From an optimization exercise on the open Yosys and OpenROAD flow, aimed at small area and a short achievable clock period; shortcuts taken in it are not production practice.
At most, simulation tests tie the RTL to the original design; equivalence was not proved.
Not every run is shown, and edits may drop behaviour that the tests do not exercise.
For runs 1 to 8, only the layout was checked, not whether the RTL still works.
The clock port is modelled as an ideal driver; clocking choices that lean on that would not hold on a real chip.

==> flow/design.v <==
module fir_32nd (
    input clk,
    input reset,
    input signed [15:0] data_in,
    output reg signed [15:0] filtered_output
);
  reg [15:0] x0;
  reg [15:0] x1;
  reg [15:0] x2;
  reg [15:0] x3;
  reg [15:0] x4;
  reg [15:0] x5;
  reg [15:0] x6;
  reg [15:0] x7;
  reg [15:0] x8;
  reg [15:0] x9;
  reg [15:0] x10;
  reg [15:0] x11;
  reg [15:0] x12;
  reg [15:0] x13;
  reg [15:0] x14;
  reg [15:0] x15;
  reg [15:0] x16;
  reg [15:0] x17;
  reg [15:0] x18;
  reg [15:0] x19;
  reg [15:0] x20;
  reg [16:0] p5;
  reg [16:0] p6;
  reg [16:0] p7;
  reg [16:0] p8;
  reg [16:0] p9;
  reg [16:0] p10;
  reg [16:0] p11;
  reg [16:0] p12;
  reg [16:0] p13;
  reg [16:0] p14;
  reg [16:0] p15;
  reg [17:0] G6;
  reg [17:0] G7;
  reg [17:0] G8;
  reg [17:0] G14;
  reg [17:0] G15;
  reg [28:0] R0a;
  reg [28:0] R0b;
  reg [30:0] R1a;
  reg [29:0] R1b;
  reg [30:0] R2a;
  reg [30:0] R2b;
  reg [0:0] v1_;
  reg [0:0] v2_;
  wire s0, c0;
  fir_ha us0 (x1[0], x14[2], s0, c0);
  wire s1, c1;
  fir_fa us1 (x1[1], x14[3], x15[10], s1, c1);
  wire s2, c2;
  fir_ha us2 (x1[9], x1[7], s2, c2);
  wire s3, c3;
  fir_fa us3 (x1[2], x14[4], x15[11], s3, c3);
  wire s4, c4;
  fir_fa us4 (x1[10], x1[8], x1[5], s4, c4);
  wire s5, c5;
  fir_ha us5 (x16[12], x16[4], s5, c5);
  wire s6, c6;
  fir_fa us6 (x1[3], x14[5], x15[12], s6, c6);
  wire s7, c7;
  fir_fa us7 (x1[11], x1[9], x1[6], s7, c7);
  wire s8, c8;
  fir_fa us8 (x16[13], x16[5], p11[2], s8, c8);
  wire s9, c9;
  fir_fa us9 (x1[4], x14[6], x15[13], s9, c9);
  wire s10, c10;
  fir_fa us10 (x1[12], x1[10], x1[7], s10, c10);
  wire s11, c11;
  fir_fa us11 (x16[14], x16[6], p11[3], s11, c11);
  wire s12, c12;
  fir_fa us12 (x1[5], x14[15], x14[7], s12, c12);
  wire s13, c13;
  fir_fa us13 (x1[13], x1[11], x1[8], s13, c13);
  wire s14, c14;
  fir_fa us14 (x15[14], x16[7], p11[4], s14, c14);
  wire s15, c15;
  fir_fa us15 (x1[6], x2[15], x14[8], s15, c15);
  wire s16, c16;
  fir_fa us16 (x1[14], x1[12], x1[9], s16, c16);
  wire s17, c17;
  fir_ha us17 (x1[2], x1[0], s17, c17);
  wire s18, c18;
  fir_fa us18 (x1[3], x1[1], x2[4], s18, c18);
  wire s19, c19;
  fir_fa us19 (x1[4], x1[2], x2[5], s19, c19);
  wire s20, c20;
  fir_fa us20 (x1[5], x1[3], x1[0], s20, c20);
  wire s21, c21;
  fir_ha us21 (x15[6], x16[7], s21, c21);
  wire s22, c22;
  fir_fa us22 (x1[6], x1[4], x1[1], s22, c22);
  wire s23, c23;
  fir_fa us23 (x14[0], x15[7], x16[8], s23, c23);
  wire s24, c24;
  fir_fa us24 (x2[7], x14[8], x14[4], s24, c24);
  wire s25, c25;
  fir_fa us25 (x1[7], x1[5], x1[2], s25, c25);
  wire s26, c26;
  fir_fa us26 (x14[1], x15[8], x16[9], s26, c26);
  wire s27, c27;
  fir_fa us27 (x2[8], x14[9], x14[5], s27, c27);
  wire s28, c28;
  fir_ha us28 (x16[1], p14[8], s28, c28);
  wire s29, c29;
  fir_fa us29 (x1[8], x1[6], x1[3], s29, c29);
  wire s30, c30;
  fir_fa us30 (x15[9], x16[10], x16[2], s30, c30);
  wire s31, c31;
  fir_fa us31 (x2[9], x14[10], x14[6], s31, c31);
  wire s32, c32;
  fir_fa us32 (p14[9], p7[10], s0, s32, c32);
  wire s33, c33;
  fir_fa us33 (x16[11], x16[3], p11[0], s33, c33);
  wire s34, c34;
  fir_fa us34 (x1[4], x2[10], x14[11], s34, c34);
  wire s35, c35;
  fir_fa us35 (p14[10], p7[11], c0, s35, c35);
  wire s36, c36;
  fir_fa us36 (x14[7], x16[7], s2, s36, c36);
  wire s37, c37;
  fir_fa us37 (p11[1], p14[11], p7[12], s37, c37);
  wire s38, c38;
  fir_fa us38 (x2[11], x14[12], x14[8], s38, c38);
  wire s39, c39;
  fir_fa us39 (p7[0], s5, c1, s39, c39);
  wire s40, c40;
  fir_fa us40 (x16[8], c2, s4, s40, c40);
  wire s41, c41;
  fir_fa us41 (p14[12], p7[13], p7[1], s41, c41);
  wire s42, c42;
  fir_fa us42 (x2[12], x14[13], x14[9], s42, c42);
  wire s43, c43;
  fir_fa us43 (c5, c3, s6, s43, c43);
  wire s44, c44;
  fir_fa us44 (x16[9], c4, s7, s44, c44);
  wire s45, c45;
  fir_fa us45 (p14[13], p7[14], p7[2], s45, c45);
  wire s46, c46;
  fir_fa us46 (x2[13], x14[14], x14[10], s46, c46);
  wire s47, c47;
  fir_fa us47 (c6, c8, s9, s47, c47);
  wire s48, c48;
  fir_fa us48 (x16[10], c7, s10, s48, c48);
  wire s49, c49;
  fir_fa us49 (p14[14], p7[15], p7[3], s49, c49);
  wire s50, c50;
  fir_fa us50 (x2[14], x14[11], x16[15], s50, c50);
  wire s51, c51;
  fir_fa us51 (c9, c11, s12, s51, c51);
  wire s52, c52;
  fir_fa us52 (x16[11], c10, s13, s52, c52);
  wire s53, c53;
  fir_fa us53 (x16[8], p11[5], p14[15], s53, c53);
  wire s54, c54;
  fir_fa us54 (x14[12], x15[15], x16[12], s54, c54);
  wire s55, c55;
  fir_fa us55 (p7[4], c12, c14, s55, c55);
  wire s56, c56;
  fir_fa us56 (p7[16], c13, s16, s56, c56);
  wire s57, c57;
  fir_fa us57 (x1[15], x1[7], x14[9], s57, c57);
  wire s58, c58;
  fir_fa us58 (x1[13], x1[10], x14[13], s58, c58);
  wire s59, c59;
  fir_fa us59 (x16[9], p11[6], p7[5], s59, c59);
  wire s60, c60;
  fir_fa us60 (x16[13], p14[16], c16, s60, c60);
  wire s61, c61;
  fir_fa us61 (x1[8], x14[10], x16[10], s61, c61);
  wire s62, c62;
  fir_fa us62 (x1[14], x1[11], x14[14], s62, c62);
  wire s63, c63;
  fir_fa us63 (x1[15], x1[9], x14[15], s63, c63);
  wire s64, c64;
  fir_ha us64 (x15[1], x16[2], s64, c64);
  wire s65, c65;
  fir_fa us65 (x15[2], x16[3], p14[2], s65, c65);
  wire s66, c66;
  fir_fa us66 (x2[3], x14[4], x14[0], s66, c66);
  wire s67, c67;
  fir_fa us67 (x15[3], x16[4], p14[3], s67, c67);
  wire s68, c68;
  fir_fa us68 (x14[5], x14[1], x16[1], s68, c68);
  wire s69, c69;
  fir_fa us69 (x15[4], x16[5], p14[4], s69, c69);
  wire s70, c70;
  fir_ha us70 (c17, s18, s70, c70);
  wire s71, c71;
  fir_fa us71 (x14[6], x14[2], x16[2], s71, c71);
  wire s72, c72;
  fir_fa us72 (x15[5], x16[6], p14[5], s72, c72);
  wire i73 = ~p7[6];
  wire s74, c74;
  fir_fa us74 (c18, s19, i73, s74, c74);
  wire s75, c75;
  fir_fa us75 (x2[6], x14[7], x14[3], s75, c75);
  wire s76, c76;
  fir_fa us76 (p14[6], p7[7], s21, s76, c76);
  wire s77, c77;
  fir_fa us77 (x16[3], c19, s20, s77, c77);
  wire s78, c78;
  fir_fa us78 (x16[0], p14[7], p7[8], s78, c78);
  wire s79, c79;
  fir_fa us79 (x16[4], c20, s22, s79, c79);
  wire i80 = ~s24;
  wire s81, c81;
  fir_fa us81 (c21, s23, i80, s81, c81);
  wire s82, c82;
  fir_fa us82 (x16[5], c22, c24, s82, c82);
  wire s83, c83;
  fir_fa us83 (p7[9], s28, c23, s83, c83);
  wire i84 = ~s26;
  wire s85, c85;
  fir_fa us85 (s25, s27, i84, s85, c85);
  wire s86, c86;
  fir_fa us86 (x16[6], c25, c27, s86, c86);
  wire s87, c87;
  fir_fa us87 (c28, c26, s30, s87, c87);
  wire i88 = ~s32;
  wire s89, c89;
  fir_fa us89 (s29, s31, i88, s89, c89);
  wire s90, c90;
  fir_fa us90 (c30, s33, s1, s90, c90);
  wire s91, c91;
  fir_fa us91 (c29, c31, s34, s91, c91);
  wire i92 = ~s36;
  wire s93, c93;
  fir_fa us93 (s35, c32, i92, s93, c93);
  wire s94, c94;
  fir_fa us94 (c33, s37, s3, s94, c94);
  wire s95, c95;
  fir_fa us95 (c34, s38, c36, s95, c95);
  wire i96 = ~s40;
  wire s97, c97;
  fir_fa us97 (c35, s39, i96, s97, c97);
  wire s98, c98;
  fir_fa us98 (c37, s41, s8, s98, c98);
  wire s99, c99;
  fir_fa us99 (c38, s42, c40, s99, c99);
  wire i100 = ~s44;
  wire s101, c101;
  fir_fa us101 (c39, s43, i100, s101, c101);
  wire s102, c102;
  fir_fa us102 (c41, s45, s11, s102, c102);
  wire s103, c103;
  fir_fa us103 (c42, s46, c44, s103, c103);
  wire i104 = ~s48;
  wire s105, c105;
  fir_fa us105 (c43, s47, i104, s105, c105);
  wire s106, c106;
  fir_fa us106 (c45, s49, s14, s106, c106);
  wire s107, c107;
  fir_fa us107 (c46, s50, c48, s107, c107);
  wire i108 = ~s52;
  wire s109, c109;
  fir_fa us109 (c47, s51, i108, s109, c109);
  wire s110, c110;
  fir_fa us110 (c49, s53, s15, s110, c110);
  wire s111, c111;
  fir_fa us111 (c50, s54, c52, s111, c111);
  wire i112 = ~s56;
  wire s113, c113;
  fir_fa us113 (c51, s55, i112, s113, c113);
  wire s114, c114;
  fir_fa us114 (c53, s57, s59, s114, c114);
  wire s115, c115;
  fir_fa us115 (c54, s58, c56, s115, c115);
  wire i116 = ~s60;
  wire s117, c117;
  fir_fa us117 (c15, c55, i116, s117, c117);
  wire s118, c118;
  fir_fa us118 (p11[7], p7[6], c57, s118, c118);
  wire s119, c119;
  fir_fa us119 (x16[14], c58, s62, s119, c119);
  wire i120 = ~c60;
  wire s121, c121;
  fir_fa us121 (c59, s61, i120, s121, c121);
  wire s122, c122;
  fir_fa us122 (x14[11], x16[15], x16[11], s122, c122);
  wire s123, c123;
  fir_fa us123 (p11[8], p7[7], c61, s123, c123);
  wire i124 = ~s63;
  wire s125, c125;
  fir_fa us125 (x1[12], c62, i124, s125, c125);
  wire s126, c126;
  fir_fa us126 (x1[10], x14[12], x16[12], s126, c126);
  wire s127, c127;
  fir_fa us127 (p11[9], p7[8], c63, s127, c127);
  wire s128, c128;
  fir_fa us128 (x1[11], x14[13], x16[13], s128, c128);
  wire s129, c129;
  fir_ha us129 (x1[15], x1[12], s129, c129);
  wire s130, c130;
  fir_fa us130 (x15[0], x16[1], p14[0], s130, c130);
  wire s131, c131;
  fir_fa us131 (p14[1], p7[2], s64, s131, c131);
  wire s132, c132;
  fir_ha us132 (x1[0], x2[1], s132, c132);
  wire s133, c133;
  fir_fa us133 (p7[3], c64, s65, s133, c133);
  wire s134, c134;
  fir_fa us134 (x1[1], x2[2], x14[3], s134, c134);
  wire s135, c135;
  fir_fa us135 (p7[4], c65, s67, s135, c135);
  wire s136, c136;
  fir_fa us136 (x16[0], s17, s66, s136, c136);
  wire s137, c137;
  fir_fa us137 (p7[5], c67, s69, s137, c137);
  wire s138, c138;
  fir_fa us138 (c66, s68, s70, s138, c138);
  wire s139, c139;
  fir_fa us139 (c68, s71, c70, s139, c139);
  wire i140 = ~s74;
  wire s141, c141;
  fir_fa us141 (c69, s72, i140, s141, c141);
  wire s142, c142;
  fir_fa us142 (c71, s75, c74, s142, c142);
  wire i143 = ~s77;
  wire s144, c144;
  fir_fa us144 (c72, s76, i143, s144, c144);
  wire s145, c145;
  fir_fa us145 (s78, c76, s81, s145, c145);
  wire s146, c146;
  fir_fa us146 (c75, c77, s79, s146, c146);
  wire s147, c147;
  fir_fa us147 (c78, s83, c81, s147, c147);
  wire s148, c148;
  fir_fa us148 (c79, s82, s85, s148, c148);
  wire s149, c149;
  fir_fa us149 (c82, s86, c85, s149, c149);
  wire i150 = ~s89;
  wire s151, c151;
  fir_fa us151 (c83, s87, i150, s151, c151);
  wire s152, c152;
  fir_fa us152 (c87, s90, s93, s152, c152);
  wire s153, c153;
  fir_fa us153 (c86, s91, c89, s153, c153);
  wire s154, c154;
  fir_fa us154 (c90, s94, c93, s154, c154);
  wire i155 = ~s97;
  wire s156, c156;
  fir_fa us156 (c91, s95, i155, s156, c156);
  wire s157, c157;
  fir_fa us157 (c94, s98, c97, s157, c157);
  wire i158 = ~s101;
  wire s159, c159;
  fir_fa us159 (c95, s99, i158, s159, c159);
  wire s160, c160;
  fir_fa us160 (c98, s102, c101, s160, c160);
  wire i161 = ~s105;
  wire s162, c162;
  fir_fa us162 (c99, s103, i161, s162, c162);
  wire s163, c163;
  fir_fa us163 (c102, s106, c105, s163, c163);
  wire i164 = ~s109;
  wire s165, c165;
  fir_fa us165 (c103, s107, i164, s165, c165);
  wire s166, c166;
  fir_fa us166 (c106, s110, c109, s166, c166);
  wire i167 = ~s113;
  wire s168, c168;
  fir_fa us168 (c107, s111, i167, s168, c168);
  wire s169, c169;
  fir_fa us169 (c110, s114, c113, s169, c169);
  wire i170 = ~s117;
  wire s171, c171;
  fir_fa us171 (c111, s115, i170, s171, c171);
  wire s172, c172;
  fir_fa us172 (c114, s118, c117, s172, c172);
  wire i173 = ~s121;
  wire s174, c174;
  fir_fa us174 (s119, c115, i173, s174, c174);
  wire s175, c175;
  fir_fa us175 (s122, c118, s123, s175, c175);
  wire i176 = ~c121;
  wire s177, c177;
  fir_fa us177 (c119, s125, i176, s177, c177);
  wire s178, c178;
  fir_fa us178 (c122, s126, c123, s178, c178);
  wire i179 = ~s127;
  wire s180, c180;
  fir_fa us180 (x1[13], c125, i179, s180, c180);
  wire s181, c181;
  fir_fa us181 (p11[10], p7[9], c126, s181, c181);
  wire i182 = ~x1[14];
  wire s183, c183;
  fir_fa us183 (s128, c127, i182, s183, c183);
  wire s184, c184;
  fir_fa us184 (x14[14], x16[14], p11[11], s184, c184);
  wire s185, c185;
  fir_fa us185 (p7[10], s129, c128, s185, c185);
  wire s186, c186;
  fir_fa us186 (x1[13], p11[12], p7[11], s186, c186);
  wire i187 = ~c129;
  wire s188, c188;
  fir_fa us188 (x14[15], x16[15], i187, s188, c188);
  wire s189, c189;
  fir_ha us189 (x1[14], p11[13], s189, c189);
  wire s190, c190;
  fir_ha us190 (p7[1], s130, s190, c190);
  wire i191 = ~x14[2];
  wire s192, c192;
  fir_fa us192 (c130, s131, i191, s192, c192);
  wire i193 = ~c132;
  wire s194, c194;
  fir_fa us194 (c131, s133, i193, s194, c194);
  wire i195 = ~c134;
  wire s196, c196;
  fir_fa us196 (c133, s135, i195, s196, c196);
  wire i197 = ~c136;
  wire s198, c198;
  fir_fa us198 (c135, s137, i197, s198, c198);
  wire i199 = ~s139;
  wire s200, c200;
  fir_fa us200 (c137, s141, i199, s200, c200);
  wire i201 = ~c139;
  wire s202, c202;
  fir_fa us202 (c141, s144, i201, s202, c202);
  wire i203 = ~c142;
  wire s204, c204;
  fir_fa us204 (c144, s145, i203, s204, c204);
  wire i205 = ~c146;
  wire s206, c206;
  fir_fa us206 (c145, s147, i205, s206, c206);
  wire i207 = ~c148;
  wire s208, c208;
  fir_fa us208 (c147, s151, i207, s208, c208);
  wire i209 = ~c149;
  wire s210, c210;
  fir_fa us210 (s152, c151, i209, s210, c210);
  wire i211 = ~c153;
  wire s212, c212;
  fir_fa us212 (c152, s154, i211, s212, c212);
  wire i213 = ~c156;
  wire s214, c214;
  fir_fa us214 (c154, s157, i213, s214, c214);
  wire i215 = ~c159;
  wire s216, c216;
  fir_fa us216 (c157, s160, i215, s216, c216);
  wire i217 = ~c162;
  wire s218, c218;
  fir_fa us218 (c160, s163, i217, s218, c218);
  wire i219 = ~c165;
  wire s220, c220;
  fir_fa us220 (c163, s166, i219, s220, c220);
  wire i221 = ~c168;
  wire s222, c222;
  fir_fa us222 (c166, s169, i221, s222, c222);
  wire i223 = ~c171;
  wire s224, c224;
  fir_fa us224 (c169, s172, i223, s224, c224);
  wire i225 = ~c174;
  wire s226, c226;
  fir_fa us226 (s175, c172, i225, s226, c226);
  wire i227 = ~s180;
  wire s228, c228;
  fir_fa us228 (c175, s178, i227, s228, c228);
  wire s229, c229;
  fir_fa us229 (s181, c178, s183, s229, c229);
  wire s230, c230;
  fir_fa us230 (s184, c181, s185, s230, c230);
  wire s231, c231;
  fir_fa us231 (c184, s186, c185, s231, c231);
  wire s232, c232;
  fir_fa us232 (p7[12], s189, c186, s232, c232);
  wire s233, c233;
  fir_fa us233 (p11[14], p7[13], c189, s233, c233);
  wire s234, c234;
  fir_ha us234 (x16[0], p7[0], s234, c234);
  wire i235 = ~s190;
  wire s236, c236;
  fir_fa us236 (x2[0], x14[1], i235, s236, c236);
  wire i237 = ~s132;
  wire s238, c238;
  fir_fa us238 (c190, s192, i237, s238, c238);
  wire i239 = ~s134;
  wire s240, c240;
  fir_fa us240 (c192, s194, i239, s240, c240);
  wire i241 = ~s136;
  wire s242, c242;
  fir_fa us242 (c194, s196, i241, s242, c242);
  wire i243 = ~s138;
  wire s244, c244;
  fir_fa us244 (c196, s198, i243, s244, c244);
  wire i245 = ~c138;
  wire s246, c246;
  fir_fa us246 (c198, s200, i245, s246, c246);
  wire i247 = ~s142;
  wire s248, c248;
  fir_fa us248 (c200, s202, i247, s248, c248);
  wire i249 = ~s146;
  wire s250, c250;
  fir_fa us250 (c202, s204, i249, s250, c250);
  wire i251 = ~s148;
  wire s252, c252;
  fir_fa us252 (c204, s206, i251, s252, c252);
  wire i253 = ~s149;
  wire s254, c254;
  fir_fa us254 (c206, s208, i253, s254, c254);
  wire i255 = ~s153;
  wire s256, c256;
  fir_fa us256 (c208, s210, i255, s256, c256);
  wire i257 = ~s156;
  wire s258, c258;
  fir_fa us258 (c210, s212, i257, s258, c258);
  wire i259 = ~s159;
  wire s260, c260;
  fir_fa us260 (c212, s214, i259, s260, c260);
  wire i261 = ~s162;
  wire s262, c262;
  fir_fa us262 (c214, s216, i261, s262, c262);
  wire i263 = ~s165;
  wire s264, c264;
  fir_fa us264 (c216, s218, i263, s264, c264);
  wire i265 = ~s168;
  wire s266, c266;
  fir_fa us266 (c218, s220, i265, s266, c266);
  wire i267 = ~s171;
  wire s268, c268;
  fir_fa us268 (c220, s222, i267, s268, c268);
  wire i269 = ~s174;
  wire s270, c270;
  fir_fa us270 (c222, s224, i269, s270, c270);
  wire i271 = ~s177;
  wire s272, c272;
  fir_fa us272 (c224, s226, i271, s272, c272);
  wire i273 = ~c177;
  wire s274, c274;
  fir_fa us274 (s228, c226, i273, s274, c274);
  wire i275 = ~c180;
  wire s276, c276;
  fir_fa us276 (s229, c228, i275, s276, c276);
  wire s277, c277;
  fir_fa us277 (s230, c183, c229, s277, c277);
  wire i278 = ~s188;
  wire s279, c279;
  fir_fa us279 (c230, s231, i278, s279, c279);
  wire i280 = ~c188;
  wire s281, c281;
  fir_fa us281 (s232, c231, i280, s281, c281);
  wire i282 = ~x1[15];
  wire s283, c283;
  fir_fa us283 (s233, c232, i282, s283, c283);
  wire s284, c284;
  fir_fa us284 (p11[15], p7[14], c233, s284, c284);
  wire i285 = ~p11[16];
  wire s286, c286;
  fir_ha us286 (p7[15], i285, s286, c286);
  wire s287, c287;
  fir_ha us287 (G7[1], G7[4], s287, c287);
  wire s288, c288;
  fir_fa us288 (G7[0], G7[2], G7[5], s288, c288);
  wire s289, c289;
  fir_fa us289 (G8[4], x0[1], x0[2], s289, c289);
  wire s290, c290;
  fir_fa us290 (G7[1], G7[3], G7[6], s290, c290);
  wire s291, c291;
  fir_fa us291 (G8[5], x0[2], x0[3], s291, c291);
  wire s292, c292;
  fir_ha us292 (G7[8], G8[9], s292, c292);
  wire s293, c293;
  fir_fa us293 (G7[0], G7[2], G7[4], s293, c293);
  wire s294, c294;
  fir_fa us294 (G7[7], G8[6], x0[3], s294, c294);
  wire s295, c295;
  fir_fa us295 (G7[9], G8[10], G8[2], s295, c295);
  wire s296, c296;
  fir_ha us296 (x0[4], x1[3], s296, c296);
  wire s297, c297;
  fir_fa us297 (G7[0], G7[1], G7[3], s297, c297);
  wire s298, c298;
  fir_fa us298 (G7[5], G7[8], G8[7], s298, c298);
  wire s299, c299;
  fir_fa us299 (x0[4], x0[5], x1[4], s299, c299);
  wire s300, c300;
  fir_fa us300 (G7[10], G8[11], G8[3], s300, c300);
  wire s301, c301;
  fir_ha us301 (x1[5], R0a[11], s301, c301);
  wire s302, c302;
  fir_fa us302 (G7[1], G7[2], G7[4], s302, c302);
  wire s303, c303;
  fir_fa us303 (G7[6], G7[9], G8[8], s303, c303);
  wire s304, c304;
  fir_fa us304 (G8[0], x0[5], x0[6], s304, c304);
  wire s305, c305;
  fir_fa us305 (G7[11], G8[12], G8[4], s305, c305);
  wire s306, c306;
  fir_fa us306 (x1[5], x1[6], R0a[12], s306, c306);
  wire s307, c307;
  fir_ha us307 (x0[10], x1[10], s307, c307);
  wire s308, c308;
  fir_fa us308 (G7[2], G7[3], G7[5], s308, c308);
  wire s309, c309;
  fir_fa us309 (G7[7], G7[10], G8[9], s309, c309);
  wire s310, c310;
  fir_fa us310 (G8[1], x0[6], x0[7], s310, c310);
  wire s311, c311;
  fir_fa us311 (G7[12], G8[13], G8[5], s311, c311);
  wire s312, c312;
  fir_fa us312 (x1[6], x1[7], R0a[13], s312, c312);
  wire s313, c313;
  fir_fa us313 (x0[11], x1[11], x1[13], s313, c313);
  wire s314, c314;
  fir_fa us314 (G7[3], G7[4], G7[6], s314, c314);
  wire s315, c315;
  fir_fa us315 (G7[8], G7[11], G8[10], s315, c315);
  wire s316, c316;
  fir_fa us316 (G8[2], x0[7], x0[8], s316, c316);
  wire s317, c317;
  fir_fa us317 (G7[13], G8[14], G8[6], s317, c317);
  wire s318, c318;
  fir_fa us318 (x1[7], x1[8], R0a[14], s318, c318);
  wire s319, c319;
  fir_fa us319 (x0[12], x1[12], x1[14], s319, c319);
  wire s320, c320;
  fir_fa us320 (G7[4], G7[5], G7[7], s320, c320);
  wire s321, c321;
  fir_fa us321 (G7[9], G7[12], G8[11], s321, c321);
  wire s322, c322;
  fir_fa us322 (G8[3], x0[8], x0[9], s322, c322);
  wire s323, c323;
  fir_fa us323 (x1[8], x1[9], x1[15], s323, c323);
  wire s324, c324;
  fir_fa us324 (G7[14], G8[15], G8[7], s324, c324);
  wire i325 = ~x0[13];
  wire s326, c326;
  fir_fa us326 (R0a[15], R0b[15], i325, s326, c326);
  wire s327, c327;
  fir_fa us327 (G7[5], G7[6], G7[8], s327, c327);
  wire s328, c328;
  fir_fa us328 (G7[10], G7[13], G8[12], s328, c328);
  wire s329, c329;
  fir_fa us329 (G8[4], x0[9], x0[10], s329, c329);
  wire s330, c330;
  fir_fa us330 (G7[15], G8[16], G8[8], s330, c330);
  wire s331, c331;
  fir_fa us331 (x1[9], x1[10], R0a[16], s331, c331);
  wire s332, c332;
  fir_ha us332 (x0[14], x1[14], s332, c332);
  wire s333, c333;
  fir_fa us333 (G7[6], G7[7], G7[9], s333, c333);
  wire s334, c334;
  fir_fa us334 (G7[11], G7[14], G8[17], s334, c334);
  wire s335, c335;
  fir_fa us335 (G8[13], G8[5], x0[10], s335, c335);
  wire s336, c336;
  fir_fa us336 (x0[11], x0[15], x1[10], s336, c336);
  wire s337, c337;
  fir_fa us337 (x1[11], x1[15], R0a[17], s337, c337);
  wire s338, c338;
  fir_ha us338 (G7[16], G8[9], s338, c338);
  wire s339, c339;
  fir_fa us339 (G7[7], G7[8], G7[10], s339, c339);
  wire s340, c340;
  fir_fa us340 (G7[12], G7[15], G7[17], s340, c340);
  wire s341, c341;
  fir_fa us341 (G8[14], G8[6], x0[11], s341, c341);
  wire s342, c342;
  fir_fa us342 (x0[12], x1[11], x1[12], s342, c342);
  wire s343, c343;
  fir_fa us343 (G7[8], G7[9], G7[11], s343, c343);
  wire s344, c344;
  fir_fa us344 (G7[13], G7[16], G8[15], s344, c344);
  wire s345, c345;
  fir_ha us345 (G8[7], x0[12], s345, c345);
  wire s346, c346;
  fir_fa us346 (G7[9], G7[10], G7[12], s346, c346);
  wire s347, c347;
  fir_fa us347 (G7[14], G8[16], G8[8], s347, c347);
  wire s348, c348;
  fir_fa us348 (G7[10], G7[11], G7[13], s348, c348);
  wire s349, c349;
  fir_fa us349 (G7[0], G7[3], G8[2], s349, c349);
  wire s350, c350;
  fir_ha us350 (G7[5], G8[6], s350, c350);
  wire s351, c351;
  fir_fa us351 (G8[3], x0[0], x0[1], s351, c351);
  wire s352, c352;
  fir_fa us352 (x1[0], x1[1], R0a[7], s352, c352);
  wire s353, c353;
  fir_fa us353 (G7[6], G8[7], x0[5], s353, c353);
  wire s354, c354;
  fir_fa us354 (x1[1], x1[2], R0a[8], s354, c354);
  wire s355, c355;
  fir_fa us355 (G7[7], G8[8], G8[0], s355, c355);
  wire s356, c356;
  fir_fa us356 (R0b[8], c287, s288, s356, c356);
  wire s357, c357;
  fir_ha us357 (x0[6], x1[6], s357, c357);
  wire s358, c358;
  fir_fa us358 (x1[2], x1[3], R0a[9], s358, c358);
  wire s359, c359;
  fir_fa us359 (R0b[9], c288, c289, s359, c359);
  wire s360, c360;
  fir_fa us360 (G8[1], x0[7], x1[7], s360, c360);
  wire i361 = ~x1[9];
  wire s362, c362;
  fir_fa us362 (s290, s291, i361, s362, c362);
  wire s363, c363;
  fir_fa us363 (x1[4], R0a[10], R0b[10], s363, c363);
  wire s364, c364;
  fir_fa us364 (s296, c290, c291, s364, c364);
  wire s365, c365;
  fir_fa us365 (x0[8], x1[8], x1[10], s365, c365);
  wire i366 = ~c292;
  wire s367, c367;
  fir_fa us367 (s293, s294, i366, s367, c367);
  wire s368, c368;
  fir_fa us368 (R0b[11], c296, s301, s368, c368);
  wire s369, c369;
  fir_fa us369 (c293, c294, s297, s369, c369);
  wire s370, c370;
  fir_fa us370 (x0[9], x1[9], x1[11], s370, c370);
  wire i371 = ~c295;
  wire s372, c372;
  fir_fa us372 (s298, s299, i371, s372, c372);
  wire s373, c373;
  fir_fa us373 (R0b[12], c301, c297, s373, c373);
  wire s374, c374;
  fir_fa us374 (c298, c299, s302, s374, c374);
  wire s375, c375;
  fir_fa us375 (x1[12], s307, c300, s375, c375);
  wire s376, c376;
  fir_fa us376 (s303, s304, s306, s376, c376);
  wire s377, c377;
  fir_fa us377 (R0b[13], c302, c303, s377, c377);
  wire s378, c378;
  fir_fa us378 (c304, c306, s308, s378, c378);
  wire s379, c379;
  fir_fa us379 (c307, c305, s311, s379, c379);
  wire s380, c380;
  fir_fa us380 (s309, s310, s312, s380, c380);
  wire s381, c381;
  fir_fa us381 (R0b[14], c308, c309, s381, c381);
  wire s382, c382;
  fir_fa us382 (c310, c312, s314, s382, c382);
  wire s383, c383;
  fir_fa us383 (c311, c313, s317, s383, c383);
  wire s384, c384;
  fir_fa us384 (s315, s316, s318, s384, c384);
  wire s385, c385;
  fir_fa us385 (c314, c315, c316, s385, c385);
  wire s386, c386;
  fir_fa us386 (c318, s320, s321, s386, c386);
  wire s387, c387;
  fir_fa us387 (x1[13], c317, c319, s387, c387);
  wire s388, c388;
  fir_fa us388 (s322, s323, s326, s388, c388);
  wire s389, c389;
  fir_fa us389 (R0b[16], c320, c321, s389, c389);
  wire s390, c390;
  fir_fa us390 (c322, c323, s327, s390, c390);
  wire s391, c391;
  fir_fa us391 (s328, s329, s331, s391, c391);
  wire s392, c392;
  fir_fa us392 (s332, c324, s330, s392, c392);
  wire s393, c393;
  fir_fa us393 (R0b[17], c327, c328, s393, c393);
  wire s394, c394;
  fir_fa us394 (c329, c331, s333, s394, c394);
  wire s395, c395;
  fir_fa us395 (s334, s335, s336, s395, c395);
  wire s396, c396;
  fir_fa us396 (c332, s338, c330, s396, c396);
  wire s397, c397;
  fir_fa us397 (R0a[18], R0b[18], c333, s397, c397);
  wire s398, c398;
  fir_fa us398 (c334, c335, c336, s398, c398);
  wire s399, c399;
  fir_fa us399 (c337, s339, s340, s399, c399);
  wire i400 = ~G8[10];
  wire s401, c401;
  fir_fa us401 (s341, s342, i400, s401, c401);
  wire s402, c402;
  fir_fa us402 (x0[13], x1[12], x1[13], s402, c402);
  wire s403, c403;
  fir_fa us403 (R0a[19], R0b[19], s345, s403, c403);
  wire s404, c404;
  fir_fa us404 (c339, c340, c341, s404, c404);
  wire s405, c405;
  fir_fa us405 (c342, s343, s344, s405, c405);
  wire s406, c406;
  fir_fa us406 (x0[13], x0[14], x1[13], s406, c406);
  wire s407, c407;
  fir_fa us407 (x1[14], R0a[20], R0b[20], s407, c407);
  wire s408, c408;
  fir_fa us408 (c345, c343, c344, s408, c408);
  wire i409 = ~G7[17];
  wire s410, c410;
  fir_fa us410 (s346, s347, i409, s410, c410);
  wire s411, c411;
  fir_fa us411 (G7[15], G8[9], x0[14], s411, c411);
  wire s412, c412;
  fir_fa us412 (x1[14], R0a[21], R0b[21], s412, c412);
  wire s413, c413;
  fir_fa us413 (G8[17], G8[13], x0[15], s413, c413);
  wire s414, c414;
  fir_fa us414 (c346, c347, s348, s414, c414);
  wire s415, c415;
  fir_fa us415 (G7[11], G7[12], G7[14], s415, c415);
  wire s416, c416;
  fir_fa us416 (G7[16], G8[10], R0a[22], s416, c416);
  wire s417, c417;
  fir_fa us417 (G8[14], x0[15], x1[15], s417, c417);
  wire s418, c418;
  fir_fa us418 (G7[12], G7[13], G7[15], s418, c418);
  wire s419, c419;
  fir_ha us419 (G7[1], G8[2], s419, c419);
  wire s420, c420;
  fir_fa us420 (G7[2], G8[3], x0[1], s420, c420);
  wire s421, c421;
  fir_ha us421 (G7[0], R0a[3], s421, c421);
  wire s422, c422;
  fir_fa us422 (G7[3], G8[4], x0[2], s422, c422);
  wire s423, c423;
  fir_fa us423 (G7[1], G8[0], R0a[4], s423, c423);
  wire s424, c424;
  fir_ha us424 (x1[2], x1[4], s424, c424);
  wire s425, c425;
  fir_fa us425 (G7[4], G8[5], x0[3], s425, c425);
  wire s426, c426;
  fir_fa us426 (G7[2], G8[1], R0a[5], s426, c426);
  wire i427 = ~R0b[5];
  wire s428, c428;
  fir_fa us428 (x1[3], x1[5], i427, s428, c428);
  wire s429, c429;
  fir_fa us429 (x0[0], x1[0], R0a[6], s429, c429);
  wire s430, c430;
  fir_fa us430 (x0[4], x1[4], x1[6], s430, c430);
  wire i431 = ~s350;
  wire s432, c432;
  fir_fa us432 (R0b[6], s349, i431, s432, c432);
  wire s433, c433;
  fir_fa us433 (R0b[7], s287, c349, s433, c433);
  wire s434, c434;
  fir_fa us434 (x1[5], x1[7], c350, s434, c434);
  wire i435 = ~s353;
  wire s436, c436;
  fir_fa us436 (s351, s352, i435, s436, c436);
  wire s437, c437;
  fir_fa us437 (c351, c352, s354, s437, c437);
  wire s438, c438;
  fir_fa us438 (x1[8], s357, c353, s438, c438);
  wire i439 = ~s355;
  wire s440, c440;
  fir_fa us440 (s289, s356, i439, s440, c440);
  wire s441, c441;
  fir_fa us441 (c354, s358, c356, s441, c441);
  wire s442, c442;
  fir_fa us442 (c357, s292, c355, s442, c442);
  wire i443 = ~s360;
  wire s444, c444;
  fir_fa us444 (s359, s362, i443, s444, c444);
  wire s445, c445;
  fir_fa us445 (c358, s363, c359, s445, c445);
  wire s446, c446;
  fir_fa us446 (c362, s364, s367, s446, c446);
  wire s447, c447;
  fir_fa us447 (c360, s365, s295, s447, c447);
  wire s448, c448;
  fir_fa us448 (c363, s368, c364, s448, c448);
  wire s449, c449;
  fir_fa us449 (c367, s369, s372, s449, c449);
  wire s450, c450;
  fir_fa us450 (c365, s370, s300, s450, c450);
  wire s451, c451;
  fir_fa us451 (c368, c369, s373, s451, c451);
  wire s452, c452;
  fir_fa us452 (s374, s376, c372, s452, c452);
  wire s453, c453;
  fir_fa us453 (c370, s305, s375, s453, c453);
  wire s454, c454;
  fir_fa us454 (c373, c374, c376, s454, c454);
  wire s455, c455;
  fir_fa us455 (s377, s378, s380, s455, c455);
  wire s456, c456;
  fir_fa us456 (s313, c375, s379, s456, c456);
  wire s457, c457;
  fir_fa us457 (c377, c378, c380, s457, c457);
  wire s458, c458;
  fir_fa us458 (s381, s382, s384, s458, c458);
  wire s459, c459;
  fir_fa us459 (s319, c379, s383, s459, c459);
  wire s460, c460;
  fir_fa us460 (c381, c382, c384, s460, c460);
  wire s461, c461;
  fir_fa us461 (s385, s386, s388, s461, c461);
  wire s462, c462;
  fir_fa us462 (s324, c383, s387, s462, c462);
  wire s463, c463;
  fir_fa us463 (c326, c385, c386, s463, c463);
  wire s464, c464;
  fir_fa us464 (s389, s390, s391, s464, c464);
  wire i465 = ~c388;
  wire s466, c466;
  fir_fa us466 (c387, s392, i465, s466, c466);
  wire s467, c467;
  fir_fa us467 (s337, c389, c390, s467, c467);
  wire s468, c468;
  fir_fa us468 (c391, s393, s394, s468, c468);
  wire i469 = ~s395;
  wire s470, c470;
  fir_fa us470 (c392, s396, i469, s470, c470);
  wire s471, c471;
  fir_fa us471 (c393, c394, c395, s471, c471);
  wire s472, c472;
  fir_fa us472 (s397, s398, s399, s472, c472);
  wire i473 = ~s401;
  wire s474, c474;
  fir_fa us474 (c338, c396, i473, s474, c474);
  wire s475, c475;
  fir_fa us475 (s402, s403, c397, s475, c475);
  wire s476, c476;
  fir_fa us476 (c398, c399, c401, s476, c476);
  wire i477 = ~G8[11];
  wire s478, c478;
  fir_fa us478 (s404, s405, i477, s478, c478);
  wire s479, c479;
  fir_fa us479 (c402, s406, s407, s479, c479);
  wire s480, c480;
  fir_fa us480 (c403, c404, c405, s480, c480);
  wire i481 = ~G8[12];
  wire s482, c482;
  fir_fa us482 (s408, s410, i481, s482, c482);
  wire s483, c483;
  fir_fa us483 (c406, c407, s411, s483, c483);
  wire s484, c484;
  fir_fa us484 (s412, c408, c410, s484, c484);
  wire i485 = ~s414;
  wire s486, c486;
  fir_fa us486 (x1[15], s413, i485, s486, c486);
  wire s487, c487;
  fir_fa us487 (R0b[22], c411, c412, s487, c487);
  wire s488, c488;
  fir_fa us488 (s415, s416, c348, s488, c488);
  wire i489 = ~c414;
  wire s490, c490;
  fir_fa us490 (c413, s417, i489, s490, c490);
  wire s491, c491;
  fir_fa us491 (G8[11], R0a[23], R0b[23], s491, c491);
  wire s492, c492;
  fir_fa us492 (c415, c416, s418, s492, c492);
  wire s493, c493;
  fir_fa us493 (G7[17], G8[15], c417, s493, c493);
  wire s494, c494;
  fir_fa us494 (G7[13], G7[14], G7[16], s494, c494);
  wire s495, c495;
  fir_fa us495 (G8[12], R0a[24], R0b[24], s495, c495);
  wire i496 = ~G8[16];
  wire s497, c497;
  fir_ha us497 (c418, i496, s497, c497);
  wire s498, c498;
  fir_fa us498 (G7[14], G7[15], G8[17], s498, c498);
  wire s499, c499;
  fir_fa us499 (G8[13], R0a[25], R0b[25], s499, c499);
  wire s500, c500;
  fir_ha us500 (G7[15], G7[16], s500, c500);
  wire s501, c501;
  fir_ha us501 (G7[0], G8[1], s501, c501);
  wire s502, c502;
  fir_fa us502 (x0[0], x1[0], x1[2], s502, c502);
  wire s503, c503;
  fir_ha us503 (R0a[2], s419, s503, c503);
  wire s504, c504;
  fir_fa us504 (x1[1], x1[3], c419, s504, c504);
  wire i505 = ~s420;
  wire s506, c506;
  fir_fa us506 (R0b[3], s421, i505, s506, c506);
  wire s507, c507;
  fir_fa us507 (R0b[4], c421, s423, s507, c507);
  wire s508, c508;
  fir_fa us508 (s424, c420, s422, s508, c508);
  wire s509, c509;
  fir_fa us509 (c424, c422, s425, s509, c509);
  wire i510 = ~s428;
  wire s511, c511;
  fir_fa us511 (c423, s426, i510, s511, c511);
  wire s512, c512;
  fir_fa us512 (c426, s429, s432, s512, c512);
  wire s513, c513;
  fir_fa us513 (c425, s430, c428, s513, c513);
  wire s514, c514;
  fir_fa us514 (c429, c432, s433, s514, c514);
  wire i515 = ~s436;
  wire s516, c516;
  fir_fa us516 (c430, s434, i515, s516, c516);
  wire s517, c517;
  fir_fa us517 (c433, s437, c436, s517, c517);
  wire i518 = ~s440;
  wire s519, c519;
  fir_fa us519 (c434, s438, i518, s519, c519);
  wire s520, c520;
  fir_fa us520 (c437, c440, s441, s520, c520);
  wire i521 = ~s444;
  wire s522, c522;
  fir_fa us522 (c438, s442, i521, s522, c522);
  wire s523, c523;
  fir_fa us523 (c441, c444, s445, s523, c523);
  wire i524 = ~s446;
  wire s525, c525;
  fir_fa us525 (c442, s447, i524, s525, c525);
  wire s526, c526;
  fir_fa us526 (c445, c446, s448, s526, c526);
  wire i527 = ~s449;
  wire s528, c528;
  fir_fa us528 (c447, s450, i527, s528, c528);
  wire s529, c529;
  fir_fa us529 (c448, s451, c449, s529, c529);
  wire i530 = ~s452;
  wire s531, c531;
  fir_fa us531 (c450, s453, i530, s531, c531);
  wire s532, c532;
  fir_fa us532 (c451, s454, s455, s532, c532);
  wire i533 = ~c452;
  wire s534, c534;
  fir_fa us534 (c453, s456, i533, s534, c534);
  wire s535, c535;
  fir_fa us535 (c454, c455, s457, s535, c535);
  wire i536 = ~s458;
  wire s537, c537;
  fir_fa us537 (c456, s459, i536, s537, c537);
  wire s538, c538;
  fir_fa us538 (c457, c458, s460, s538, c538);
  wire i539 = ~s461;
  wire s540, c540;
  fir_fa us540 (c459, s462, i539, s540, c540);
  wire s541, c541;
  fir_fa us541 (c460, s463, s464, s541, c541);
  wire i542 = ~c461;
  wire s543, c543;
  fir_fa us543 (c462, s466, i542, s543, c543);
  wire s544, c544;
  fir_fa us544 (c463, c464, s467, s544, c544);
  wire i545 = ~s468;
  wire s546, c546;
  fir_fa us546 (s470, c466, i545, s546, c546);
  wire s547, c547;
  fir_fa us547 (c467, c468, s471, s547, c547);
  wire i548 = ~s472;
  wire s549, c549;
  fir_fa us549 (c470, s474, i548, s549, c549);
  wire s550, c550;
  fir_fa us550 (c471, c472, s475, s550, c550);
  wire i551 = ~c474;
  wire s552, c552;
  fir_fa us552 (s476, s478, i551, s552, c552);
  wire s553, c553;
  fir_fa us553 (s479, c475, c476, s553, c553);
  wire s554, c554;
  fir_fa us554 (c478, s480, s482, s554, c554);
  wire s555, c555;
  fir_fa us555 (c479, s483, c480, s555, c555);
  wire i556 = ~s486;
  wire s557, c557;
  fir_fa us557 (c482, s484, i556, s557, c557);
  wire s558, c558;
  fir_fa us558 (c483, s487, s488, s558, c558);
  wire i559 = ~c484;
  wire s560, c560;
  fir_fa us560 (c486, s490, i559, s560, c560);
  wire s561, c561;
  fir_fa us561 (s491, c487, c488, s561, c561);
  wire i562 = ~s492;
  wire s563, c563;
  fir_fa us563 (s493, c490, i562, s563, c563);
  wire s564, c564;
  fir_fa us564 (c491, s494, s495, s564, c564);
  wire i565 = ~c493;
  wire s566, c566;
  fir_fa us566 (s497, c492, i565, s566, c566);
  wire s567, c567;
  fir_fa us567 (c494, c495, s498, s567, c567);
  wire i568 = ~G7[17];
  wire s569, c569;
  fir_fa us569 (s499, c497, i568, s569, c569);
  wire s570, c570;
  fir_fa us570 (G8[14], R0a[26], R0b[26], s570, c570);
  wire s571, c571;
  fir_fa us571 (s500, c498, c499, s571, c571);
  wire s572, c572;
  fir_fa us572 (G7[16], G8[15], R0a[27], s572, c572);
  wire i573 = ~G7[17];
  wire s574, c574;
  fir_fa us574 (R0b[27], c500, i573, s574, c574);
  wire i575 = ~G7[17];
  wire s576, c576;
  fir_fa us576 (G8[16], R0a[28], i575, s576, c576);
  wire s577, c577;
  fir_ha us577 (G8[0], x1[0], s577, c577);
  wire s578, c578;
  fir_fa us578 (x1[1], R0b[1], s501, s578, c578);
  wire s579, c579;
  fir_fa us579 (c501, s502, s503, s579, c579);
  wire s580, c580;
  fir_fa us580 (c502, c503, s504, s580, c580);
  wire i581 = ~c504;
  wire s582, c582;
  fir_fa us582 (s507, c506, i581, s582, c582);
  wire i583 = ~c508;
  wire s584, c584;
  fir_fa us584 (c507, s511, i583, s584, c584);
  wire i585 = ~c509;
  wire s586, c586;
  fir_fa us586 (c511, s512, i585, s586, c586);
  wire i587 = ~c513;
  wire s588, c588;
  fir_fa us588 (c512, s514, i587, s588, c588);
  wire i589 = ~c516;
  wire s590, c590;
  fir_fa us590 (c514, s517, i589, s590, c590);
  wire i591 = ~c519;
  wire s592, c592;
  fir_fa us592 (c517, s520, i591, s592, c592);
  wire i593 = ~c522;
  wire s594, c594;
  fir_fa us594 (c520, s523, i593, s594, c594);
  wire i595 = ~c525;
  wire s596, c596;
  fir_fa us596 (c523, s526, i595, s596, c596);
  wire i597 = ~c528;
  wire s598, c598;
  fir_fa us598 (c526, s529, i597, s598, c598);
  wire i599 = ~c531;
  wire s600, c600;
  fir_fa us600 (s532, c529, i599, s600, c600);
  wire i601 = ~s537;
  wire s602, c602;
  fir_fa us602 (c532, s535, i601, s602, c602);
  wire i603 = ~c537;
  wire s604, c604;
  fir_fa us604 (c535, s538, i603, s604, c604);
  wire i605 = ~c540;
  wire s606, c606;
  fir_fa us606 (c538, s541, i605, s606, c606);
  wire i607 = ~c543;
  wire s608, c608;
  fir_fa us608 (c541, s544, i607, s608, c608);
  wire i609 = ~s549;
  wire s610, c610;
  fir_fa us610 (c544, s547, i609, s610, c610);
  wire s611, c611;
  fir_fa us611 (c547, s550, s552, s611, c611);
  wire s612, c612;
  fir_fa us612 (c550, s553, s554, s612, c612);
  wire s613, c613;
  fir_fa us613 (c553, c554, s555, s613, c613);
  wire s614, c614;
  fir_fa us614 (s558, c555, c557, s614, c614);
  wire i615 = ~c560;
  wire s616, c616;
  fir_fa us616 (c558, s561, i615, s616, c616);
  wire s617, c617;
  fir_fa us617 (s564, c561, s566, s617, c617);
  wire s618, c618;
  fir_fa us618 (c564, s567, s569, s618, c618);
  wire s619, c619;
  fir_fa us619 (s570, c567, s571, s619, c619);
  wire s620, c620;
  fir_fa us620 (c570, s572, s574, s620, c620);
  wire s621, c621;
  fir_fa us621 (c572, s576, c574, s621, c621);
  wire s622, c622;
  fir_ha us622 (R0b[0], s577, s622, c622);
  wire i623 = ~R0a[1];
  wire s624, c624;
  fir_fa us624 (c577, s578, i623, s624, c624);
  wire i625 = ~R0b[2];
  wire s626, c626;
  fir_fa us626 (c578, s579, i625, s626, c626);
  wire i627 = ~s506;
  wire s628, c628;
  fir_fa us628 (c579, s580, i627, s628, c628);
  wire i629 = ~s582;
  wire s630, c630;
  fir_fa us630 (s508, c580, i629, s630, c630);
  wire i631 = ~s509;
  wire s632, c632;
  fir_fa us632 (c582, s584, i631, s632, c632);
  wire i633 = ~s513;
  wire s634, c634;
  fir_fa us634 (c584, s586, i633, s634, c634);
  wire i635 = ~s516;
  wire s636, c636;
  fir_fa us636 (c586, s588, i635, s636, c636);
  wire i637 = ~s519;
  wire s638, c638;
  fir_fa us638 (c588, s590, i637, s638, c638);
  wire i639 = ~s522;
  wire s640, c640;
  fir_fa us640 (c590, s592, i639, s640, c640);
  wire i641 = ~s525;
  wire s642, c642;
  fir_fa us642 (c592, s594, i641, s642, c642);
  wire i643 = ~s528;
  wire s644, c644;
  fir_fa us644 (c594, s596, i643, s644, c644);
  wire i645 = ~s531;
  wire s646, c646;
  fir_fa us646 (c596, s598, i645, s646, c646);
  wire i647 = ~s534;
  wire s648, c648;
  fir_fa us648 (c598, s600, i647, s648, c648);
  wire i649 = ~c534;
  wire s650, c650;
  fir_fa us650 (s602, c600, i649, s650, c650);
  wire i651 = ~s540;
  wire s652, c652;
  fir_fa us652 (c602, s604, i651, s652, c652);
  wire i653 = ~s543;
  wire s654, c654;
  fir_fa us654 (c604, s606, i653, s654, c654);
  wire i655 = ~s546;
  wire s656, c656;
  fir_fa us656 (c606, s608, i655, s656, c656);
  wire i657 = ~c546;
  wire s658, c658;
  fir_fa us658 (s610, c608, i657, s658, c658);
  wire i659 = ~c549;
  wire s660, c660;
  fir_fa us660 (c610, s611, i659, s660, c660);
  wire s661, c661;
  fir_fa us661 (c552, s612, c611, s661, c661);
  wire s662, c662;
  fir_fa us662 (s557, c612, s613, s662, c662);
  wire i663 = ~s560;
  wire s664, c664;
  fir_fa us664 (c613, s614, i663, s664, c664);
  wire i665 = ~s563;
  wire s666, c666;
  fir_fa us666 (s616, c614, i665, s666, c666);
  wire i667 = ~c563;
  wire s668, c668;
  fir_fa us668 (s617, c616, i667, s668, c668);
  wire s669, c669;
  fir_fa us669 (c566, s618, c617, s669, c669);
  wire s670, c670;
  fir_fa us670 (c569, s619, c618, s670, c670);
  wire s671, c671;
  fir_fa us671 (c571, s620, c619, s671, c671);
  wire i672 = ~R0b[28];
  wire s673, c673;
  fir_fa us673 (c620, s621, i672, s673, c673);
  wire i674 = ~G8[17];
  wire s675, c675;
  fir_fa us675 (c576, c621, i674, s675, c675);
  wire s676, c676;
  fir_ha us676 (G6[1], G6[2], s676, c676);
  wire s677, c677;
  fir_fa us677 (G6[0], G6[2], G6[3], s677, c677);
  wire s678, c678;
  fir_fa us678 (G6[5], G14[1], G14[4], s678, c678);
  wire s679, c679;
  fir_fa us679 (G6[1], G6[3], G6[4], s679, c679);
  wire s680, c680;
  fir_fa us680 (G6[6], G14[0], G14[2], s680, c680);
  wire s681, c681;
  fir_fa us681 (G14[5], G14[6], G14[10], s681, c681);
  wire s682, c682;
  fir_fa us682 (G6[0], G6[2], G6[4], s682, c682);
  wire s683, c683;
  fir_fa us683 (G6[5], G6[7], G14[1], s683, c683);
  wire s684, c684;
  fir_fa us684 (G14[3], G14[6], G14[7], s684, c684);
  wire s685, c685;
  fir_fa us685 (G14[11], G15[2], G15[4], s685, c685);
  wire s686, c686;
  fir_ha us686 (G15[5], p5[0], s686, c686);
  wire s687, c687;
  fir_fa us687 (G6[1], G6[3], G6[5], s687, c687);
  wire s688, c688;
  fir_fa us688 (G6[6], G6[8], G14[2], s688, c688);
  wire s689, c689;
  fir_fa us689 (G14[4], G14[7], G14[8], s689, c689);
  wire s690, c690;
  fir_fa us690 (G14[12], G15[3], G15[5], s690, c690);
  wire s691, c691;
  fir_fa us691 (G15[6], p5[1], x0[11], s691, c691);
  wire s692, c692;
  fir_ha us692 (R1a[12], R1b[12], s692, c692);
  wire s693, c693;
  fir_fa us693 (G6[2], G6[4], G6[6], s693, c693);
  wire s694, c694;
  fir_fa us694 (G6[7], G6[9], G14[3], s694, c694);
  wire s695, c695;
  fir_fa us695 (G14[5], G14[8], G14[9], s695, c695);
  wire s696, c696;
  fir_fa us696 (G14[13], G15[4], G15[6], s696, c696);
  wire s697, c697;
  fir_fa us697 (G15[7], p5[2], x0[12], s697, c697);
  wire i698 = ~G6[13];
  wire s699, c699;
  fir_fa us699 (R1a[13], R1b[13], i698, s699, c699);
  wire s700, c700;
  fir_fa us700 (G6[3], G6[5], G6[7], s700, c700);
  wire s701, c701;
  fir_fa us701 (G6[8], G6[10], G14[4], s701, c701);
  wire s702, c702;
  fir_fa us702 (G14[6], G14[9], G14[10], s702, c702);
  wire s703, c703;
  fir_fa us703 (G14[14], G15[5], G15[7], s703, c703);
  wire s704, c704;
  fir_fa us704 (G15[8], p5[3], x0[13], s704, c704);
  wire i705 = ~G6[14];
  wire s706, c706;
  fir_fa us706 (R1a[14], R1b[14], i705, s706, c706);
  wire s707, c707;
  fir_fa us707 (G6[4], G6[6], G6[8], s707, c707);
  wire s708, c708;
  fir_fa us708 (G6[9], G6[11], G14[5], s708, c708);
  wire s709, c709;
  fir_fa us709 (G14[7], G14[10], G14[11], s709, c709);
  wire s710, c710;
  fir_fa us710 (G14[15], G15[6], G15[8], s710, c710);
  wire s711, c711;
  fir_fa us711 (G15[9], p5[4], x0[14], s711, c711);
  wire i712 = ~G6[15];
  wire s713, c713;
  fir_fa us713 (R1a[15], R1b[15], i712, s713, c713);
  wire s714, c714;
  fir_fa us714 (G6[5], G6[7], G6[9], s714, c714);
  wire s715, c715;
  fir_fa us715 (G6[10], G6[12], G14[6], s715, c715);
  wire s716, c716;
  fir_fa us716 (G14[8], G14[11], G14[12], s716, c716);
  wire s717, c717;
  fir_fa us717 (G14[16], G15[7], G15[9], s717, c717);
  wire s718, c718;
  fir_fa us718 (G15[10], p5[5], R1a[16], s718, c718);
  wire s719, c719;
  fir_fa us719 (G6[16], G15[15], x0[15], s719, c719);
  wire s720, c720;
  fir_fa us720 (G6[6], G6[8], G6[10], s720, c720);
  wire s721, c721;
  fir_fa us721 (G6[11], G6[13], G6[17], s721, c721);
  wire s722, c722;
  fir_fa us722 (G14[7], G14[9], G14[12], s722, c722);
  wire s723, c723;
  fir_fa us723 (G14[13], G15[8], G15[10], s723, c723);
  wire s724, c724;
  fir_fa us724 (G15[11], p5[6], R1a[17], s724, c724);
  wire s725, c725;
  fir_ha us725 (G14[17], G15[16], s725, c725);
  wire s726, c726;
  fir_fa us726 (G6[7], G6[9], G6[11], s726, c726);
  wire s727, c727;
  fir_fa us727 (G6[12], G6[14], G14[8], s727, c727);
  wire s728, c728;
  fir_fa us728 (G14[10], G14[13], G14[14], s728, c728);
  wire s729, c729;
  fir_fa us729 (G15[9], G15[11], G15[12], s729, c729);
  wire s730, c730;
  fir_ha us730 (G15[17], p5[7], s730, c730);
  wire s731, c731;
  fir_fa us731 (G6[8], G6[10], G6[12], s731, c731);
  wire s732, c732;
  fir_fa us732 (G6[13], G6[15], G14[9], s732, c732);
  wire s733, c733;
  fir_fa us733 (G14[11], G14[14], G14[15], s733, c733);
  wire s734, c734;
  fir_ha us734 (G15[10], G15[12], s734, c734);
  wire s735, c735;
  fir_fa us735 (G6[9], G6[11], G6[13], s735, c735);
  wire s736, c736;
  fir_fa us736 (G6[14], G6[16], G14[10], s736, c736);
  wire s737, c737;
  fir_fa us737 (G14[12], G14[15], G14[16], s737, c737);
  wire s738, c738;
  fir_fa us738 (G6[10], G6[12], G6[14], s738, c738);
  wire s739, c739;
  fir_fa us739 (G6[15], G14[11], G14[13], s739, c739);
  wire s740, c740;
  fir_ha us740 (G14[16], G15[12], s740, c740);
  wire s741, c741;
  fir_fa us741 (G6[11], G6[13], G6[15], s741, c741);
  wire s742, c742;
  fir_ha us742 (G6[16], G14[12], s742, c742);
  wire s743, c743;
  fir_ha us743 (G6[12], G6[14], s743, c743);
  wire s744, c744;
  fir_fa us744 (G6[0], G6[2], G14[1], s744, c744);
  wire s745, c745;
  fir_fa us745 (G6[0], G6[1], G6[3], s745, c745);
  wire s746, c746;
  fir_fa us746 (G14[2], G14[3], G14[7], s746, c746);
  wire s747, c747;
  fir_ha us747 (G15[0], G15[1], s747, c747);
  wire s748, c748;
  fir_fa us748 (G6[4], G14[0], G14[3], s748, c748);
  wire s749, c749;
  fir_fa us749 (G14[4], G14[8], G15[1], s749, c749);
  wire s750, c750;
  fir_fa us750 (G15[2], x0[7], R1a[8], s750, c750);
  wire s751, c751;
  fir_ha us751 (R1b[8], s676, s751, c751);
  wire s752, c752;
  fir_fa us752 (G14[5], G14[9], G15[0], s752, c752);
  wire s753, c753;
  fir_fa us753 (G15[2], G15[3], x0[8], s753, c753);
  wire s754, c754;
  fir_fa us754 (R1a[9], R1b[9], c676, s754, c754);
  wire i755 = ~G6[9];
  wire s756, c756;
  fir_fa us756 (s677, s678, i755, s756, c756);
  wire s757, c757;
  fir_fa us757 (G15[1], G15[3], G15[4], s757, c757);
  wire s758, c758;
  fir_fa us758 (x0[9], R1a[10], R1b[10], s758, c758);
  wire s759, c759;
  fir_fa us759 (c677, c678, s679, s759, c759);
  wire i760 = ~G6[10];
  wire s761, c761;
  fir_fa us761 (s680, s681, i760, s761, c761);
  wire s762, c762;
  fir_fa us762 (x0[10], R1a[11], R1b[11], s762, c762);
  wire s763, c763;
  fir_fa us763 (s686, c679, c680, s763, c763);
  wire s764, c764;
  fir_fa us764 (c681, s682, s683, s764, c764);
  wire i765 = ~G6[11];
  wire s766, c766;
  fir_fa us766 (s684, s685, i765, s766, c766);
  wire s767, c767;
  fir_fa us767 (c686, s692, c682, s767, c767);
  wire s768, c768;
  fir_fa us768 (c683, c684, c685, s768, c768);
  wire s769, c769;
  fir_fa us769 (s687, s688, s689, s769, c769);
  wire i770 = ~G6[12];
  wire s771, c771;
  fir_fa us771 (s690, s691, i770, s771, c771);
  wire s772, c772;
  fir_fa us772 (c692, c687, c688, s772, c772);
  wire s773, c773;
  fir_fa us773 (c689, c690, c691, s773, c773);
  wire s774, c774;
  fir_fa us774 (s693, s694, s695, s774, c774);
  wire s775, c775;
  fir_fa us775 (s696, s697, s699, s775, c775);
  wire s776, c776;
  fir_fa us776 (c693, c694, c695, s776, c776);
  wire s777, c777;
  fir_fa us777 (c696, c697, s700, s777, c777);
  wire s778, c778;
  fir_fa us778 (s701, s702, s703, s778, c778);
  wire s779, c779;
  fir_fa us779 (s704, c699, s706, s779, c779);
  wire s780, c780;
  fir_fa us780 (c700, c701, c702, s780, c780);
  wire s781, c781;
  fir_fa us781 (c703, c704, s707, s781, c781);
  wire s782, c782;
  fir_fa us782 (s708, s709, s710, s782, c782);
  wire s783, c783;
  fir_fa us783 (s711, c706, s713, s783, c783);
  wire s784, c784;
  fir_fa us784 (R1b[16], c707, c708, s784, c784);
  wire s785, c785;
  fir_fa us785 (c709, c710, c711, s785, c785);
  wire s786, c786;
  fir_fa us786 (s714, s715, s716, s786, c786);
  wire s787, c787;
  fir_fa us787 (s717, s718, c713, s787, c787);
  wire s788, c788;
  fir_fa us788 (R1b[17], c714, c715, s788, c788);
  wire s789, c789;
  fir_fa us789 (c716, c717, c718, s789, c789);
  wire s790, c790;
  fir_fa us790 (s720, s721, s722, s790, c790);
  wire i791 = ~s725;
  wire s792, c792;
  fir_fa us792 (s723, s724, i791, s792, c792);
  wire s793, c793;
  fir_fa us793 (R1a[18], R1b[18], s730, s793, c793);
  wire s794, c794;
  fir_fa us794 (c720, c721, c722, s794, c794);
  wire s795, c795;
  fir_fa us795 (c723, c724, s726, s795, c795);
  wire s796, c796;
  fir_fa us796 (s727, s728, s729, s796, c796);
  wire s797, c797;
  fir_fa us797 (G15[13], p5[8], R1a[19], s797, c797);
  wire s798, c798;
  fir_fa us798 (R1b[19], c730, s734, s798, c798);
  wire s799, c799;
  fir_fa us799 (c726, c727, c728, s799, c799);
  wire s800, c800;
  fir_fa us800 (c729, s731, s732, s800, c800);
  wire s801, c801;
  fir_fa us801 (G15[11], G15[13], G15[14], s801, c801);
  wire s802, c802;
  fir_fa us802 (p5[9], R1a[20], R1b[20], s802, c802);
  wire s803, c803;
  fir_fa us803 (c734, c731, c732, s803, c803);
  wire s804, c804;
  fir_fa us804 (c733, s735, s736, s804, c804);
  wire s805, c805;
  fir_fa us805 (G15[14], G15[15], p5[10], s805, c805);
  wire s806, c806;
  fir_fa us806 (R1a[21], R1b[21], s740, s806, c806);
  wire s807, c807;
  fir_fa us807 (c735, c736, c737, s807, c807);
  wire i808 = ~G6[17];
  wire s809, c809;
  fir_fa us809 (s738, s739, i808, s809, c809);
  wire s810, c810;
  fir_fa us810 (G14[14], G15[13], G15[15], s810, c810);
  wire s811, c811;
  fir_fa us811 (G15[16], p5[11], R1a[22], s811, c811);
  wire s812, c812;
  fir_fa us812 (R1b[22], c740, s742, s812, c812);
  wire s813, c813;
  fir_fa us813 (c738, c739, s741, s813, c813);
  wire s814, c814;
  fir_fa us814 (G6[16], G14[13], G14[15], s814, c814);
  wire s815, c815;
  fir_fa us815 (G15[14], G15[16], p5[12], s815, c815);
  wire s816, c816;
  fir_fa us816 (R1a[23], R1b[23], c742, s816, c816);
  wire i817 = ~G6[17];
  wire s818, c818;
  fir_fa us818 (s743, c741, i817, s818, c818);
  wire s819, c819;
  fir_fa us819 (G6[13], G6[15], G14[14], s819, c819);
  wire s820, c820;
  fir_fa us820 (G14[16], G15[15], p5[13], s820, c820);
  wire s821, c821;
  fir_fa us821 (R1a[24], R1b[24], c743, s821, c821);
  wire s822, c822;
  fir_fa us822 (G6[14], G6[16], G14[15], s822, c822);
  wire s823, c823;
  fir_fa us823 (G6[0], G14[0], G14[4], s823, c823);
  wire s824, c824;
  fir_fa us824 (G6[1], G14[0], G14[1], s824, c824);
  wire s825, c825;
  fir_fa us825 (G14[5], x0[4], R1b[5], s825, c825);
  wire s826, c826;
  fir_fa us826 (G14[2], G14[6], G15[0], s826, c826);
  wire s827, c827;
  fir_fa us827 (x0[5], R1a[6], R1b[6], s827, c827);
  wire s828, c828;
  fir_ha us828 (G6[6], G15[5], s828, c828);
  wire s829, c829;
  fir_fa us829 (x0[6], R1a[7], R1b[7], s829, c829);
  wire s830, c830;
  fir_fa us830 (s747, c744, s745, s830, c830);
  wire i831 = ~s746;
  wire s832, c832;
  fir_fa us832 (G6[7], G15[6], i831, s832, c832);
  wire s833, c833;
  fir_fa us833 (c747, c745, c746, s833, c833);
  wire s834, c834;
  fir_fa us834 (s748, s749, s750, s834, c834);
  wire i835 = ~s751;
  wire s836, c836;
  fir_fa us836 (G6[8], G15[7], i835, s836, c836);
  wire s837, c837;
  fir_fa us837 (c748, c749, c750, s837, c837);
  wire s838, c838;
  fir_fa us838 (s752, s753, c751, s838, c838);
  wire i839 = ~G15[8];
  wire s840, c840;
  fir_fa us840 (s754, s756, i839, s840, c840);
  wire s841, c841;
  fir_fa us841 (c752, c753, s757, s841, c841);
  wire s842, c842;
  fir_fa us842 (s758, c754, c756, s842, c842);
  wire i843 = ~G15[9];
  wire s844, c844;
  fir_fa us844 (s759, s761, i843, s844, c844);
  wire s845, c845;
  fir_fa us845 (c757, c758, s762, s845, c845);
  wire s846, c846;
  fir_fa us846 (c759, c761, s763, s846, c846);
  wire i847 = ~G15[10];
  wire s848, c848;
  fir_fa us848 (s764, s766, i847, s848, c848);
  wire s849, c849;
  fir_fa us849 (c762, c763, c764, s849, c849);
  wire s850, c850;
  fir_fa us850 (c766, s767, s768, s850, c850);
  wire i851 = ~G15[11];
  wire s852, c852;
  fir_fa us852 (s769, s771, i851, s852, c852);
  wire s853, c853;
  fir_fa us853 (c767, c768, c769, s853, c853);
  wire s854, c854;
  fir_fa us854 (c771, s772, s773, s854, c854);
  wire i855 = ~G15[12];
  wire s856, c856;
  fir_fa us856 (s774, s775, i855, s856, c856);
  wire s857, c857;
  fir_fa us857 (c772, c773, c774, s857, c857);
  wire s858, c858;
  fir_fa us858 (s776, s777, s778, s858, c858);
  wire i859 = ~G15[13];
  wire s860, c860;
  fir_fa us860 (c775, s779, i859, s860, c860);
  wire s861, c861;
  fir_fa us861 (c776, c777, c778, s861, c861);
  wire s862, c862;
  fir_fa us862 (s780, s781, s782, s862, c862);
  wire i863 = ~G15[14];
  wire s864, c864;
  fir_fa us864 (c779, s783, i863, s864, c864);
  wire s865, c865;
  fir_fa us865 (c780, c781, c782, s865, c865);
  wire s866, c866;
  fir_fa us866 (s784, s785, s786, s866, c866);
  wire i867 = ~s719;
  wire s868, c868;
  fir_fa us868 (c783, s787, i867, s868, c868);
  wire s869, c869;
  fir_fa us869 (c784, c785, c786, s869, c869);
  wire s870, c870;
  fir_fa us870 (s788, s789, s790, s870, c870);
  wire i871 = ~c719;
  wire s872, c872;
  fir_fa us872 (s792, c787, i871, s872, c872);
  wire s873, c873;
  fir_fa us873 (s793, c788, c789, s873, c873);
  wire s874, c874;
  fir_fa us874 (c790, c792, s794, s874, c874);
  wire i875 = ~c725;
  wire s876, c876;
  fir_fa us876 (s795, s796, i875, s876, c876);
  wire s877, c877;
  fir_fa us877 (s797, s733, c793, s877, c877);
  wire s878, c878;
  fir_fa us878 (s798, c794, c795, s878, c878);
  wire s879, c879;
  fir_fa us879 (c796, s799, s800, s879, c879);
  wire s880, c880;
  fir_fa us880 (c797, s801, s802, s880, c880);
  wire s881, c881;
  fir_fa us881 (s737, c798, c799, s881, c881);
  wire s882, c882;
  fir_fa us882 (c800, s803, s804, s882, c882);
  wire s883, c883;
  fir_fa us883 (c801, c802, s805, s883, c883);
  wire s884, c884;
  fir_fa us884 (s806, c803, c804, s884, c884);
  wire i885 = ~G14[17];
  wire s886, c886;
  fir_fa us886 (s807, s809, i885, s886, c886);
  wire s887, c887;
  fir_fa us887 (c805, s810, s811, s887, c887);
  wire s888, c888;
  fir_fa us888 (c806, s812, c807, s888, c888);
  wire i889 = ~G14[17];
  wire s890, c890;
  fir_fa us890 (c809, s813, i889, s890, c890);
  wire s891, c891;
  fir_fa us891 (c810, c811, s814, s891, c891);
  wire s892, c892;
  fir_fa us892 (s815, s816, c812, s892, c892);
  wire i893 = ~G15[17];
  wire s894, c894;
  fir_fa us894 (c813, s818, i893, s894, c894);
  wire s895, c895;
  fir_fa us895 (c814, c815, s819, s895, c895);
  wire s896, c896;
  fir_fa us896 (s820, c816, s821, s896, c896);
  wire i897 = ~c818;
  wire s898, c898;
  fir_fa us898 (G6[17], G15[17], i897, s898, c898);
  wire s899, c899;
  fir_fa us899 (G15[16], p5[14], R1a[25], s899, c899);
  wire s900, c900;
  fir_fa us900 (R1b[25], c819, c820, s900, c900);
  wire i901 = ~G14[17];
  wire s902, c902;
  fir_fa us902 (s822, c821, i901, s902, c902);
  wire s903, c903;
  fir_fa us903 (G6[15], G14[16], p5[15], s903, c903);
  wire s904, c904;
  fir_fa us904 (R1a[26], R1b[26], c822, s904, c904);
  wire s905, c905;
  fir_ha us905 (G6[17], G15[17], s905, c905);
  wire s906, c906;
  fir_fa us906 (G6[16], R1a[27], R1b[27], s906, c906);
  wire s907, c907;
  fir_fa us907 (G6[1], G15[0], R1a[1], s907, c907);
  wire s908, c908;
  fir_fa us908 (G6[2], G15[1], R1a[2], s908, c908);
  wire s909, c909;
  fir_ha us909 (G14[2], x0[1], s909, c909);
  wire s910, c910;
  fir_fa us910 (G6[3], G15[2], R1a[3], s910, c910);
  wire i911 = ~R1b[3];
  wire s912, c912;
  fir_fa us912 (G14[3], x0[2], i911, s912, c912);
  wire s913, c913;
  fir_fa us913 (G6[4], G15[3], R1a[4], s913, c913);
  wire i914 = ~R1b[4];
  wire s915, c915;
  fir_fa us915 (x0[3], s823, i914, s915, c915);
  wire s916, c916;
  fir_fa us916 (c823, s824, s825, s916, c916);
  wire s917, c917;
  fir_fa us917 (G6[5], G15[4], R1a[5], s917, c917);
  wire s918, c918;
  fir_fa us918 (c824, c825, s826, s918, c918);
  wire i919 = ~s828;
  wire s920, c920;
  fir_fa us920 (s827, s744, i919, s920, c920);
  wire s921, c921;
  fir_fa us921 (c826, c827, s829, s921, c921);
  wire i922 = ~s830;
  wire s923, c923;
  fir_fa us923 (c828, s832, i922, s923, c923);
  wire s924, c924;
  fir_fa us924 (c829, c830, s833, s924, c924);
  wire i925 = ~s834;
  wire s926, c926;
  fir_fa us926 (c832, s836, i925, s926, c926);
  wire s927, c927;
  fir_fa us927 (c833, c834, s837, s927, c927);
  wire i928 = ~c836;
  wire s929, c929;
  fir_fa us929 (s838, s840, i928, s929, c929);
  wire s930, c930;
  fir_fa us930 (c837, s841, c838, s930, c930);
  wire s931, c931;
  fir_fa us931 (c840, s842, s844, s931, c931);
  wire s932, c932;
  fir_fa us932 (c841, s845, c842, s932, c932);
  wire s933, c933;
  fir_fa us933 (c844, s846, s848, s933, c933);
  wire s934, c934;
  fir_fa us934 (c845, c846, c848, s934, c934);
  wire s935, c935;
  fir_fa us935 (s849, s850, s852, s935, c935);
  wire s936, c936;
  fir_fa us936 (c849, c850, c852, s936, c936);
  wire s937, c937;
  fir_fa us937 (s853, s854, s856, s937, c937);
  wire s938, c938;
  fir_fa us938 (c853, c854, s857, s938, c938);
  wire s939, c939;
  fir_fa us939 (s858, c856, s860, s939, c939);
  wire s940, c940;
  fir_fa us940 (c857, c858, s861, s940, c940);
  wire s941, c941;
  fir_fa us941 (s862, c860, s864, s941, c941);
  wire s942, c942;
  fir_fa us942 (c861, c862, s865, s942, c942);
  wire s943, c943;
  fir_fa us943 (s866, c864, s868, s943, c943);
  wire s944, c944;
  fir_fa us944 (c865, c866, s869, s944, c944);
  wire s945, c945;
  fir_fa us945 (s870, c868, s872, s945, c945);
  wire s946, c946;
  fir_fa us946 (c869, c870, s873, s946, c946);
  wire s947, c947;
  fir_fa us947 (s874, s876, c872, s947, c947);
  wire s948, c948;
  fir_fa us948 (s877, c873, c874, s948, c948);
  wire s949, c949;
  fir_fa us949 (c876, s878, s879, s949, c949);
  wire s950, c950;
  fir_fa us950 (s880, c877, c878, s950, c950);
  wire s951, c951;
  fir_fa us951 (c879, s881, s882, s951, c951);
  wire s952, c952;
  fir_fa us952 (c880, s883, c881, s952, c952);
  wire s953, c953;
  fir_fa us953 (c882, s884, s886, s953, c953);
  wire s954, c954;
  fir_fa us954 (c883, s887, c884, s954, c954);
  wire s955, c955;
  fir_fa us955 (c886, s888, s890, s955, c955);
  wire s956, c956;
  fir_fa us956 (c887, s891, s892, s956, c956);
  wire s957, c957;
  fir_fa us957 (c888, c890, s894, s957, c957);
  wire s958, c958;
  fir_fa us958 (c891, s895, s896, s958, c958);
  wire i959 = ~s898;
  wire s960, c960;
  fir_fa us960 (c892, c894, i959, s960, c960);
  wire s961, c961;
  fir_fa us961 (s899, c895, s900, s961, c961);
  wire i962 = ~c898;
  wire s963, c963;
  fir_fa us963 (c896, s902, i962, s963, c963);
  wire s964, c964;
  fir_fa us964 (c899, s903, c900, s964, c964);
  wire i965 = ~s905;
  wire s966, c966;
  fir_fa us966 (s904, c902, i965, s966, c966);
  wire s967, c967;
  fir_fa us967 (c903, s906, c904, s967, c967);
  wire s968, c968;
  fir_fa us968 (G14[17], p5[16], c905, s968, c968);
  wire s969, c969;
  fir_fa us969 (R1a[28], R1b[28], c906, s969, c969);
  wire s970, c970;
  fir_ha us970 (G14[0], R1b[0], s970, c970);
  wire i971 = ~R1b[1];
  wire s972, c972;
  fir_fa us972 (G14[1], x0[0], i971, s972, c972);
  wire s973, c973;
  fir_fa us973 (R1b[2], c907, s908, s973, c973);
  wire i974 = ~c908;
  wire s975, c975;
  fir_fa us975 (c909, s912, i974, s975, c975);
  wire i976 = ~c910;
  wire s977, c977;
  fir_fa us977 (c912, s915, i976, s977, c977);
  wire i978 = ~c913;
  wire s979, c979;
  fir_fa us979 (c915, s916, i978, s979, c979);
  wire s980, c980;
  fir_fa us980 (c916, s918, s920, s980, c980);
  wire s981, c981;
  fir_fa us981 (c918, c920, s921, s981, c981);
  wire i982 = ~c923;
  wire s983, c983;
  fir_fa us983 (c921, s924, i982, s983, c983);
  wire s984, c984;
  fir_fa us984 (c924, s927, s929, s984, c984);
  wire s985, c985;
  fir_fa us985 (c927, s930, c929, s985, c985);
  wire s986, c986;
  fir_fa us986 (c930, c931, s932, s986, c986);
  wire s987, c987;
  fir_fa us987 (c932, c933, s934, s987, c987);
  wire s988, c988;
  fir_fa us988 (c934, c935, s936, s988, c988);
  wire s989, c989;
  fir_fa us989 (c936, s938, c937, s989, c989);
  wire s990, c990;
  fir_fa us990 (c938, s940, c939, s990, c990);
  wire s991, c991;
  fir_fa us991 (c940, s942, c941, s991, c991);
  wire s992, c992;
  fir_fa us992 (c942, s944, c943, s992, c992);
  wire s993, c993;
  fir_fa us993 (c944, s946, c945, s993, c993);
  wire s994, c994;
  fir_fa us994 (c946, s948, s949, s994, c994);
  wire s995, c995;
  fir_fa us995 (c948, c949, s950, s995, c995);
  wire s996, c996;
  fir_fa us996 (c950, c951, s952, s996, c996);
  wire s997, c997;
  fir_fa us997 (c952, c953, s954, s997, c997);
  wire s998, c998;
  fir_fa us998 (s956, c954, c955, s998, c998);
  wire s999, c999;
  fir_fa us999 (s958, c956, c957, s999, c999);
  wire s1000, c1000;
  fir_fa us1000 (s961, c958, c960, s1000, c1000);
  wire s1001, c1001;
  fir_fa us1001 (c961, s964, s966, s1001, c1001);
  wire s1002, c1002;
  fir_fa us1002 (c964, s967, c966, s1002, c1002);
  wire i1003 = ~G6[17];
  wire s1004, c1004;
  fir_fa us1004 (s969, c967, i1003, s1004, c1004);
  wire s1005, c1005;
  fir_ha us1005 (R1a[29], R1b[29], s1005, c1005);
  wire s1006, c1006;
  fir_ha us1006 (G6[0], R1a[0], s1006, c1006);
  wire i1007 = ~s907;
  wire s1008, c1008;
  fir_fa us1008 (c970, s972, i1007, s1008, c1008);
  wire i1009 = ~s973;
  wire s1010, c1010;
  fir_fa us1010 (s909, c972, i1009, s1010, c1010);
  wire i1011 = ~s975;
  wire s1012, c1012;
  fir_fa us1012 (s910, c973, i1011, s1012, c1012);
  wire i1013 = ~s913;
  wire s1014, c1014;
  fir_fa us1014 (c975, s977, i1013, s1014, c1014);
  wire i1015 = ~s917;
  wire s1016, c1016;
  fir_fa us1016 (c977, s979, i1015, s1016, c1016);
  wire i1017 = ~c917;
  wire s1018, c1018;
  fir_fa us1018 (c979, s980, i1017, s1018, c1018);
  wire i1019 = ~s923;
  wire s1020, c1020;
  fir_fa us1020 (c980, s981, i1019, s1020, c1020);
  wire i1021 = ~s926;
  wire s1022, c1022;
  fir_fa us1022 (c981, s983, i1021, s1022, c1022);
  wire i1023 = ~c926;
  wire s1024, c1024;
  fir_fa us1024 (c983, s984, i1023, s1024, c1024);
  wire s1025, c1025;
  fir_fa us1025 (s931, c984, s985, s1025, c1025);
  wire s1026, c1026;
  fir_fa us1026 (s933, c985, s986, s1026, c1026);
  wire s1027, c1027;
  fir_fa us1027 (s935, c986, s987, s1027, c1027);
  wire s1028, c1028;
  fir_fa us1028 (s937, c987, s988, s1028, c1028);
  wire s1029, c1029;
  fir_fa us1029 (s939, c988, s989, s1029, c1029);
  wire s1030, c1030;
  fir_fa us1030 (s941, c989, s990, s1030, c1030);
  wire s1031, c1031;
  fir_fa us1031 (s943, c990, s991, s1031, c1031);
  wire s1032, c1032;
  fir_fa us1032 (s945, c991, s992, s1032, c1032);
  wire s1033, c1033;
  fir_fa us1033 (s947, c992, s993, s1033, c1033);
  wire s1034, c1034;
  fir_fa us1034 (c947, s994, c993, s1034, c1034);
  wire s1035, c1035;
  fir_fa us1035 (s951, c994, s995, s1035, c1035);
  wire s1036, c1036;
  fir_fa us1036 (s953, c995, s996, s1036, c1036);
  wire s1037, c1037;
  fir_fa us1037 (s955, c996, s997, s1037, c1037);
  wire s1038, c1038;
  fir_fa us1038 (s957, c997, s998, s1038, c1038);
  wire s1039, c1039;
  fir_fa us1039 (s960, c998, s999, s1039, c1039);
  wire s1040, c1040;
  fir_fa us1040 (s963, c999, s1000, s1040, c1040);
  wire s1041, c1041;
  fir_fa us1041 (c963, s1001, c1000, s1041, c1041);
  wire i1042 = ~s968;
  wire s1043, c1043;
  fir_fa us1043 (c1001, s1002, i1042, s1043, c1043);
  wire i1044 = ~c968;
  wire s1045, c1045;
  fir_fa us1045 (s1004, c1002, i1044, s1045, c1045);
  wire s1046, c1046;
  fir_fa us1046 (s1005, c969, c1004, s1046, c1046);
  wire s1047, c1047;
  fir_ha us1047 (R1a[30], c1005, s1047, c1047);
  wire i1048 = ~R2a[0];
  wire i1049 = ~R2a[1];
  wire i1050 = ~R2b[3];
  wire i1051 = ~R2a[4];
  wire [30:0] fa_ = {R2a[30], R2a[29], R2a[28], R2a[27], R2a[26], R2a[25], R2a[24], R2a[23], R2a[22], R2a[21], R2a[20], R2a[19], R2a[18], R2a[17], R2a[16], R2a[15], R2a[14], R2a[13], R2a[12], R2a[11], R2a[10], R2a[9], R2a[8], R2a[7], R2a[6], R2a[5], i1051, R2a[3], R2a[2], i1049, i1048};
  wire [30:0] fb_ = {R2b[30], R2b[29], R2b[28], R2b[27], R2b[26], R2b[25], R2b[24], R2b[23], R2b[22], R2b[21], R2b[20], R2b[19], R2b[18], R2b[17], R2b[16], R2b[15], R2b[14], R2b[13], R2b[12], R2b[11], R2b[10], R2b[9], R2b[8], R2b[7], R2b[6], R2b[5], R2b[4], i1050, R2b[2], R2b[1], R2b[0]};
  wire [30:0] fk_ = 31'd1972872693;
  wire [30:0] fs_ = fa_ ^ fb_ ^ fk_;
  wire [30:0] fc_ = (fa_ & fb_) | (fa_ & fk_) | (fb_ & fk_);
  wire [30:0] fsum = fs_ + {fc_[29:0], 1'b0};
  always @(posedge clk or posedge reset) begin
    if (reset) begin
      x0 <= 16'd0;
      x1 <= 16'd0;
      x2 <= 16'd0;
      x3 <= 16'd0;
      x4 <= 16'd0;
      x5 <= 16'd0;
      x6 <= 16'd0;
      x7 <= 16'd0;
      x8 <= 16'd0;
      x9 <= 16'd0;
      x10 <= 16'd0;
      x11 <= 16'd0;
      x12 <= 16'd0;
      x13 <= 16'd0;
      x14 <= 16'd0;
      x15 <= 16'd0;
      x16 <= 16'd0;
      x17 <= 16'd0;
      x18 <= 16'd0;
      x19 <= 16'd0;
      x20 <= 16'd0;
      p5 <= 17'd0;
      p6 <= 17'd0;
      p7 <= 17'd0;
      p8 <= 17'd0;
      p9 <= 17'd0;
      p10 <= 17'd0;
      p11 <= 17'd0;
      p12 <= 17'd0;
      p13 <= 17'd0;
      p14 <= 17'd0;
      p15 <= 17'd0;
      G7 <= 18'd0;
      G8 <= 18'd0;
      R0a <= 29'd6287096;
      R0b <= 29'd184555650;
      v1_ <= 1'd0;
      v2_ <= 1'd0;
      filtered_output <= 16'd0;
    end else begin
      x0 <= data_in;
      x1 <= x0;
      x2 <= x1;
      x3 <= x2;
      x4 <= x3;
      x5 <= x4;
      x6 <= x5;
      x7 <= x6;
      x8 <= x7;
      x9 <= x8;
      x10 <= x9;
      x11 <= x10;
      x12 <= x11;
      x13 <= x12;
      x14 <= x13;
      x15 <= x14;
      x16 <= x15;
      x17 <= x16;
      x18 <= x17;
      x19 <= x18;
      x20 <= x19;
      p5 <= {x4[15], x4} + {x20[15], x20};
      p6 <= p5;
      p7 <= p6;
      p8 <= p7;
      p9 <= p8;
      p10 <= p9;
      p11 <= p10;
      p12 <= p11;
      p13 <= p12;
      p14 <= p13;
      p15 <= p14;
      G7 <= {{1{p5[16]}}, p5} + {{1{p9[16]}}, p9};
      G8 <= {{1{p6[16]}}, p6} + {{1{p8[16]}}, p8};
      R0a <= {c286, c284, c283, c281, c279, c277, c276, c274, c272, c270, c268, c266, c264, c262, c260, c258, c256, c254, c252, c250, c248, c246, c244, c242, c240, c238, c236, c234, s234};
      R0b <= {p7[16], s286, s284, s283, s281, s279, s277, s276, s274, s272, s270, s268, s266, s264, s262, s260, s258, s256, s254, s252, s250, s248, s246, s244, s242, s240, s238, s236, x14[0]};
      v1_ <= 1'b1;
      v2_ <= v1_;
      filtered_output <= v2_ ? fsum[30:15] : 16'd0;
    end
  end
  always @(posedge clk) begin
    G6 <= {{1{p5[16]}}, p5} + {{1{p11[16]}}, p11};
    G14 <= {{1{p13[16]}}, p13} + {{2{x19[15]}}, x19} + {{2{x3[15]}}, x3};
    G15 <= {{1{p14[16]}}, p14} + {{2{x18[15]}}, x18};
    R1a <= {c675, c673, c671, c670, c669, c668, c666, c664, c662, c661, c660, c658, c656, c654, c652, c650, c648, c646, c644, c642, c640, c638, c636, c634, c632, c630, c628, c626, c624, c622, s622};
    R1b <= {s675, s673, s671, s670, s669, s668, s666, s664, s662, s661, s660, s658, s656, s654, s652, s650, s648, s646, s644, s642, s640, s638, s636, s634, s632, s630, s628, s626, s624, R0a[0]};
    R2a <= {c1046, c1045, c1043, c1041, c1040, c1039, c1038, c1037, c1036, c1035, c1034, c1033, c1032, c1031, c1030, c1029, c1028, c1027, c1026, c1025, c1024, c1022, c1020, c1018, c1016, c1014, c1012, c1010, c1008, c1006, s1006};
    R2b <= {s1047, s1046, s1045, s1043, s1041, s1040, s1039, s1038, s1037, s1036, s1035, s1034, s1033, s1032, s1031, s1030, s1029, s1028, s1027, s1026, s1025, s1024, s1022, s1020, s1018, s1016, s1014, s1012, s1010, s1008, s970};
  end
endmodule
module fir_fa (input a, input b, input c, output s, output co);
  assign s = a ^ b ^ c;
  assign co = (a & b) | (a & c) | (b & c);
endmodule
module fir_ha (input a, input b, output s, output co);
  assign s = a ^ b;
  assign co = a & b;
endmodule
==> flow/flow/run.sh <==
#!/bin/bash
# Own flow: the standard synthesis, then the standard ORFS steps with
# buf_4 port buffers, no delay cells in buffering, a fanout limit that
# turns the reset net into a buffer tree, and a larger setup margin so
# timing repair works on the paths that set the achieved period.
set -e
H=$PWD/flow/hook.tcl
bash standard.sh synth > synth.log 2>&1
bash standard.sh SETUP_SLACK_MARGIN=11 BUFFER_PORTS_ARGS="-buffer_cell sky130_fd_sc_hd__buf_4" \
  PRE_GLOBAL_PLACE_TCL=$H PRE_RESIZE_TCL=$H PRE_CTS_TCL=$H PRE_GLOBAL_ROUTE_TCL=$H finish > layout.log 2>&1
==> flow/flow/hook.tcl <==
# Keep delay cells out of buffering and sizing; split high-fanout nets (the reset net).
set_dont_use [get_lib_cells {sky130_fd_sc_hd__clkdlybuf4s* sky130_fd_sc_hd__dlygate4sd* sky130_fd_sc_hd__dlymetal6s*}]
set_max_fanout 16 [current_design]
==> flow/standard.sh <==
#!/bin/bash
# synth_recipe.tcl (not shown) runs the flow's synth.tcl, then flattens the netlist and writes it again
# the make line also repeats each setting of config.mk as NAME=value (left out here)
make -C /OpenROAD-flow-scripts/flow DESIGN_CONFIG=/design/flow/config.mk WORK_HOME=/design/flow/orfs CLKGATE_MAP_FILE= SYNTH_SCRIPT=/design/flow/synth_recipe.tcl "${@:-finish}"
==> flow/config.mk <==
export PLATFORM = sky130hd
export DESIGN_NAME = fir_32nd
export DESIGN_NICKNAME = fir_32nd
export VERILOG_FILES = /design/flow/design.v
export SDC_FILE = /design/flow/constraint.sdc
export NUM_CORES = 4
export LEC_CHECK = 0
export CAP_MARGIN = 20
export CORE_MARGIN = 2
export CORE_UTILIZATION = 60
export CTS_CLUSTER_DIAMETER = 120
export CTS_CLUSTER_SIZE = 40
export SLEW_MARGIN = 20
export SYNTH_HIERARCHICAL = 1
export TNS_END_PERCENT = 5
==> flow/constraint.sdc <==
create_clock -name core_clock -period 15.0 [get_ports {clk}]
set_input_delay 3.0000 -clock core_clock [delete_from_list [all_inputs] [get_ports {clk}]]
set_output_delay 3.0000 -clock core_clock [all_outputs]
set_load 0.01 [all_outputs]
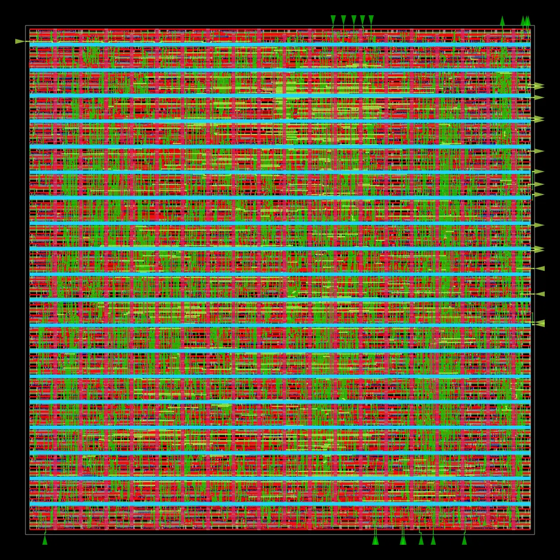
Fig. 1. Final layout (run 1).
DRT Wirelength: 105,000 µm
die width: 271 µm
fin area: 0.0462 mm²

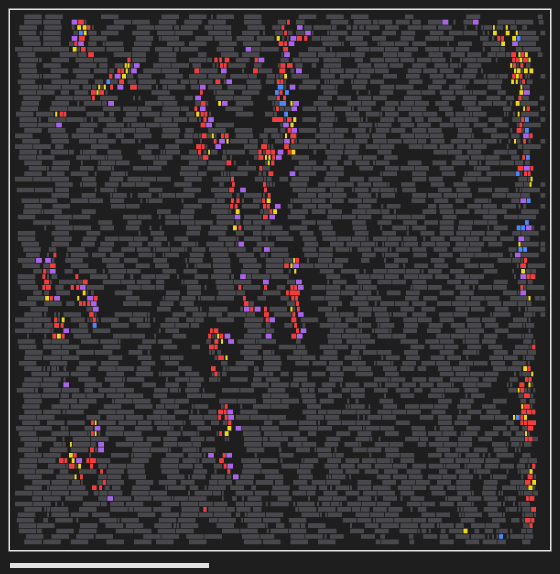
Fig. 2. Gate families picked out (run 1).
Scale bar: 100 µm.
xor and xnor cells: shown in purple, cells 90, most used xnor2_1, where all over the die. nand cells: shown in yellow, cells 94, most used nand2_1, where all over the die. aoi and oai cells: shown in red, cells 231, most used a21oi_1, where all over the die. and/or cells: shown in blue, cells 21, most used and2_1.
leading cell type in the layout, fill and taps excluded: fa_1
post-route insts no fill: 3,869

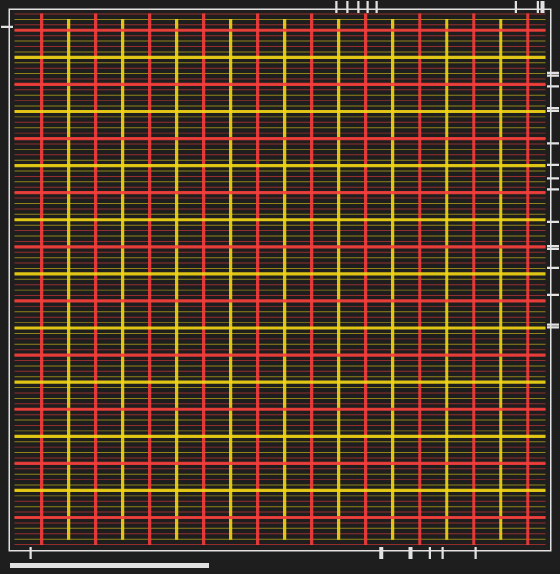
Fig. 3. Power grid (run 1).
Scale bar: 100 µm. Pins as bars on the die edge.
VDD: shown in yellow. VSS: shown in red.
34 signal pins sit on the boundary. 19 straps on met4.
core area: 0.0711 mm²
Chip Height: 271 µm

==> run 1: per-module statistics from Yosys (local to each module, per instance) <==
module | area, µm² | cells inside
fir_32nd | 26400 | 1890
fir_fa | 20.0 | 1
fir_ha | 12.5 | 1
==> run 1: routing by layer <==
metal / up-vias / wire length (µm) / part of all wire
li1: 8979 / - / -
met1: 11800 / 44500 / 0.42
met2: 624 / 50300 / 0.48
met3: 169 / 7210 / 0.069
met4: 0 / 3040 / 0.029
met5: - / 0 / 0
==> run 1: path summary, 6_finish.rpt <==
path,start,endpoint,slack [ns]
setup / recovery,filtered_output[4],filtered_output[4],10.87
hold / removal,x17[14],x18[14],0.34
setup reg to reg,x1[7],R0b[15],10.91
hold reg to reg,x17[14],x18[14],0.34
max in group asynchronous,reset,filtered_output[12],10.99
min in group asynchronous,reset,x16[14],2.57
==> run 1: final cells by class <==
cell class	instances	area (µm²)	area share
Clock inverter	3	33.8	0.000731
Inverter	316	1190	0.0258
Clock buffer	98	1560	0.0337
Sequential cell	793	19000	0.411
Multi-Input combinational cell	1614	22700	0.490
Timing Repair Buffer	94	573	0.0124
Antenna cell	1	2.50	0.0000542
Tap cell	950	1190	0.0257
==> flow_summary.yaml, run 1 <==
timing:
  period_share: 0.275
  setup_tns_ns: 0
  fin_ws_ns: 10.87
  max_freq_ghz: 0.242
outcome:
  status: "no timing/DRC/antenna violations"
setup_path:
  cp.arrival_ns: 1.13
  critPathKind: "register to primary output"
  cp_slowest_cell: "dfrtp_1"
  cp-end-kind: "primary output"
  max_stage_delay_ns: 0.37
  crit_chain: "buf_4"
cts:
  post_cts_buffers: 4
  clock_latency_ns: 0.64
  ctsResizeCount: 36
  path_clk_slew_ns: 0.08
logic_synthesis:
  synth_fa_ha_area_frac: 0.441
  yosys-top-cells-area: "fa_1 38%, dfrtp_1 35%, dfxtp_1 8.3%"
  avgSynthCellArea_um2: 15.7
  yosysSeqAreaShare: 0.443
  synth_edf_count: 0
  muxShareOfSynthArea: 0.00315
  yosys_warnings: 7
  synth_top_family_by_area: "adder cells"
  synth_xor_area_frac: 0.0184
grt:
  grt-ovfl-total: 0
  grtUsageMet3: 0.0643
  grt_pass1_vias: 25100
  grtUsageMet1: 0.429
  track_usage: 0.303
  grt_util_met2: 0.487
  grt.busiest_layer: "met2"
min_path:
  min-delay-path-class: "register to register"
layout:
  final_cell_mix: "815 x fa_1, 586 x dfrtp_1, 315 x inv_1, 208 x ha_1, 177 x dfxtp_1"
floorplanning:
  start_util: 0.603
  pin_count: 34
  dieArea_mm2: 0.0736
detailed_routing:
  drt-initial-drc-count: 1603
  wire_per_inst_um: 27.2
  vias_per_cell: 5.58
  drc: 0
  postRouteAntennaNets: 0
placed_design:
  dp_hpwl_um: 87800
Fig. 4: run 1, met1 routing
Scale bar: 100 µm. Supply wires on this layer in gray.
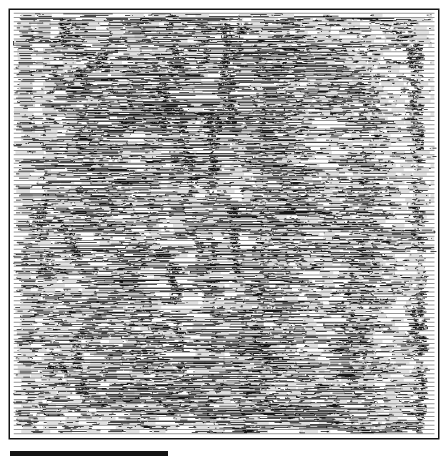

==> run 2: a larger rewrite; changed files in full <==
==> flow/design.v <==
module fir_32nd (
    input clk,
    input reset,
    input signed [15:0] data_in,
    output reg signed [15:0] filtered_output
);
  reg [15:0] x0;
  reg [15:0] x1;
  reg [15:0] x2;
  reg [15:0] x3;
  reg [15:0] x4;
  reg [15:0] x5;
  reg [15:0] x6;
  reg [15:0] x7;
  reg [15:0] x8;
  reg [15:0] x9;
  reg [15:0] x10;
  reg [15:0] x11;
  reg [15:0] x12;
  reg [15:0] x13;
  reg [15:0] x14;
  reg [15:0] x15;
  reg [15:0] x16;
  reg [15:0] x17;
  reg [15:0] x18;
  reg [15:0] x19;
  reg [15:0] x20;
  reg [16:0] p5;
  reg [16:0] p6;
  reg [16:0] p7;
  reg [16:0] p8;
  reg [16:0] p9;
  reg [16:0] p10;
  reg [16:0] p11;
  reg [16:0] p12;
  reg [16:0] p13;
  reg [16:0] p14;
  reg [16:0] p15;
  reg [17:0] G6;
  reg [17:0] G7;
  reg [17:0] G8;
  reg [17:0] G14;
  reg [17:0] G15;
  reg [28:0] R1a;
  reg [28:0] R1b;
  reg [30:0] R2a;
  reg [30:0] R2b;
  reg [0:0] v1_;
  reg [0:0] v2_;
  wire m0 = ~x0[15];
  wire m1 = ~x1[15];
  wire m2 = ~x2[15];
  wire m3 = ~x3[15];
  wire m4 = ~x15[15];
  wire m5 = ~x16[15];
  wire m6 = ~x17[15];
  wire m7 = ~p8[16];
  wire m8 = ~p12[16];
  wire m9 = ~p15[16];
  wire s10, c10;
  fir_ha us10 (x0[1], x0[2], s10, c10);
  wire s11, c11;
  fir_fa us11 (x0[2], x0[3], x1[2], s11, c11);
  wire s12, c12;
  fir_fa us12 (x0[3], x0[4], x1[3], s12, c12);
  wire s13, c13;
  fir_ha us13 (x0[8], x1[8], s13, c13);
  wire s14, c14;
  fir_fa us14 (x0[4], x0[5], x1[4], s14, c14);
  wire s15, c15;
  fir_fa us15 (x0[9], x1[9], x1[11], s15, c15);
  wire s16, c16;
  fir_ha us16 (x1[5], x2[1], s16, c16);
  wire s17, c17;
  fir_fa us17 (x0[5], x0[6], x1[5], s17, c17);
  wire s18, c18;
  fir_fa us18 (x1[6], x2[2], x15[4], s18, c18);
  wire s19, c19;
  fir_fa us19 (x0[10], x1[10], x1[12], s19, c19);
  wire s20, c20;
  fir_ha us20 (x16[11], x17[12], s20, c20);
  wire s21, c21;
  fir_fa us21 (x0[6], x0[7], x1[6], s21, c21);
  wire s22, c22;
  fir_fa us22 (x1[7], x2[3], x15[5], s22, c22);
  wire s23, c23;
  fir_fa us23 (x0[11], x1[11], x1[13], s23, c23);
  wire s24, c24;
  fir_fa us24 (x16[12], x17[13], x17[5], s24, c24);
  wire s25, c25;
  fir_fa us25 (x0[7], x0[8], x1[7], s25, c25);
  wire s26, c26;
  fir_fa us26 (x1[8], x2[4], x15[6], s26, c26);
  wire s27, c27;
  fir_fa us27 (x0[12], x1[12], x1[14], s27, c27);
  wire s28, c28;
  fir_fa us28 (x16[13], x17[14], x17[6], s28, c28);
  wire s29, c29;
  fir_fa us29 (x0[8], x0[9], x1[8], s29, c29);
  wire s30, c30;
  fir_fa us30 (x1[9], x2[5], x15[7], s30, c30);
  wire s31, c31;
  fir_fa us31 (x0[13], x1[13], m1, s31, c31);
  wire s32, c32;
  fir_fa us32 (x16[14], m6, x17[7], s32, c32);
  wire s33, c33;
  fir_fa us33 (x0[9], x0[10], x1[9], s33, c33);
  wire s34, c34;
  fir_fa us34 (x1[10], x2[6], x15[8], s34, c34);
  wire s35, c35;
  fir_ha us35 (x0[14], x1[14], s35, c35);
  wire s36, c36;
  fir_ha us36 (x0[10], x0[11], s36, c36);
  wire s37, c37;
  fir_fa us37 (x0[4], x1[4], x1[6], s37, c37);
  wire s38, c38;
  fir_fa us38 (x0[5], x1[5], x1[7], s38, c38);
  wire s39, c39;
  fir_fa us39 (x0[0], x0[1], x1[0], s39, c39);
  wire s40, c40;
  fir_fa us40 (x2[5], x2[3], x2[0], s40, c40);
  wire s41, c41;
  fir_fa us41 (x0[6], x1[6], x1[8], s41, c41);
  wire s42, c42;
  fir_fa us42 (x1[1], x1[2], x15[0], s42, c42);
  wire s43, c43;
  fir_fa us43 (x2[6], x2[4], x2[1], s43, c43);
  wire s44, c44;
  fir_fa us44 (x16[7], x17[8], x17[0], s44, c44);
  wire s45, c45;
  fir_ha us45 (x3[7], x15[8], s45, c45);
  wire s46, c46;
  fir_fa us46 (x0[7], x1[7], x1[9], s46, c46);
  wire s47, c47;
  fir_fa us47 (x1[3], x15[1], x16[8], s47, c47);
  wire s48, c48;
  fir_fa us48 (x2[7], x2[5], x2[2], s48, c48);
  wire s49, c49;
  fir_fa us49 (x17[9], x17[1], p8[9], s49, c49);
  wire s50, c50;
  fir_fa us50 (x3[8], x15[9], x15[5], s50, c50);
  wire s51, c51;
  fir_ha us51 (p15[8], c10, s51, c51);
  wire s52, c52;
  fir_fa us52 (x1[4], x2[0], x15[2], s52, c52);
  wire s53, c53;
  fir_fa us53 (x1[10], x2[8], x2[6], s53, c53);
  wire s54, c54;
  fir_fa us54 (x16[9], x17[10], x17[2], s54, c54);
  wire s55, c55;
  fir_fa us55 (x2[3], x3[9], x15[10], s55, c55);
  wire s56, c56;
  fir_fa us56 (p8[10], p15[9], c11, s56, c56);
  wire s57, c57;
  fir_fa us57 (x15[6], x17[6], s13, s57, c57);
  wire s58, c58;
  fir_fa us58 (x15[3], x16[10], x17[11], s58, c58);
  wire s59, c59;
  fir_fa us59 (x2[9], x2[7], x2[4], s59, c59);
  wire s60, c60;
  fir_fa us60 (x17[3], p8[11], p12[0], s60, c60);
  wire s61, c61;
  fir_fa us61 (x3[10], x15[11], x15[7], s61, c61);
  wire s62, c62;
  fir_fa us62 (p15[10], s16, c12, s62, c62);
  wire s63, c63;
  fir_fa us63 (x17[7], c13, s15, s63, c63);
  wire s64, c64;
  fir_fa us64 (x17[4], p8[12], p8[0], s64, c64);
  wire s65, c65;
  fir_fa us65 (x2[10], x2[8], x2[5], s65, c65);
  wire s66, c66;
  fir_fa us66 (p12[1], p15[11], c16, s66, c66);
  wire s67, c67;
  fir_fa us67 (x3[11], x15[12], x15[8], s67, c67);
  wire s68, c68;
  fir_fa us68 (s20, c14, s17, s68, c68);
  wire s69, c69;
  fir_fa us69 (x17[8], c15, s19, s69, c69);
  wire s70, c70;
  fir_fa us70 (p8[13], p8[1], p12[2], s70, c70);
  wire s71, c71;
  fir_fa us71 (x2[11], x2[9], x2[6], s71, c71);
  wire s72, c72;
  fir_fa us72 (p15[12], c20, c17, s72, c72);
  wire s73, c73;
  fir_fa us73 (x3[12], x15[13], x15[9], s73, c73);
  wire s74, c74;
  fir_fa us74 (c18, s21, s22, s74, c74);
  wire s75, c75;
  fir_fa us75 (x17[9], c19, s23, s75, c75);
  wire s76, c76;
  fir_fa us76 (p8[14], p8[2], p12[3], s76, c76);
  wire s77, c77;
  fir_fa us77 (x2[12], x2[10], x2[7], s77, c77);
  wire s78, c78;
  fir_fa us78 (p15[13], c21, c22, s78, c78);
  wire s79, c79;
  fir_fa us79 (x3[13], x15[14], x15[10], s79, c79);
  wire s80, c80;
  fir_fa us80 (c24, s25, s26, s80, c80);
  wire s81, c81;
  fir_fa us81 (x17[10], c23, s27, s81, c81);
  wire s82, c82;
  fir_fa us82 (p8[15], p8[3], p12[4], s82, c82);
  wire s83, c83;
  fir_fa us83 (x2[13], x2[11], x2[8], s83, c83);
  wire s84, c84;
  fir_fa us84 (p15[14], c25, c26, s84, c84);
  wire s85, c85;
  fir_fa us85 (x3[14], m4, x15[11], s85, c85);
  wire s86, c86;
  fir_fa us86 (c28, s29, s30, s86, c86);
  wire s87, c87;
  fir_fa us87 (x17[11], c27, s31, s87, c87);
  wire s88, c88;
  fir_fa us88 (m5, x17[8], m7, s88, c88);
  wire s89, c89;
  fir_fa us89 (p8[4], p12[5], p15[15], s89, c89);
  wire s90, c90;
  fir_fa us90 (x2[14], x2[12], x2[9], s90, c90);
  wire s91, c91;
  fir_fa us91 (c29, c30, c32, s91, c91);
  wire s92, c92;
  fir_fa us92 (m3, x15[12], x17[12], s92, c92);
  wire i93 = ~s35;
  wire s94, c94;
  fir_fa us94 (s33, s34, i93, s94, c94);
  wire s95, c95;
  fir_fa us95 (x1[10], x1[11], x2[7], s95, c95);
  wire s96, c96;
  fir_fa us96 (x15[9], x17[9], p8[5], s96, c96);
  wire s97, c97;
  fir_fa us97 (m0, m1, m2, s97, c97);
  wire s98, c98;
  fir_fa us98 (p12[6], m9, s36, s98, c98);
  wire s99, c99;
  fir_fa us99 (x2[13], x2[10], x15[13], s99, c99);
  wire i100 = ~x17[13];
  wire s101, c101;
  fir_fa us101 (c33, c34, i100, s101, c101);
  wire s102, c102;
  fir_fa us102 (x0[11], x0[12], x1[11], s102, c102);
  wire s103, c103;
  fir_fa us103 (x1[12], x2[8], x15[10], s103, c103);
  wire s104, c104;
  fir_fa us104 (x17[10], p8[6], p12[7], s104, c104);
  wire s105, c105;
  fir_ha us105 (x2[14], x2[11], s105, c105);
  wire s106, c106;
  fir_fa us106 (x0[12], x0[13], x1[12], s106, c106);
  wire s107, c107;
  fir_fa us107 (x1[13], x2[9], x15[11], s107, c107);
  wire s108, c108;
  fir_ha us108 (x0[0], x1[0], s108, c108);
  wire s109, c109;
  fir_fa us109 (x0[1], x1[1], x1[3], s109, c109);
  wire s110, c110;
  fir_fa us110 (x0[2], x1[2], x1[4], s110, c110);
  wire s111, c111;
  fir_fa us111 (x2[2], x2[0], x3[3], s111, c111);
  wire s112, c112;
  fir_ha us112 (x16[3], x17[4], s112, c112);
  wire s113, c113;
  fir_fa us113 (x0[3], x1[3], x1[5], s113, c113);
  wire s114, c114;
  fir_fa us114 (x2[3], x2[1], x3[4], s114, c114);
  wire s115, c115;
  fir_fa us115 (x16[4], x17[5], p8[5], s115, c115);
  wire s116, c116;
  fir_ha us116 (x15[5], x15[1], s116, c116);
  wire s117, c117;
  fir_fa us117 (x2[4], x2[2], x3[5], s117, c117);
  wire s118, c118;
  fir_fa us118 (x0[0], x1[0], x16[5], s118, c118);
  wire s119, c119;
  fir_fa us119 (x15[6], x15[2], x17[2], s119, c119);
  wire s120, c120;
  fir_fa us120 (x17[6], p8[6], p15[5], s120, c120);
  wire s121, c121;
  fir_fa us121 (x3[6], x15[7], x15[3], s121, c121);
  wire s122, c122;
  fir_fa us122 (x1[1], x16[6], x17[7], s122, c122);
  wire s123, c123;
  fir_fa us123 (x17[3], c37, s38, s123, c123);
  wire s124, c124;
  fir_fa us124 (p8[7], p15[6], s39, s124, c124);
  wire s125, c125;
  fir_fa us125 (x15[4], x17[4], s45, s125, c125);
  wire s126, c126;
  fir_fa us126 (p8[8], p15[7], s10, s126, c126);
  wire s127, c127;
  fir_fa us127 (c38, c40, s41, s127, c127);
  wire s128, c128;
  fir_fa us128 (c39, s42, s44, s128, c128);
  wire s129, c129;
  fir_fa us129 (x17[5], c45, c41, s129, c129);
  wire s130, c130;
  fir_fa us130 (c42, c44, s47, s130, c130);
  wire s131, c131;
  fir_fa us131 (c43, s46, s48, s131, c131);
  wire s132, c132;
  fir_fa us132 (s49, s11, s51, s132, c132);
  wire s133, c133;
  fir_fa us133 (c47, c49, s52, s133, c133);
  wire s134, c134;
  fir_fa us134 (c46, c48, c50, s134, c134);
  wire s135, c135;
  fir_fa us135 (s54, s12, c51, s135, c135);
  wire s136, c136;
  fir_fa us136 (s53, s55, s57, s136, c136);
  wire s137, c137;
  fir_fa us137 (c52, c54, s58, s137, c137);
  wire s138, c138;
  fir_fa us138 (c53, c55, s59, s138, c138);
  wire s139, c139;
  fir_fa us139 (s60, s14, c56, s139, c139);
  wire s140, c140;
  fir_fa us140 (s61, c57, s63, s140, c140);
  wire s141, c141;
  fir_fa us141 (c58, c60, s64, s141, c141);
  wire s142, c142;
  fir_fa us142 (c59, c61, s65, s142, c142);
  wire s143, c143;
  fir_fa us143 (s18, s66, c62, s143, c143);
  wire s144, c144;
  fir_fa us144 (s67, c63, s69, s144, c144);
  wire s145, c145;
  fir_fa us145 (c64, s70, s24, s145, c145);
  wire s146, c146;
  fir_fa us146 (c65, c67, s71, s146, c146);
  wire s147, c147;
  fir_fa us147 (c66, c68, s72, s147, c147);
  wire s148, c148;
  fir_fa us148 (s73, c69, s75, s148, c148);
  wire s149, c149;
  fir_fa us149 (c70, s76, s28, s149, c149);
  wire s150, c150;
  fir_fa us150 (c71, c73, s77, s150, c150);
  wire s151, c151;
  fir_fa us151 (c72, c74, s78, s151, c151);
  wire s152, c152;
  fir_fa us152 (s79, c75, s81, s152, c152);
  wire s153, c153;
  fir_fa us153 (c76, s82, s32, s153, c153);
  wire s154, c154;
  fir_fa us154 (c77, c79, s83, s154, c154);
  wire s155, c155;
  fir_fa us155 (c78, c80, s84, s155, c155);
  wire s156, c156;
  fir_fa us156 (s85, c81, s87, s156, c156);
  wire s157, c157;
  fir_fa us157 (c82, s88, s89, s157, c157);
  wire s158, c158;
  fir_fa us158 (c83, c85, s90, s158, c158);
  wire s159, c159;
  fir_fa us159 (c84, c86, s91, s159, c159);
  wire s160, c160;
  fir_fa us160 (s92, c31, c87, s160, c160);
  wire s161, c161;
  fir_fa us161 (c88, c89, s95, s161, c161);
  wire s162, c162;
  fir_fa us162 (s96, s98, c91, s162, c162);
  wire s163, c163;
  fir_fa us163 (c35, c90, c92, s163, c163);
  wire i164 = ~s97;
  wire s165, c165;
  fir_fa us165 (c94, s101, i164, s165, c165);
  wire s166, c166;
  fir_fa us166 (c36, c95, c96, s166, c166);
  wire s167, c167;
  fir_fa us167 (s102, s103, s104, s167, c167);
  wire s168, c168;
  fir_fa us168 (x15[14], x17[14], s105, s168, c168);
  wire i169 = ~c97;
  wire s170, c170;
  fir_fa us170 (c98, c101, i169, s170, c170);
  wire s171, c171;
  fir_fa us171 (x17[11], p8[7], p12[8], s171, c171);
  wire s172, c172;
  fir_fa us172 (c102, c103, c104, s172, c172);
  wire s173, c173;
  fir_fa us173 (m2, x2[12], m4, s173, c173);
  wire i174 = ~m6;
  wire s175, c175;
  fir_fa us175 (s106, s107, i174, s175, c175);
  wire s176, c176;
  fir_fa us176 (x0[13], x0[14], x1[13], s176, c176);
  wire s177, c177;
  fir_fa us177 (x1[14], x2[10], x15[12], s177, c177);
  wire s178, c178;
  fir_fa us178 (x17[12], p8[8], p12[9], s178, c178);
  wire s179, c179;
  fir_ha us179 (c106, c107, s179, c179);
  wire s180, c180;
  fir_fa us180 (x0[14], m0, x1[14], s180, c180);
  wire s181, c181;
  fir_fa us181 (m1, x2[11], x15[13], s181, c181);
  wire s182, c182;
  fir_ha us182 (x17[13], p8[9], s182, c182);
  wire s183, c183;
  fir_fa us183 (m0, m1, x2[12], s183, c183);
  wire s184, c184;
  fir_ha us184 (x16[0], x17[1], s184, c184);
  wire s185, c185;
  fir_fa us185 (x1[2], x2[0], x3[1], s185, c185);
  wire s186, c186;
  fir_fa us186 (x16[1], x17[2], p8[2], s186, c186);
  wire s187, c187;
  fir_fa us187 (x2[1], x3[2], x15[3], s187, c187);
  wire s188, c188;
  fir_fa us188 (x16[2], x17[3], p8[3], s188, c188);
  wire s189, c189;
  fir_ha us189 (c108, s109, s189, c189);
  wire s190, c190;
  fir_fa us190 (x15[4], x15[0], x17[0], s190, c190);
  wire s191, c191;
  fir_fa us191 (p8[4], p15[3], s112, s191, c191);
  wire s192, c192;
  fir_fa us192 (c109, s110, s111, s192, c192);
  wire s193, c193;
  fir_fa us193 (x17[1], s116, c110, s193, c193);
  wire s194, c194;
  fir_fa us194 (p15[4], c112, s115, s194, c194);
  wire s195, c195;
  fir_fa us195 (c111, s113, s114, s195, c195);
  wire s196, c196;
  fir_fa us196 (c116, c113, c114, s196, c196);
  wire s197, c197;
  fir_fa us197 (c115, s118, s120, s197, c197);
  wire s198, c198;
  fir_fa us198 (s117, s119, s37, s198, c198);
  wire s199, c199;
  fir_fa us199 (c117, c119, s121, s199, c199);
  wire s200, c200;
  fir_fa us200 (c118, c120, s122, s200, c200);
  wire i201 = ~s124;
  wire s202, c202;
  fir_fa us202 (s40, s123, i201, s202, c202);
  wire s203, c203;
  fir_fa us203 (c121, s43, s125, s203, c203);
  wire s204, c204;
  fir_fa us204 (c122, s126, c124, s204, c204);
  wire i205 = ~s128;
  wire s206, c206;
  fir_fa us206 (c123, s127, i205, s206, c206);
  wire s207, c207;
  fir_fa us207 (s50, c125, c127, s207, c207);
  wire s208, c208;
  fir_fa us208 (c126, c128, s130, s208, c208);
  wire i209 = ~s132;
  wire s210, c210;
  fir_fa us210 (s129, s131, i209, s210, c210);
  wire s211, c211;
  fir_fa us211 (c130, s133, s56, s211, c211);
  wire s212, c212;
  fir_fa us212 (c129, c131, s134, s212, c212);
  wire i213 = ~s136;
  wire s214, c214;
  fir_fa us214 (s135, c132, i213, s214, c214);
  wire s215, c215;
  fir_fa us215 (c133, s137, s62, s215, c215);
  wire s216, c216;
  fir_fa us216 (c134, s138, c136, s216, c216);
  wire i217 = ~s140;
  wire s218, c218;
  fir_fa us218 (c135, s139, i217, s218, c218);
  wire s219, c219;
  fir_fa us219 (c137, s141, s68, s219, c219);
  wire s220, c220;
  fir_fa us220 (c138, s142, c140, s220, c220);
  wire i221 = ~s144;
  wire s222, c222;
  fir_fa us222 (c139, s143, i221, s222, c222);
  wire s223, c223;
  fir_fa us223 (c141, s145, s74, s223, c223);
  wire s224, c224;
  fir_fa us224 (c142, s146, c144, s224, c224);
  wire i225 = ~s148;
  wire s226, c226;
  fir_fa us226 (c143, s147, i225, s226, c226);
  wire s227, c227;
  fir_fa us227 (c145, s149, s80, s227, c227);
  wire s228, c228;
  fir_fa us228 (c146, s150, c148, s228, c228);
  wire i229 = ~s152;
  wire s230, c230;
  fir_fa us230 (c147, s151, i229, s230, c230);
  wire s231, c231;
  fir_fa us231 (c149, s153, s86, s231, c231);
  wire s232, c232;
  fir_fa us232 (c150, s154, c152, s232, c232);
  wire i233 = ~s156;
  wire s234, c234;
  fir_fa us234 (c151, s155, i233, s234, c234);
  wire s235, c235;
  fir_fa us235 (c153, s157, s94, s235, c235);
  wire s236, c236;
  fir_fa us236 (c154, s158, c156, s236, c236);
  wire i237 = ~s160;
  wire s238, c238;
  fir_fa us238 (c155, s159, i237, s238, c238);
  wire s239, c239;
  fir_fa us239 (c157, s161, c159, s239, c239);
  wire s240, c240;
  fir_fa us240 (s99, c158, s163, s240, c240);
  wire i241 = ~c160;
  wire s242, c242;
  fir_fa us242 (s162, s165, i241, s242, c242);
  wire s243, c243;
  fir_fa us243 (c161, s166, s167, s243, c243);
  wire s244, c244;
  fir_fa us244 (c162, c165, s170, s244, c244);
  wire s245, c245;
  fir_fa us245 (c99, s168, c163, s245, c245);
  wire s246, c246;
  fir_fa us246 (s171, c166, c167, s246, c246);
  wire s247, c247;
  fir_fa us247 (s172, s175, c170, s247, c247);
  wire s248, c248;
  fir_fa us248 (c105, s173, c168, s248, c248);
  wire s249, c249;
  fir_fa us249 (c171, s176, s177, s249, c249);
  wire s250, c250;
  fir_fa us250 (s178, s179, c172, s250, c250);
  wire i251 = ~c175;
  wire s252, c252;
  fir_fa us252 (x2[13], c173, i251, s252, c252);
  wire s253, c253;
  fir_fa us253 (p12[10], s182, c176, s253, c253);
  wire s254, c254;
  fir_fa us254 (c177, c178, s180, s254, c254);
  wire i255 = ~x2[14];
  wire s256, c256;
  fir_fa us256 (s181, c179, i255, s256, c256);
  wire s257, c257;
  fir_fa us257 (x15[14], x17[14], p8[10], s257, c257);
  wire s258, c258;
  fir_fa us258 (p12[11], c182, c180, s258, c258);
  wire i259 = ~m2;
  wire s260, c260;
  fir_fa us260 (c181, s183, i259, s260, c260);
  wire s261, c261;
  fir_fa us261 (x2[13], m4, m6, s261, c261);
  wire s262, c262;
  fir_ha us262 (p8[11], p12[12], s262, c262);
  wire s263, c263;
  fir_fa us263 (p8[1], p15[0], s184, s263, c263);
  wire s264, c264;
  fir_fa us264 (p15[1], c184, s186, s264, c264);
  wire s265, c265;
  fir_ha us265 (x15[2], s108, s265, c265);
  wire s266, c266;
  fir_fa us266 (p15[2], c186, s188, s266, c266);
  wire s267, c267;
  fir_fa us267 (c185, s187, s189, s267, c267);
  wire s268, c268;
  fir_fa us268 (c187, s190, c189, s268, c268);
  wire i269 = ~s192;
  wire s270, c270;
  fir_fa us270 (c188, s191, i269, s270, c270);
  wire s271, c271;
  fir_fa us271 (c190, c192, s193, s271, c271);
  wire i272 = ~s195;
  wire s273, c273;
  fir_fa us273 (c191, s194, i272, s273, c273);
  wire s274, c274;
  fir_fa us274 (c193, c195, s196, s274, c274);
  wire i275 = ~s198;
  wire s276, c276;
  fir_fa us276 (c194, s197, i275, s276, c276);
  wire s277, c277;
  fir_fa us277 (c196, c198, s199, s277, c277);
  wire i278 = ~s202;
  wire s279, c279;
  fir_fa us279 (c197, s200, i278, s279, c279);
  wire s280, c280;
  fir_fa us280 (c199, s203, c202, s280, c280);
  wire i281 = ~s206;
  wire s282, c282;
  fir_fa us282 (c200, s204, i281, s282, c282);
  wire s283, c283;
  fir_fa us283 (c203, s207, c206, s283, c283);
  wire i284 = ~s210;
  wire s285, c285;
  fir_fa us285 (c204, s208, i284, s285, c285);
  wire s286, c286;
  fir_fa us286 (c208, s211, s214, s286, c286);
  wire s287, c287;
  fir_fa us287 (c207, s212, c210, s287, c287);
  wire s288, c288;
  fir_fa us288 (c211, s215, c214, s288, c288);
  wire i289 = ~s218;
  wire s290, c290;
  fir_fa us290 (c212, s216, i289, s290, c290);
  wire s291, c291;
  fir_fa us291 (c215, s219, c218, s291, c291);
  wire i292 = ~s222;
  wire s293, c293;
  fir_fa us293 (c216, s220, i292, s293, c293);
  wire s294, c294;
  fir_fa us294 (c219, s223, c222, s294, c294);
  wire i295 = ~s226;
  wire s296, c296;
  fir_fa us296 (c220, s224, i295, s296, c296);
  wire s297, c297;
  fir_fa us297 (c223, s227, c226, s297, c297);
  wire i298 = ~s230;
  wire s299, c299;
  fir_fa us299 (c224, s228, i298, s299, c299);
  wire s300, c300;
  fir_fa us300 (c227, s231, c230, s300, c300);
  wire i301 = ~s234;
  wire s302, c302;
  fir_fa us302 (c228, s232, i301, s302, c302);
  wire s303, c303;
  fir_fa us303 (c231, s235, c234, s303, c303);
  wire i304 = ~s238;
  wire s305, c305;
  fir_fa us305 (c232, s236, i304, s305, c305);
  wire s306, c306;
  fir_fa us306 (c235, s239, c238, s306, c306);
  wire i307 = ~s242;
  wire s308, c308;
  fir_fa us308 (s240, c236, i307, s308, c308);
  wire s309, c309;
  fir_fa us309 (s243, c239, s244, s309, c309);
  wire i310 = ~c242;
  wire s311, c311;
  fir_fa us311 (c240, s245, i310, s311, c311);
  wire s312, c312;
  fir_fa us312 (c243, s246, c244, s312, c312);
  wire i313 = ~s247;
  wire s314, c314;
  fir_fa us314 (s248, c245, i313, s314, c314);
  wire s315, c315;
  fir_fa us315 (s249, c246, s250, s315, c315);
  wire i316 = ~c247;
  wire s317, c317;
  fir_fa us317 (c248, s252, i316, s317, c317);
  wire s318, c318;
  fir_fa us318 (c249, s253, s254, s318, c318);
  wire i319 = ~c252;
  wire s320, c320;
  fir_fa us320 (s256, c250, i319, s320, c320);
  wire s321, c321;
  fir_fa us321 (s257, c253, c254, s321, c321);
  wire s322, c322;
  fir_fa us322 (s258, s260, c256, s322, c322);
  wire s323, c323;
  fir_fa us323 (s262, c257, s261, s323, c323);
  wire s324, c324;
  fir_fa us324 (c183, c258, c260, s324, c324);
  wire s325, c325;
  fir_fa us325 (x2[14], p8[12], p12[13], s325, c325);
  wire s326, c326;
  fir_ha us326 (c262, c261, s326, c326);
  wire s327, c327;
  fir_ha us327 (m2, p8[13], s327, c327);
  wire s328, c328;
  fir_ha us328 (x17[0], p8[0], s328, c328);
  wire s329, c329;
  fir_fa us329 (x1[1], x3[0], x15[1], s329, c329);
  wire i330 = ~s185;
  wire s331, c331;
  fir_fa us331 (c263, s264, i330, s331, c331);
  wire i332 = ~c265;
  wire s333, c333;
  fir_fa us333 (c264, s266, i332, s333, c333);
  wire i334 = ~s268;
  wire s335, c335;
  fir_fa us335 (c266, s270, i334, s335, c335);
  wire i336 = ~c268;
  wire s337, c337;
  fir_fa us337 (c270, s273, i336, s337, c337);
  wire i338 = ~c271;
  wire s339, c339;
  fir_fa us339 (c273, s276, i338, s339, c339);
  wire i340 = ~c274;
  wire s341, c341;
  fir_fa us341 (c276, s279, i340, s341, c341);
  wire i342 = ~c277;
  wire s343, c343;
  fir_fa us343 (c279, s282, i342, s343, c343);
  wire i344 = ~c280;
  wire s345, c345;
  fir_fa us345 (c282, s285, i344, s345, c345);
  wire i346 = ~c283;
  wire s347, c347;
  fir_fa us347 (c285, s286, i346, s347, c347);
  wire i348 = ~c287;
  wire s349, c349;
  fir_fa us349 (c286, s288, i348, s349, c349);
  wire i350 = ~c290;
  wire s351, c351;
  fir_fa us351 (c288, s291, i350, s351, c351);
  wire i352 = ~c293;
  wire s353, c353;
  fir_fa us353 (c291, s294, i352, s353, c353);
  wire i354 = ~c296;
  wire s355, c355;
  fir_fa us355 (c294, s297, i354, s355, c355);
  wire i356 = ~c299;
  wire s357, c357;
  fir_fa us357 (c297, s300, i356, s357, c357);
  wire i358 = ~c302;
  wire s359, c359;
  fir_fa us359 (c300, s303, i358, s359, c359);
  wire i360 = ~c305;
  wire s361, c361;
  fir_fa us361 (c303, s306, i360, s361, c361);
  wire i362 = ~c308;
  wire s363, c363;
  fir_fa us363 (s309, c306, i362, s363, c363);
  wire i364 = ~s314;
  wire s365, c365;
  fir_fa us365 (c309, s312, i364, s365, c365);
  wire i366 = ~c314;
  wire s367, c367;
  fir_fa us367 (s315, c312, i366, s367, c367);
  wire s368, c368;
  fir_fa us368 (s318, c315, s320, s368, c368);
  wire s369, c369;
  fir_fa us369 (c318, s321, s322, s369, c369);
  wire s370, c370;
  fir_fa us370 (s323, c321, s324, s370, c370);
  wire s371, c371;
  fir_fa us371 (s325, s326, c323, s371, c371);
  wire s372, c372;
  fir_fa us372 (p12[14], s327, c325, s372, c372);
  wire s373, c373;
  fir_ha us373 (p8[14], p12[15], s373, c373);
  wire s374, c374;
  fir_ha us374 (x1[0], x15[0], s374, c374);
  wire i375 = ~s329;
  wire s376, c376;
  fir_fa us376 (c328, s263, i375, s376, c376);
  wire i377 = ~s331;
  wire s378, c378;
  fir_fa us378 (c329, s265, i377, s378, c378);
  wire i379 = ~s267;
  wire s380, c380;
  fir_fa us380 (c331, s333, i379, s380, c380);
  wire i381 = ~c267;
  wire s382, c382;
  fir_fa us382 (c333, s335, i381, s382, c382);
  wire i383 = ~s271;
  wire s384, c384;
  fir_fa us384 (c335, s337, i383, s384, c384);
  wire i385 = ~s274;
  wire s386, c386;
  fir_fa us386 (c337, s339, i385, s386, c386);
  wire i387 = ~s277;
  wire s388, c388;
  fir_fa us388 (c339, s341, i387, s388, c388);
  wire i389 = ~s280;
  wire s390, c390;
  fir_fa us390 (c341, s343, i389, s390, c390);
  wire i391 = ~s283;
  wire s392, c392;
  fir_fa us392 (c343, s345, i391, s392, c392);
  wire i393 = ~s287;
  wire s394, c394;
  fir_fa us394 (c345, s347, i393, s394, c394);
  wire i395 = ~s290;
  wire s396, c396;
  fir_fa us396 (c347, s349, i395, s396, c396);
  wire i397 = ~s293;
  wire s398, c398;
  fir_fa us398 (c349, s351, i397, s398, c398);
  wire i399 = ~s296;
  wire s400, c400;
  fir_fa us400 (c351, s353, i399, s400, c400);
  wire i401 = ~s299;
  wire s402, c402;
  fir_fa us402 (c353, s355, i401, s402, c402);
  wire i403 = ~s302;
  wire s404, c404;
  fir_fa us404 (c355, s357, i403, s404, c404);
  wire i405 = ~s305;
  wire s406, c406;
  fir_fa us406 (c357, s359, i405, s406, c406);
  wire i407 = ~s308;
  wire s408, c408;
  fir_fa us408 (c359, s361, i407, s408, c408);
  wire i409 = ~s311;
  wire s410, c410;
  fir_fa us410 (c361, s363, i409, s410, c410);
  wire i411 = ~c311;
  wire s412, c412;
  fir_fa us412 (s365, c363, i411, s412, c412);
  wire i413 = ~s317;
  wire s414, c414;
  fir_fa us414 (c365, s367, i413, s414, c414);
  wire i415 = ~c317;
  wire s416, c416;
  fir_fa us416 (s368, c367, i415, s416, c416);
  wire s417, c417;
  fir_fa us417 (c320, s369, c368, s417, c417);
  wire s418, c418;
  fir_fa us418 (c322, s370, c369, s418, c418);
  wire s419, c419;
  fir_fa us419 (s371, c324, c370, s419, c419);
  wire s420, c420;
  fir_fa us420 (c326, s372, c371, s420, c420);
  wire s421, c421;
  fir_fa us421 (c327, s373, c372, s421, c421);
  wire s422, c422;
  fir_fa us422 (p8[15], m8, c373, s422, c422);
  wire m423 = ~G6[17];
  wire m424 = ~G7[17];
  wire m425 = ~G8[17];
  wire m426 = ~G14[17];
  wire m427 = ~G15[17];
  wire s428, c428;
  fir_ha us428 (G6[1], G6[2], s428, c428);
  wire s429, c429;
  fir_fa us429 (G6[0], G6[2], G6[3], s429, c429);
  wire s430, c430;
  fir_fa us430 (G6[5], G7[1], G7[3], s430, c430);
  wire s431, c431;
  fir_fa us431 (G6[1], G6[3], G6[4], s431, c431);
  wire s432, c432;
  fir_fa us432 (G6[6], G7[0], G7[2], s432, c432);
  wire s433, c433;
  fir_fa us433 (G7[4], G7[7], G8[6], s433, c433);
  wire s434, c434;
  fir_ha us434 (G14[0], G14[2], s434, c434);
  wire s435, c435;
  fir_fa us435 (G6[0], G6[2], G6[4], s435, c435);
  wire s436, c436;
  fir_fa us436 (G6[5], G6[7], G7[0], s436, c436);
  wire s437, c437;
  fir_fa us437 (G7[1], G7[3], G7[5], s437, c437);
  wire s438, c438;
  fir_fa us438 (G7[8], G8[7], G14[1], s438, c438);
  wire s439, c439;
  fir_fa us439 (G14[3], G14[6], G14[7], s439, c439);
  wire s440, c440;
  fir_ha us440 (G14[11], G15[2], s440, c440);
  wire s441, c441;
  fir_fa us441 (G6[1], G6[3], G6[5], s441, c441);
  wire s442, c442;
  fir_fa us442 (G6[6], G6[8], G7[1], s442, c442);
  wire s443, c443;
  fir_fa us443 (G7[2], G7[4], G7[6], s443, c443);
  wire s444, c444;
  fir_fa us444 (G7[9], G8[8], G8[0], s444, c444);
  wire s445, c445;
  fir_fa us445 (G14[2], G14[4], G14[7], s445, c445);
  wire s446, c446;
  fir_fa us446 (G14[8], G14[12], G15[3], s446, c446);
  wire s447, c447;
  fir_fa us447 (G6[12], G7[11], G8[12], s447, c447);
  wire s448, c448;
  fir_fa us448 (G6[2], G6[4], G6[6], s448, c448);
  wire s449, c449;
  fir_fa us449 (G6[7], G6[9], G7[2], s449, c449);
  wire s450, c450;
  fir_fa us450 (G7[3], G7[5], G7[7], s450, c450);
  wire s451, c451;
  fir_fa us451 (G7[10], G8[9], G8[1], s451, c451);
  wire s452, c452;
  fir_fa us452 (G14[3], G14[5], G14[8], s452, c452);
  wire s453, c453;
  fir_fa us453 (G14[9], G14[13], G15[4], s453, c453);
  wire s454, c454;
  fir_fa us454 (G6[13], G7[12], G8[13], s454, c454);
  wire s455, c455;
  fir_ha us455 (G15[6], G15[7], s455, c455);
  wire s456, c456;
  fir_fa us456 (G6[3], G6[5], G6[7], s456, c456);
  wire s457, c457;
  fir_fa us457 (G6[8], G6[10], G7[3], s457, c457);
  wire s458, c458;
  fir_fa us458 (G7[4], G7[6], G7[8], s458, c458);
  wire s459, c459;
  fir_fa us459 (G7[11], G8[10], G8[2], s459, c459);
  wire s460, c460;
  fir_fa us460 (G14[4], G14[6], G14[9], s460, c460);
  wire s461, c461;
  fir_fa us461 (G14[10], G14[14], G15[5], s461, c461);
  wire s462, c462;
  fir_fa us462 (G6[14], G7[13], G8[14], s462, c462);
  wire s463, c463;
  fir_fa us463 (G15[7], G15[8], R1a[14], s463, c463);
  wire s464, c464;
  fir_fa us464 (G6[4], G6[6], G6[8], s464, c464);
  wire s465, c465;
  fir_fa us465 (G6[9], G6[11], G7[4], s465, c465);
  wire s466, c466;
  fir_fa us466 (G7[5], G7[7], G7[9], s466, c466);
  wire s467, c467;
  fir_fa us467 (G7[12], G8[11], G8[3], s467, c467);
  wire s468, c468;
  fir_fa us468 (G14[5], G14[7], G14[10], s468, c468);
  wire s469, c469;
  fir_fa us469 (G14[11], G14[15], G15[6], s469, c469);
  wire s470, c470;
  fir_fa us470 (G6[15], G7[14], G8[15], s470, c470);
  wire s471, c471;
  fir_fa us471 (G15[8], G15[9], R1a[15], s471, c471);
  wire s472, c472;
  fir_fa us472 (G6[5], G6[7], G6[9], s472, c472);
  wire s473, c473;
  fir_fa us473 (G6[10], G6[12], G7[5], s473, c473);
  wire s474, c474;
  fir_fa us474 (G7[6], G7[8], G7[10], s474, c474);
  wire s475, c475;
  fir_fa us475 (G7[13], G8[12], G8[4], s475, c475);
  wire s476, c476;
  fir_fa us476 (G14[6], G14[8], G14[11], s476, c476);
  wire s477, c477;
  fir_fa us477 (G14[12], G14[16], G15[7], s477, c477);
  wire s478, c478;
  fir_fa us478 (G6[16], G7[15], G8[16], s478, c478);
  wire s479, c479;
  fir_fa us479 (G15[9], G15[10], R1a[16], s479, c479);
  wire s480, c480;
  fir_fa us480 (G6[6], G6[8], G6[10], s480, c480);
  wire s481, c481;
  fir_fa us481 (G6[11], G6[13], G7[6], s481, c481);
  wire s482, c482;
  fir_fa us482 (G7[7], G7[9], G7[11], s482, c482);
  wire s483, c483;
  fir_fa us483 (G7[14], G8[13], G8[5], s483, c483);
  wire s484, c484;
  fir_fa us484 (G14[7], G14[9], G14[12], s484, c484);
  wire s485, c485;
  fir_fa us485 (G14[13], m426, G15[8], s485, c485);
  wire s486, c486;
  fir_fa us486 (m423, G7[16], m425, s486, c486);
  wire s487, c487;
  fir_fa us487 (G15[10], G15[11], R1a[17], s487, c487);
  wire s488, c488;
  fir_fa us488 (G6[7], G6[9], G6[11], s488, c488);
  wire s489, c489;
  fir_fa us489 (G6[12], G6[14], G7[7], s489, c489);
  wire s490, c490;
  fir_fa us490 (G7[8], G7[10], G7[12], s490, c490);
  wire s491, c491;
  fir_fa us491 (G7[15], G8[14], G8[6], s491, c491);
  wire s492, c492;
  fir_fa us492 (G14[8], G14[10], G14[13], s492, c492);
  wire s493, c493;
  fir_fa us493 (G14[14], G15[9], G15[11], s493, c493);
  wire s494, c494;
  fir_ha us494 (G15[12], R1a[18], s494, c494);
  wire s495, c495;
  fir_fa us495 (G6[8], G6[10], G6[12], s495, c495);
  wire s496, c496;
  fir_fa us496 (G6[13], G6[15], G7[8], s496, c496);
  wire s497, c497;
  fir_fa us497 (G7[9], G7[11], G7[13], s497, c497);
  wire s498, c498;
  fir_fa us498 (G7[16], G8[15], G8[7], s498, c498);
  wire s499, c499;
  fir_fa us499 (G14[9], G14[11], G14[14], s499, c499);
  wire s500, c500;
  fir_fa us500 (G6[9], G6[11], G6[13], s500, c500);
  wire s501, c501;
  fir_fa us501 (G6[14], G6[16], G7[9], s501, c501);
  wire s502, c502;
  fir_fa us502 (G7[10], G7[12], G7[14], s502, c502);
  wire s503, c503;
  fir_fa us503 (m424, G8[16], G8[8], s503, c503);
  wire s504, c504;
  fir_fa us504 (G6[10], G6[12], G6[14], s504, c504);
  wire s505, c505;
  fir_fa us505 (G6[15], m423, G7[10], s505, c505);
  wire s506, c506;
  fir_fa us506 (G7[11], G7[13], G7[15], s506, c506);
  wire s507, c507;
  fir_fa us507 (G6[11], G6[13], G6[15], s507, c507);
  wire s508, c508;
  fir_fa us508 (G6[0], G6[2], G7[0], s508, c508);
  wire s509, c509;
  fir_fa us509 (G6[0], G6[1], G6[3], s509, c509);
  wire s510, c510;
  fir_fa us510 (G7[1], G7[4], G8[3], s510, c510);
  wire s511, c511;
  fir_ha us511 (G14[2], G14[3], s511, c511);
  wire s512, c512;
  fir_fa us512 (G6[4], G7[0], G7[2], s512, c512);
  wire s513, c513;
  fir_fa us513 (G7[5], G8[4], G14[0], s513, c513);
  wire s514, c514;
  fir_fa us514 (G14[3], G14[4], G14[8], s514, c514);
  wire s515, c515;
  fir_fa us515 (G15[1], G15[2], R1a[8], s515, c515);
  wire s516, c516;
  fir_ha us516 (G6[8], G7[7], s516, c516);
  wire s517, c517;
  fir_fa us517 (G7[6], G8[5], G14[1], s517, c517);
  wire s518, c518;
  fir_fa us518 (G14[4], G14[5], G14[9], s518, c518);
  wire s519, c519;
  fir_fa us519 (G15[0], G15[2], G15[3], s519, c519);
  wire s520, c520;
  fir_fa us520 (R1a[9], R1b[9], c428, s520, c520);
  wire s521, c521;
  fir_fa us521 (G6[9], G7[8], G8[9], s521, c521);
  wire s522, c522;
  fir_ha us522 (s429, s430, s522, c522);
  wire s523, c523;
  fir_fa us523 (G14[5], G14[6], G14[10], s523, c523);
  wire s524, c524;
  fir_fa us524 (G15[1], G15[3], G15[4], s524, c524);
  wire s525, c525;
  fir_fa us525 (R1a[10], R1b[10], s434, s525, c525);
  wire s526, c526;
  fir_fa us526 (c429, c430, s431, s526, c526);
  wire s527, c527;
  fir_fa us527 (G6[10], G7[9], G8[10], s527, c527);
  wire i528 = ~G8[2];
  wire s529, c529;
  fir_fa us529 (s432, s433, i528, s529, c529);
  wire s530, c530;
  fir_fa us530 (G15[4], G15[5], R1a[11], s530, c530);
  wire s531, c531;
  fir_fa us531 (R1b[11], c434, s440, s531, c531);
  wire s532, c532;
  fir_fa us532 (c431, c432, c433, s532, c532);
  wire s533, c533;
  fir_fa us533 (s435, s436, s437, s533, c533);
  wire s534, c534;
  fir_fa us534 (G6[11], G7[10], G8[11], s534, c534);
  wire i535 = ~G8[3];
  wire s536, c536;
  fir_fa us536 (s438, s439, i535, s536, c536);
  wire s537, c537;
  fir_fa us537 (G15[5], G15[6], R1a[12], s537, c537);
  wire s538, c538;
  fir_fa us538 (R1b[12], c440, c435, s538, c538);
  wire s539, c539;
  fir_fa us539 (c436, c437, c438, s539, c539);
  wire s540, c540;
  fir_fa us540 (c439, s441, s442, s540, c540);
  wire s541, c541;
  fir_fa us541 (s443, s444, s445, s541, c541);
  wire s542, c542;
  fir_fa us542 (G8[4], G15[11], s447, s542, c542);
  wire s543, c543;
  fir_fa us543 (R1a[13], R1b[13], s455, s543, c543);
  wire s544, c544;
  fir_fa us544 (c441, c442, c443, s544, c544);
  wire s545, c545;
  fir_fa us545 (c444, c445, c446, s545, c545);
  wire s546, c546;
  fir_fa us546 (s448, s449, s450, s546, c546);
  wire s547, c547;
  fir_fa us547 (G8[5], G15[12], c447, s547, c547);
  wire s548, c548;
  fir_fa us548 (s451, s452, s453, s548, c548);
  wire s549, c549;
  fir_fa us549 (R1b[14], c455, c448, s549, c549);
  wire s550, c550;
  fir_fa us550 (c449, c450, c451, s550, c550);
  wire s551, c551;
  fir_fa us551 (c452, c453, s456, s551, c551);
  wire s552, c552;
  fir_fa us552 (s457, s458, s459, s552, c552);
  wire s553, c553;
  fir_fa us553 (G8[6], G15[13], c454, s553, c553);
  wire s554, c554;
  fir_fa us554 (s460, s461, s463, s554, c554);
  wire s555, c555;
  fir_fa us555 (R1b[15], c456, c457, s555, c555);
  wire s556, c556;
  fir_fa us556 (c458, c459, c460, s556, c556);
  wire s557, c557;
  fir_fa us557 (c461, c463, s464, s557, c557);
  wire s558, c558;
  fir_fa us558 (s465, s466, s467, s558, c558);
  wire s559, c559;
  fir_fa us559 (G8[7], G15[14], c462, s559, c559);
  wire s560, c560;
  fir_fa us560 (s468, s469, s471, s560, c560);
  wire s561, c561;
  fir_fa us561 (R1b[16], c464, c465, s561, c561);
  wire s562, c562;
  fir_fa us562 (c466, c467, c468, s562, c562);
  wire s563, c563;
  fir_fa us563 (c469, c471, s472, s563, c563);
  wire s564, c564;
  fir_fa us564 (s473, s474, s475, s564, c564);
  wire s565, c565;
  fir_fa us565 (G8[8], G15[15], c470, s565, c565);
  wire s566, c566;
  fir_fa us566 (s476, s477, s479, s566, c566);
  wire s567, c567;
  fir_fa us567 (R1b[17], c472, c473, s567, c567);
  wire s568, c568;
  fir_fa us568 (c474, c475, c476, s568, c568);
  wire s569, c569;
  fir_fa us569 (c477, c479, s480, s569, c569);
  wire s570, c570;
  fir_fa us570 (s481, s482, s483, s570, c570);
  wire s571, c571;
  fir_fa us571 (G8[9], G15[16], c478, s571, c571);
  wire s572, c572;
  fir_fa us572 (s484, s485, s487, s572, c572);
  wire s573, c573;
  fir_fa us573 (R1b[18], s494, c480, s573, c573);
  wire s574, c574;
  fir_fa us574 (c481, c482, c483, s574, c574);
  wire s575, c575;
  fir_fa us575 (c484, c485, c487, s575, c575);
  wire s576, c576;
  fir_fa us576 (s488, s489, s490, s576, c576);
  wire s577, c577;
  fir_fa us577 (m424, G8[10], m427, s577, c577);
  wire s578, c578;
  fir_fa us578 (s491, s492, s493, s578, c578);
  wire s579, c579;
  fir_fa us579 (G14[15], G15[10], G15[12], s579, c579);
  wire s580, c580;
  fir_fa us580 (G15[13], R1a[19], R1b[19], s580, c580);
  wire s581, c581;
  fir_fa us581 (c494, c488, c489, s581, c581);
  wire s582, c582;
  fir_fa us582 (c490, c491, c492, s582, c582);
  wire s583, c583;
  fir_fa us583 (c493, s495, s496, s583, c583);
  wire s584, c584;
  fir_fa us584 (s497, s498, s499, s584, c584);
  wire s585, c585;
  fir_fa us585 (G14[10], G14[12], G14[15], s585, c585);
  wire s586, c586;
  fir_fa us586 (G14[16], G15[11], G15[13], s586, c586);
  wire s587, c587;
  fir_fa us587 (G15[14], R1a[20], R1b[20], s587, c587);
  wire s588, c588;
  fir_fa us588 (c495, c496, c497, s588, c588);
  wire s589, c589;
  fir_fa us589 (c498, c499, s500, s589, c589);
  wire s590, c590;
  fir_fa us590 (s501, s502, s503, s590, c590);
  wire s591, c591;
  fir_fa us591 (m425, G8[9], G14[11], s591, c591);
  wire s592, c592;
  fir_fa us592 (G14[13], G14[16], m426, s592, c592);
  wire s593, c593;
  fir_fa us593 (G15[12], G15[14], G15[15], s593, c593);
  wire s594, c594;
  fir_fa us594 (R1a[21], R1b[21], c500, s594, c594);
  wire s595, c595;
  fir_fa us595 (c501, c502, c503, s595, c595);
  wire s596, c596;
  fir_fa us596 (s504, s505, s506, s596, c596);
  wire s597, c597;
  fir_fa us597 (G6[16], G7[11], G7[12], s597, c597);
  wire s598, c598;
  fir_fa us598 (G7[14], G7[16], G8[10], s598, c598);
  wire s599, c599;
  fir_fa us599 (G14[12], G14[14], m426, s599, c599);
  wire s600, c600;
  fir_fa us600 (G15[13], G15[15], G15[16], s600, c600);
  wire s601, c601;
  fir_fa us601 (R1a[22], R1b[22], c504, s601, c601);
  wire s602, c602;
  fir_fa us602 (c505, c506, s507, s602, c602);
  wire s603, c603;
  fir_fa us603 (G6[12], G6[14], G6[16], s603, c603);
  wire s604, c604;
  fir_fa us604 (m423, G7[12], G7[13], s604, c604);
  wire s605, c605;
  fir_fa us605 (G7[15], m424, G8[11], s605, c605);
  wire s606, c606;
  fir_fa us606 (G14[13], G14[15], G15[14], s606, c606);
  wire s607, c607;
  fir_fa us607 (G15[16], m427, R1a[23], s607, c607);
  wire s608, c608;
  fir_ha us608 (R1b[23], c507, s608, c608);
  wire s609, c609;
  fir_fa us609 (G6[13], G6[15], m423, s609, c609);
  wire s610, c610;
  fir_fa us610 (G7[13], G7[14], G7[16], s610, c610);
  wire s611, c611;
  fir_fa us611 (G8[12], G14[14], G14[16], s611, c611);
  wire s612, c612;
  fir_ha us612 (G15[15], m427, s612, c612);
  wire s613, c613;
  fir_fa us613 (G6[14], G6[16], G7[14], s613, c613);
  wire s614, c614;
  fir_ha us614 (G7[15], m424, s614, c614);
  wire s615, c615;
  fir_fa us615 (G6[0], G7[1], G8[0], s615, c615);
  wire s616, c616;
  fir_fa us616 (G6[1], G7[2], G8[1], s616, c616);
  wire s617, c617;
  fir_fa us617 (G14[0], G14[1], G14[5], s617, c617);
  wire s618, c618;
  fir_fa us618 (G7[3], G8[2], G14[1], s618, c618);
  wire s619, c619;
  fir_fa us619 (G14[2], G14[6], G15[0], s619, c619);
  wire s620, c620;
  fir_fa us620 (G6[6], G7[5], G8[6], s620, c620);
  wire s621, c621;
  fir_fa us621 (G14[7], G15[0], G15[1], s621, c621);
  wire s622, c622;
  fir_fa us622 (R1a[7], R1b[7], s511, s622, c622);
  wire s623, c623;
  fir_fa us623 (G6[7], G7[6], G8[7], s623, c623);
  wire s624, c624;
  fir_ha us624 (c508, s509, s624, c624);
  wire s625, c625;
  fir_fa us625 (R1b[8], c511, s428, s625, c625);
  wire s626, c626;
  fir_fa us626 (c509, c510, s512, s626, c626);
  wire s627, c627;
  fir_fa us627 (G8[8], G8[0], G15[7], s627, c627);
  wire s628, c628;
  fir_fa us628 (s513, s514, s515, s628, c628);
  wire s629, c629;
  fir_fa us629 (c512, c513, c514, s629, c629);
  wire s630, c630;
  fir_fa us630 (c515, s517, s518, s630, c630);
  wire s631, c631;
  fir_fa us631 (G8[1], G15[8], c516, s631, c631);
  wire s632, c632;
  fir_fa us632 (s519, s520, s522, s632, c632);
  wire s633, c633;
  fir_fa us633 (c517, c518, c519, s633, c633);
  wire s634, c634;
  fir_fa us634 (s523, s524, c520, s634, c634);
  wire s635, c635;
  fir_fa us635 (c522, s525, s526, s635, c635);
  wire s636, c636;
  fir_fa us636 (G15[9], c521, s527, s636, c636);
  wire s637, c637;
  fir_fa us637 (c523, c524, s530, s637, c637);
  wire s638, c638;
  fir_fa us638 (c525, s531, c526, s638, c638);
  wire s639, c639;
  fir_fa us639 (c529, s532, s533, s639, c639);
  wire s640, c640;
  fir_fa us640 (G15[10], c527, s534, s640, c640);
  wire s641, c641;
  fir_fa us641 (c530, s537, s446, s641, c641);
  wire s642, c642;
  fir_fa us642 (c531, c532, c533, s642, c642);
  wire s643, c643;
  fir_fa us643 (c536, s538, s539, s643, c643);
  wire i644 = ~c534;
  wire s645, c645;
  fir_fa us645 (s540, s541, i644, s645, c645);
  wire s646, c646;
  fir_fa us646 (c537, s543, c538, s646, c646);
  wire s647, c647;
  fir_fa us647 (c539, c540, c541, s647, c647);
  wire s648, c648;
  fir_fa us648 (s544, s545, s546, s648, c648);
  wire s649, c649;
  fir_fa us649 (s454, c542, s547, s649, c649);
  wire s650, c650;
  fir_fa us650 (c543, c544, c545, s650, c650);
  wire s651, c651;
  fir_fa us651 (c546, c548, s549, s651, c651);
  wire s652, c652;
  fir_fa us652 (s550, s551, s552, s652, c652);
  wire s653, c653;
  fir_fa us653 (s462, c547, s553, s653, c653);
  wire s654, c654;
  fir_fa us654 (c549, c550, c551, s654, c654);
  wire s655, c655;
  fir_fa us655 (c552, c554, s555, s655, c655);
  wire s656, c656;
  fir_fa us656 (s556, s557, s558, s656, c656);
  wire s657, c657;
  fir_fa us657 (s470, c553, s559, s657, c657);
  wire s658, c658;
  fir_fa us658 (c555, c556, c557, s658, c658);
  wire s659, c659;
  fir_fa us659 (c558, c560, s561, s659, c659);
  wire s660, c660;
  fir_fa us660 (s562, s563, s564, s660, c660);
  wire s661, c661;
  fir_fa us661 (s478, c559, s565, s661, c661);
  wire s662, c662;
  fir_fa us662 (c561, c562, c563, s662, c662);
  wire s663, c663;
  fir_fa us663 (c564, c566, s567, s663, c663);
  wire s664, c664;
  fir_fa us664 (s568, s569, s570, s664, c664);
  wire s665, c665;
  fir_fa us665 (s486, c565, s571, s665, c665);
  wire s666, c666;
  fir_fa us666 (c567, c568, c569, s666, c666);
  wire s667, c667;
  fir_fa us667 (c570, c572, s573, s667, c667);
  wire s668, c668;
  fir_fa us668 (s574, s575, s576, s668, c668);
  wire s669, c669;
  fir_fa us669 (s577, c486, c571, s669, c669);
  wire s670, c670;
  fir_fa us670 (s579, s580, c573, s670, c670);
  wire s671, c671;
  fir_fa us671 (c574, c575, c576, s671, c671);
  wire s672, c672;
  fir_fa us672 (c578, s581, s582, s672, c672);
  wire i673 = ~G8[11];
  wire s674, c674;
  fir_fa us674 (s583, s584, i673, s674, c674);
  wire s675, c675;
  fir_fa us675 (c579, c580, s585, s675, c675);
  wire s676, c676;
  fir_fa us676 (s586, s587, c581, s676, c676);
  wire s677, c677;
  fir_fa us677 (c582, c583, c584, s677, c677);
  wire s678, c678;
  fir_fa us678 (s588, s589, s590, s678, c678);
  wire s679, c679;
  fir_fa us679 (c585, c586, c587, s679, c679);
  wire s680, c680;
  fir_fa us680 (s591, s592, s593, s680, c680);
  wire s681, c681;
  fir_fa us681 (c588, c589, c590, s681, c681);
  wire s682, c682;
  fir_fa us682 (s594, s595, s596, s682, c682);
  wire s683, c683;
  fir_fa us683 (c591, c592, c593, s683, c683);
  wire s684, c684;
  fir_fa us684 (s597, s598, s599, s684, c684);
  wire s685, c685;
  fir_fa us685 (s600, c594, c595, s685, c685);
  wire s686, c686;
  fir_fa us686 (c596, s601, s602, s686, c686);
  wire s687, c687;
  fir_fa us687 (c597, c598, c599, s687, c687);
  wire s688, c688;
  fir_fa us688 (c600, s603, s604, s688, c688);
  wire s689, c689;
  fir_fa us689 (s605, s606, s607, s689, c689);
  wire s690, c690;
  fir_fa us690 (s608, c601, c602, s690, c690);
  wire s691, c691;
  fir_fa us691 (R1a[24], R1b[24], s612, s691, c691);
  wire s692, c692;
  fir_fa us692 (c603, c604, c605, s692, c692);
  wire s693, c693;
  fir_fa us693 (c606, c607, s609, s693, c693);
  wire s694, c694;
  fir_fa us694 (s610, s611, c608, s694, c694);
  wire s695, c695;
  fir_fa us695 (G8[13], G14[15], m426, s695, c695);
  wire s696, c696;
  fir_fa us696 (G15[16], R1a[25], R1b[25], s696, c696);
  wire s697, c697;
  fir_fa us697 (c612, s614, c609, s697, c697);
  wire s698, c698;
  fir_fa us698 (c610, c611, s613, s698, c698);
  wire s699, c699;
  fir_fa us699 (G6[15], m423, G7[15], s699, c699);
  wire s700, c700;
  fir_fa us700 (G7[16], G8[14], G14[16], s700, c700);
  wire s701, c701;
  fir_fa us701 (m427, R1a[26], R1b[26], s701, c701);
  wire s702, c702;
  fir_ha us702 (G6[16], G7[16], s702, c702);
  wire s703, c703;
  fir_ha us703 (G6[1], G7[0], s703, c703);
  wire s704, c704;
  fir_fa us704 (G6[2], G7[1], G8[2], s704, c704);
  wire s705, c705;
  fir_fa us705 (G6[3], G7[2], G8[3], s705, c705);
  wire s706, c706;
  fir_ha us706 (G7[0], G14[3], s706, c706);
  wire s707, c707;
  fir_fa us707 (G14[0], G14[4], R1a[4], s707, c707);
  wire s708, c708;
  fir_fa us708 (G6[4], G7[3], G8[4], s708, c708);
  wire s709, c709;
  fir_ha us709 (R1b[4], s615, s709, c709);
  wire s710, c710;
  fir_fa us710 (R1a[5], R1b[5], c615, s710, c710);
  wire s711, c711;
  fir_fa us711 (G6[5], G7[4], G8[5], s711, c711);
  wire i712 = ~G15[4];
  wire s713, c713;
  fir_fa us713 (s616, s617, i712, s713, c713);
  wire s714, c714;
  fir_fa us714 (R1a[6], R1b[6], c616, s714, c714);
  wire s715, c715;
  fir_fa us715 (c617, s618, s619, s715, c715);
  wire i716 = ~s508;
  wire s717, c717;
  fir_fa us717 (G15[5], s620, i716, s717, c717);
  wire s718, c718;
  fir_fa us718 (c618, c619, s621, s718, c718);
  wire s719, c719;
  fir_fa us719 (s510, s622, s624, s719, c719);
  wire s720, c720;
  fir_fa us720 (G15[6], c620, s623, s720, c720);
  wire s721, c721;
  fir_fa us721 (c621, c624, c622, s721, c721);
  wire s722, c722;
  fir_fa us722 (s625, s626, s628, s722, c722);
  wire s723, c723;
  fir_fa us723 (s516, c623, s627, s723, c723);
  wire s724, c724;
  fir_fa us724 (c625, c626, c628, s724, c724);
  wire s725, c725;
  fir_fa us725 (s629, s630, s632, s725, c725);
  wire s726, c726;
  fir_fa us726 (c627, s521, s631, s726, c726);
  wire s727, c727;
  fir_fa us727 (c629, c630, s633, s727, c727);
  wire s728, c728;
  fir_fa us728 (s529, s634, c632, s728, c728);
  wire i729 = ~s635;
  wire s730, c730;
  fir_fa us730 (c631, s636, i729, s730, c730);
  wire s731, c731;
  fir_fa us731 (c633, s637, s536, s731, c731);
  wire s732, c732;
  fir_fa us732 (c634, c635, s638, s732, c732);
  wire i733 = ~s639;
  wire s734, c734;
  fir_fa us734 (c636, s640, i733, s734, c734);
  wire s735, c735;
  fir_fa us735 (c637, s641, c638, s735, c735);
  wire s736, c736;
  fir_fa us736 (c639, s642, s643, s736, c736);
  wire i737 = ~s645;
  wire s738, c738;
  fir_fa us738 (c640, s542, i737, s738, c738);
  wire s739, c739;
  fir_fa us739 (c641, s548, c642, s739, c739);
  wire s740, c740;
  fir_fa us740 (c643, c645, s646, s740, c740);
  wire i741 = ~s649;
  wire s742, c742;
  fir_fa us742 (s647, s648, i741, s742, c742);
  wire s743, c743;
  fir_fa us743 (s554, c646, c647, s743, c743);
  wire s744, c744;
  fir_fa us744 (c648, s650, s651, s744, c744);
  wire i745 = ~s652;
  wire s746, c746;
  fir_fa us746 (c649, s653, i745, s746, c746);
  wire s747, c747;
  fir_fa us747 (s560, c650, c651, s747, c747);
  wire s748, c748;
  fir_fa us748 (c652, s654, s655, s748, c748);
  wire i749 = ~s656;
  wire s750, c750;
  fir_fa us750 (c653, s657, i749, s750, c750);
  wire s751, c751;
  fir_fa us751 (s566, c654, c655, s751, c751);
  wire s752, c752;
  fir_fa us752 (c656, s658, s659, s752, c752);
  wire i753 = ~s660;
  wire s754, c754;
  fir_fa us754 (c657, s661, i753, s754, c754);
  wire s755, c755;
  fir_fa us755 (s572, c658, c659, s755, c755);
  wire s756, c756;
  fir_fa us756 (c660, s662, s663, s756, c756);
  wire i757 = ~s664;
  wire s758, c758;
  fir_fa us758 (c661, s665, i757, s758, c758);
  wire s759, c759;
  fir_fa us759 (s578, c662, c663, s759, c759);
  wire s760, c760;
  fir_fa us760 (c664, s666, s667, s760, c760);
  wire i761 = ~s668;
  wire s762, c762;
  fir_fa us762 (c665, s669, i761, s762, c762);
  wire s763, c763;
  fir_fa us763 (c666, c667, c668, s763, c763);
  wire s764, c764;
  fir_fa us764 (s670, s671, s672, s764, c764);
  wire i765 = ~s674;
  wire s766, c766;
  fir_fa us766 (c577, c669, i765, s766, c766);
  wire s767, c767;
  fir_fa us767 (s675, c670, c671, s767, c767);
  wire s768, c768;
  fir_fa us768 (c672, c674, s676, s768, c768);
  wire i769 = ~G8[12];
  wire s770, c770;
  fir_fa us770 (s677, s678, i769, s770, c770);
  wire s771, c771;
  fir_fa us771 (c675, s679, s680, s771, c771);
  wire s772, c772;
  fir_fa us772 (c676, c677, c678, s772, c772);
  wire i773 = ~G8[13];
  wire s774, c774;
  fir_fa us774 (s681, s682, i773, s774, c774);
  wire s775, c775;
  fir_fa us775 (c679, c680, s683, s775, c775);
  wire s776, c776;
  fir_fa us776 (s684, c681, c682, s776, c776);
  wire i777 = ~G8[14];
  wire s778, c778;
  fir_fa us778 (s685, s686, i777, s778, c778);
  wire s779, c779;
  fir_fa us779 (c683, c684, s687, s779, c779);
  wire s780, c780;
  fir_fa us780 (s688, s689, c685, s780, c780);
  wire i781 = ~G8[15];
  wire s782, c782;
  fir_fa us782 (c686, s690, i781, s782, c782);
  wire s783, c783;
  fir_fa us783 (s691, c687, c688, s783, c783);
  wire s784, c784;
  fir_fa us784 (c689, s692, s693, s784, c784);
  wire i785 = ~G8[16];
  wire s786, c786;
  fir_fa us786 (s694, c690, i785, s786, c786);
  wire s787, c787;
  fir_fa us787 (s695, s696, c691, s787, c787);
  wire s788, c788;
  fir_fa us788 (c692, c693, s697, s788, c788);
  wire i789 = ~m425;
  wire s790, c790;
  fir_fa us790 (s698, c694, i789, s790, c790);
  wire s791, c791;
  fir_fa us791 (c614, c695, c696, s791, c791);
  wire s792, c792;
  fir_fa us792 (s699, s700, s701, s792, c792);
  wire s793, c793;
  fir_fa us793 (c613, c697, c698, s793, c793);
  wire s794, c794;
  fir_fa us794 (m424, G8[15], m426, s794, c794);
  wire s795, c795;
  fir_fa us795 (R1a[27], R1b[27], s702, s795, c795);
  wire s796, c796;
  fir_fa us796 (c699, c700, c701, s796, c796);
  wire s797, c797;
  fir_fa us797 (m423, m424, G8[16], s797, c797);
  wire s798, c798;
  fir_ha us798 (R1a[28], R1b[28], s798, c798);
  wire s799, c799;
  fir_ha us799 (G6[0], G8[0], s799, c799);
  wire s800, c800;
  fir_fa us800 (G8[1], G15[0], R1a[1], s800, c800);
  wire s801, c801;
  fir_ha us801 (G14[1], R1b[1], s801, c801);
  wire s802, c802;
  fir_fa us802 (G15[1], R1b[2], c703, s802, c802);
  wire i803 = ~s704;
  wire s804, c804;
  fir_fa us804 (G14[2], R1a[2], i803, s804, c804);
  wire s805, c805;
  fir_fa us805 (G15[2], R1a[3], c704, s805, c805);
  wire i806 = ~s705;
  wire s807, c807;
  fir_fa us807 (R1b[3], s706, i806, s807, c807);
  wire s808, c808;
  fir_fa us808 (c706, s707, s709, s808, c808);
  wire s809, c809;
  fir_fa us809 (G15[3], c705, s708, s809, c809);
  wire s810, c810;
  fir_fa us810 (c707, c709, s710, s810, c810);
  wire i811 = ~s713;
  wire s812, c812;
  fir_fa us812 (c708, s711, i811, s812, c812);
  wire s813, c813;
  fir_fa us813 (c710, c713, s714, s813, c813);
  wire i814 = ~s715;
  wire s815, c815;
  fir_fa us815 (c711, s717, i814, s815, c815);
  wire s816, c816;
  fir_fa us816 (c714, c715, s718, s816, c816);
  wire i817 = ~s719;
  wire s818, c818;
  fir_fa us818 (s720, c717, i817, s818, c818);
  wire s819, c819;
  fir_fa us819 (c718, c719, s721, s819, c819);
  wire i820 = ~s722;
  wire s821, c821;
  fir_fa us821 (c720, s723, i820, s821, c821);
  wire s822, c822;
  fir_fa us822 (c721, c722, s724, s822, c822);
  wire i823 = ~s725;
  wire s824, c824;
  fir_fa us824 (c723, s726, i823, s824, c824);
  wire s825, c825;
  fir_fa us825 (c724, s727, c725, s825, c825);
  wire i826 = ~s728;
  wire s827, c827;
  fir_fa us827 (c726, s730, i826, s827, c827);
  wire s828, c828;
  fir_fa us828 (c727, s731, c728, s828, c828);
  wire i829 = ~s732;
  wire s830, c830;
  fir_fa us830 (c730, s734, i829, s830, c830);
  wire s831, c831;
  fir_fa us831 (c731, c732, s735, s831, c831);
  wire i832 = ~s736;
  wire s833, c833;
  fir_fa us833 (c734, s738, i832, s833, c833);
  wire s834, c834;
  fir_fa us834 (c735, c736, s739, s834, c834);
  wire i835 = ~c738;
  wire s836, c836;
  fir_fa us836 (s740, s742, i835, s836, c836);
  wire s837, c837;
  fir_fa us837 (c739, c740, s743, s837, c837);
  wire i838 = ~s746;
  wire s839, c839;
  fir_fa us839 (s744, c742, i838, s839, c839);
  wire s840, c840;
  fir_fa us840 (c743, c744, s747, s840, c840);
  wire i841 = ~s748;
  wire s842, c842;
  fir_fa us842 (c746, s750, i841, s842, c842);
  wire s843, c843;
  fir_fa us843 (c747, c748, s751, s843, c843);
  wire i844 = ~s752;
  wire s845, c845;
  fir_fa us845 (c750, s754, i844, s845, c845);
  wire s846, c846;
  fir_fa us846 (c751, c752, s755, s846, c846);
  wire i847 = ~s756;
  wire s848, c848;
  fir_fa us848 (c754, s758, i847, s848, c848);
  wire s849, c849;
  fir_fa us849 (c755, c756, s759, s849, c849);
  wire i850 = ~s760;
  wire s851, c851;
  fir_fa us851 (c758, s762, i850, s851, c851);
  wire s852, c852;
  fir_fa us852 (c759, c760, s763, s852, c852);
  wire i853 = ~s764;
  wire s854, c854;
  fir_fa us854 (c762, s766, i853, s854, c854);
  wire s855, c855;
  fir_fa us855 (c763, c764, s767, s855, c855);
  wire i856 = ~c766;
  wire s857, c857;
  fir_fa us857 (s768, s770, i856, s857, c857);
  wire s858, c858;
  fir_fa us858 (s771, c767, c768, s858, c858);
  wire s859, c859;
  fir_fa us859 (c770, s772, s774, s859, c859);
  wire s860, c860;
  fir_fa us860 (c771, s775, c772, s860, c860);
  wire s861, c861;
  fir_fa us861 (c774, s776, s778, s861, c861);
  wire s862, c862;
  fir_fa us862 (c775, s779, c776, s862, c862);
  wire s863, c863;
  fir_fa us863 (c778, s780, s782, s863, c863);
  wire s864, c864;
  fir_fa us864 (c779, s783, s784, s864, c864);
  wire s865, c865;
  fir_fa us865 (c780, c782, s786, s865, c865);
  wire s866, c866;
  fir_fa us866 (s787, c783, c784, s866, c866);
  wire s867, c867;
  fir_fa us867 (s788, s790, c786, s867, c867);
  wire s868, c868;
  fir_fa us868 (s791, s792, c787, s868, c868);
  wire s869, c869;
  fir_fa us869 (c788, s793, c790, s869, c869);
  wire s870, c870;
  fir_fa us870 (s794, s795, c791, s870, c870);
  wire s871, c871;
  fir_fa us871 (c792, s796, c793, s871, c871);
  wire s872, c872;
  fir_fa us872 (c702, s798, c794, s872, c872);
  wire s873, c873;
  fir_fa us873 (s797, c795, c796, s873, c873);
  wire s874, c874;
  fir_ha us874 (m425, c798, s874, c874);
  wire s875, c875;
  fir_ha us875 (G14[0], R1b[0], s875, c875);
  wire s876, c876;
  fir_fa us876 (c799, s703, s800, s876, c876);
  wire i877 = ~c800;
  wire s878, c878;
  fir_fa us878 (c801, s804, i877, s878, c878);
  wire i879 = ~c802;
  wire s880, c880;
  fir_fa us880 (c804, s807, i879, s880, c880);
  wire i881 = ~c805;
  wire s882, c882;
  fir_fa us882 (c807, s808, i881, s882, c882);
  wire i883 = ~c809;
  wire s884, c884;
  fir_fa us884 (c808, s810, i883, s884, c884);
  wire i885 = ~c812;
  wire s886, c886;
  fir_fa us886 (c810, s813, i885, s886, c886);
  wire i887 = ~c815;
  wire s888, c888;
  fir_fa us888 (c813, s816, i887, s888, c888);
  wire i889 = ~c818;
  wire s890, c890;
  fir_fa us890 (c816, s819, i889, s890, c890);
  wire i891 = ~c821;
  wire s892, c892;
  fir_fa us892 (c819, s822, i891, s892, c892);
  wire i893 = ~c824;
  wire s894, c894;
  fir_fa us894 (c822, s825, i893, s894, c894);
  wire i895 = ~c827;
  wire s896, c896;
  fir_fa us896 (c825, s828, i895, s896, c896);
  wire i897 = ~c830;
  wire s898, c898;
  fir_fa us898 (c828, s831, i897, s898, c898);
  wire s899, c899;
  fir_fa us899 (c831, s834, s836, s899, c899);
  wire s900, c900;
  fir_fa us900 (c834, s837, c836, s900, c900);
  wire s901, c901;
  fir_fa us901 (c837, s840, c839, s901, c901);
  wire i902 = ~c842;
  wire s903, c903;
  fir_fa us903 (c840, s843, i902, s903, c903);
  wire i904 = ~c845;
  wire s905, c905;
  fir_fa us905 (c843, s846, i904, s905, c905);
  wire i906 = ~c848;
  wire s907, c907;
  fir_fa us907 (c846, s849, i906, s907, c907);
  wire i908 = ~c851;
  wire s909, c909;
  fir_fa us909 (c849, s852, i908, s909, c909);
  wire s910, c910;
  fir_fa us910 (c852, s855, s857, s910, c910);
  wire s911, c911;
  fir_fa us911 (c855, s858, s859, s911, c911);
  wire s912, c912;
  fir_fa us912 (c858, c859, s860, s912, c912);
  wire s913, c913;
  fir_fa us913 (c860, c861, s862, s913, c913);
  wire s914, c914;
  fir_fa us914 (s864, c862, c863, s914, c914);
  wire s915, c915;
  fir_fa us915 (c864, s866, c865, s915, c915);
  wire s916, c916;
  fir_fa us916 (s868, c866, s869, s916, c916);
  wire s917, c917;
  fir_fa us917 (s870, c868, s871, s917, c917);
  wire s918, c918;
  fir_fa us918 (s872, c870, s873, s918, c918);
  wire s919, c919;
  fir_fa us919 (c797, s874, c872, s919, c919);
  wire s920, c920;
  fir_ha us920 (R1a[0], s799, s920, c920);
  wire i921 = ~s876;
  wire s922, c922;
  fir_fa us922 (c875, s801, i921, s922, c922);
  wire i923 = ~s878;
  wire s924, c924;
  fir_fa us924 (s802, c876, i923, s924, c924);
  wire i925 = ~s805;
  wire s926, c926;
  fir_fa us926 (c878, s880, i925, s926, c926);
  wire i927 = ~s809;
  wire s928, c928;
  fir_fa us928 (c880, s882, i927, s928, c928);
  wire i929 = ~s812;
  wire s930, c930;
  fir_fa us930 (c882, s884, i929, s930, c930);
  wire i931 = ~s815;
  wire s932, c932;
  fir_fa us932 (c884, s886, i931, s932, c932);
  wire i933 = ~s818;
  wire s934, c934;
  fir_fa us934 (c886, s888, i933, s934, c934);
  wire i935 = ~s821;
  wire s936, c936;
  fir_fa us936 (c888, s890, i935, s936, c936);
  wire i937 = ~s824;
  wire s938, c938;
  fir_fa us938 (c890, s892, i937, s938, c938);
  wire i939 = ~s827;
  wire s940, c940;
  fir_fa us940 (c892, s894, i939, s940, c940);
  wire i941 = ~s830;
  wire s942, c942;
  fir_fa us942 (c894, s896, i941, s942, c942);
  wire i943 = ~s833;
  wire s944, c944;
  fir_fa us944 (c896, s898, i943, s944, c944);
  wire i945 = ~c833;
  wire s946, c946;
  fir_fa us946 (c898, s899, i945, s946, c946);
  wire s947, c947;
  fir_fa us947 (s839, c899, s900, s947, c947);
  wire i948 = ~s842;
  wire s949, c949;
  fir_fa us949 (c900, s901, i948, s949, c949);
  wire i950 = ~s845;
  wire s951, c951;
  fir_fa us951 (c901, s903, i950, s951, c951);
  wire i952 = ~s848;
  wire s953, c953;
  fir_fa us953 (c903, s905, i952, s953, c953);
  wire i954 = ~s851;
  wire s955, c955;
  fir_fa us955 (c905, s907, i954, s955, c955);
  wire i956 = ~s854;
  wire s957, c957;
  fir_fa us957 (c907, s909, i956, s957, c957);
  wire i958 = ~c854;
  wire s959, c959;
  fir_fa us959 (c909, s910, i958, s959, c959);
  wire s960, c960;
  fir_fa us960 (c857, s911, c910, s960, c960);
  wire s961, c961;
  fir_fa us961 (s861, c911, s912, s961, c961);
  wire s962, c962;
  fir_fa us962 (s863, c912, s913, s962, c962);
  wire s963, c963;
  fir_fa us963 (s865, c913, s914, s963, c963);
  wire s964, c964;
  fir_fa us964 (s867, c914, s915, s964, c964);
  wire s965, c965;
  fir_fa us965 (c867, s916, c915, s965, c965);
  wire s966, c966;
  fir_fa us966 (c869, s917, c916, s966, c966);
  wire s967, c967;
  fir_fa us967 (s918, c871, c917, s967, c967);
  wire s968, c968;
  fir_fa us968 (s919, c873, c918, s968, c968);
  wire s969, c969;
  fir_ha us969 (c874, c919, s969, c969);
  wire m970 = ~p6[16];
  wire s971, c971;
  fir_ha us971 (p6[0], x1[10], s971, c971);
  wire s972, c972;
  fir_fa us972 (p6[1], x1[11], R2a[12], s972, c972);
  wire s973, c973;
  fir_fa us973 (p6[2], x1[12], R2a[13], s973, c973);
  wire s974, c974;
  fir_fa us974 (p6[3], x1[13], R2a[14], s974, c974);
  wire s975, c975;
  fir_fa us975 (p6[4], x1[14], R2a[15], s975, c975);
  wire s976, c976;
  fir_fa us976 (p6[5], m1, R2a[16], s976, c976);
  wire s977, c977;
  fir_ha us977 (p6[6], R2a[17], s977, c977);
  wire s978, c978;
  fir_ha us978 (p6[7], R2a[18], s978, c978);
  wire s979, c979;
  fir_ha us979 (p6[8], R2a[19], s979, c979);
  wire s980, c980;
  fir_ha us980 (p6[9], R2a[20], s980, c980);
  wire s981, c981;
  fir_ha us981 (p6[10], R2a[21], s981, c981);
  wire s982, c982;
  fir_ha us982 (p6[11], R2a[22], s982, c982);
  wire s983, c983;
  fir_ha us983 (p6[12], R2a[23], s983, c983);
  wire s984, c984;
  fir_ha us984 (p6[13], R2a[24], s984, c984);
  wire s985, c985;
  fir_ha us985 (p6[14], R2a[25], s985, c985);
  wire s986, c986;
  fir_ha us986 (p6[15], R2a[26], s986, c986);
  wire s987, c987;
  fir_ha us987 (m970, R2a[27], s987, c987);
  wire s988, c988;
  fir_ha us988 (x1[0], R2b[1], s988, c988);
  wire i989 = ~R2b[2];
  wire s990, c990;
  fir_fa us990 (x1[1], R2a[2], i989, s990, c990);
  wire i991 = ~R2a[3];
  wire s992, c992;
  fir_fa us992 (x1[2], R2b[3], i991, s992, c992);
  wire s993, c993;
  fir_fa us993 (x1[3], R2a[4], R2b[4], s993, c993);
  wire s994, c994;
  fir_fa us994 (x1[4], R2a[5], R2b[5], s994, c994);
  wire s995, c995;
  fir_fa us995 (x1[5], R2a[6], R2b[6], s995, c995);
  wire s996, c996;
  fir_fa us996 (x1[6], R2a[7], R2b[7], s996, c996);
  wire s997, c997;
  fir_fa us997 (x1[7], R2a[8], R2b[8], s997, c997);
  wire s998, c998;
  fir_fa us998 (x1[8], R2a[9], R2b[9], s998, c998);
  wire s999, c999;
  fir_fa us999 (x1[9], R2a[10], R2b[10], s999, c999);
  wire s1000, c1000;
  fir_fa us1000 (R2a[11], R2b[11], s971, s1000, c1000);
  wire s1001, c1001;
  fir_fa us1001 (R2b[12], c971, s972, s1001, c1001);
  wire s1002, c1002;
  fir_fa us1002 (R2b[13], c972, s973, s1002, c1002);
  wire s1003, c1003;
  fir_fa us1003 (R2b[14], c973, s974, s1003, c1003);
  wire s1004, c1004;
  fir_fa us1004 (R2b[15], c974, s975, s1004, c1004);
  wire s1005, c1005;
  fir_fa us1005 (R2b[16], c975, s976, s1005, c1005);
  wire s1006, c1006;
  fir_fa us1006 (R2b[17], s977, c976, s1006, c1006);
  wire s1007, c1007;
  fir_fa us1007 (R2b[18], c977, s978, s1007, c1007);
  wire s1008, c1008;
  fir_fa us1008 (R2b[19], c978, s979, s1008, c1008);
  wire s1009, c1009;
  fir_fa us1009 (R2b[20], c979, s980, s1009, c1009);
  wire s1010, c1010;
  fir_fa us1010 (R2b[21], c980, s981, s1010, c1010);
  wire s1011, c1011;
  fir_fa us1011 (R2b[22], c981, s982, s1011, c1011);
  wire s1012, c1012;
  fir_fa us1012 (R2b[23], c982, s983, s1012, c1012);
  wire s1013, c1013;
  fir_fa us1013 (R2b[24], c983, s984, s1013, c1013);
  wire s1014, c1014;
  fir_fa us1014 (R2b[25], c984, s985, s1014, c1014);
  wire s1015, c1015;
  fir_fa us1015 (R2b[26], c985, s986, s1015, c1015);
  wire s1016, c1016;
  fir_fa us1016 (R2b[27], c986, s987, s1016, c1016);
  wire s1017, c1017;
  fir_fa us1017 (R2a[28], R2b[28], c987, s1017, c1017);
  wire s1018, c1018;
  fir_ha us1018 (R2a[29], R2b[29], s1018, c1018);
  wire s1019, c1019;
  fir_ha us1019 (R2a[30], R2b[30], s1019, c1019);
  wire i1020 = ~R2a[0];
  wire i1021 = ~R2a[1];
  wire [30:0] fa_ = {c1018, c1017, c1016, c1015, c1014, c1013, c1012, c1011, c1010, c1009, c1008, c1007, c1006, c1005, c1004, c1003, c1002, c1001, c1000, c999, c998, c997, c996, c995, c994, c993, c992, c990, c988, s988, i1020};
  wire [30:0] fb_ = {s1019, s1018, s1017, s1016, s1015, s1014, s1013, s1012, s1011, s1010, s1009, s1008, s1007, s1006, s1005, s1004, s1003, s1002, s1001, s1000, s999, s998, s997, s996, s995, s994, s993, s992, s990, i1021, R2b[0]};
  wire [30:0] fk_ = 31'd2039987089;
  wire [30:0] fs_ = fa_ ^ fb_ ^ fk_;
  wire [30:0] fc_ = (fa_ & fb_) | (fa_ & fk_) | (fb_ & fk_);
  wire [30:0] fsum = fs_ + {fc_[29:0], 1'b0};
  always @(posedge clk or posedge reset) begin
    if (reset) begin
      x0 <= 16'd0;
      x1 <= 16'd0;
      x2 <= 16'd0;
      x3 <= 16'd0;
      x4 <= 16'd0;
      x5 <= 16'd0;
      x6 <= 16'd0;
      x7 <= 16'd0;
      x8 <= 16'd0;
      x9 <= 16'd0;
      x10 <= 16'd0;
      x11 <= 16'd0;
      x12 <= 16'd0;
      x13 <= 16'd0;
      x14 <= 16'd0;
      x15 <= 16'd0;
      x16 <= 16'd0;
      x17 <= 16'd0;
      x18 <= 16'd0;
      x19 <= 16'd0;
      x20 <= 16'd0;
      p5 <= 17'd0;
      p6 <= 17'd0;
      p7 <= 17'd0;
      p8 <= 17'd0;
      p9 <= 17'd0;
      p10 <= 17'd0;
      p11 <= 17'd0;
      p12 <= 17'd0;
      p13 <= 17'd0;
      p14 <= 17'd0;
      p15 <= 17'd0;
      v1_ <= 1'd0;
      v2_ <= 1'd0;
      filtered_output <= 16'd0;
    end else begin
      x0 <= data_in;
      x1 <= x0;
      x2 <= x1;
      x3 <= x2;
      x4 <= x3;
      x5 <= x4;
      x6 <= x5;
      x7 <= x6;
      x8 <= x7;
      x9 <= x8;
      x10 <= x9;
      x11 <= x10;
      x12 <= x11;
      x13 <= x12;
      x14 <= x13;
      x15 <= x14;
      x16 <= x15;
      x17 <= x16;
      x18 <= x17;
      x19 <= x18;
      x20 <= x19;
      p5 <= {x4[15], x4} + {x20[15], x20};
      p6 <= p5;
      p7 <= p6;
      p8 <= p7;
      p9 <= p8;
      p10 <= p9;
      p11 <= p10;
      p12 <= p11;
      p13 <= p12;
      p14 <= p13;
      p15 <= p14;
      v1_ <= 1'b1;
      v2_ <= v1_;
      filtered_output <= v2_ ? fsum[30:15] : 16'd0;
    end
  end
  always @(posedge clk) begin
    G6 <= {{1{p5[16]}}, p5} + {{1{p11[16]}}, p11};
    G7 <= {{1{p6[16]}}, p6} + {{1{p10[16]}}, p10};
    G8 <= {{1{p7[16]}}, p7} + {{1{p9[16]}}, p9};
    G14 <= {{1{p13[16]}}, p13} + {{2{x19[15]}}, x19} + {{2{x3[15]}}, x3};
    G15 <= {{1{p14[16]}}, p14} + {{2{x18[15]}}, x18};
    R1a <= {c422, c421, c420, c419, c418, c417, c416, c414, c412, c410, c408, c406, c404, c402, c400, c398, c396, c394, c392, c390, c388, c386, c384, c382, c380, c378, c376, c374, s374};
    R1b <= {m7, s422, s421, s420, s419, s418, s417, s416, s414, s412, s410, s408, s406, s404, s402, s400, s398, s396, s394, s392, s390, s388, s386, s384, s382, s380, s378, s376, s328};
    R2a <= {c968, c967, c966, c965, c964, c963, c962, c961, c960, c959, c957, c955, c953, c951, c949, c947, c946, c944, c942, c940, c938, c936, c934, c932, c930, c928, c926, c924, c922, c920, s920};
    R2b <= {s969, s968, s967, s966, s965, s964, s963, s962, s961, s960, s959, s957, s955, s953, s951, s949, s947, s946, s944, s942, s940, s938, s936, s934, s932, s930, s928, s926, s924, s922, s875};
  end
endmodule
module fir_fa (input a, input b, input c, output s, output co);
  assign s = a ^ b ^ c;
  assign co = (a & b) | (a & c) | (b & c);
endmodule
module fir_ha (input a, input b, output s, output co);
  assign s = a ^ b;
  assign co = a & b;
endmodule
==> flow/config.mk <==
export PLATFORM = sky130hd
export DESIGN_NAME = fir_32nd
export DESIGN_NICKNAME = fir_32nd
export VERILOG_FILES = /design/flow/design.v
export SDC_FILE = /design/flow/constraint.sdc
export NUM_CORES = 4
export LEC_CHECK = 0
export CAP_MARGIN = 20
export CORE_MARGIN = 2
export CORE_UTILIZATION = 60
export CTS_BUF_LIST = sky130_fd_sc_hd__clkbuf_8 sky130_fd_sc_hd__clkbuf_16
export CTS_CLUSTER_DIAMETER = 120
export CTS_CLUSTER_SIZE = 40
export SLEW_MARGIN = 20
export SYNTH_HIERARCHICAL = 1
export TNS_END_PERCENT = 5
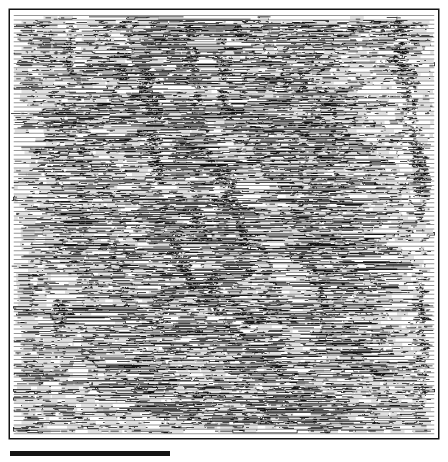
Fig. 5. Met1 routing (run 2).
Scale bar: 100 µm. Supply wires on this layer in gray.
The layer holds 43% of the routed length. 3,587 nets have wire on it. The longest straight run is 85.6 µm. The wires run mostly horizontal.

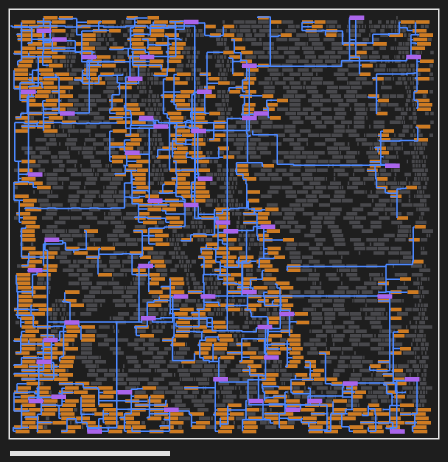
Fig. 6. Clock wires, drivers and flops (run 2).
Scale bar: 100 µm.
flip-flops: shown in orange, count 751. clock drivers: shown in purple, count 52. clock wires: shown in blue, length 8,330 µm.
Position of the flops: all over the die.
Final Skew: 0.0312 ns

==> flow_summary.yaml, run 2 <==
layout:
  multi_input_area_mm2: 0.0229
  largest_class: "multi-input combinational cells"
  seq_cell_count: 751
  final_cell_mix: "808 x fa_1, 531 x dfrtp_1, 294 x inv_1, 217 x ha_1, 164 x dfxtp_1"
  ff_latch_area_mm2: 0.0179
  multi_input_area_share: 0.509
  final_common_cell: "fa_1"
  antenna_cells: 1
  inverters: 256
  fin_cells: 3770
  num-nonclk-buffers: 97
setup_path:
  cp_slowest_cell: "dfrtp_4"
  cp-end-kind: "register"
  max_stage_delay_ns: 0.60
  cp.arrival_ns: 4.71
cts:
  ctsResizeCount: 80
  clock_latency_ns: 0.63
  path_clk_slew_ns: 0.08
detailed_routing:
  met1_length_um: 45200
  met2WireLength_um: 48500
  postRouteAntennaNets: 0
  top_layer: "met5"
  vias_per_cell: 5.72
  wl_um: 106000
  wire_per_inst_um: 28.0
grt:
  grt_util_met2: 0.490
  grt_pass1_vias: 24700
  track_usage: 0.319
  grt.busiest_layer: "met2"
  grtUsageMet1: 0.472
floorplanning:
  start_util: 0.607
  core_area_mm2: 0.0686
  pin_count: 34
  dieArea_mm2: 0.0715
logic_synthesis:
  muxShareOfSynthArea: 0.00123
  yosysSeqAreaShare: 0.427
  synth_top_family_by_area: "adder cells"
  synth_xor_area_frac: 0.0185
  synth_fa_ha_area_frac: 0.457
  avgSynthCellArea_um2: 15.7
  yosys_warnings: 7
timing:
  max_freq_ghz: 0.237
  setup_tns_ns: 0
min_path:
  min-delay-path-class: "register to register"
  worstHoldStart: "x9[3]"
outcome:
  status: "no timing/DRC/antenna violations"
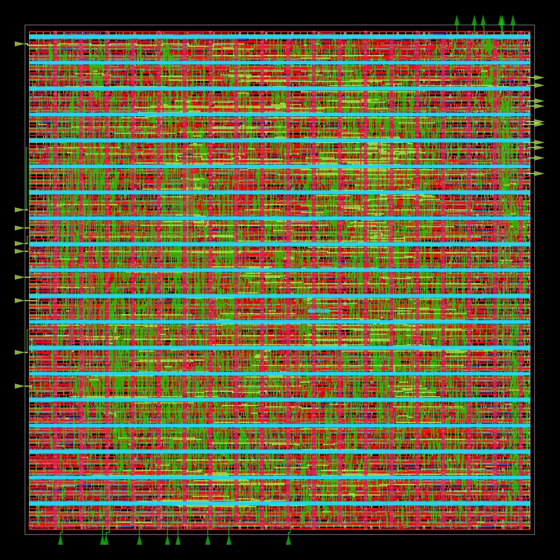
Fig. 7. Final layout (run 2).
die width: 267 µm
cell row count: 96

==> run 2: worst max-delay path by stage <==
stage	from	end	slack, ns	cells past startpoint
floorplan	reset	filtered_output[0]	4.64	1
finish	x1[11]	R1b[12]	10.77	10
CTS	G6[0]	R2b[12]	10.73	9
global placement	reset	filtered_output[1]	8.75	7
detailed placement	reset	filtered_output[2]	8.64	7
global route	G8[7]	R2b[13]	10.67	7
==> run 2: per-module statistics from Yosys (local to each module, per instance) <==
| module | cells inside | flip-flops and latches | cell area (µm²) | times used |
|---|---|---|---|---|
| fir_32nd | 1796 | 751 | 25000 | 1 |
| fir_ha | 1 | 0 | 12.5 | 61 |
| fir_fa | 1 | 0 | 20.0 | 791 |
==> run 2: kinds of logic after synthesis <==
logic type | Yosys count
compound gates | 276
fa+ha+maj | 1032
other cells | 1
mux | 5
simple gates | 234
buf+inv | 261
flops | 751
xor+xnor | 88
Fig. 8: run 2, gate families picked out
Scale bar: 100 µm.
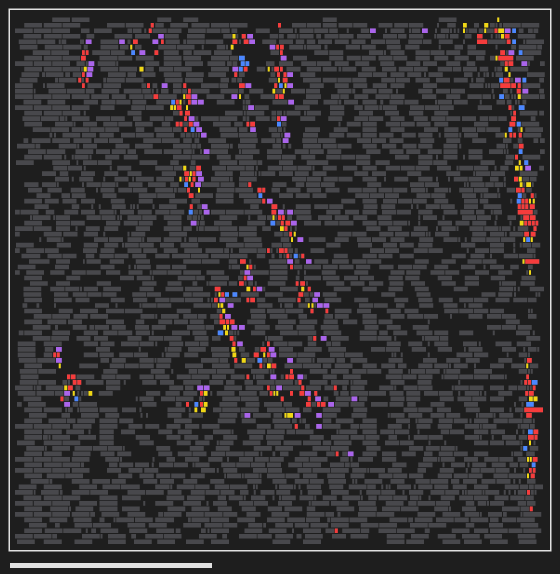

==> run 2 -> run 3 <==
--- a/flow/flow/run.sh
+++ b/flow/flow/run.sh
@@ -7,4 +7,4 @@
 H=$PWD/flow/hook.tcl
 bash standard.sh synth > synth.log 2>&1
-bash standard.sh SETUP_SLACK_MARGIN=11 BUFFER_PORTS_ARGS="-buffer_cell sky130_fd_sc_hd__buf_4" \
+bash standard.sh SETUP_SLACK_MARGIN=10.9 BUFFER_PORTS_ARGS="-buffer_cell sky130_fd_sc_hd__buf_4" \
   PRE_GLOBAL_PLACE_TCL=$H PRE_RESIZE_TCL=$H PRE_CTS_TCL=$H PRE_GLOBAL_ROUTE_TCL=$H finish > layout.log 2>&1
--- a/flow/config.mk
+++ b/flow/config.mk
@@ -9,5 +9,4 @@
 export CORE_MARGIN = 2
 export CORE_UTILIZATION = 60
-export CTS_BUF_LIST = sky130_fd_sc_hd__clkbuf_8 sky130_fd_sc_hd__clkbuf_16
 export CTS_CLUSTER_DIAMETER = 120
 export CTS_CLUSTER_SIZE = 40
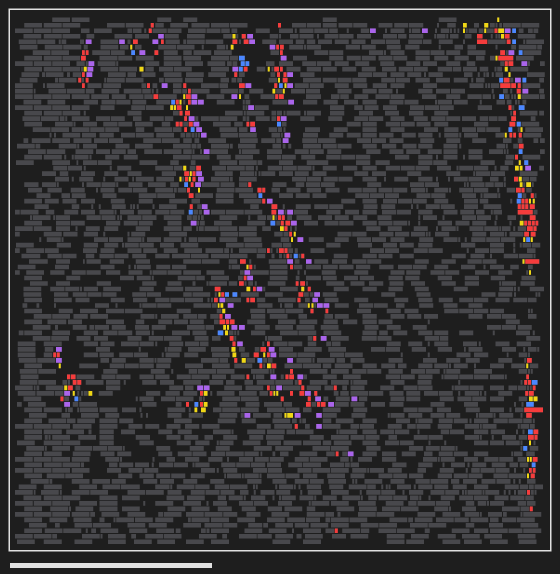
Fig. 9. Gate families picked out (run 3).
Scale bar: 100 µm.
nand cells: shown in yellow, cells 87, most used nand2_1, where all over the die. xor and xnor cells: shown in purple, cells 88, most used xnor2_1. aoi and oai cells: shown in red, cells 199, most used a21oi_1, where all over the die. and/or cells: shown in blue, cells 39, most used and3_1, where all over the die.
post-route insts no fill: 3,752
fraction of area in multi-input gates: 0.510

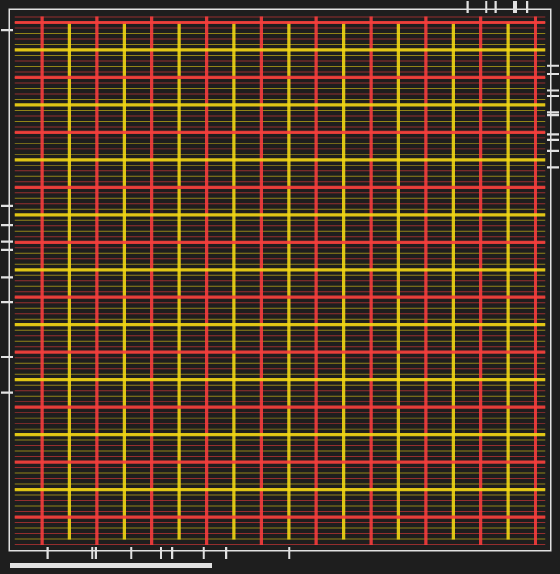
Fig. 10. Power grid (run 3).
Scale bar: 100 µm. Pins as bars on the die edge.
VDD: shown in yellow. VSS: shown in red.
19 straps on met5. 97 met1 rails follow the rows. 34 signal pins sit on the boundary. 19 straps on met4. The core has 96 rows.
Chip Height: 267 µm
core area: 0.0686 mm²

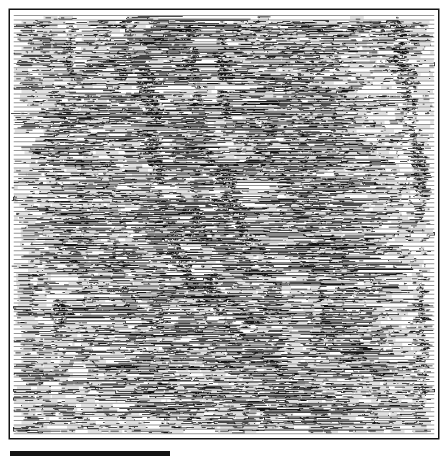
Fig. 11. Met1 routing (run 3).
Scale bar: 100 µm. Supply wires on this layer in gray.
The layer carries 45.6 mm of wire. 3,578 nets have wire on it. The longest straight run is 81.9 µm. The layer holds 43% of the routed length.

==> flow_summary.yaml, run 3 <==
outcome:
  status: "no timing/DRC/antenna violations"
layout:
  ff_latch_area_mm2: 0.0178
  postLayoutCellArea_mm2: 0.0448
  final_common_cell: "fa_1"
  final_cell_mix: "814 x fa_1, 533 x dfrtp_1, 254 x inv_1, 218 x ha_1, 190 x dfxtp_1"
grt:
  grtUsageMet3: 0.0596
  grt_pass1_vias: 24700
  grt-ovfl-total: 0
  track_usage: 0.319
detailed_routing:
  top_layer: "met5"
  drt-initial-drc-count: 1678
  met1_length_um: 45600
timing:
  setup_tns_ns: 0
  fin_ws_ns: 10.69
min_path:
  worstHoldStart: "x9[3]"
cts:
  ctsResizeCount: 56
  clock_latency_ns: 0.63
  post_cts_buffers: 2
logic_synthesis:
  yosys_warnings: 7
setup_path:
  cp_slowest_cell: "dfxtp_1"
  critPathKind: "register to register"
  max_stage_delay_ns: 0.70
floorplanning:
  dieArea_mm2: 0.0715
  core.rowCount: 96
placed_design:
  dp_hpwl_um: 88600
==> run 3: cell counts after synthesis <==
No cell type changed its count.
==> run 3: cells by family (layout without fill, tap and decap cells) <==
logic type | Yosys count | count (layout) | share of synthesized area
buffers and inverters | 261 | 433 | 0.0238
adder cells (fa/ha/maj) | 1032 | 1032 | 0.457
other | 1 | 2 | 0.0000901
XOR/XNOR | 88 | 88 | 0.0185
AND/OR/NAND/NOR | 234 | 234 | 0.0281
multiplexers | 5 | 5 | 0.00123
flip-flops | 751 | 751 | 0.427
AO/OA/AOI/OAI | 276 | 276 | 0.0445
==> run 3: cell type report <==
cell class              count  share of cell area
diodes                      1           0.0000558
clock buffers              96              0.0332
clock inverters             2            0.000866
inverters                 256              0.0216
multi-input cells        1636               0.510
flip-flops and latches    751               0.397
well taps                 931              0.0260
repair buffers             79              0.0111
Fig. 12: run 3, clock wires, drivers and flops
Scale bar: 100 µm.
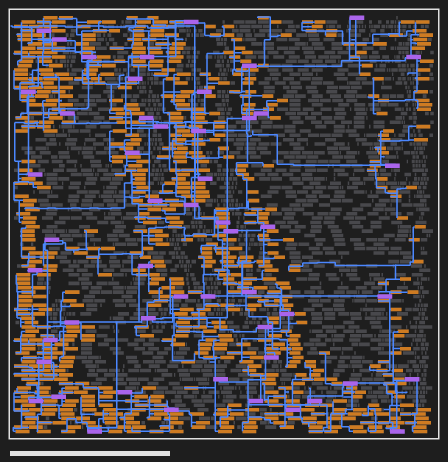

## Run 4: large edit since run 3, in outline
flow/design.v: 2024 -> 2036 lines; modules unchanged: 2
  fir_32nd: edited, 2016 -> 2028 lines
--- a/flow/flow/run.sh
+++ b/flow/flow/run.sh
@@ -7,4 +7,4 @@
 H=$PWD/flow/hook.tcl
 bash standard.sh synth > synth.log 2>&1
-bash standard.sh SETUP_SLACK_MARGIN=10.9 BUFFER_PORTS_ARGS="-buffer_cell sky130_fd_sc_hd__buf_4" \
+bash standard.sh SETUP_SLACK_MARGIN=11 BUFFER_PORTS_ARGS="-buffer_cell sky130_fd_sc_hd__buf_4" \
   PRE_GLOBAL_PLACE_TCL=$H PRE_RESIZE_TCL=$H PRE_CTS_TCL=$H PRE_GLOBAL_ROUTE_TCL=$H finish > layout.log 2>&1
--- a/flow/config.mk
+++ b/flow/config.mk
@@ -9,6 +9,6 @@
 export CORE_MARGIN = 2
 export CORE_UTILIZATION = 60
-export CTS_CLUSTER_DIAMETER = 120
-export CTS_CLUSTER_SIZE = 40
+export CTS_CLUSTER_DIAMETER = 60
+export CTS_CLUSTER_SIZE = 30
 export SLEW_MARGIN = 20
 export SYNTH_HIERARCHICAL = 1
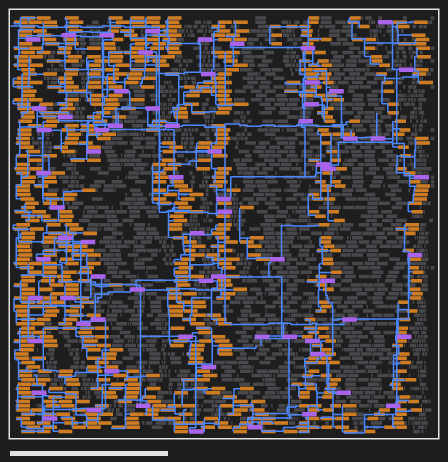
Fig. 13. Clock wires, drivers and flops (run 4).
Scale bar: 100 µm.
flip-flops: shown in orange, count 794. clock wires: shown in blue, length 8,820 µm. clock drivers: shown in purple, count 69.
There are 70 routed clock nets.
Final Skew: 0.0337 ns
Clock Latency Late Sink: 0.65 ns

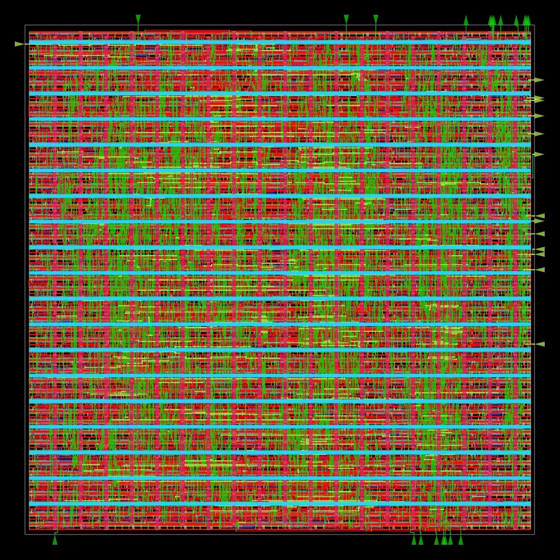
Fig. 14. Final layout (run 4).
die width: 270 µm
cell row count: 97
Die Area: 0.0730 mm²
post-layout util: 0.662
DRT Wirelength: 102,000 µm

==> flow_summary.yaml, run 4 <==
layout:
  fin_cells: 3804
  ff_latch_area_mm2: 0.0190
  final_cell_mix: "815 x fa_1, 591 x dfrtp_1, 282 x inv_1, 208 x ha_1, 177 x dfxtp_1"
logic_synthesis:
  yosys_warnings: 7
  avgSynthCellArea_um2: 16.0
  synth_edf_count: 0
  synth_top_family_by_area: "adder cells"
  muxShareOfSynthArea: 0.000941
  synth_xor_area_frac: 0.0200
  yosys-top-cells-area: "fa_1 38%, dfrtp_1 35%, dfxtp_1 8.3%"
  synthSimpleGateAreaFrac: 0.0213
  yosysSeqAreaShare: 0.447
setup_path:
  cp-end-kind: "async pin"
  r2r_slack_ns: 10.84
  crit_chain: "buf_4, clkinvlp_4, buf_2, buf_2, buf_2, buf_2"
  cp.arrival_ns: 4.92
  worstSetupStartpoint: "reset"
  max_stage_delay_ns: 0.40
  reg2reg_to: "R0b[17]"
  critPathKind: "input pin to async pin"
  timing.rr.start: "x1[8]"
detailed_routing:
  drt-initial-drc-count: 1596
  met3_wirelength_um: 5710
  vias_per_cell: 5.55
outcome:
  status: "no timing/DRC/antenna violations"
grt:
  grt_pass1_vias: 24600
  grtUsageMet3: 0.0560
  grt_util_met2: 0.469
  grtUsageMet1: 0.439
  grt-ovfl-total: 0
min_path:
  min_to: "p11[5]"
  min-delay-path-class: "register to register"
  worstHoldStart: "p10[5]"
cts:
  path_clk_slew_ns: 0.07
floorplanning:
  pin_count: 34
  start_util: 0.606
timing:
  setup_tns_ns: 0
  fin_ws_ns: 10.82
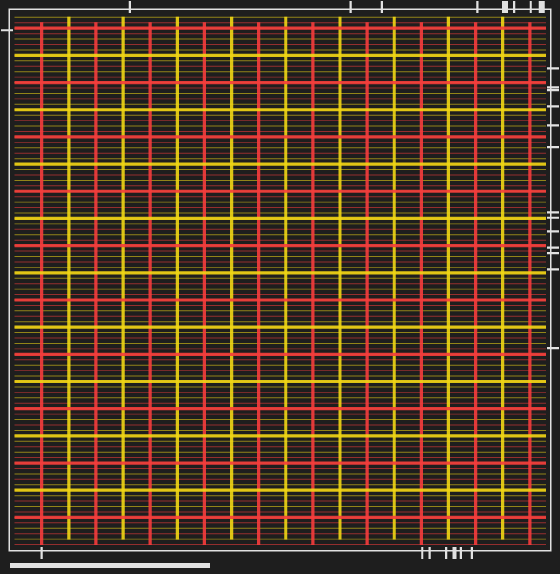
Fig. 15. Power grid (run 4).
Scale bar: 100 µm. Pins as bars on the die edge.
VSS: shown in red. VDD: shown in yellow.
19 straps on met4. 19 straps on met5. 98 met1 rails follow the rows. 34 signal pins sit on the boundary.
core area: 0.0701 mm²
Chip Height: 270 µm

[run 4: cell count changes in the layout (fill, tap and decap cells not counted), sizes merged, moves of 10 or more]
cell,before,now
inv,255,294
a21oi,74,91
dfrtp,541,591
dfxtp,210,177
o21a,24,11
xnor2,60,74
ha,218,208
dfstp,0,26
nor2,69,34
buf,73,86
and3,19,9
[run 4: kinds of logic (layout without fill, tap and decap cells)]
family          Yosys count  after routing
xor+xnor                 97             97
compound gates          269            269
mux                       4              4
flops                   794            794
buf+inv                 284            491
fa+ha+maj              1023           1023
simple gates            182            182
other cells               1              4
[run 4: cell type report]
type	count	area share
Antenna cell	3	0.000162
Clock buffer	95	0.0393
Clock inverter	25	0.00827
Inverter	283	0.0230
Multi-Input combinational cell	1576	0.484
Sequential cell	794	0.410
Tap cell	940	0.0253
Timing Repair Buffer	88	0.0109
[run 4: timing repair]
action	4_1_cts	5_1_grt
pin swaps	0	0
gates cloned	0	0
setup endpoints to repair	430	288
resized for setup	32	4
Fig. 16: run 4, met1 routing
Scale bar: 100 µm. Supply wires on this layer in gray.
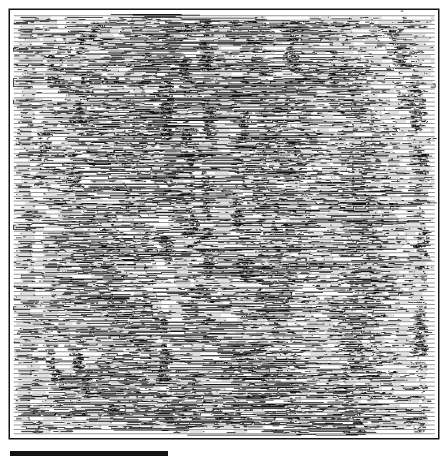

==> run 4 -> run 5 <==
==> flow/flow/run.sh (replaced) <==
#!/bin/bash
# Own flow: the standard synthesis, then the standard ORFS steps with
# buf_4 port buffers, no delay cells in buffering, a fanout limit that
# turns the reset net into a buffer tree, and a larger setup margin so
# timing repair works on the paths that set the achieved period, and
# clock tree options for a shallower (lower-latency) balanced tree.
set -e
H=$PWD/flow/hook.tcl
bash standard.sh synth > synth.log 2>&1
bash standard.sh SETUP_SLACK_MARGIN=11 BUFFER_PORTS_ARGS="-buffer_cell sky130_fd_sc_hd__buf_4" \
  PRE_GLOBAL_PLACE_TCL=$H PRE_RESIZE_TCL=$H PRE_CTS_TCL=$H PRE_GLOBAL_ROUTE_TCL=$H CTS_ARGS="-sink_clustering_enable -repair_clock_nets -sink_clustering_size 30 -sink_clustering_max_diameter 100 -dont_use_dummy_load" finish > layout.log 2>&1
--- a/flow/config.mk
+++ b/flow/config.mk
@@ -9,6 +9,4 @@
 export CORE_MARGIN = 2
 export CORE_UTILIZATION = 60
-export CTS_CLUSTER_DIAMETER = 60
-export CTS_CLUSTER_SIZE = 30
 export SLEW_MARGIN = 20
 export SYNTH_HIERARCHICAL = 1
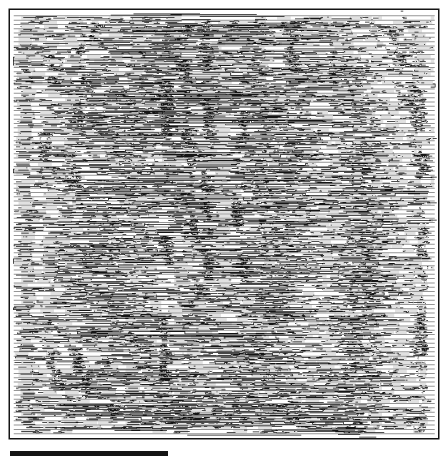
Fig. 17. Met1 routing (run 5).
Scale bar: 100 µm. Supply wires on this layer in gray.
3,644 nets have wire on it. The layer holds 44% of the routed length.

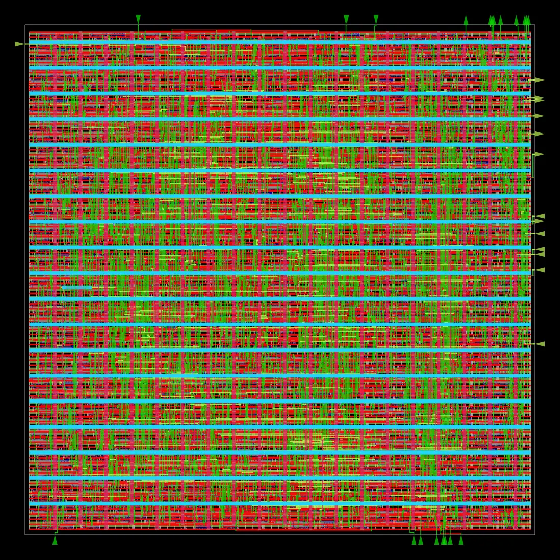
Fig. 18. Final layout (run 5).
IO Pins: 34
post-layout util: 0.651
fin area: 0.0457 mm²

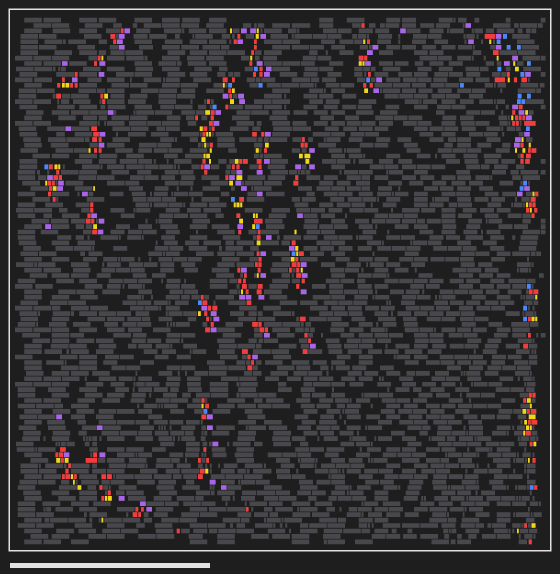
Fig. 19. Gate families picked out (run 5).
Scale bar: 100 µm.
and/or cells: shown in blue, cells 30, most used and2_1. nand cells: shown in yellow, cells 95, most used nand2_1, where all over the die. xor and xnor cells: shown in purple, cells 97, most used xnor2_1, where all over the die. aoi and oai cells: shown in red, cells 208, most used a21oi_1, where all over the die.
post-route insts no fill: 3,743
fraction of area in multi-input gates: 0.492

==> flow_summary.yaml, run 5 <==
outcome:
  status: "no timing/DRC/antenna violations"
grt:
  grt-ovfl-total: 0
  track_usage: 0.297
  grt_pass1_vias: 24500
setup_path:
  cp_slowest_cell: "buf_2"
  crit_chain: "buf_4, clkinvlp_4, buf_2, buf_2, buf_2, buf_2"
  crit_end: "R0a[17]"
  reg2reg_to: "R0b[17]"
  cp.depth: 6
detailed_routing:
  postRouteAntennaNets: 0
  wl_um: 101000
logic_synthesis:
  synth_compound_area_frac: 0.0407
  muxShareOfSynthArea: 0.000941
  synthSimpleGateAreaFrac: 0.0213
  yosys_warnings: 7
  yosys-top-cells-area: "fa_1 38%, dfrtp_1 35%, dfxtp_1 8.3%"
  synth_xor_area_frac: 0.0200
  synth_edf_count: 0
  synth_top_family_by_area: "adder cells"
  synth_fa_ha_area_frac: 0.445
timing:
  fin_ws_ns: 10.83
  finClkSkew_ns: 0.0576
  period_share: 0.278
floorplanning:
  start_util: 0.606
  core_area_mm2: 0.0701
  core.rowCount: 97
cts:
  clock_latency_ns: 0.64
layout:
  final_cell_mix: "815 x fa_1, 591 x dfrtp_1, 282 x inv_1, 208 x ha_1, 177 x dfxtp_1"
placed_design:
  dp_hpwl_um: 85000
[run 5: worst min path at each step]
stage               cells after the start    start  endpoint  slack (ns)
floorplan                               0   R0a[0]    R1b[0]        0.32
finish                                  0    x8[0]     x9[0]        0.34
CTS                                     0   x10[2]    x11[2]        0.34
global route                            0    x8[0]     x9[0]        0.35
detailed placement                      0  p12[13]   p13[13]        0.33
global placement                        0  p10[10]   p11[10]        0.33
[run 5: routing by layer]
metal	GRT usage	routed length (µm)
met4	0.0720	2560
met2	0.469	47800
met3	0.0571	6330
met1	0.437	44800
met5	0	13
[run 5: repair_timing]
action	4_1_cts	5_1_grt
resized for setup	32	3
endpoints found under the hold margin	0	0
buffers inserted	0	0
setup endpoints to repair	430	287
[run 5: final cells by class]
cell class | count | area, µm² | area share
Clock buffer | 58 | 1450 | 0.0318
Multi-Input combinational cell | 1576 | 22400 | 0.492
Timing Repair Buffer | 88 | 503 | 0.0110
Tap cell | 940 | 1180 | 0.0258
Inverter | 283 | 1070 | 0.0233
Sequential cell | 794 | 19000 | 0.416
Antenna cell | 4 | 10.0 | 0.000219
Fig. 20: run 5, clock wires, drivers and flops
Scale bar: 100 µm.
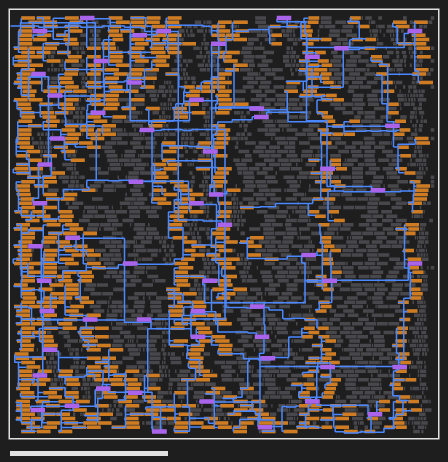

==> run 5 -> run 6 <==
--- a/flow/flow/run.sh
+++ b/flow/flow/run.sh
@@ -9,3 +9,3 @@
 bash standard.sh synth > synth.log 2>&1
 bash standard.sh SETUP_SLACK_MARGIN=11 BUFFER_PORTS_ARGS="-buffer_cell sky130_fd_sc_hd__buf_4" \
-  PRE_GLOBAL_PLACE_TCL=$H PRE_RESIZE_TCL=$H PRE_CTS_TCL=$H PRE_GLOBAL_ROUTE_TCL=$H CTS_ARGS="-sink_clustering_enable -repair_clock_nets -sink_clustering_size 30 -sink_clustering_max_diameter 100 -dont_use_dummy_load" finish > layout.log 2>&1
+  PRE_GLOBAL_PLACE_TCL=$H PRE_RESIZE_TCL=$H PRE_CTS_TCL=$H PRE_GLOBAL_ROUTE_TCL=$H CTS_ARGS="-sink_clustering_enable -repair_clock_nets -sink_clustering_size 40 -sink_clustering_max_diameter 150 -sink_clustering_levels 1 -dont_use_dummy_load" finish > layout.log 2>&1
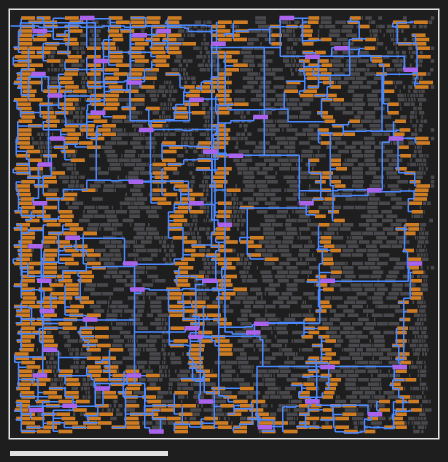
Fig. 21. Clock wires, drivers and flops (run 6).
Scale bar: 100 µm.
flip-flops: shown in orange, count 794. clock drivers: shown in purple, count 55. clock wires: shown in blue, length 8,550 µm.
There are 56 routed clock nets. Position of the flops: all over the die.
Clock Latency Late Sink: 0.64 ns
Final Skew: 0.0602 ns

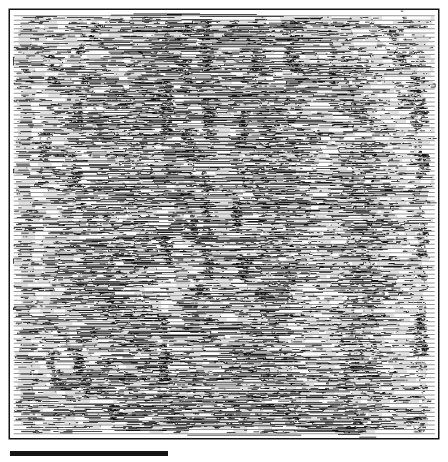
Fig. 22. Met1 routing (run 6).
Scale bar: 100 µm. Supply wires on this layer in gray.
3,631 nets have wire on it. The longest straight run is 110 µm. The wires run mostly horizontal.
met1 usage: 0.440
vias: 20,900

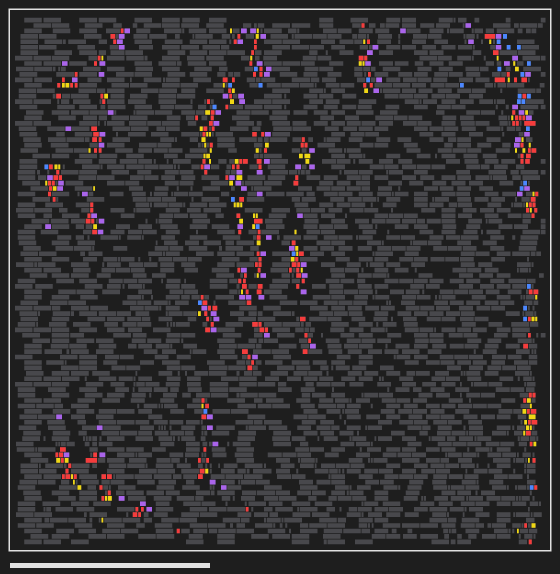
Fig. 23. Gate families picked out (run 6).
Scale bar: 100 µm.
nand cells: shown in yellow, cells 95, most used nand2_1, where all over the die. xor and xnor cells: shown in purple, cells 97, most used xnor2_1, where all over the die. aoi and oai cells: shown in red, cells 208, most used a21oi_1, where all over the die. and/or cells: shown in blue, cells 30, most used and2_1.
fraction of area in multi-input gates: 0.492
post-route insts no fill: 3,740

==> flow_summary.yaml, run 6 <==
logic_synthesis:
  yosysSeqAreaShare: 0.447
  synth_compound_area_frac: 0.0407
  synth_fa_ha_area_frac: 0.445
  synth_edf_count: 0
  yosys_warnings: 7
  avgSynthCellArea_um2: 16.0
  synth_top_family_by_area: "adder cells"
  synth_xor_area_frac: 0.0200
floorplanning:
  start_util: 0.606
  chipWidth_um: 270
  pin_count: 34
  dieArea_mm2: 0.0730
  die_y_um: 270
grt:
  grt_pass1_vias: 24400
  grt-ovfl-total: 0
  track_usage: 0.297
setup_path:
  cp.arrival_ns: 4.91
  max_stage_delay_ns: 0.41
  r2r_slack_ns: 10.83
  cp-end-kind: "async pin"
  timing.rr.start: "x1[8]"
  cp_slowest_cell: "buf_2"
  critPathKind: "input pin to async pin"
placed_design:
  dp_hpwl_um: 85000
layout:
  utilization: 0.650
  postLayoutCellArea_mm2: 0.0456
  final_cell_mix: "815 x fa_1, 591 x dfrtp_1, 282 x inv_1, 208 x ha_1, 177 x dfxtp_1"
detailed_routing:
  wl_um: 102000
  drc: 0
  postRouteAntennaNets: 0
  vias_per_cell: 5.58
  drt-initial-drc-count: 1498
timing:
  fin_ws_ns: 10.82
outcome:
  status: "no timing/DRC/antenna violations"
cts:
  path_clk_slew_ns: 0.07
  post_cts_buffers: 0
min_path:
  min_to: "x11[2]"
-- run 6: modules after synthesis (local to each module, per instance) --
module	cell area (µm²)	flops+latches	cells inside
fir_ha	12.5	0	1
fir_32nd	26000	794	1811
fir_fa	20.0	0	1
-- run 6: routing by layer --
layer,wire (µm),GRT usage
met5,0,0
met4,2240,0.0634
met3,5970,0.0519
met2,48300,0.472
met1,45000,0.440
-- run 6: kinds of logic after synthesis --
logic type,Yosys count
other,1
DFF,794
adders and majority gates,1023
AOI/OAI and AO/OA,269
and+or+nand+nor,182
xor gates and xnor gates,97
muxes,4
buffers and inverters,284
-- run 6: cell type report --
class / count / area [µm²]
fillers: 5041 / 24600
multi-input cells: 1576 / 22400
flip-flops and latches: 794 / 19000
clock buffers: 55 / 1380
well taps: 940 / 1180
inverters: 283 / 1070
repair buffers: 88 / 503
diodes: 4 / 10.0
-- run 6: timing repair --
item | in CTS | in global routing
setup endpoints to repair | 429 | 293
gates cloned | 0 | 0
resized for setup | 32 | 3
endpoints found under the hold margin | 0 | 0
==> run 6 -> run 7 <==
==> flow/flow/run.sh (replaced) <==
#!/bin/bash
# Own flow: the standard synthesis, then the standard ORFS steps with
# buf_4 port buffers, no delay cells in buffering, the reset net rebuilt
# as a balanced buffer tree after placement (flow/reset_tree.tcl), and a
# larger setup margin so timing repair works on the paths that set the
# achieved period.
set -e
H=$PWD/flow/hook.tcl
bash standard.sh synth > synth.log 2>&1
bash standard.sh SETUP_SLACK_MARGIN=11 BUFFER_PORTS_ARGS="-buffer_cell sky130_fd_sc_hd__buf_4" \
  PRE_GLOBAL_PLACE_TCL=$H PRE_RESIZE_TCL=$H POST_RESIZE_TCL=$PWD/flow/reset_tree.tcl PRE_CTS_TCL=$H PRE_GLOBAL_ROUTE_TCL=$H finish > layout.log 2>&1
==> flow/flow/hook.tcl (replaced) <==
# Keep delay cells out of buffering and sizing.
set_dont_use [get_lib_cells {sky130_fd_sc_hd__clkdlybuf4s* sky130_fd_sc_hd__dlygate4sd* sky130_fd_sc_hd__dlymetal6s*}]
==> flow/flow/reset_tree.tcl (new file) <==
# Rebuild the asynchronous reset net as a balanced two-level buffer tree.
# The reset port's buffer drives the inverter that makes the active-low
# RESET_B/SET_B signal; every buffer below that inverter is removed and
# the flip-flops are re-clustered by recursive bisection of their
# locations: leaf buffers drive up to LEAF pins, mid buffers drive up to
# MID leaf buffers, and the inverter drives the mid buffers.
set LEAF 20
set MID 8
set block [ord::get_db_block]
set db [ord::get_db]

proc is_async_pin {it} {
  set n [[$it getMTerm] getName]
  return [expr {$n eq "RESET_B" || $n eq "SET_B"}]
}
proc is_buf {inst} {
  set m [[$inst getMaster] getName]
  return [expr {[string match "sky130_fd_sc_hd__buf_*" $m] || [string match "sky130_fd_sc_hd__clkbuf_*" $m]}]
}
proc out_iterm {inst} {
  foreach it [$inst getITerms] {
    if {[$it isOutputSignal]} { return $it }
  }
  return ""
}

# root: the net driven by the inverter fed from the reset port's buffer
set rport [$block findBTerm reset]
set pnet [$rport getNet]
set root ""
set inv ""
foreach it [$pnet getITerms] {
  set b [$it getInst]
  set bo [out_iterm $b]
  if {$bo eq ""} continue
  foreach it2 [[$bo getNet] getITerms] {
    if {[$it2 isInputSignal]} {
      set m [[[$it2 getInst] getMaster] getName]
      if {[string match "*inv*" $m]} { set inv [$it2 getInst]; set root [[out_iterm $inv] getNet] }
    }
  }
}
if {$root eq ""} { puts "reset_tree: root not found"; return }

# collect sinks and the buffers between the root and the sinks
set sinks {}
set bufs {}
set nets {}
proc walk {net} {
  global sinks bufs nets
  foreach it [$net getITerms] {
    if {![$it isInputSignal]} continue
    set inst [$it getInst]
    if {[is_async_pin $it]} {
      lappend sinks $it
    } elseif {[is_buf $inst]} {
      lappend bufs $inst
      set o [[out_iterm $inst] getNet]
      lappend nets $o
      walk $o
    } else {
      puts "reset_tree: unexpected load [$inst getName]/[[$it getMTerm] getName]"
    }
  }
}
walk $root
puts "reset_tree: [llength $sinks] sinks, removing [llength $bufs] buffers"
foreach it $sinks { $it disconnect }
foreach b $bufs { odb::dbInst_destroy $b }
foreach n $nets { odb::dbNet_destroy $n }

proc loc {it} {
  set bb [[$it getInst] getBBox]
  return [list [expr {([$bb xMin] + [$bb xMax]) / 2}] [expr {([$bb yMin] + [$bb yMax]) / 2}]]
}
# recursive bisection of {x y payload} items into groups of at most n
proc bisect {items n} {
  if {[llength $items] <= $n} { return [list $items] }
  set xs [lsort -integer [lmap i $items {lindex $i 0}]]
  set ys [lsort -integer [lmap i $items {lindex $i 1}]]
  set k [expr {([lindex $xs end] - [lindex $xs 0]) >= ([lindex $ys end] - [lindex $ys 0]) ? 0 : 1}]
  set s [lsort -integer -index $k $items]
  set h [expr {[llength $s] / 2}]
  return [concat [bisect [lrange $s 0 [expr {$h - 1}]] $n] [bisect [lrange $s $h end] $n]]
}
proc centroid {grp} {
  set sx 0; set sy 0
  foreach i $grp { incr sx [lindex $i 0]; incr sy [lindex $i 1] }
  set c [llength $grp]
  return [list [expr {$sx / $c}] [expr {$sy / $c}]]
}
set cnt 0
proc add_buf {master xy innet} {
  global block db cnt
  set name "rsttree_$cnt"
  incr cnt
  set inst [odb::dbInst_create $block [$db findMaster $master] $name]
  $inst setLocation [lindex $xy 0] [lindex $xy 1]
  $inst setPlacementStatus PLACED
  set net [odb::dbNet_create $block "${name}_o"]
  [$inst findITerm A] connect $innet
  [$inst findITerm X] connect $net
  return [list $inst $net]
}

set items [lmap it $sinks {concat [loc $it] [list $it]}]
set leaves {}
foreach grp [bisect $items $LEAF] {
  set xy [centroid $grp]
  lassign [add_buf sky130_fd_sc_hd__buf_4 $xy $root] inst net
  foreach i $grp { [lindex $i 2] connect $net }
  lappend leaves [concat $xy [list $inst]]
}
foreach grp [bisect $leaves $MID] {
  set xy [centroid $grp]
  lassign [add_buf sky130_fd_sc_hd__buf_8 $xy $root] inst net
  foreach i $grp {
    set a [[lindex $i 2] findITerm A]
    $a disconnect
    $a connect $net
  }
}
$inv swapMaster [$db findMaster sky130_fd_sc_hd__inv_8]
puts "reset_tree: built [llength $leaves] leaf buffers, $cnt buffers in all"
--- a/flow/config.mk
+++ b/flow/config.mk
@@ -9,4 +9,6 @@
 export CORE_MARGIN = 2
 export CORE_UTILIZATION = 60
+export CTS_CLUSTER_DIAMETER = 120
+export CTS_CLUSTER_SIZE = 40
 export SLEW_MARGIN = 20
 export SYNTH_HIERARCHICAL = 1
==> flow_summary.yaml, run 7 <==
logic_synthesis:
  yosys-top-cells-area: "fa_1 38%, dfrtp_1 35%, dfxtp_1 8.3%"
  synth_fa_ha_area_frac: 0.445
  synth_xor_area_frac: 0.0200
  synth_cells: 2654
  synth_edf_count: 0
  muxShareOfSynthArea: 0.000941
  yosysSeqAreaShare: 0.447
  synth.most_common_cell: "fa_1"
  syn_nets: 3695
  synth_cell_types: 57
  synthSimpleGateAreaFrac: 0.0213
  synth_compound_area_frac: 0.0407
  synth_area_mm2: 0.0425
  synth_top_cell_area_share: 0.384
  synthTopCellsByCount: "815 x fa_1, 591 x dfrtp_1, 283 x inv_1"
  synth_top_family_by_area: "adder cells"
  avgSynthCellArea_um2: 16.0
  yosys.area.top_type: "fa_1"
  yosys_warnings: 7
  ys.flop_type: "dfrtp_1"
  yosys_register_bits: 794
floorplanning:
  pin_count: 34
  start_util: 0.606
  die_y_um: 270
  core.rowCount: 97
  chipWidth_um: 270
outcome:
  haltStage: "placement repair (3_4_place_resized)"
  status: "aborted with a tool error"
  stop_error: "Error: resize.tcl, 39 divide by zero"
placed_design:
  port_buffers: 33
  gp_routability_congestion: 0.930
run 7: cell counts after synthesis:
No cell type changed its count.
run 7: cells by family after synthesis:
family,after synthesis
AOI/OAI and AO/OA,269
xor gates and xnor gates,97
adders and majority gates,1023
buffers and inverters,284
DFF,794
muxes,4
other,1
and+or+nand+nor,182
run 7: stage by stage:
step	setup slack [ns]	instances	hold WS, ns
after floorplan	3.60	2654	0.324
after global placement	8.58	3640	0.332
run 7: Yosys stat by module (local to each module, per instance):
| module | flip-flops and latches | cell area [µm²] | copies in the design | cells inside |
|---|---|---|---|---|
| fir_fa | 0 | 20.0 | 792 | 1 |
| fir_ha | 0 | 12.5 | 51 | 1 |
| fir_32nd | 794 | 26000 | 1 | 1811 |
run 7: how the worst max path moves through the flow:
stage	slack [ns]	cells after the start	endpoint
3_3_place_gp	8.58	5	p10[14]
2_1_floorplan	3.60	1	G7[0]
==> run 7 -> run 8 <==
--- a/flow/flow/reset_tree.tcl
+++ b/flow/flow/reset_tree.tcl
@@ -5,8 +5,10 @@
 # locations: leaf buffers drive up to LEAF pins, mid buffers drive up to
 # MID leaf buffers, and the inverter drives the mid buffers.
-set LEAF 20
-set MID 8
-set block [ord::get_db_block]
-set db [ord::get_db]
+# (This file is sourced from inside a proc: keep state in ::rt.)
+namespace eval rt {}
+set ::rt::LEAF 20
+set ::rt::MID 8
+set ::rt::block [ord::get_db_block]
+set ::rt::db [ord::get_db]
 
 proc is_async_pin {it} {
@@ -26,5 +28,5 @@
 
 # root: the net driven by the inverter fed from the reset port's buffer
-set rport [$block findBTerm reset]
+set rport [$::rt::block findBTerm reset]
 set pnet [$rport getNet]
 set root ""
@@ -44,19 +46,18 @@
 
 # collect sinks and the buffers between the root and the sinks
-set sinks {}
-set bufs {}
-set nets {}
-proc walk {net} {
-  global sinks bufs nets
+set ::rt::sinks {}
+set ::rt::bufs {}
+set ::rt::nets {}
+proc ::rt::walk {net} {
   foreach it [$net getITerms] {
     if {![$it isInputSignal]} continue
     set inst [$it getInst]
     if {[is_async_pin $it]} {
-      lappend sinks $it
+      lappend ::rt::sinks $it
     } elseif {[is_buf $inst]} {
-      lappend bufs $inst
+      lappend ::rt::bufs $inst
       set o [[out_iterm $inst] getNet]
-      lappend nets $o
-      walk $o
+      lappend ::rt::nets $o
+      ::rt::walk $o
     } else {
       puts "reset_tree: unexpected load [$inst getName]/[[$it getMTerm] getName]"
@@ -64,9 +65,11 @@
   }
 }
-walk $root
-puts "reset_tree: [llength $sinks] sinks, removing [llength $bufs] buffers"
+::rt::walk $root
+set sinks $::rt::sinks
+puts "reset_tree: [llength $sinks] sinks, removing [llength $::rt::bufs] buffers"
+if {[llength $sinks] == 0} { return }
 foreach it $sinks { $it disconnect }
-foreach b $bufs { odb::dbInst_destroy $b }
-foreach n $nets { odb::dbNet_destroy $n }
+foreach b $::rt::bufs { odb::dbInst_destroy $b }
+foreach n $::rt::nets { odb::dbNet_destroy $n }
 
 proc loc {it} {
@@ -90,13 +93,12 @@
   return [list [expr {$sx / $c}] [expr {$sy / $c}]]
 }
-set cnt 0
+set ::rt::cnt 0
 proc add_buf {master xy innet} {
-  global block db cnt
-  set name "rsttree_$cnt"
-  incr cnt
-  set inst [odb::dbInst_create $block [$db findMaster $master] $name]
+  set name "rsttree_$::rt::cnt"
+  incr ::rt::cnt
+  set inst [odb::dbInst_create $::rt::block [$::rt::db findMaster $master] $name]
   $inst setLocation [lindex $xy 0] [lindex $xy 1]
   $inst setPlacementStatus PLACED
-  set net [odb::dbNet_create $block "${name}_o"]
+  set net [odb::dbNet_create $::rt::block "${name}_o"]
   [$inst findITerm A] connect $innet
   [$inst findITerm X] connect $net
@@ -106,5 +108,5 @@
 set items [lmap it $sinks {concat [loc $it] [list $it]}]
 set leaves {}
-foreach grp [bisect $items $LEAF] {
+foreach grp [bisect $items $::rt::LEAF] {
   set xy [centroid $grp]
   lassign [add_buf sky130_fd_sc_hd__buf_4 $xy $root] inst net
@@ -112,5 +114,5 @@
   lappend leaves [concat $xy [list $inst]]
 }
-foreach grp [bisect $leaves $MID] {
+foreach grp [bisect $leaves $::rt::MID] {
   set xy [centroid $grp]
   lassign [add_buf sky130_fd_sc_hd__buf_8 $xy $root] inst net
@@ -121,4 +123,4 @@
   }
 }
-$inv swapMaster [$db findMaster sky130_fd_sc_hd__inv_8]
-puts "reset_tree: built [llength $leaves] leaf buffers, $cnt buffers in all"
+$inv swapMaster [$::rt::db findMaster sky130_fd_sc_hd__inv_8]
+puts "reset_tree: built [llength $leaves] leaf buffers, $::rt::cnt buffers in all"
--- a/flow/config.mk
+++ b/flow/config.mk
@@ -10,5 +10,5 @@
 export CORE_UTILIZATION = 60
 export CTS_CLUSTER_DIAMETER = 120
-export CTS_CLUSTER_SIZE = 40
+export CTS_CLUSTER_SIZE = 16
 export SLEW_MARGIN = 20
 export SYNTH_HIERARCHICAL = 1
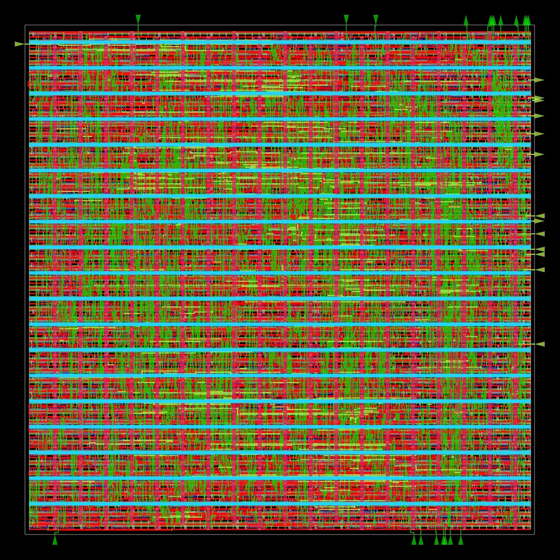
Fig. 24. Final layout (run 8).
fin area: 0.0459 mm²
post-layout util: 0.655
post-route insts no fill: 3,772
DRT Wirelength: 104,000 µm

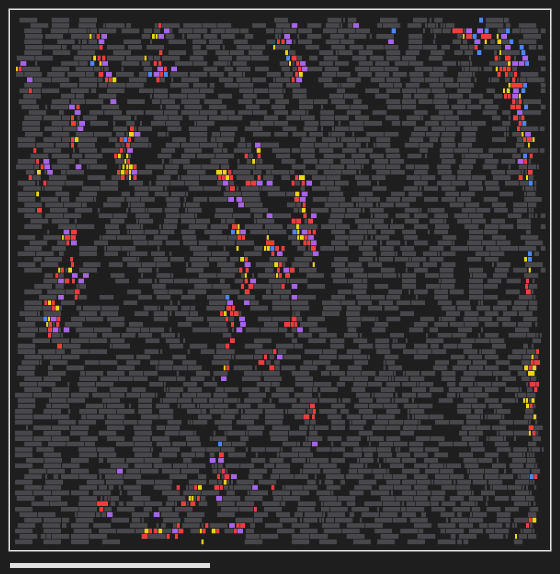
Fig. 25. Gate families picked out (run 8).
Scale bar: 100 µm.
aoi and oai cells: shown in red, cells 208, most used a21oi_1, where all over the die. nand cells: shown in yellow, cells 95, most used nand2_1, where all over the die. and/or cells: shown in blue, cells 30, most used and2_1. xor and xnor cells: shown in purple, cells 97, most used xnor2_1, where all over the die.
fraction of area in multi-input gates: 0.489

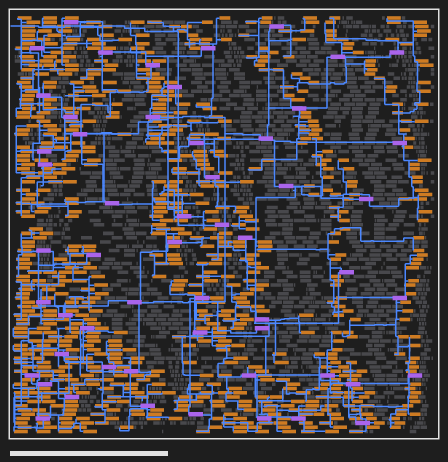
Fig. 26. Clock wires, drivers and flops (run 8).
Scale bar: 100 µm.
flip-flops: shown in orange, count 794. clock drivers: shown in purple, count 55. clock wires: shown in blue, length 9,000 µm.
Position of the flops: all over the die. There are 56 routed clock nets.
Clock Latency Late Sink: 0.65 ns
Final Skew: 0.0349 ns

==> flow_summary.yaml, run 8 <==
outcome:
  status: "no timing/DRC/antenna violations"
floorplanning:
  die_y_um: 270
  pin_count: 34
  core.rowCount: 97
  core_area_mm2: 0.0701
  chipWidth_um: 270
  start_util: 0.606
setup_path:
  critPathKind: "register to primary output"
  timing.rr.start: "x1[9]"
  crit_chain: "buf_6"
  r2r_slack_ns: 10.97
  worstSetupStartpoint: "filtered_output[12]"
  cp.arrival_ns: 1.15
  reg2reg_to: "R0b[14]"
  max_stage_delay_ns: 0.39
  cp-end-kind: "primary output"
min_path:
  min_to: "x7[13]"
  min_path_cells: 0
  min-delay-path-class: "register to register"
  worstHoldStart: "x6[13]"
logic_synthesis:
  synthSimpleGateAreaFrac: 0.0213
  synth_area_mm2: 0.0425
  yosys.area.top_type: "fa_1"
  syn_nets: 3695
  synth_top_family_by_area: "adder cells"
  avgSynthCellArea_um2: 16.0
  synth_top_cell_area_share: 0.384
  yosys-top-cells-area: "fa_1 38%, dfrtp_1 35%, dfxtp_1 8.3%"
  synth_cells: 2654
  synth_fa_ha_area_frac: 0.445
  synth_compound_area_frac: 0.0407
  synth.most_common_cell: "fa_1"
  synth_xor_area_frac: 0.0200
  muxShareOfSynthArea: 0.000941
  synth_edf_count: 0
detailed_routing:
  vias: 21100
  postRouteAntennaNets: 0
  drc: 0
  met3_wirelength_um: 5830
  vias_per_cell: 5.60
  met2WireLength_um: 48800
grt:
  grtUsageMet3: 0.0450
  grt_util_met2: 0.475
  grt_pass1_vias: 24600
layout:
  final_cell_mix: "815 x fa_1, 587 x dfrtp_1, 282 x inv_1, 208 x ha_1, 177 x dfxtp_1"
  fillers: 5023
placed_design:
  dp_hpwl_um: 85500
  port_buffers: 33
  gp_routability_congestion: 0.930
timing:
  period_share: 0.276
  setup_tns_ns: 0
  fin_ws_ns: 10.85
cts:
  path_clk_slew_ns: 0.09
-- run 8: cell counts after synthesis --
No cell type changed its count.
-- run 8: logic make-up after synthesis --
logic type,Yosys count
adder cells (fa/ha/maj),1023
multiplexers,4
flip-flops,794
AO/OA/AOI/OAI,269
other,1
AND/OR/NAND/NOR,182
XOR/XNOR,97
buffers and inverters,284
-- run 8: layout make-up, clock buffers not listed --
type | instances | share of cell area
inverter | 283 | 0.0233
antenna | 1 | 0.0000545
multi-input combinational | 1576 | 0.489
timing repair buffer | 39 | 0.00632
clock inverter | 2 | 0.000818
tap | 940 | 0.0256
sequential | 794 | 0.414
buffer | 36 | 0.00654
-- run 8: what timing repair did --
| item | in CTS | in global routing |
|---|---|---|
| hold buffers | 0 | 0 |
| pin swaps | 0 | 0 |
| gates resized for setup | 5 | 5 |
| gates cloned | 0 | 0 |
| setup endpoints to repair | 30 | 45 |
| setup buffers | 0 | 0 |
Fig. 27: run 8, met1 routing
Scale bar: 100 µm. Supply wires on this layer in gray.
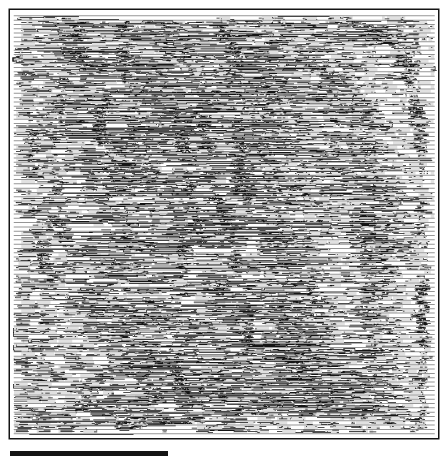

--- run 9: outline of the changes from run 8 ---
flow/design.v: 2036 -> 2028 lines; modules unchanged: 2
  fir_32nd: edited, 2028 -> 2020 lines
==> flow/flow/run.sh (replaced) <==
#!/bin/bash
# Own flow: the standard synthesis, then the standard ORFS steps with
# faster port buffers and a larger setup margin for timing repair.
set -e
bash standard.sh synth > synth.log 2>&1
bash standard.sh SETUP_SLACK_MARGIN=10 BUFFER_PORTS_ARGS="-buffer_cell sky130_fd_sc_hd__buf_4" finish > layout.log 2>&1
--- a/flow/config.mk
+++ b/flow/config.mk
@@ -8,8 +8,5 @@
 export CAP_MARGIN = 20
 export CORE_MARGIN = 2
-export CORE_UTILIZATION = 60
-export CTS_CLUSTER_DIAMETER = 120
-export CTS_CLUSTER_SIZE = 16
+export CORE_UTILIZATION = 45
 export SLEW_MARGIN = 20
 export SYNTH_HIERARCHICAL = 1
-export TNS_END_PERCENT = 5
removed: flow/flow/hook.tcl
removed: flow/flow/reset_tree.tcl
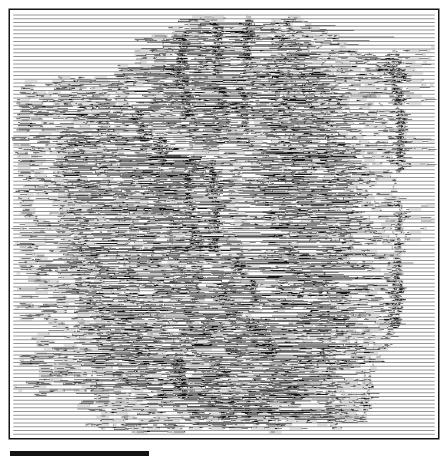
Fig. 28. Met1 routing (run 9).
Scale bar: 100 µm. Supply wires on this layer in gray.
The longest straight run is 118 µm. The layer carries 48.5 mm of wire. 3,600 nets have wire on it. The layer holds 45% of the routed length. The wires run mostly horizontal.
vias: 21,500
met1 usage: 0.350

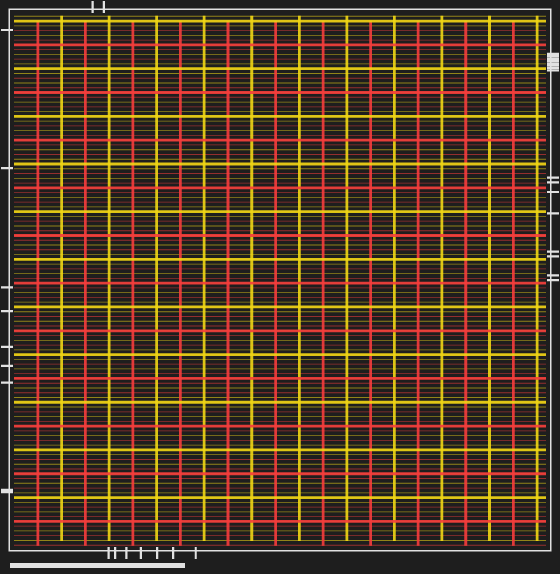
Fig. 29. Power grid (run 9).
Scale bar: 100 µm. Pins as bars on the die edge.
VSS: shown in red. VDD: shown in yellow.
112 met1 rails follow the rows. The core has 111 rows. 34 signal pins sit on the boundary.
die width: 308 µm
core area: 0.0917 mm²
Chip Height: 308 µm

==> flow_summary.yaml, run 9 <==
outcome:
  status: "no timing/DRC/antenna violations"
setup_path:
  critPathKind: "input pin to async pin"
  timing.rr.start: "x1[6]"
  crit_chain: "buf_4, clkinvlp_4, buf_12, clkbuf_8"
  cp-end-kind: "async pin"
layout:
  buffer_area_frac: 0.00685
  seq_cell_count: 751
  largest_class: "multi-input combinational cells"
  ff_latch_area_mm2: 0.0177
  antenna_cells: 3
  final.clkbuf_count: 113
logic_synthesis:
  synthSimpleGateAreaFrac: 0.0269
  synth_top_family_by_area: "adder cells"
  synth_area_mm2: 0.0416
  yosys-top-cells-area: "fa_1 39%, dfrtp_1 33%, dfxtp_1 10%"
  synth_xor_area_frac: 0.0183
  yosys.area.top_type: "fa_1"
  yosys_register_bits: 751
  synth_fa_ha_area_frac: 0.455
  synth_cell_types: 64
  synth_edf_count: 0
  ys.flop_type: "dfrtp_1"
  synth_top_cell_area_share: 0.391
floorplanning:
  start_util: 0.454
  dieArea_mm2: 0.0950
  core.rowCount: 111
placed_design:
  dp_hpwl_um: 88100
  port_buffers: 33
min_path:
  min-delay-path-class: "register to register"
  min_to: "x15[7]"
detailed_routing:
  wl_um: 109000
cts:
  clock_latency_ns: 0.65
  path_clk_slew_ns: 0.06
  hold_buffers: 0
timing:
  max_freq_ghz: 0.216
  fin_ws_ns: 10.38
  period_share: 0.308
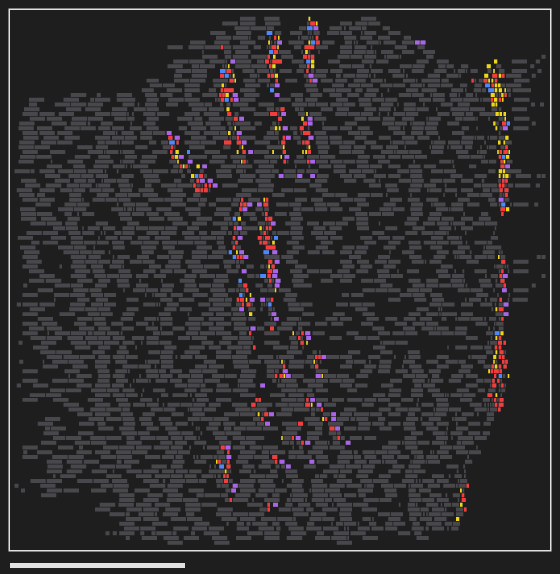
Fig. 30. Gate families picked out (run 9).
Scale bar: 100 µm.
xor and xnor cells: shown in purple, cells 87, most used xnor2_1. and/or cells: shown in blue, cells 29, most used or4_1. aoi and oai cells: shown in red, cells 204, most used a21oi_1. nand cells: shown in yellow, cells 112, most used nand2_1.
fraction of area in multi-input gates: 0.494
post-route insts no fill: 4,038

-- run 9: repair_timing --
action	CTS	global route
hold endpoints to repair	0	0
gates resized for setup	1	1
setup endpoints to repair	87	87
-- run 9: routing by layer --
layer | share of wire | wire length, µm | GRT usage | up-vias
met1 | 0.45 | 48500 | 0.350 | 11700
met3 | 0.059 | 6390 | 0.0324 | 184
li1 | - | - | - | 8849
met5 | 0 | 0 | 0 | -
met2 | 0.46 | 49800 | 0.375 | 755
met4 | 0.036 | 3860 | 0.0863 | 0
-- run 9: critical path: cells and delay by family --
family / cells / cell delay (ns)
buffers and inverters: 4 / 2.12
-- run 9: per-module statistics from Yosys (local to each module, per instance) --
| module | flops+latches | cells |
|---|---|---|
| fir_fa | 0 | 1 |
| fir_32nd | 751 | 1827 |
| fir_ha | 0 | 1 |
Fig. 31: run 9, final layout
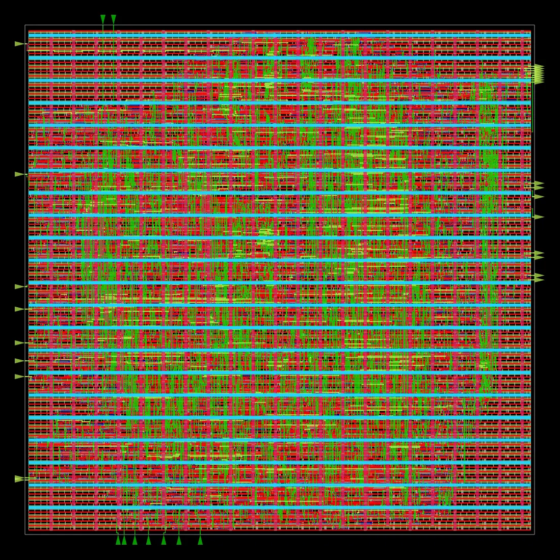

==> run 9 -> run 10 <==
==> flow/flow/run.sh (replaced) <==
#!/bin/bash
# Own flow: the standard synthesis, then the standard ORFS steps with
# faster port buffers and a larger setup margin for timing repair.
set -e
bash standard.sh synth > synth.log 2>&1
bash standard.sh SETUP_SLACK_MARGIN=11 BUFFER_PORTS_ARGS="-buffer_cell sky130_fd_sc_hd__buf_4" finish > layout.log 2>&1
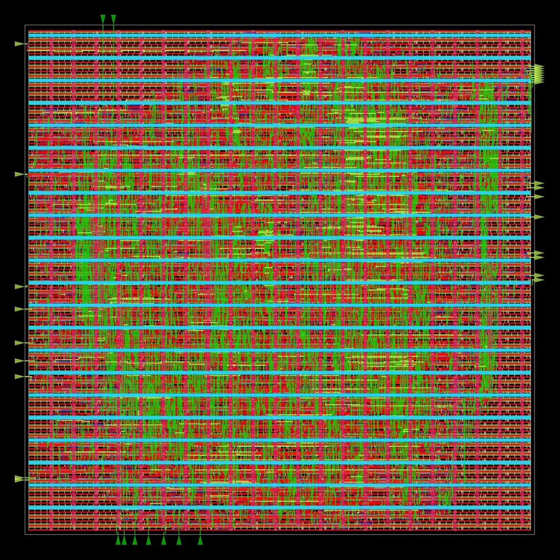
Fig. 32. Final layout (run 10).
post-route insts no fill: 4,132
fin area: 0.0478 mm²

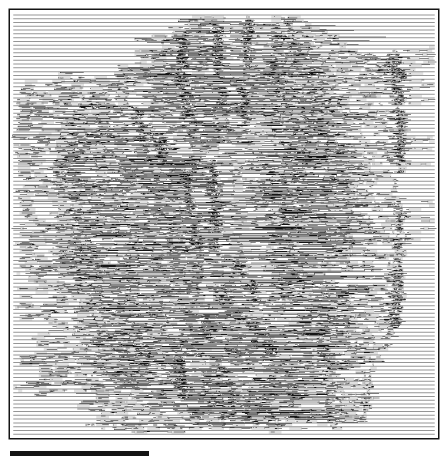
Fig. 33. Met1 routing (run 10).
Scale bar: 100 µm. Supply wires on this layer in gray.
3,695 nets have wire on it. The wires run mostly horizontal. The longest straight run is 112 µm. The layer holds 44% of the routed length.
vias: 21,900
DRT Wirelength: 111,000 µm

==> flow_summary.yaml, run 10 <==
logic_synthesis:
  synthTopCellsByCount: "814 x fa_1, 541 x dfrtp_1, 279 x inv_1"
  muxShareOfSynthArea: 0.000961
  synth.most_common_cell: "fa_1"
  synth_fa_ha_area_frac: 0.455
  syn_nets: 3715
  synth_top_family_by_area: "adder cells"
  avgSynthCellArea_um2: 15.6
  yosys-top-cells-area: "fa_1 39%, dfrtp_1 33%, dfxtp_1 10%"
  synth_edf_count: 0
  synth_cell_types: 64
  ys.flop_type: "dfrtp_1"
  synth_area_mm2: 0.0416
  synth_xor_area_frac: 0.0183
  synth_top_cell_area_share: 0.391
detailed_routing:
  vias_per_cell: 5.30
  top_layer: "met4"
  drc: 0
  wire_per_inst_um: 26.9
  met2WireLength_um: 51900
layout:
  inverters: 280
  final.clkbuf_count: 113
  antenna_cells: 1
  clock_area_frac: 0.0580
  final_common_cell: "fa_1"
  seq_cell_count: 751
  ff_latch_area_mm2: 0.0181
  final_cell_mix: "713 x fa_1, 501 x dfrtp_1, 260 x inv_1, 208 x ha_1, 133 x dfxtp_1"
  sh_seq_area: 0.378
  fillers: 7501
placed_design:
  gp_routability_congestion: 0.951
  dp_hpwl_um: 88100
setup_path:
  cp_slowest_cell: "fa_1"
  crit_family: "adder cells"
  crit_chain: "fa_1, fa_1, fa_1, inv_1, fa_1, inv_2, fa_2, fa_1, fa_2"
  max_stage_delay_ns: 0.56
  cp_num_buf_inv: 2
floorplanning:
  die_y_um: 308
  dieArea_mm2: 0.0950
  start_util: 0.454
  core.rowCount: 111
grt:
  grtUsageMet3: 0.0370
  grt_pass1_vias: 24800
  grt_util_met2: 0.389
  grt.busiest_layer: "met2"
  grtUsageMet1: 0.349
timing:
  max_freq_ghz: 0.241
  finClkSkew_ns: 0.0299
  setup_tns_ns: 0
cts:
  clock_latency_ns: 0.66
outcome:
  status: "no timing/DRC/antenna violations"
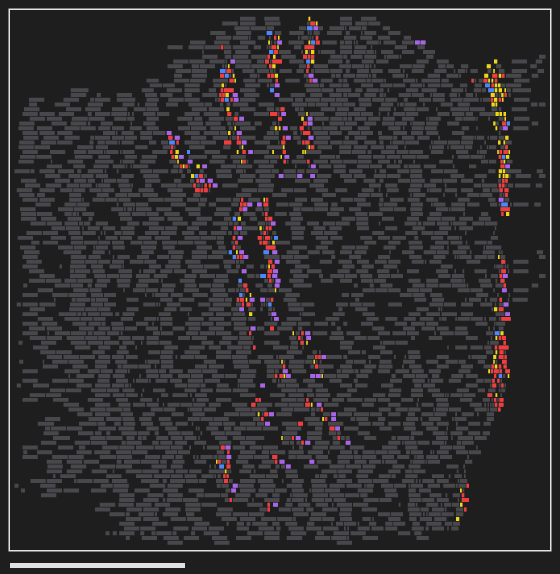
Fig. 34. Gate families picked out (run 10).
Scale bar: 100 µm.
and/or cells: shown in blue, cells 29, most used or4_1. aoi and oai cells: shown in red, cells 204, most used a21oi_1. xor and xnor cells: shown in purple, cells 87, most used xnor2_1. nand cells: shown in yellow, cells 112, most used nand2_1.

run 10: worst paths after layout:
path | from | to | slack [ns] | cells after the start
setup / recovery | x1[6] | R1b[14] | 10.85 | 9
hold / removal | x14[7] | x15[7] | 0.33 | 0
setup reg to reg | x1[6] | R1b[14] | 10.85 | 9
hold reg to reg | x14[7] | x15[7] | 0.33 | 0
max in group asynchronous | reset | filtered_output[14] | 11.17 | 3
min in group asynchronous | reset | x7[4] | 2.48 | 2
run 10: logic make-up after synthesis:
| kind of cell | count (synthesis) |
|---|---|
| AO/OA/AOI/OAI | 289 |
| adder cells (fa/ha/maj) | 1025 |
| AND/OR/NAND/NOR | 226 |
| flip-flops | 751 |
| buffers and inverters | 289 |
| XOR/XNOR | 87 |
| multiplexers | 4 |
| other | 1 |
run 10: repair_timing:
item | in CTS | in global routing
gates resized for setup | 248 | 117
hold buffers | 0 | 0
hold endpoints to repair | 0 | 0
setup endpoints to repair | 316 | 236
buffers inserted | 55 | 39
cloned | 2 | 0
pin swaps | 51 | 91
Fig. 35: run 10, clock wires, drivers and flops
Scale bar: 100 µm.
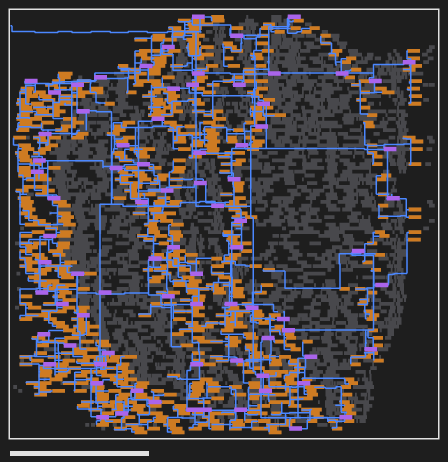

==> run 10 -> run 11 <==
==> flow/flow/run.sh (replaced) <==
#!/bin/bash
# Own flow: the standard synthesis, then the standard ORFS steps with
# faster port buffers, a reset buffer tree and a larger setup margin.
set -e
bash standard.sh synth > synth.log 2>&1
bash standard.sh SETUP_SLACK_MARGIN=10 BUFFER_PORTS_ARGS="-buffer_cell sky130_fd_sc_hd__buf_4" PRE_RESIZE_TCL=$PWD/flow/pre_resize.tcl finish > layout.log 2>&1
==> flow/flow/pre_resize.tcl (new file) <==
# Split high-fanout nets (the reset net) into a buffer tree.
set_max_fanout 10 [current_design]
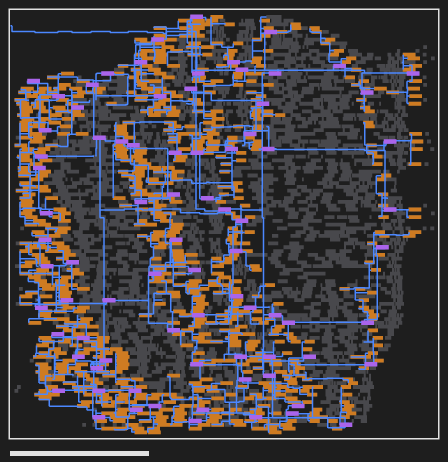
Fig. 36. Clock wires, drivers and flops (run 11).
Scale bar: 100 µm.
flip-flops: shown in orange, count 751. clock drivers: shown in purple, count 80. clock wires: shown in blue, length 9,170 µm.
Position of the flops: all over the die. There are 81 routed clock nets.

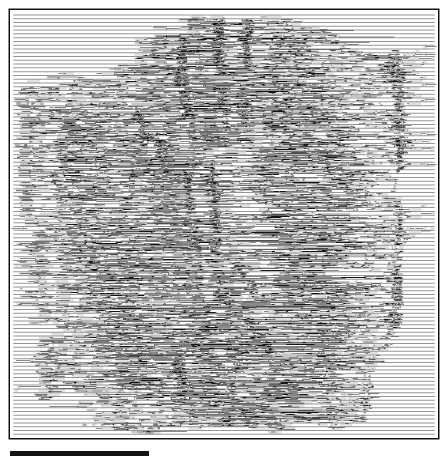
Fig. 37. Met1 routing (run 11).
Scale bar: 100 µm. Supply wires on this layer in gray.
The layer holds 44% of the routed length. The layer carries 48.6 mm of wire. 3,677 nets have wire on it. The wires run mostly horizontal.
met1 usage: 0.350
DRT Wirelength: 111,000 µm
vias: 21,800

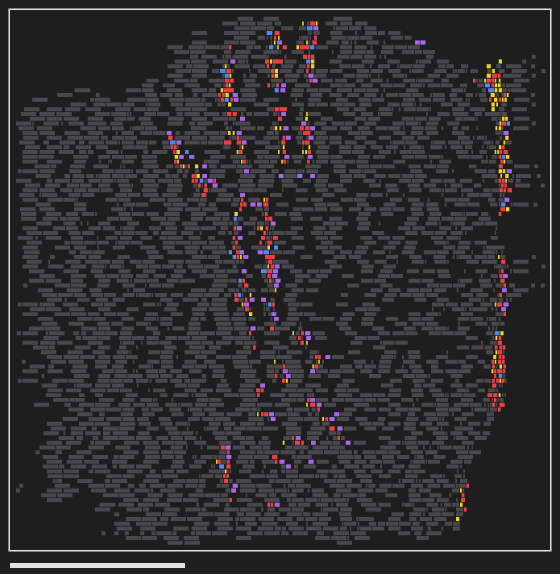
Fig. 38. Gate families picked out (run 11).
Scale bar: 100 µm.
aoi and oai cells: shown in red, cells 204, most used a21oi_1. xor and xnor cells: shown in purple, cells 87, most used xnor2_1. and/or cells: shown in blue, cells 29, most used or4_1. nand cells: shown in yellow, cells 112, most used nand2_1.
post-route insts no fill: 4,106
fraction of area in multi-input gates: 0.487

==> flow_summary.yaml, run 11 <==
outcome:
  status: "no timing/DRC/antenna violations"
logic_synthesis:
  avgSynthCellArea_um2: 15.6
  syn_nets: 3715
  synth_cells: 2672
  yosysSeqAreaShare: 0.426
  yosys_warnings: 7
placed_design:
  dp_hpwl_um: 91500
detailed_routing:
  drt-initial-drc-count: 1594
  met1_length_um: 48600
  met2WireLength_um: 51100
  top_layer: "met5"
setup_path:
  critPathKind: "input pin to async pin"
  cp.arrival_ns: 5.67
  crit_family: "buffers and inverters"
  cp_num_buf_inv: 8
  crit_chain: "buf_4, clkinvlp_4, clkdlybuf4s50_1, buf_4, buf_12, clkdlybuf4s15_2, clkdlybuf4s50_1, clkdlybuf4s15_2"
grt:
  grt_util_met2: 0.386
  grt.busiest_layer: "met2"
cts:
  path_clk_slew_ns: 0.06
  clock_latency_ns: 0.67
timing:
  fin_ws_ns: 10.16
  setup_tns_ns: 0
floorplanning:
  core_area_mm2: 0.0917
  chipWidth_um: 308
  start_util: 0.454
  core.rowCount: 111
min_path:
  min-delay-path-class: "register to register"
  min_to: "x11[1]"
run 11: cell type report:
type,count,area (µm²)
multi-input cells,1632,22800
inverters,279,1050
flip-flops and latches,751,17700
clock buffers,114,2260
repair buffers,111,1000
clock inverters,33,504
fillers,7573,44800
well taps,1186,1480
run 11: timing repair:
item | CTS | global route
endpoints found under the setup margin | 391 | 139
gates resized for setup | 105 | 24
hold buffers | 0 | 0
run 11: kinds of logic (layout without fill, tap and decap cells):
| kind of cell | Yosys count | in the layout | synth area share |
|---|---|---|---|
| flip-flops | 751 | 751 | 0.426 |
| XOR/XNOR | 87 | 87 | 0.0183 |
| adder cells (fa/ha/maj) | 1025 | 1025 | 0.455 |
| AO/OA/AOI/OAI | 289 | 289 | 0.0470 |
| AND/OR/NAND/NOR | 226 | 226 | 0.0269 |
| other | 1 | 1 | 0.0000900 |
| buffers and inverters | 289 | 537 | 0.0260 |
| multiplexers | 4 | 4 | 0.000961 |
run 11: stage by stage:
step / area, µm² / utilization / hold slack [ns]
after floorplan: 41700 / - / 0.331
after global placement: 43400 / 0.474 / 0.331
after detailed placement: 44100 / 0.482 / 0.335
after CTS: 46900 / 0.512 / 0.317
after global routing: 46900 / 0.511 / 0.332
final: 46900 / 0.511 / 0.325
Fig. 39: run 11, final layout
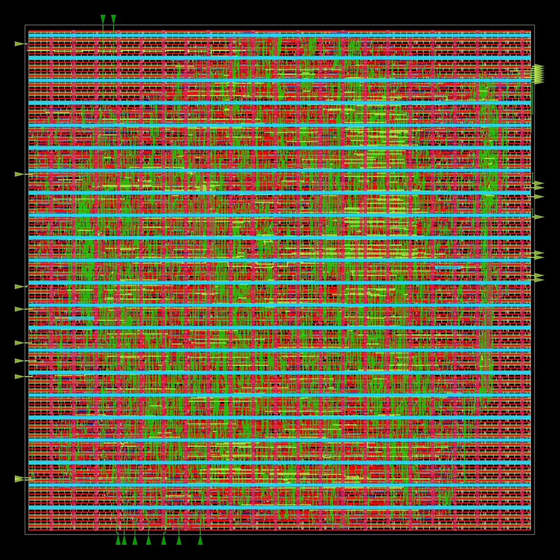

==> run 11 -> run 12 <==
==> flow/flow/run.sh (replaced) <==
#!/bin/bash
# Own flow: the standard synthesis, then the standard ORFS steps with
# faster port buffers, a reset buffer tree and a larger setup margin.
set -e
bash standard.sh synth > synth.log 2>&1
bash standard.sh SETUP_SLACK_MARGIN=11 BUFFER_PORTS_ARGS="-buffer_cell sky130_fd_sc_hd__buf_4" PRE_RESIZE_TCL=$PWD/flow/pre_resize.tcl finish > layout.log 2>&1
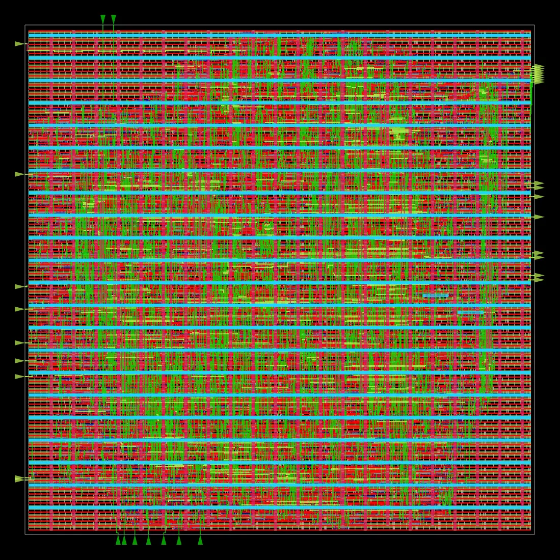
Fig. 40. Final layout (run 12).
fin area: 0.0486 mm²
cell row count: 111

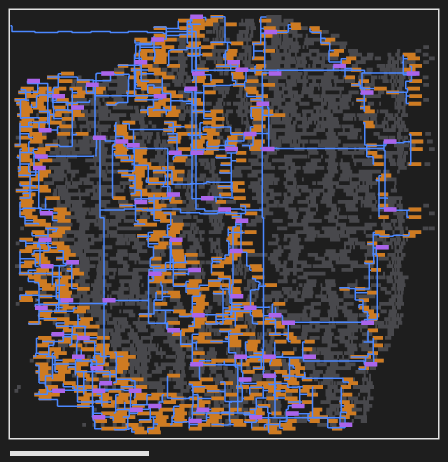
Fig. 41. Clock wires, drivers and flops (run 12).
Scale bar: 100 µm.
clock drivers: shown in purple, count 80. flip-flops: shown in orange, count 751. clock wires: shown in blue, length 9,210 µm.
Position of the flops: all over the die.
Final Skew: 0.0449 ns
Clock Latency Late Sink: 0.68 ns

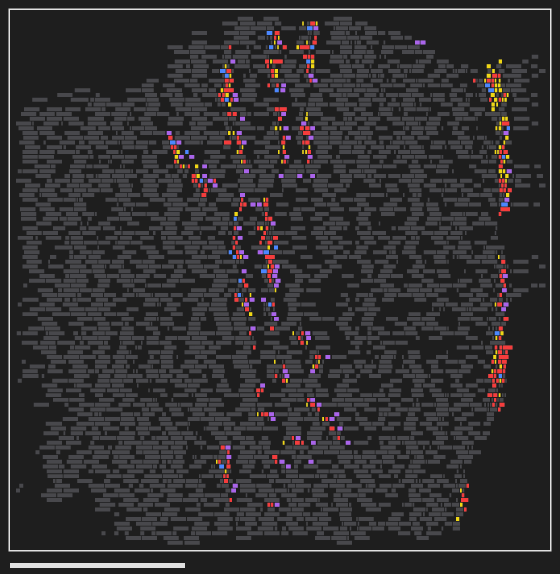
Fig. 42. Gate families picked out (run 12).
Scale bar: 100 µm.
aoi and oai cells: shown in red, cells 204, most used a21oi_1. nand cells: shown in yellow, cells 112, most used nand2_1. and/or cells: shown in blue, cells 29, most used or4_1. xor and xnor cells: shown in purple, cells 87, most used xnor2_1.
post-route insts no fill: 4,231
fraction of area in multi-input gates: 0.476

==> flow_summary.yaml, run 12 <==
timing:
  whs_ns: 0.325
  setup_tns_ns: 0
  fin_ws_ns: 10.85
  period_share: 0.277
min_path:
  min_path_cells: 0
setup_path:
  timing.rr.start: "x1[3]"
  max_stage_delay_ns: 0.55
  reg2reg_depth: 9
  crit_family: "adder cells"
  cp.arrival_ns: 4.76
detailed_routing:
  vias_per_cell: 5.25
  wire_per_inst_um: 26.7
  wl_um: 113000
logic_synthesis:
  yosysSeqAreaShare: 0.426
  yosys_warnings: 7
  synth_edf_count: 0
  syn_nets: 3715
  synth_area_mm2: 0.0416
  yosys_register_bits: 751
  synth_top_cell_area_share: 0.391
  ys.flop_type: "dfrtp_1"
floorplanning:
  dieArea_mm2: 0.0950
  die_y_um: 308
outcome:
  status: "no timing/DRC/antenna violations"
placed_design:
  port_buffers: 33
-- run 12: cell counts after synthesis --
No cell type changed its count.
-- run 12: final cells by class --
class	count	area (µm²)	area share
Antenna cell	1	2.50	0.0000515
Clock inverter	33	504	0.0104
Sequential cell	751	18100	0.372
Timing Repair Buffer	235	2060	0.0424
Clock buffer	114	2260	0.0465
Inverter	279	1050	0.0216
Tap cell	1186	1480	0.0305
Multi-Input combinational cell	1632	23200	0.476
-- run 12: routing by layer --
metal | vias up | wire length, µm | track usage
li1 | 9244 | - | -
met1 | 12100 | 49300 | 0.348
met2 | 727 | 52100 | 0.394
met3 | 191 | 6750 | 0.0456
met4 | 4 | 4690 | 0.0940
met5 | - | 27 | 0
-- run 12: logic make-up (layout without fill, tap and decap cells) --
family,after synthesis,after routing,synth area share
compound gates,289,289,0.0470
xor+xnor,87,87,0.0183
fa+ha+maj,1025,1025,0.455
buf+inv,289,661,0.0260
flops,751,751,0.426
mux,4,4,0.000961
other cells,1,2,0.0000900
simple gates,226,226,0.0269
Fig. 43: run 12, met1 routing
Scale bar: 100 µm. Supply wires on this layer in gray.
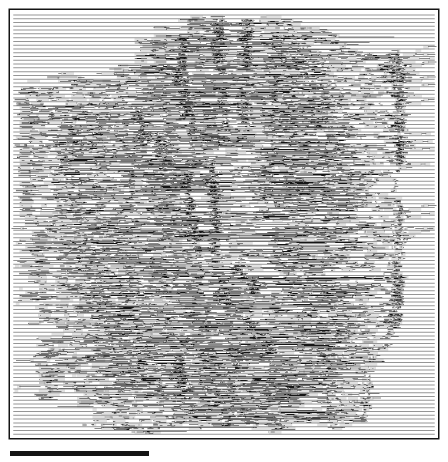

==> run 12 -> run 13 <==
==> flow/flow/run.sh (replaced) <==
#!/bin/bash
# Own flow: the standard synthesis, then the standard ORFS steps with
# buf_4 port buffers, no delay cells in buffering, a fanout limit that
# turns the reset net into a buffer tree, and a larger setup margin so
# timing repair works on the paths that set the achieved period.
set -e
H=$PWD/flow/hook.tcl
bash standard.sh synth > synth.log 2>&1
bash standard.sh SETUP_SLACK_MARGIN=11 BUFFER_PORTS_ARGS="-buffer_cell sky130_fd_sc_hd__buf_4" \
  PRE_GLOBAL_PLACE_TCL=$H PRE_RESIZE_TCL=$H PRE_CTS_TCL=$H PRE_GLOBAL_ROUTE_TCL=$H finish > layout.log 2>&1
==> flow/flow/hook.tcl (new file) <==
# Keep delay cells out of buffering and sizing; split high-fanout nets (the reset net).
set_dont_use [get_lib_cells {sky130_fd_sc_hd__clkdlybuf4s* sky130_fd_sc_hd__dlygate4sd* sky130_fd_sc_hd__dlymetal6s*}]
set_max_fanout 16 [current_design]
removed: flow/flow/pre_resize.tcl
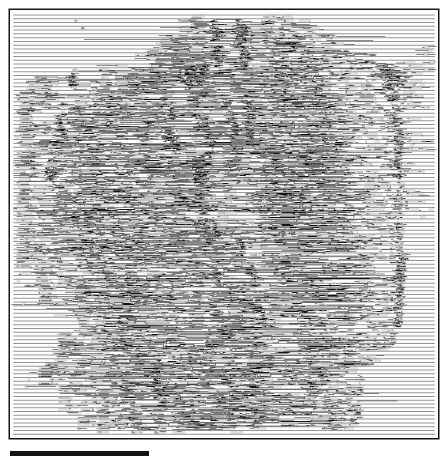
Fig. 44. Met1 routing (run 13).
Scale bar: 100 µm. Supply wires on this layer in gray.
The layer holds 44% of the routed length. The longest straight run is 86.0 µm. The layer carries 48.7 mm of wire.

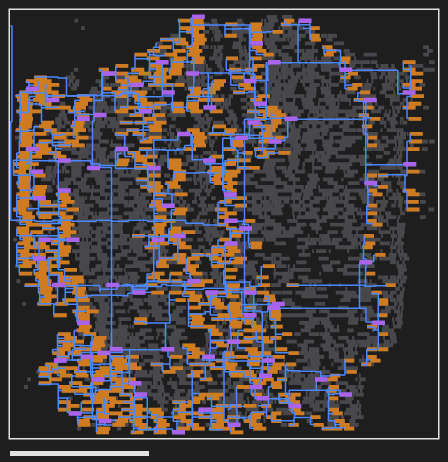
Fig. 45. Clock wires, drivers and flops (run 13).
Scale bar: 100 µm.
flip-flops: shown in orange, count 751. clock drivers: shown in purple, count 80. clock wires: shown in blue, length 9,010 µm.
Position of the flops: all over the die. There are 81 routed clock nets.

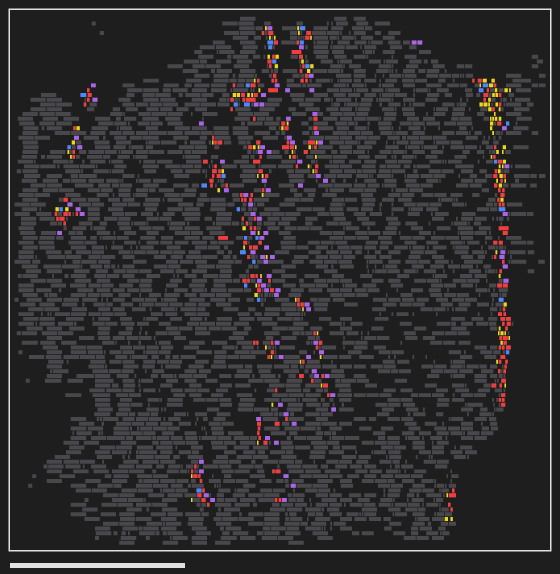
Fig. 46. Gate families picked out (run 13).
Scale bar: 100 µm.
aoi and oai cells: shown in red, cells 204, most used a21oi_1. nand cells: shown in yellow, cells 112, most used nand2_1. xor and xnor cells: shown in purple, cells 87, most used xnor2_1. and/or cells: shown in blue, cells 29, most used or4_1.
post-route insts no fill: 4,206
fraction of area in multi-input gates: 0.484

==> flow_summary.yaml, run 13 <==
outcome:
  status: "no timing/DRC/antenna violations"
cts:
  clock_latency_ns: 0.65
  hold_buffers: 0
  ctsResizeCount: 289
logic_synthesis:
  synth_edf_count: 0
  yosys_warnings: 7
  syn_nets: 3715
  synth_cell_types: 64
  synth_area_mm2: 0.0416
  avgSynthCellArea_um2: 15.6
timing:
  max_freq_ghz: 0.239
  setup_tns_ns: 0
  period_share: 0.279
  finClkSkew_ns: 0.0305
setup_path:
  reg2reg_to: "R1b[14]"
  r2r_slack_ns: 10.82
  timing.rr.start: "x1[6]"
  cp.arrival_ns: 4.77
  crit_chain: "fa_2, fa_1, fa_1, inv_1, fa_1, inv_1, fa_2, fa_2, fa_2"
  cp_slowest_cell: "fa_2"
  critPathKind: "register to register"
  crit_family: "adder cells"
floorplanning:
  tap_cells: 1186
  core_area_mm2: 0.0917
  core.rowCount: 111
layout:
  final_common_cell: "fa_1"
  multi_input_area_mm2: 0.0231
  ff_latch_area_mm2: 0.0181
  final_cell_mix: "717 x fa_1, 500 x dfrtp_1, 260 x inv_1, 208 x ha_1, 133 x dfxtp_1"
  buffer_area_frac: 0.0266
  largest_class: "multi-input combinational cells"
  postLayoutCellArea_mm2: 0.0478
detailed_routing:
  vias_per_cell: 5.25
  wl_um: 112000
  drt-initial-drc-count: 1474
  met2WireLength_um: 52800
grt:
  grtUsageMet1: 0.343
placed_design:
  dp_hpwl_um: 90900
  place_area_mm2: 0.0435
min_path:
  min-delay-path-class: "register to register"
run 13: changes by cell type in the layout (fill, tap and decap cells not counted), moves of 9 or more:
cell | previous run | this run
buf_1 | 0 | 93
buf_12 | 10 | 0
buf_2 | 12 | 35
buf_4 | 141 | 29
buf_6 | 27 | 36
clkbuf_1 | 21 | 10
clkdlybuf4s15_2 | 15 | 0
clkdlybuf4s50_1 | 10 | 0
dfxtp_2 | 8 | 18
dfxtp_4 | 69 | 59
inv_1 | 250 | 260
inv_2 | 28 | 18
run 13: worst max-delay path by stage:
stage / slack [ns] / start / to / depth (start not counted)
after floorplan: 4.64 / reset / filtered_output[0] / 1
after global placement: 8.67 / reset / p15[0] / 8
after detailed placement: 8.35 / reset / p15[0] / 8
after CTS: 10.79 / filtered_output[15] / filtered_output[15] / 1
after global routing: 10.75 / x1[6] / R1b[14] / 9
final: 10.82 / x1[6] / R1b[14] / 9
run 13: cells by family after synthesis:
family / share of synthesized area
adders and majority gates: 0.455
other: 0.0000900
muxes: 0.000961
buffers and inverters: 0.0260
and+or+nand+nor: 0.0269
AOI/OAI and AO/OA: 0.0470
DFF: 0.426
xor gates and xnor gates: 0.0183

## Gallery

Final layout.
Plate I
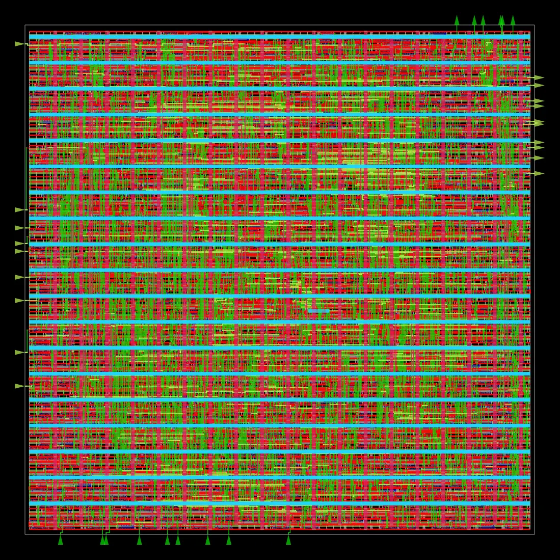
Plate II
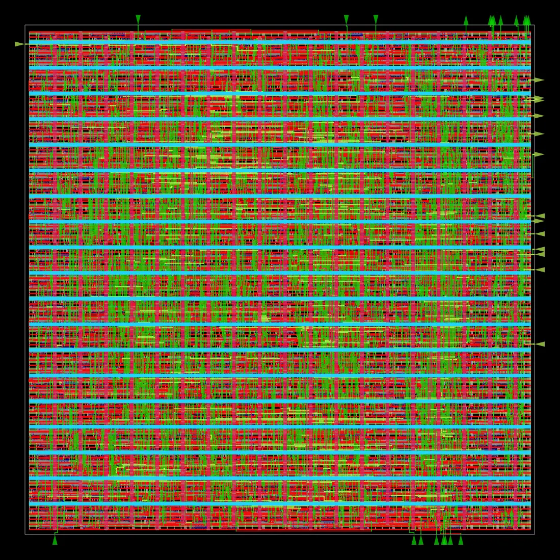
Plate III
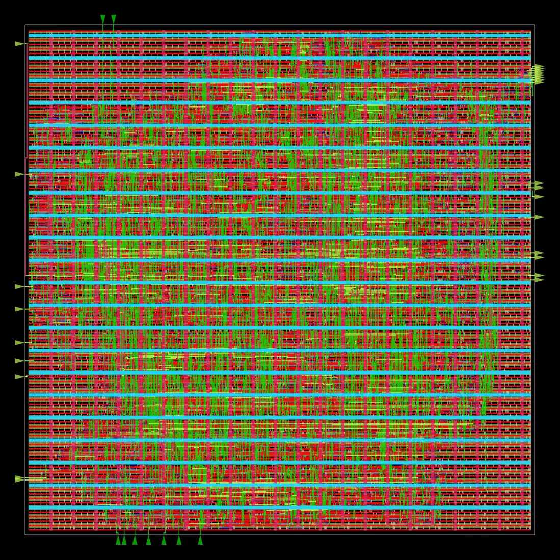
The one with the lowest utilization is Plate III.
The one with the largest die is Plate III.
Plate III is run 13.
Plate I is run 3.
Plate II is run 6.

-- static timing again, ports no longer ideal --
No port has a modelled driver above. Below, the same layouts with a new extraction and two added sets of constraints. Step 1 sets driving cells, clkbuf_16 on the clock port and buf_2 on the other inputs (assumed; they add their load-dependent delay and slew). Step 2, shift: input delay + t, output delay - t, t = (earliest + latest rising clock arrival at the registers) / 2. This alone moves slack from input paths to output paths. Three values: ideal, step 1, step 2; two values: the first two.
run	t, ns	setup slack, ns	cell pins on the clock port's net
run 1	0.685	10.869 / 10.804 / 10.348	1
run 2	0.686	10.774 / 10.774 / 10.315	1
run 3	0.686	10.691 / 10.691 / 10.209	1
run 4	0.694	10.817 / 10.751 / 10.167	1
run 5	0.679	10.830 / 10.764 / 10.194	1
run 6	0.681	10.823 / 10.776 / 10.184	1
run 8	0.704	10.855 / 10.787 / 10.969	1
run 9	0.704	10.378 / 10.420 / 9.717	1
run 10	0.704	10.846 / 10.786 / 10.509	1
run 11	0.718	10.163 / 10.209 / 9.491	1
run 12	0.720	10.845 / 10.784 / 10.440	1
run 13	0.704	10.818 / 10.778 / 10.513	1
After both steps setup and hold are still met in every run listed. For run 11, which loses most, drivers alone change the setup slack by +0.046 ns; drivers and shift together by -0.672 ns. Setup slack includes reset recovery checks.
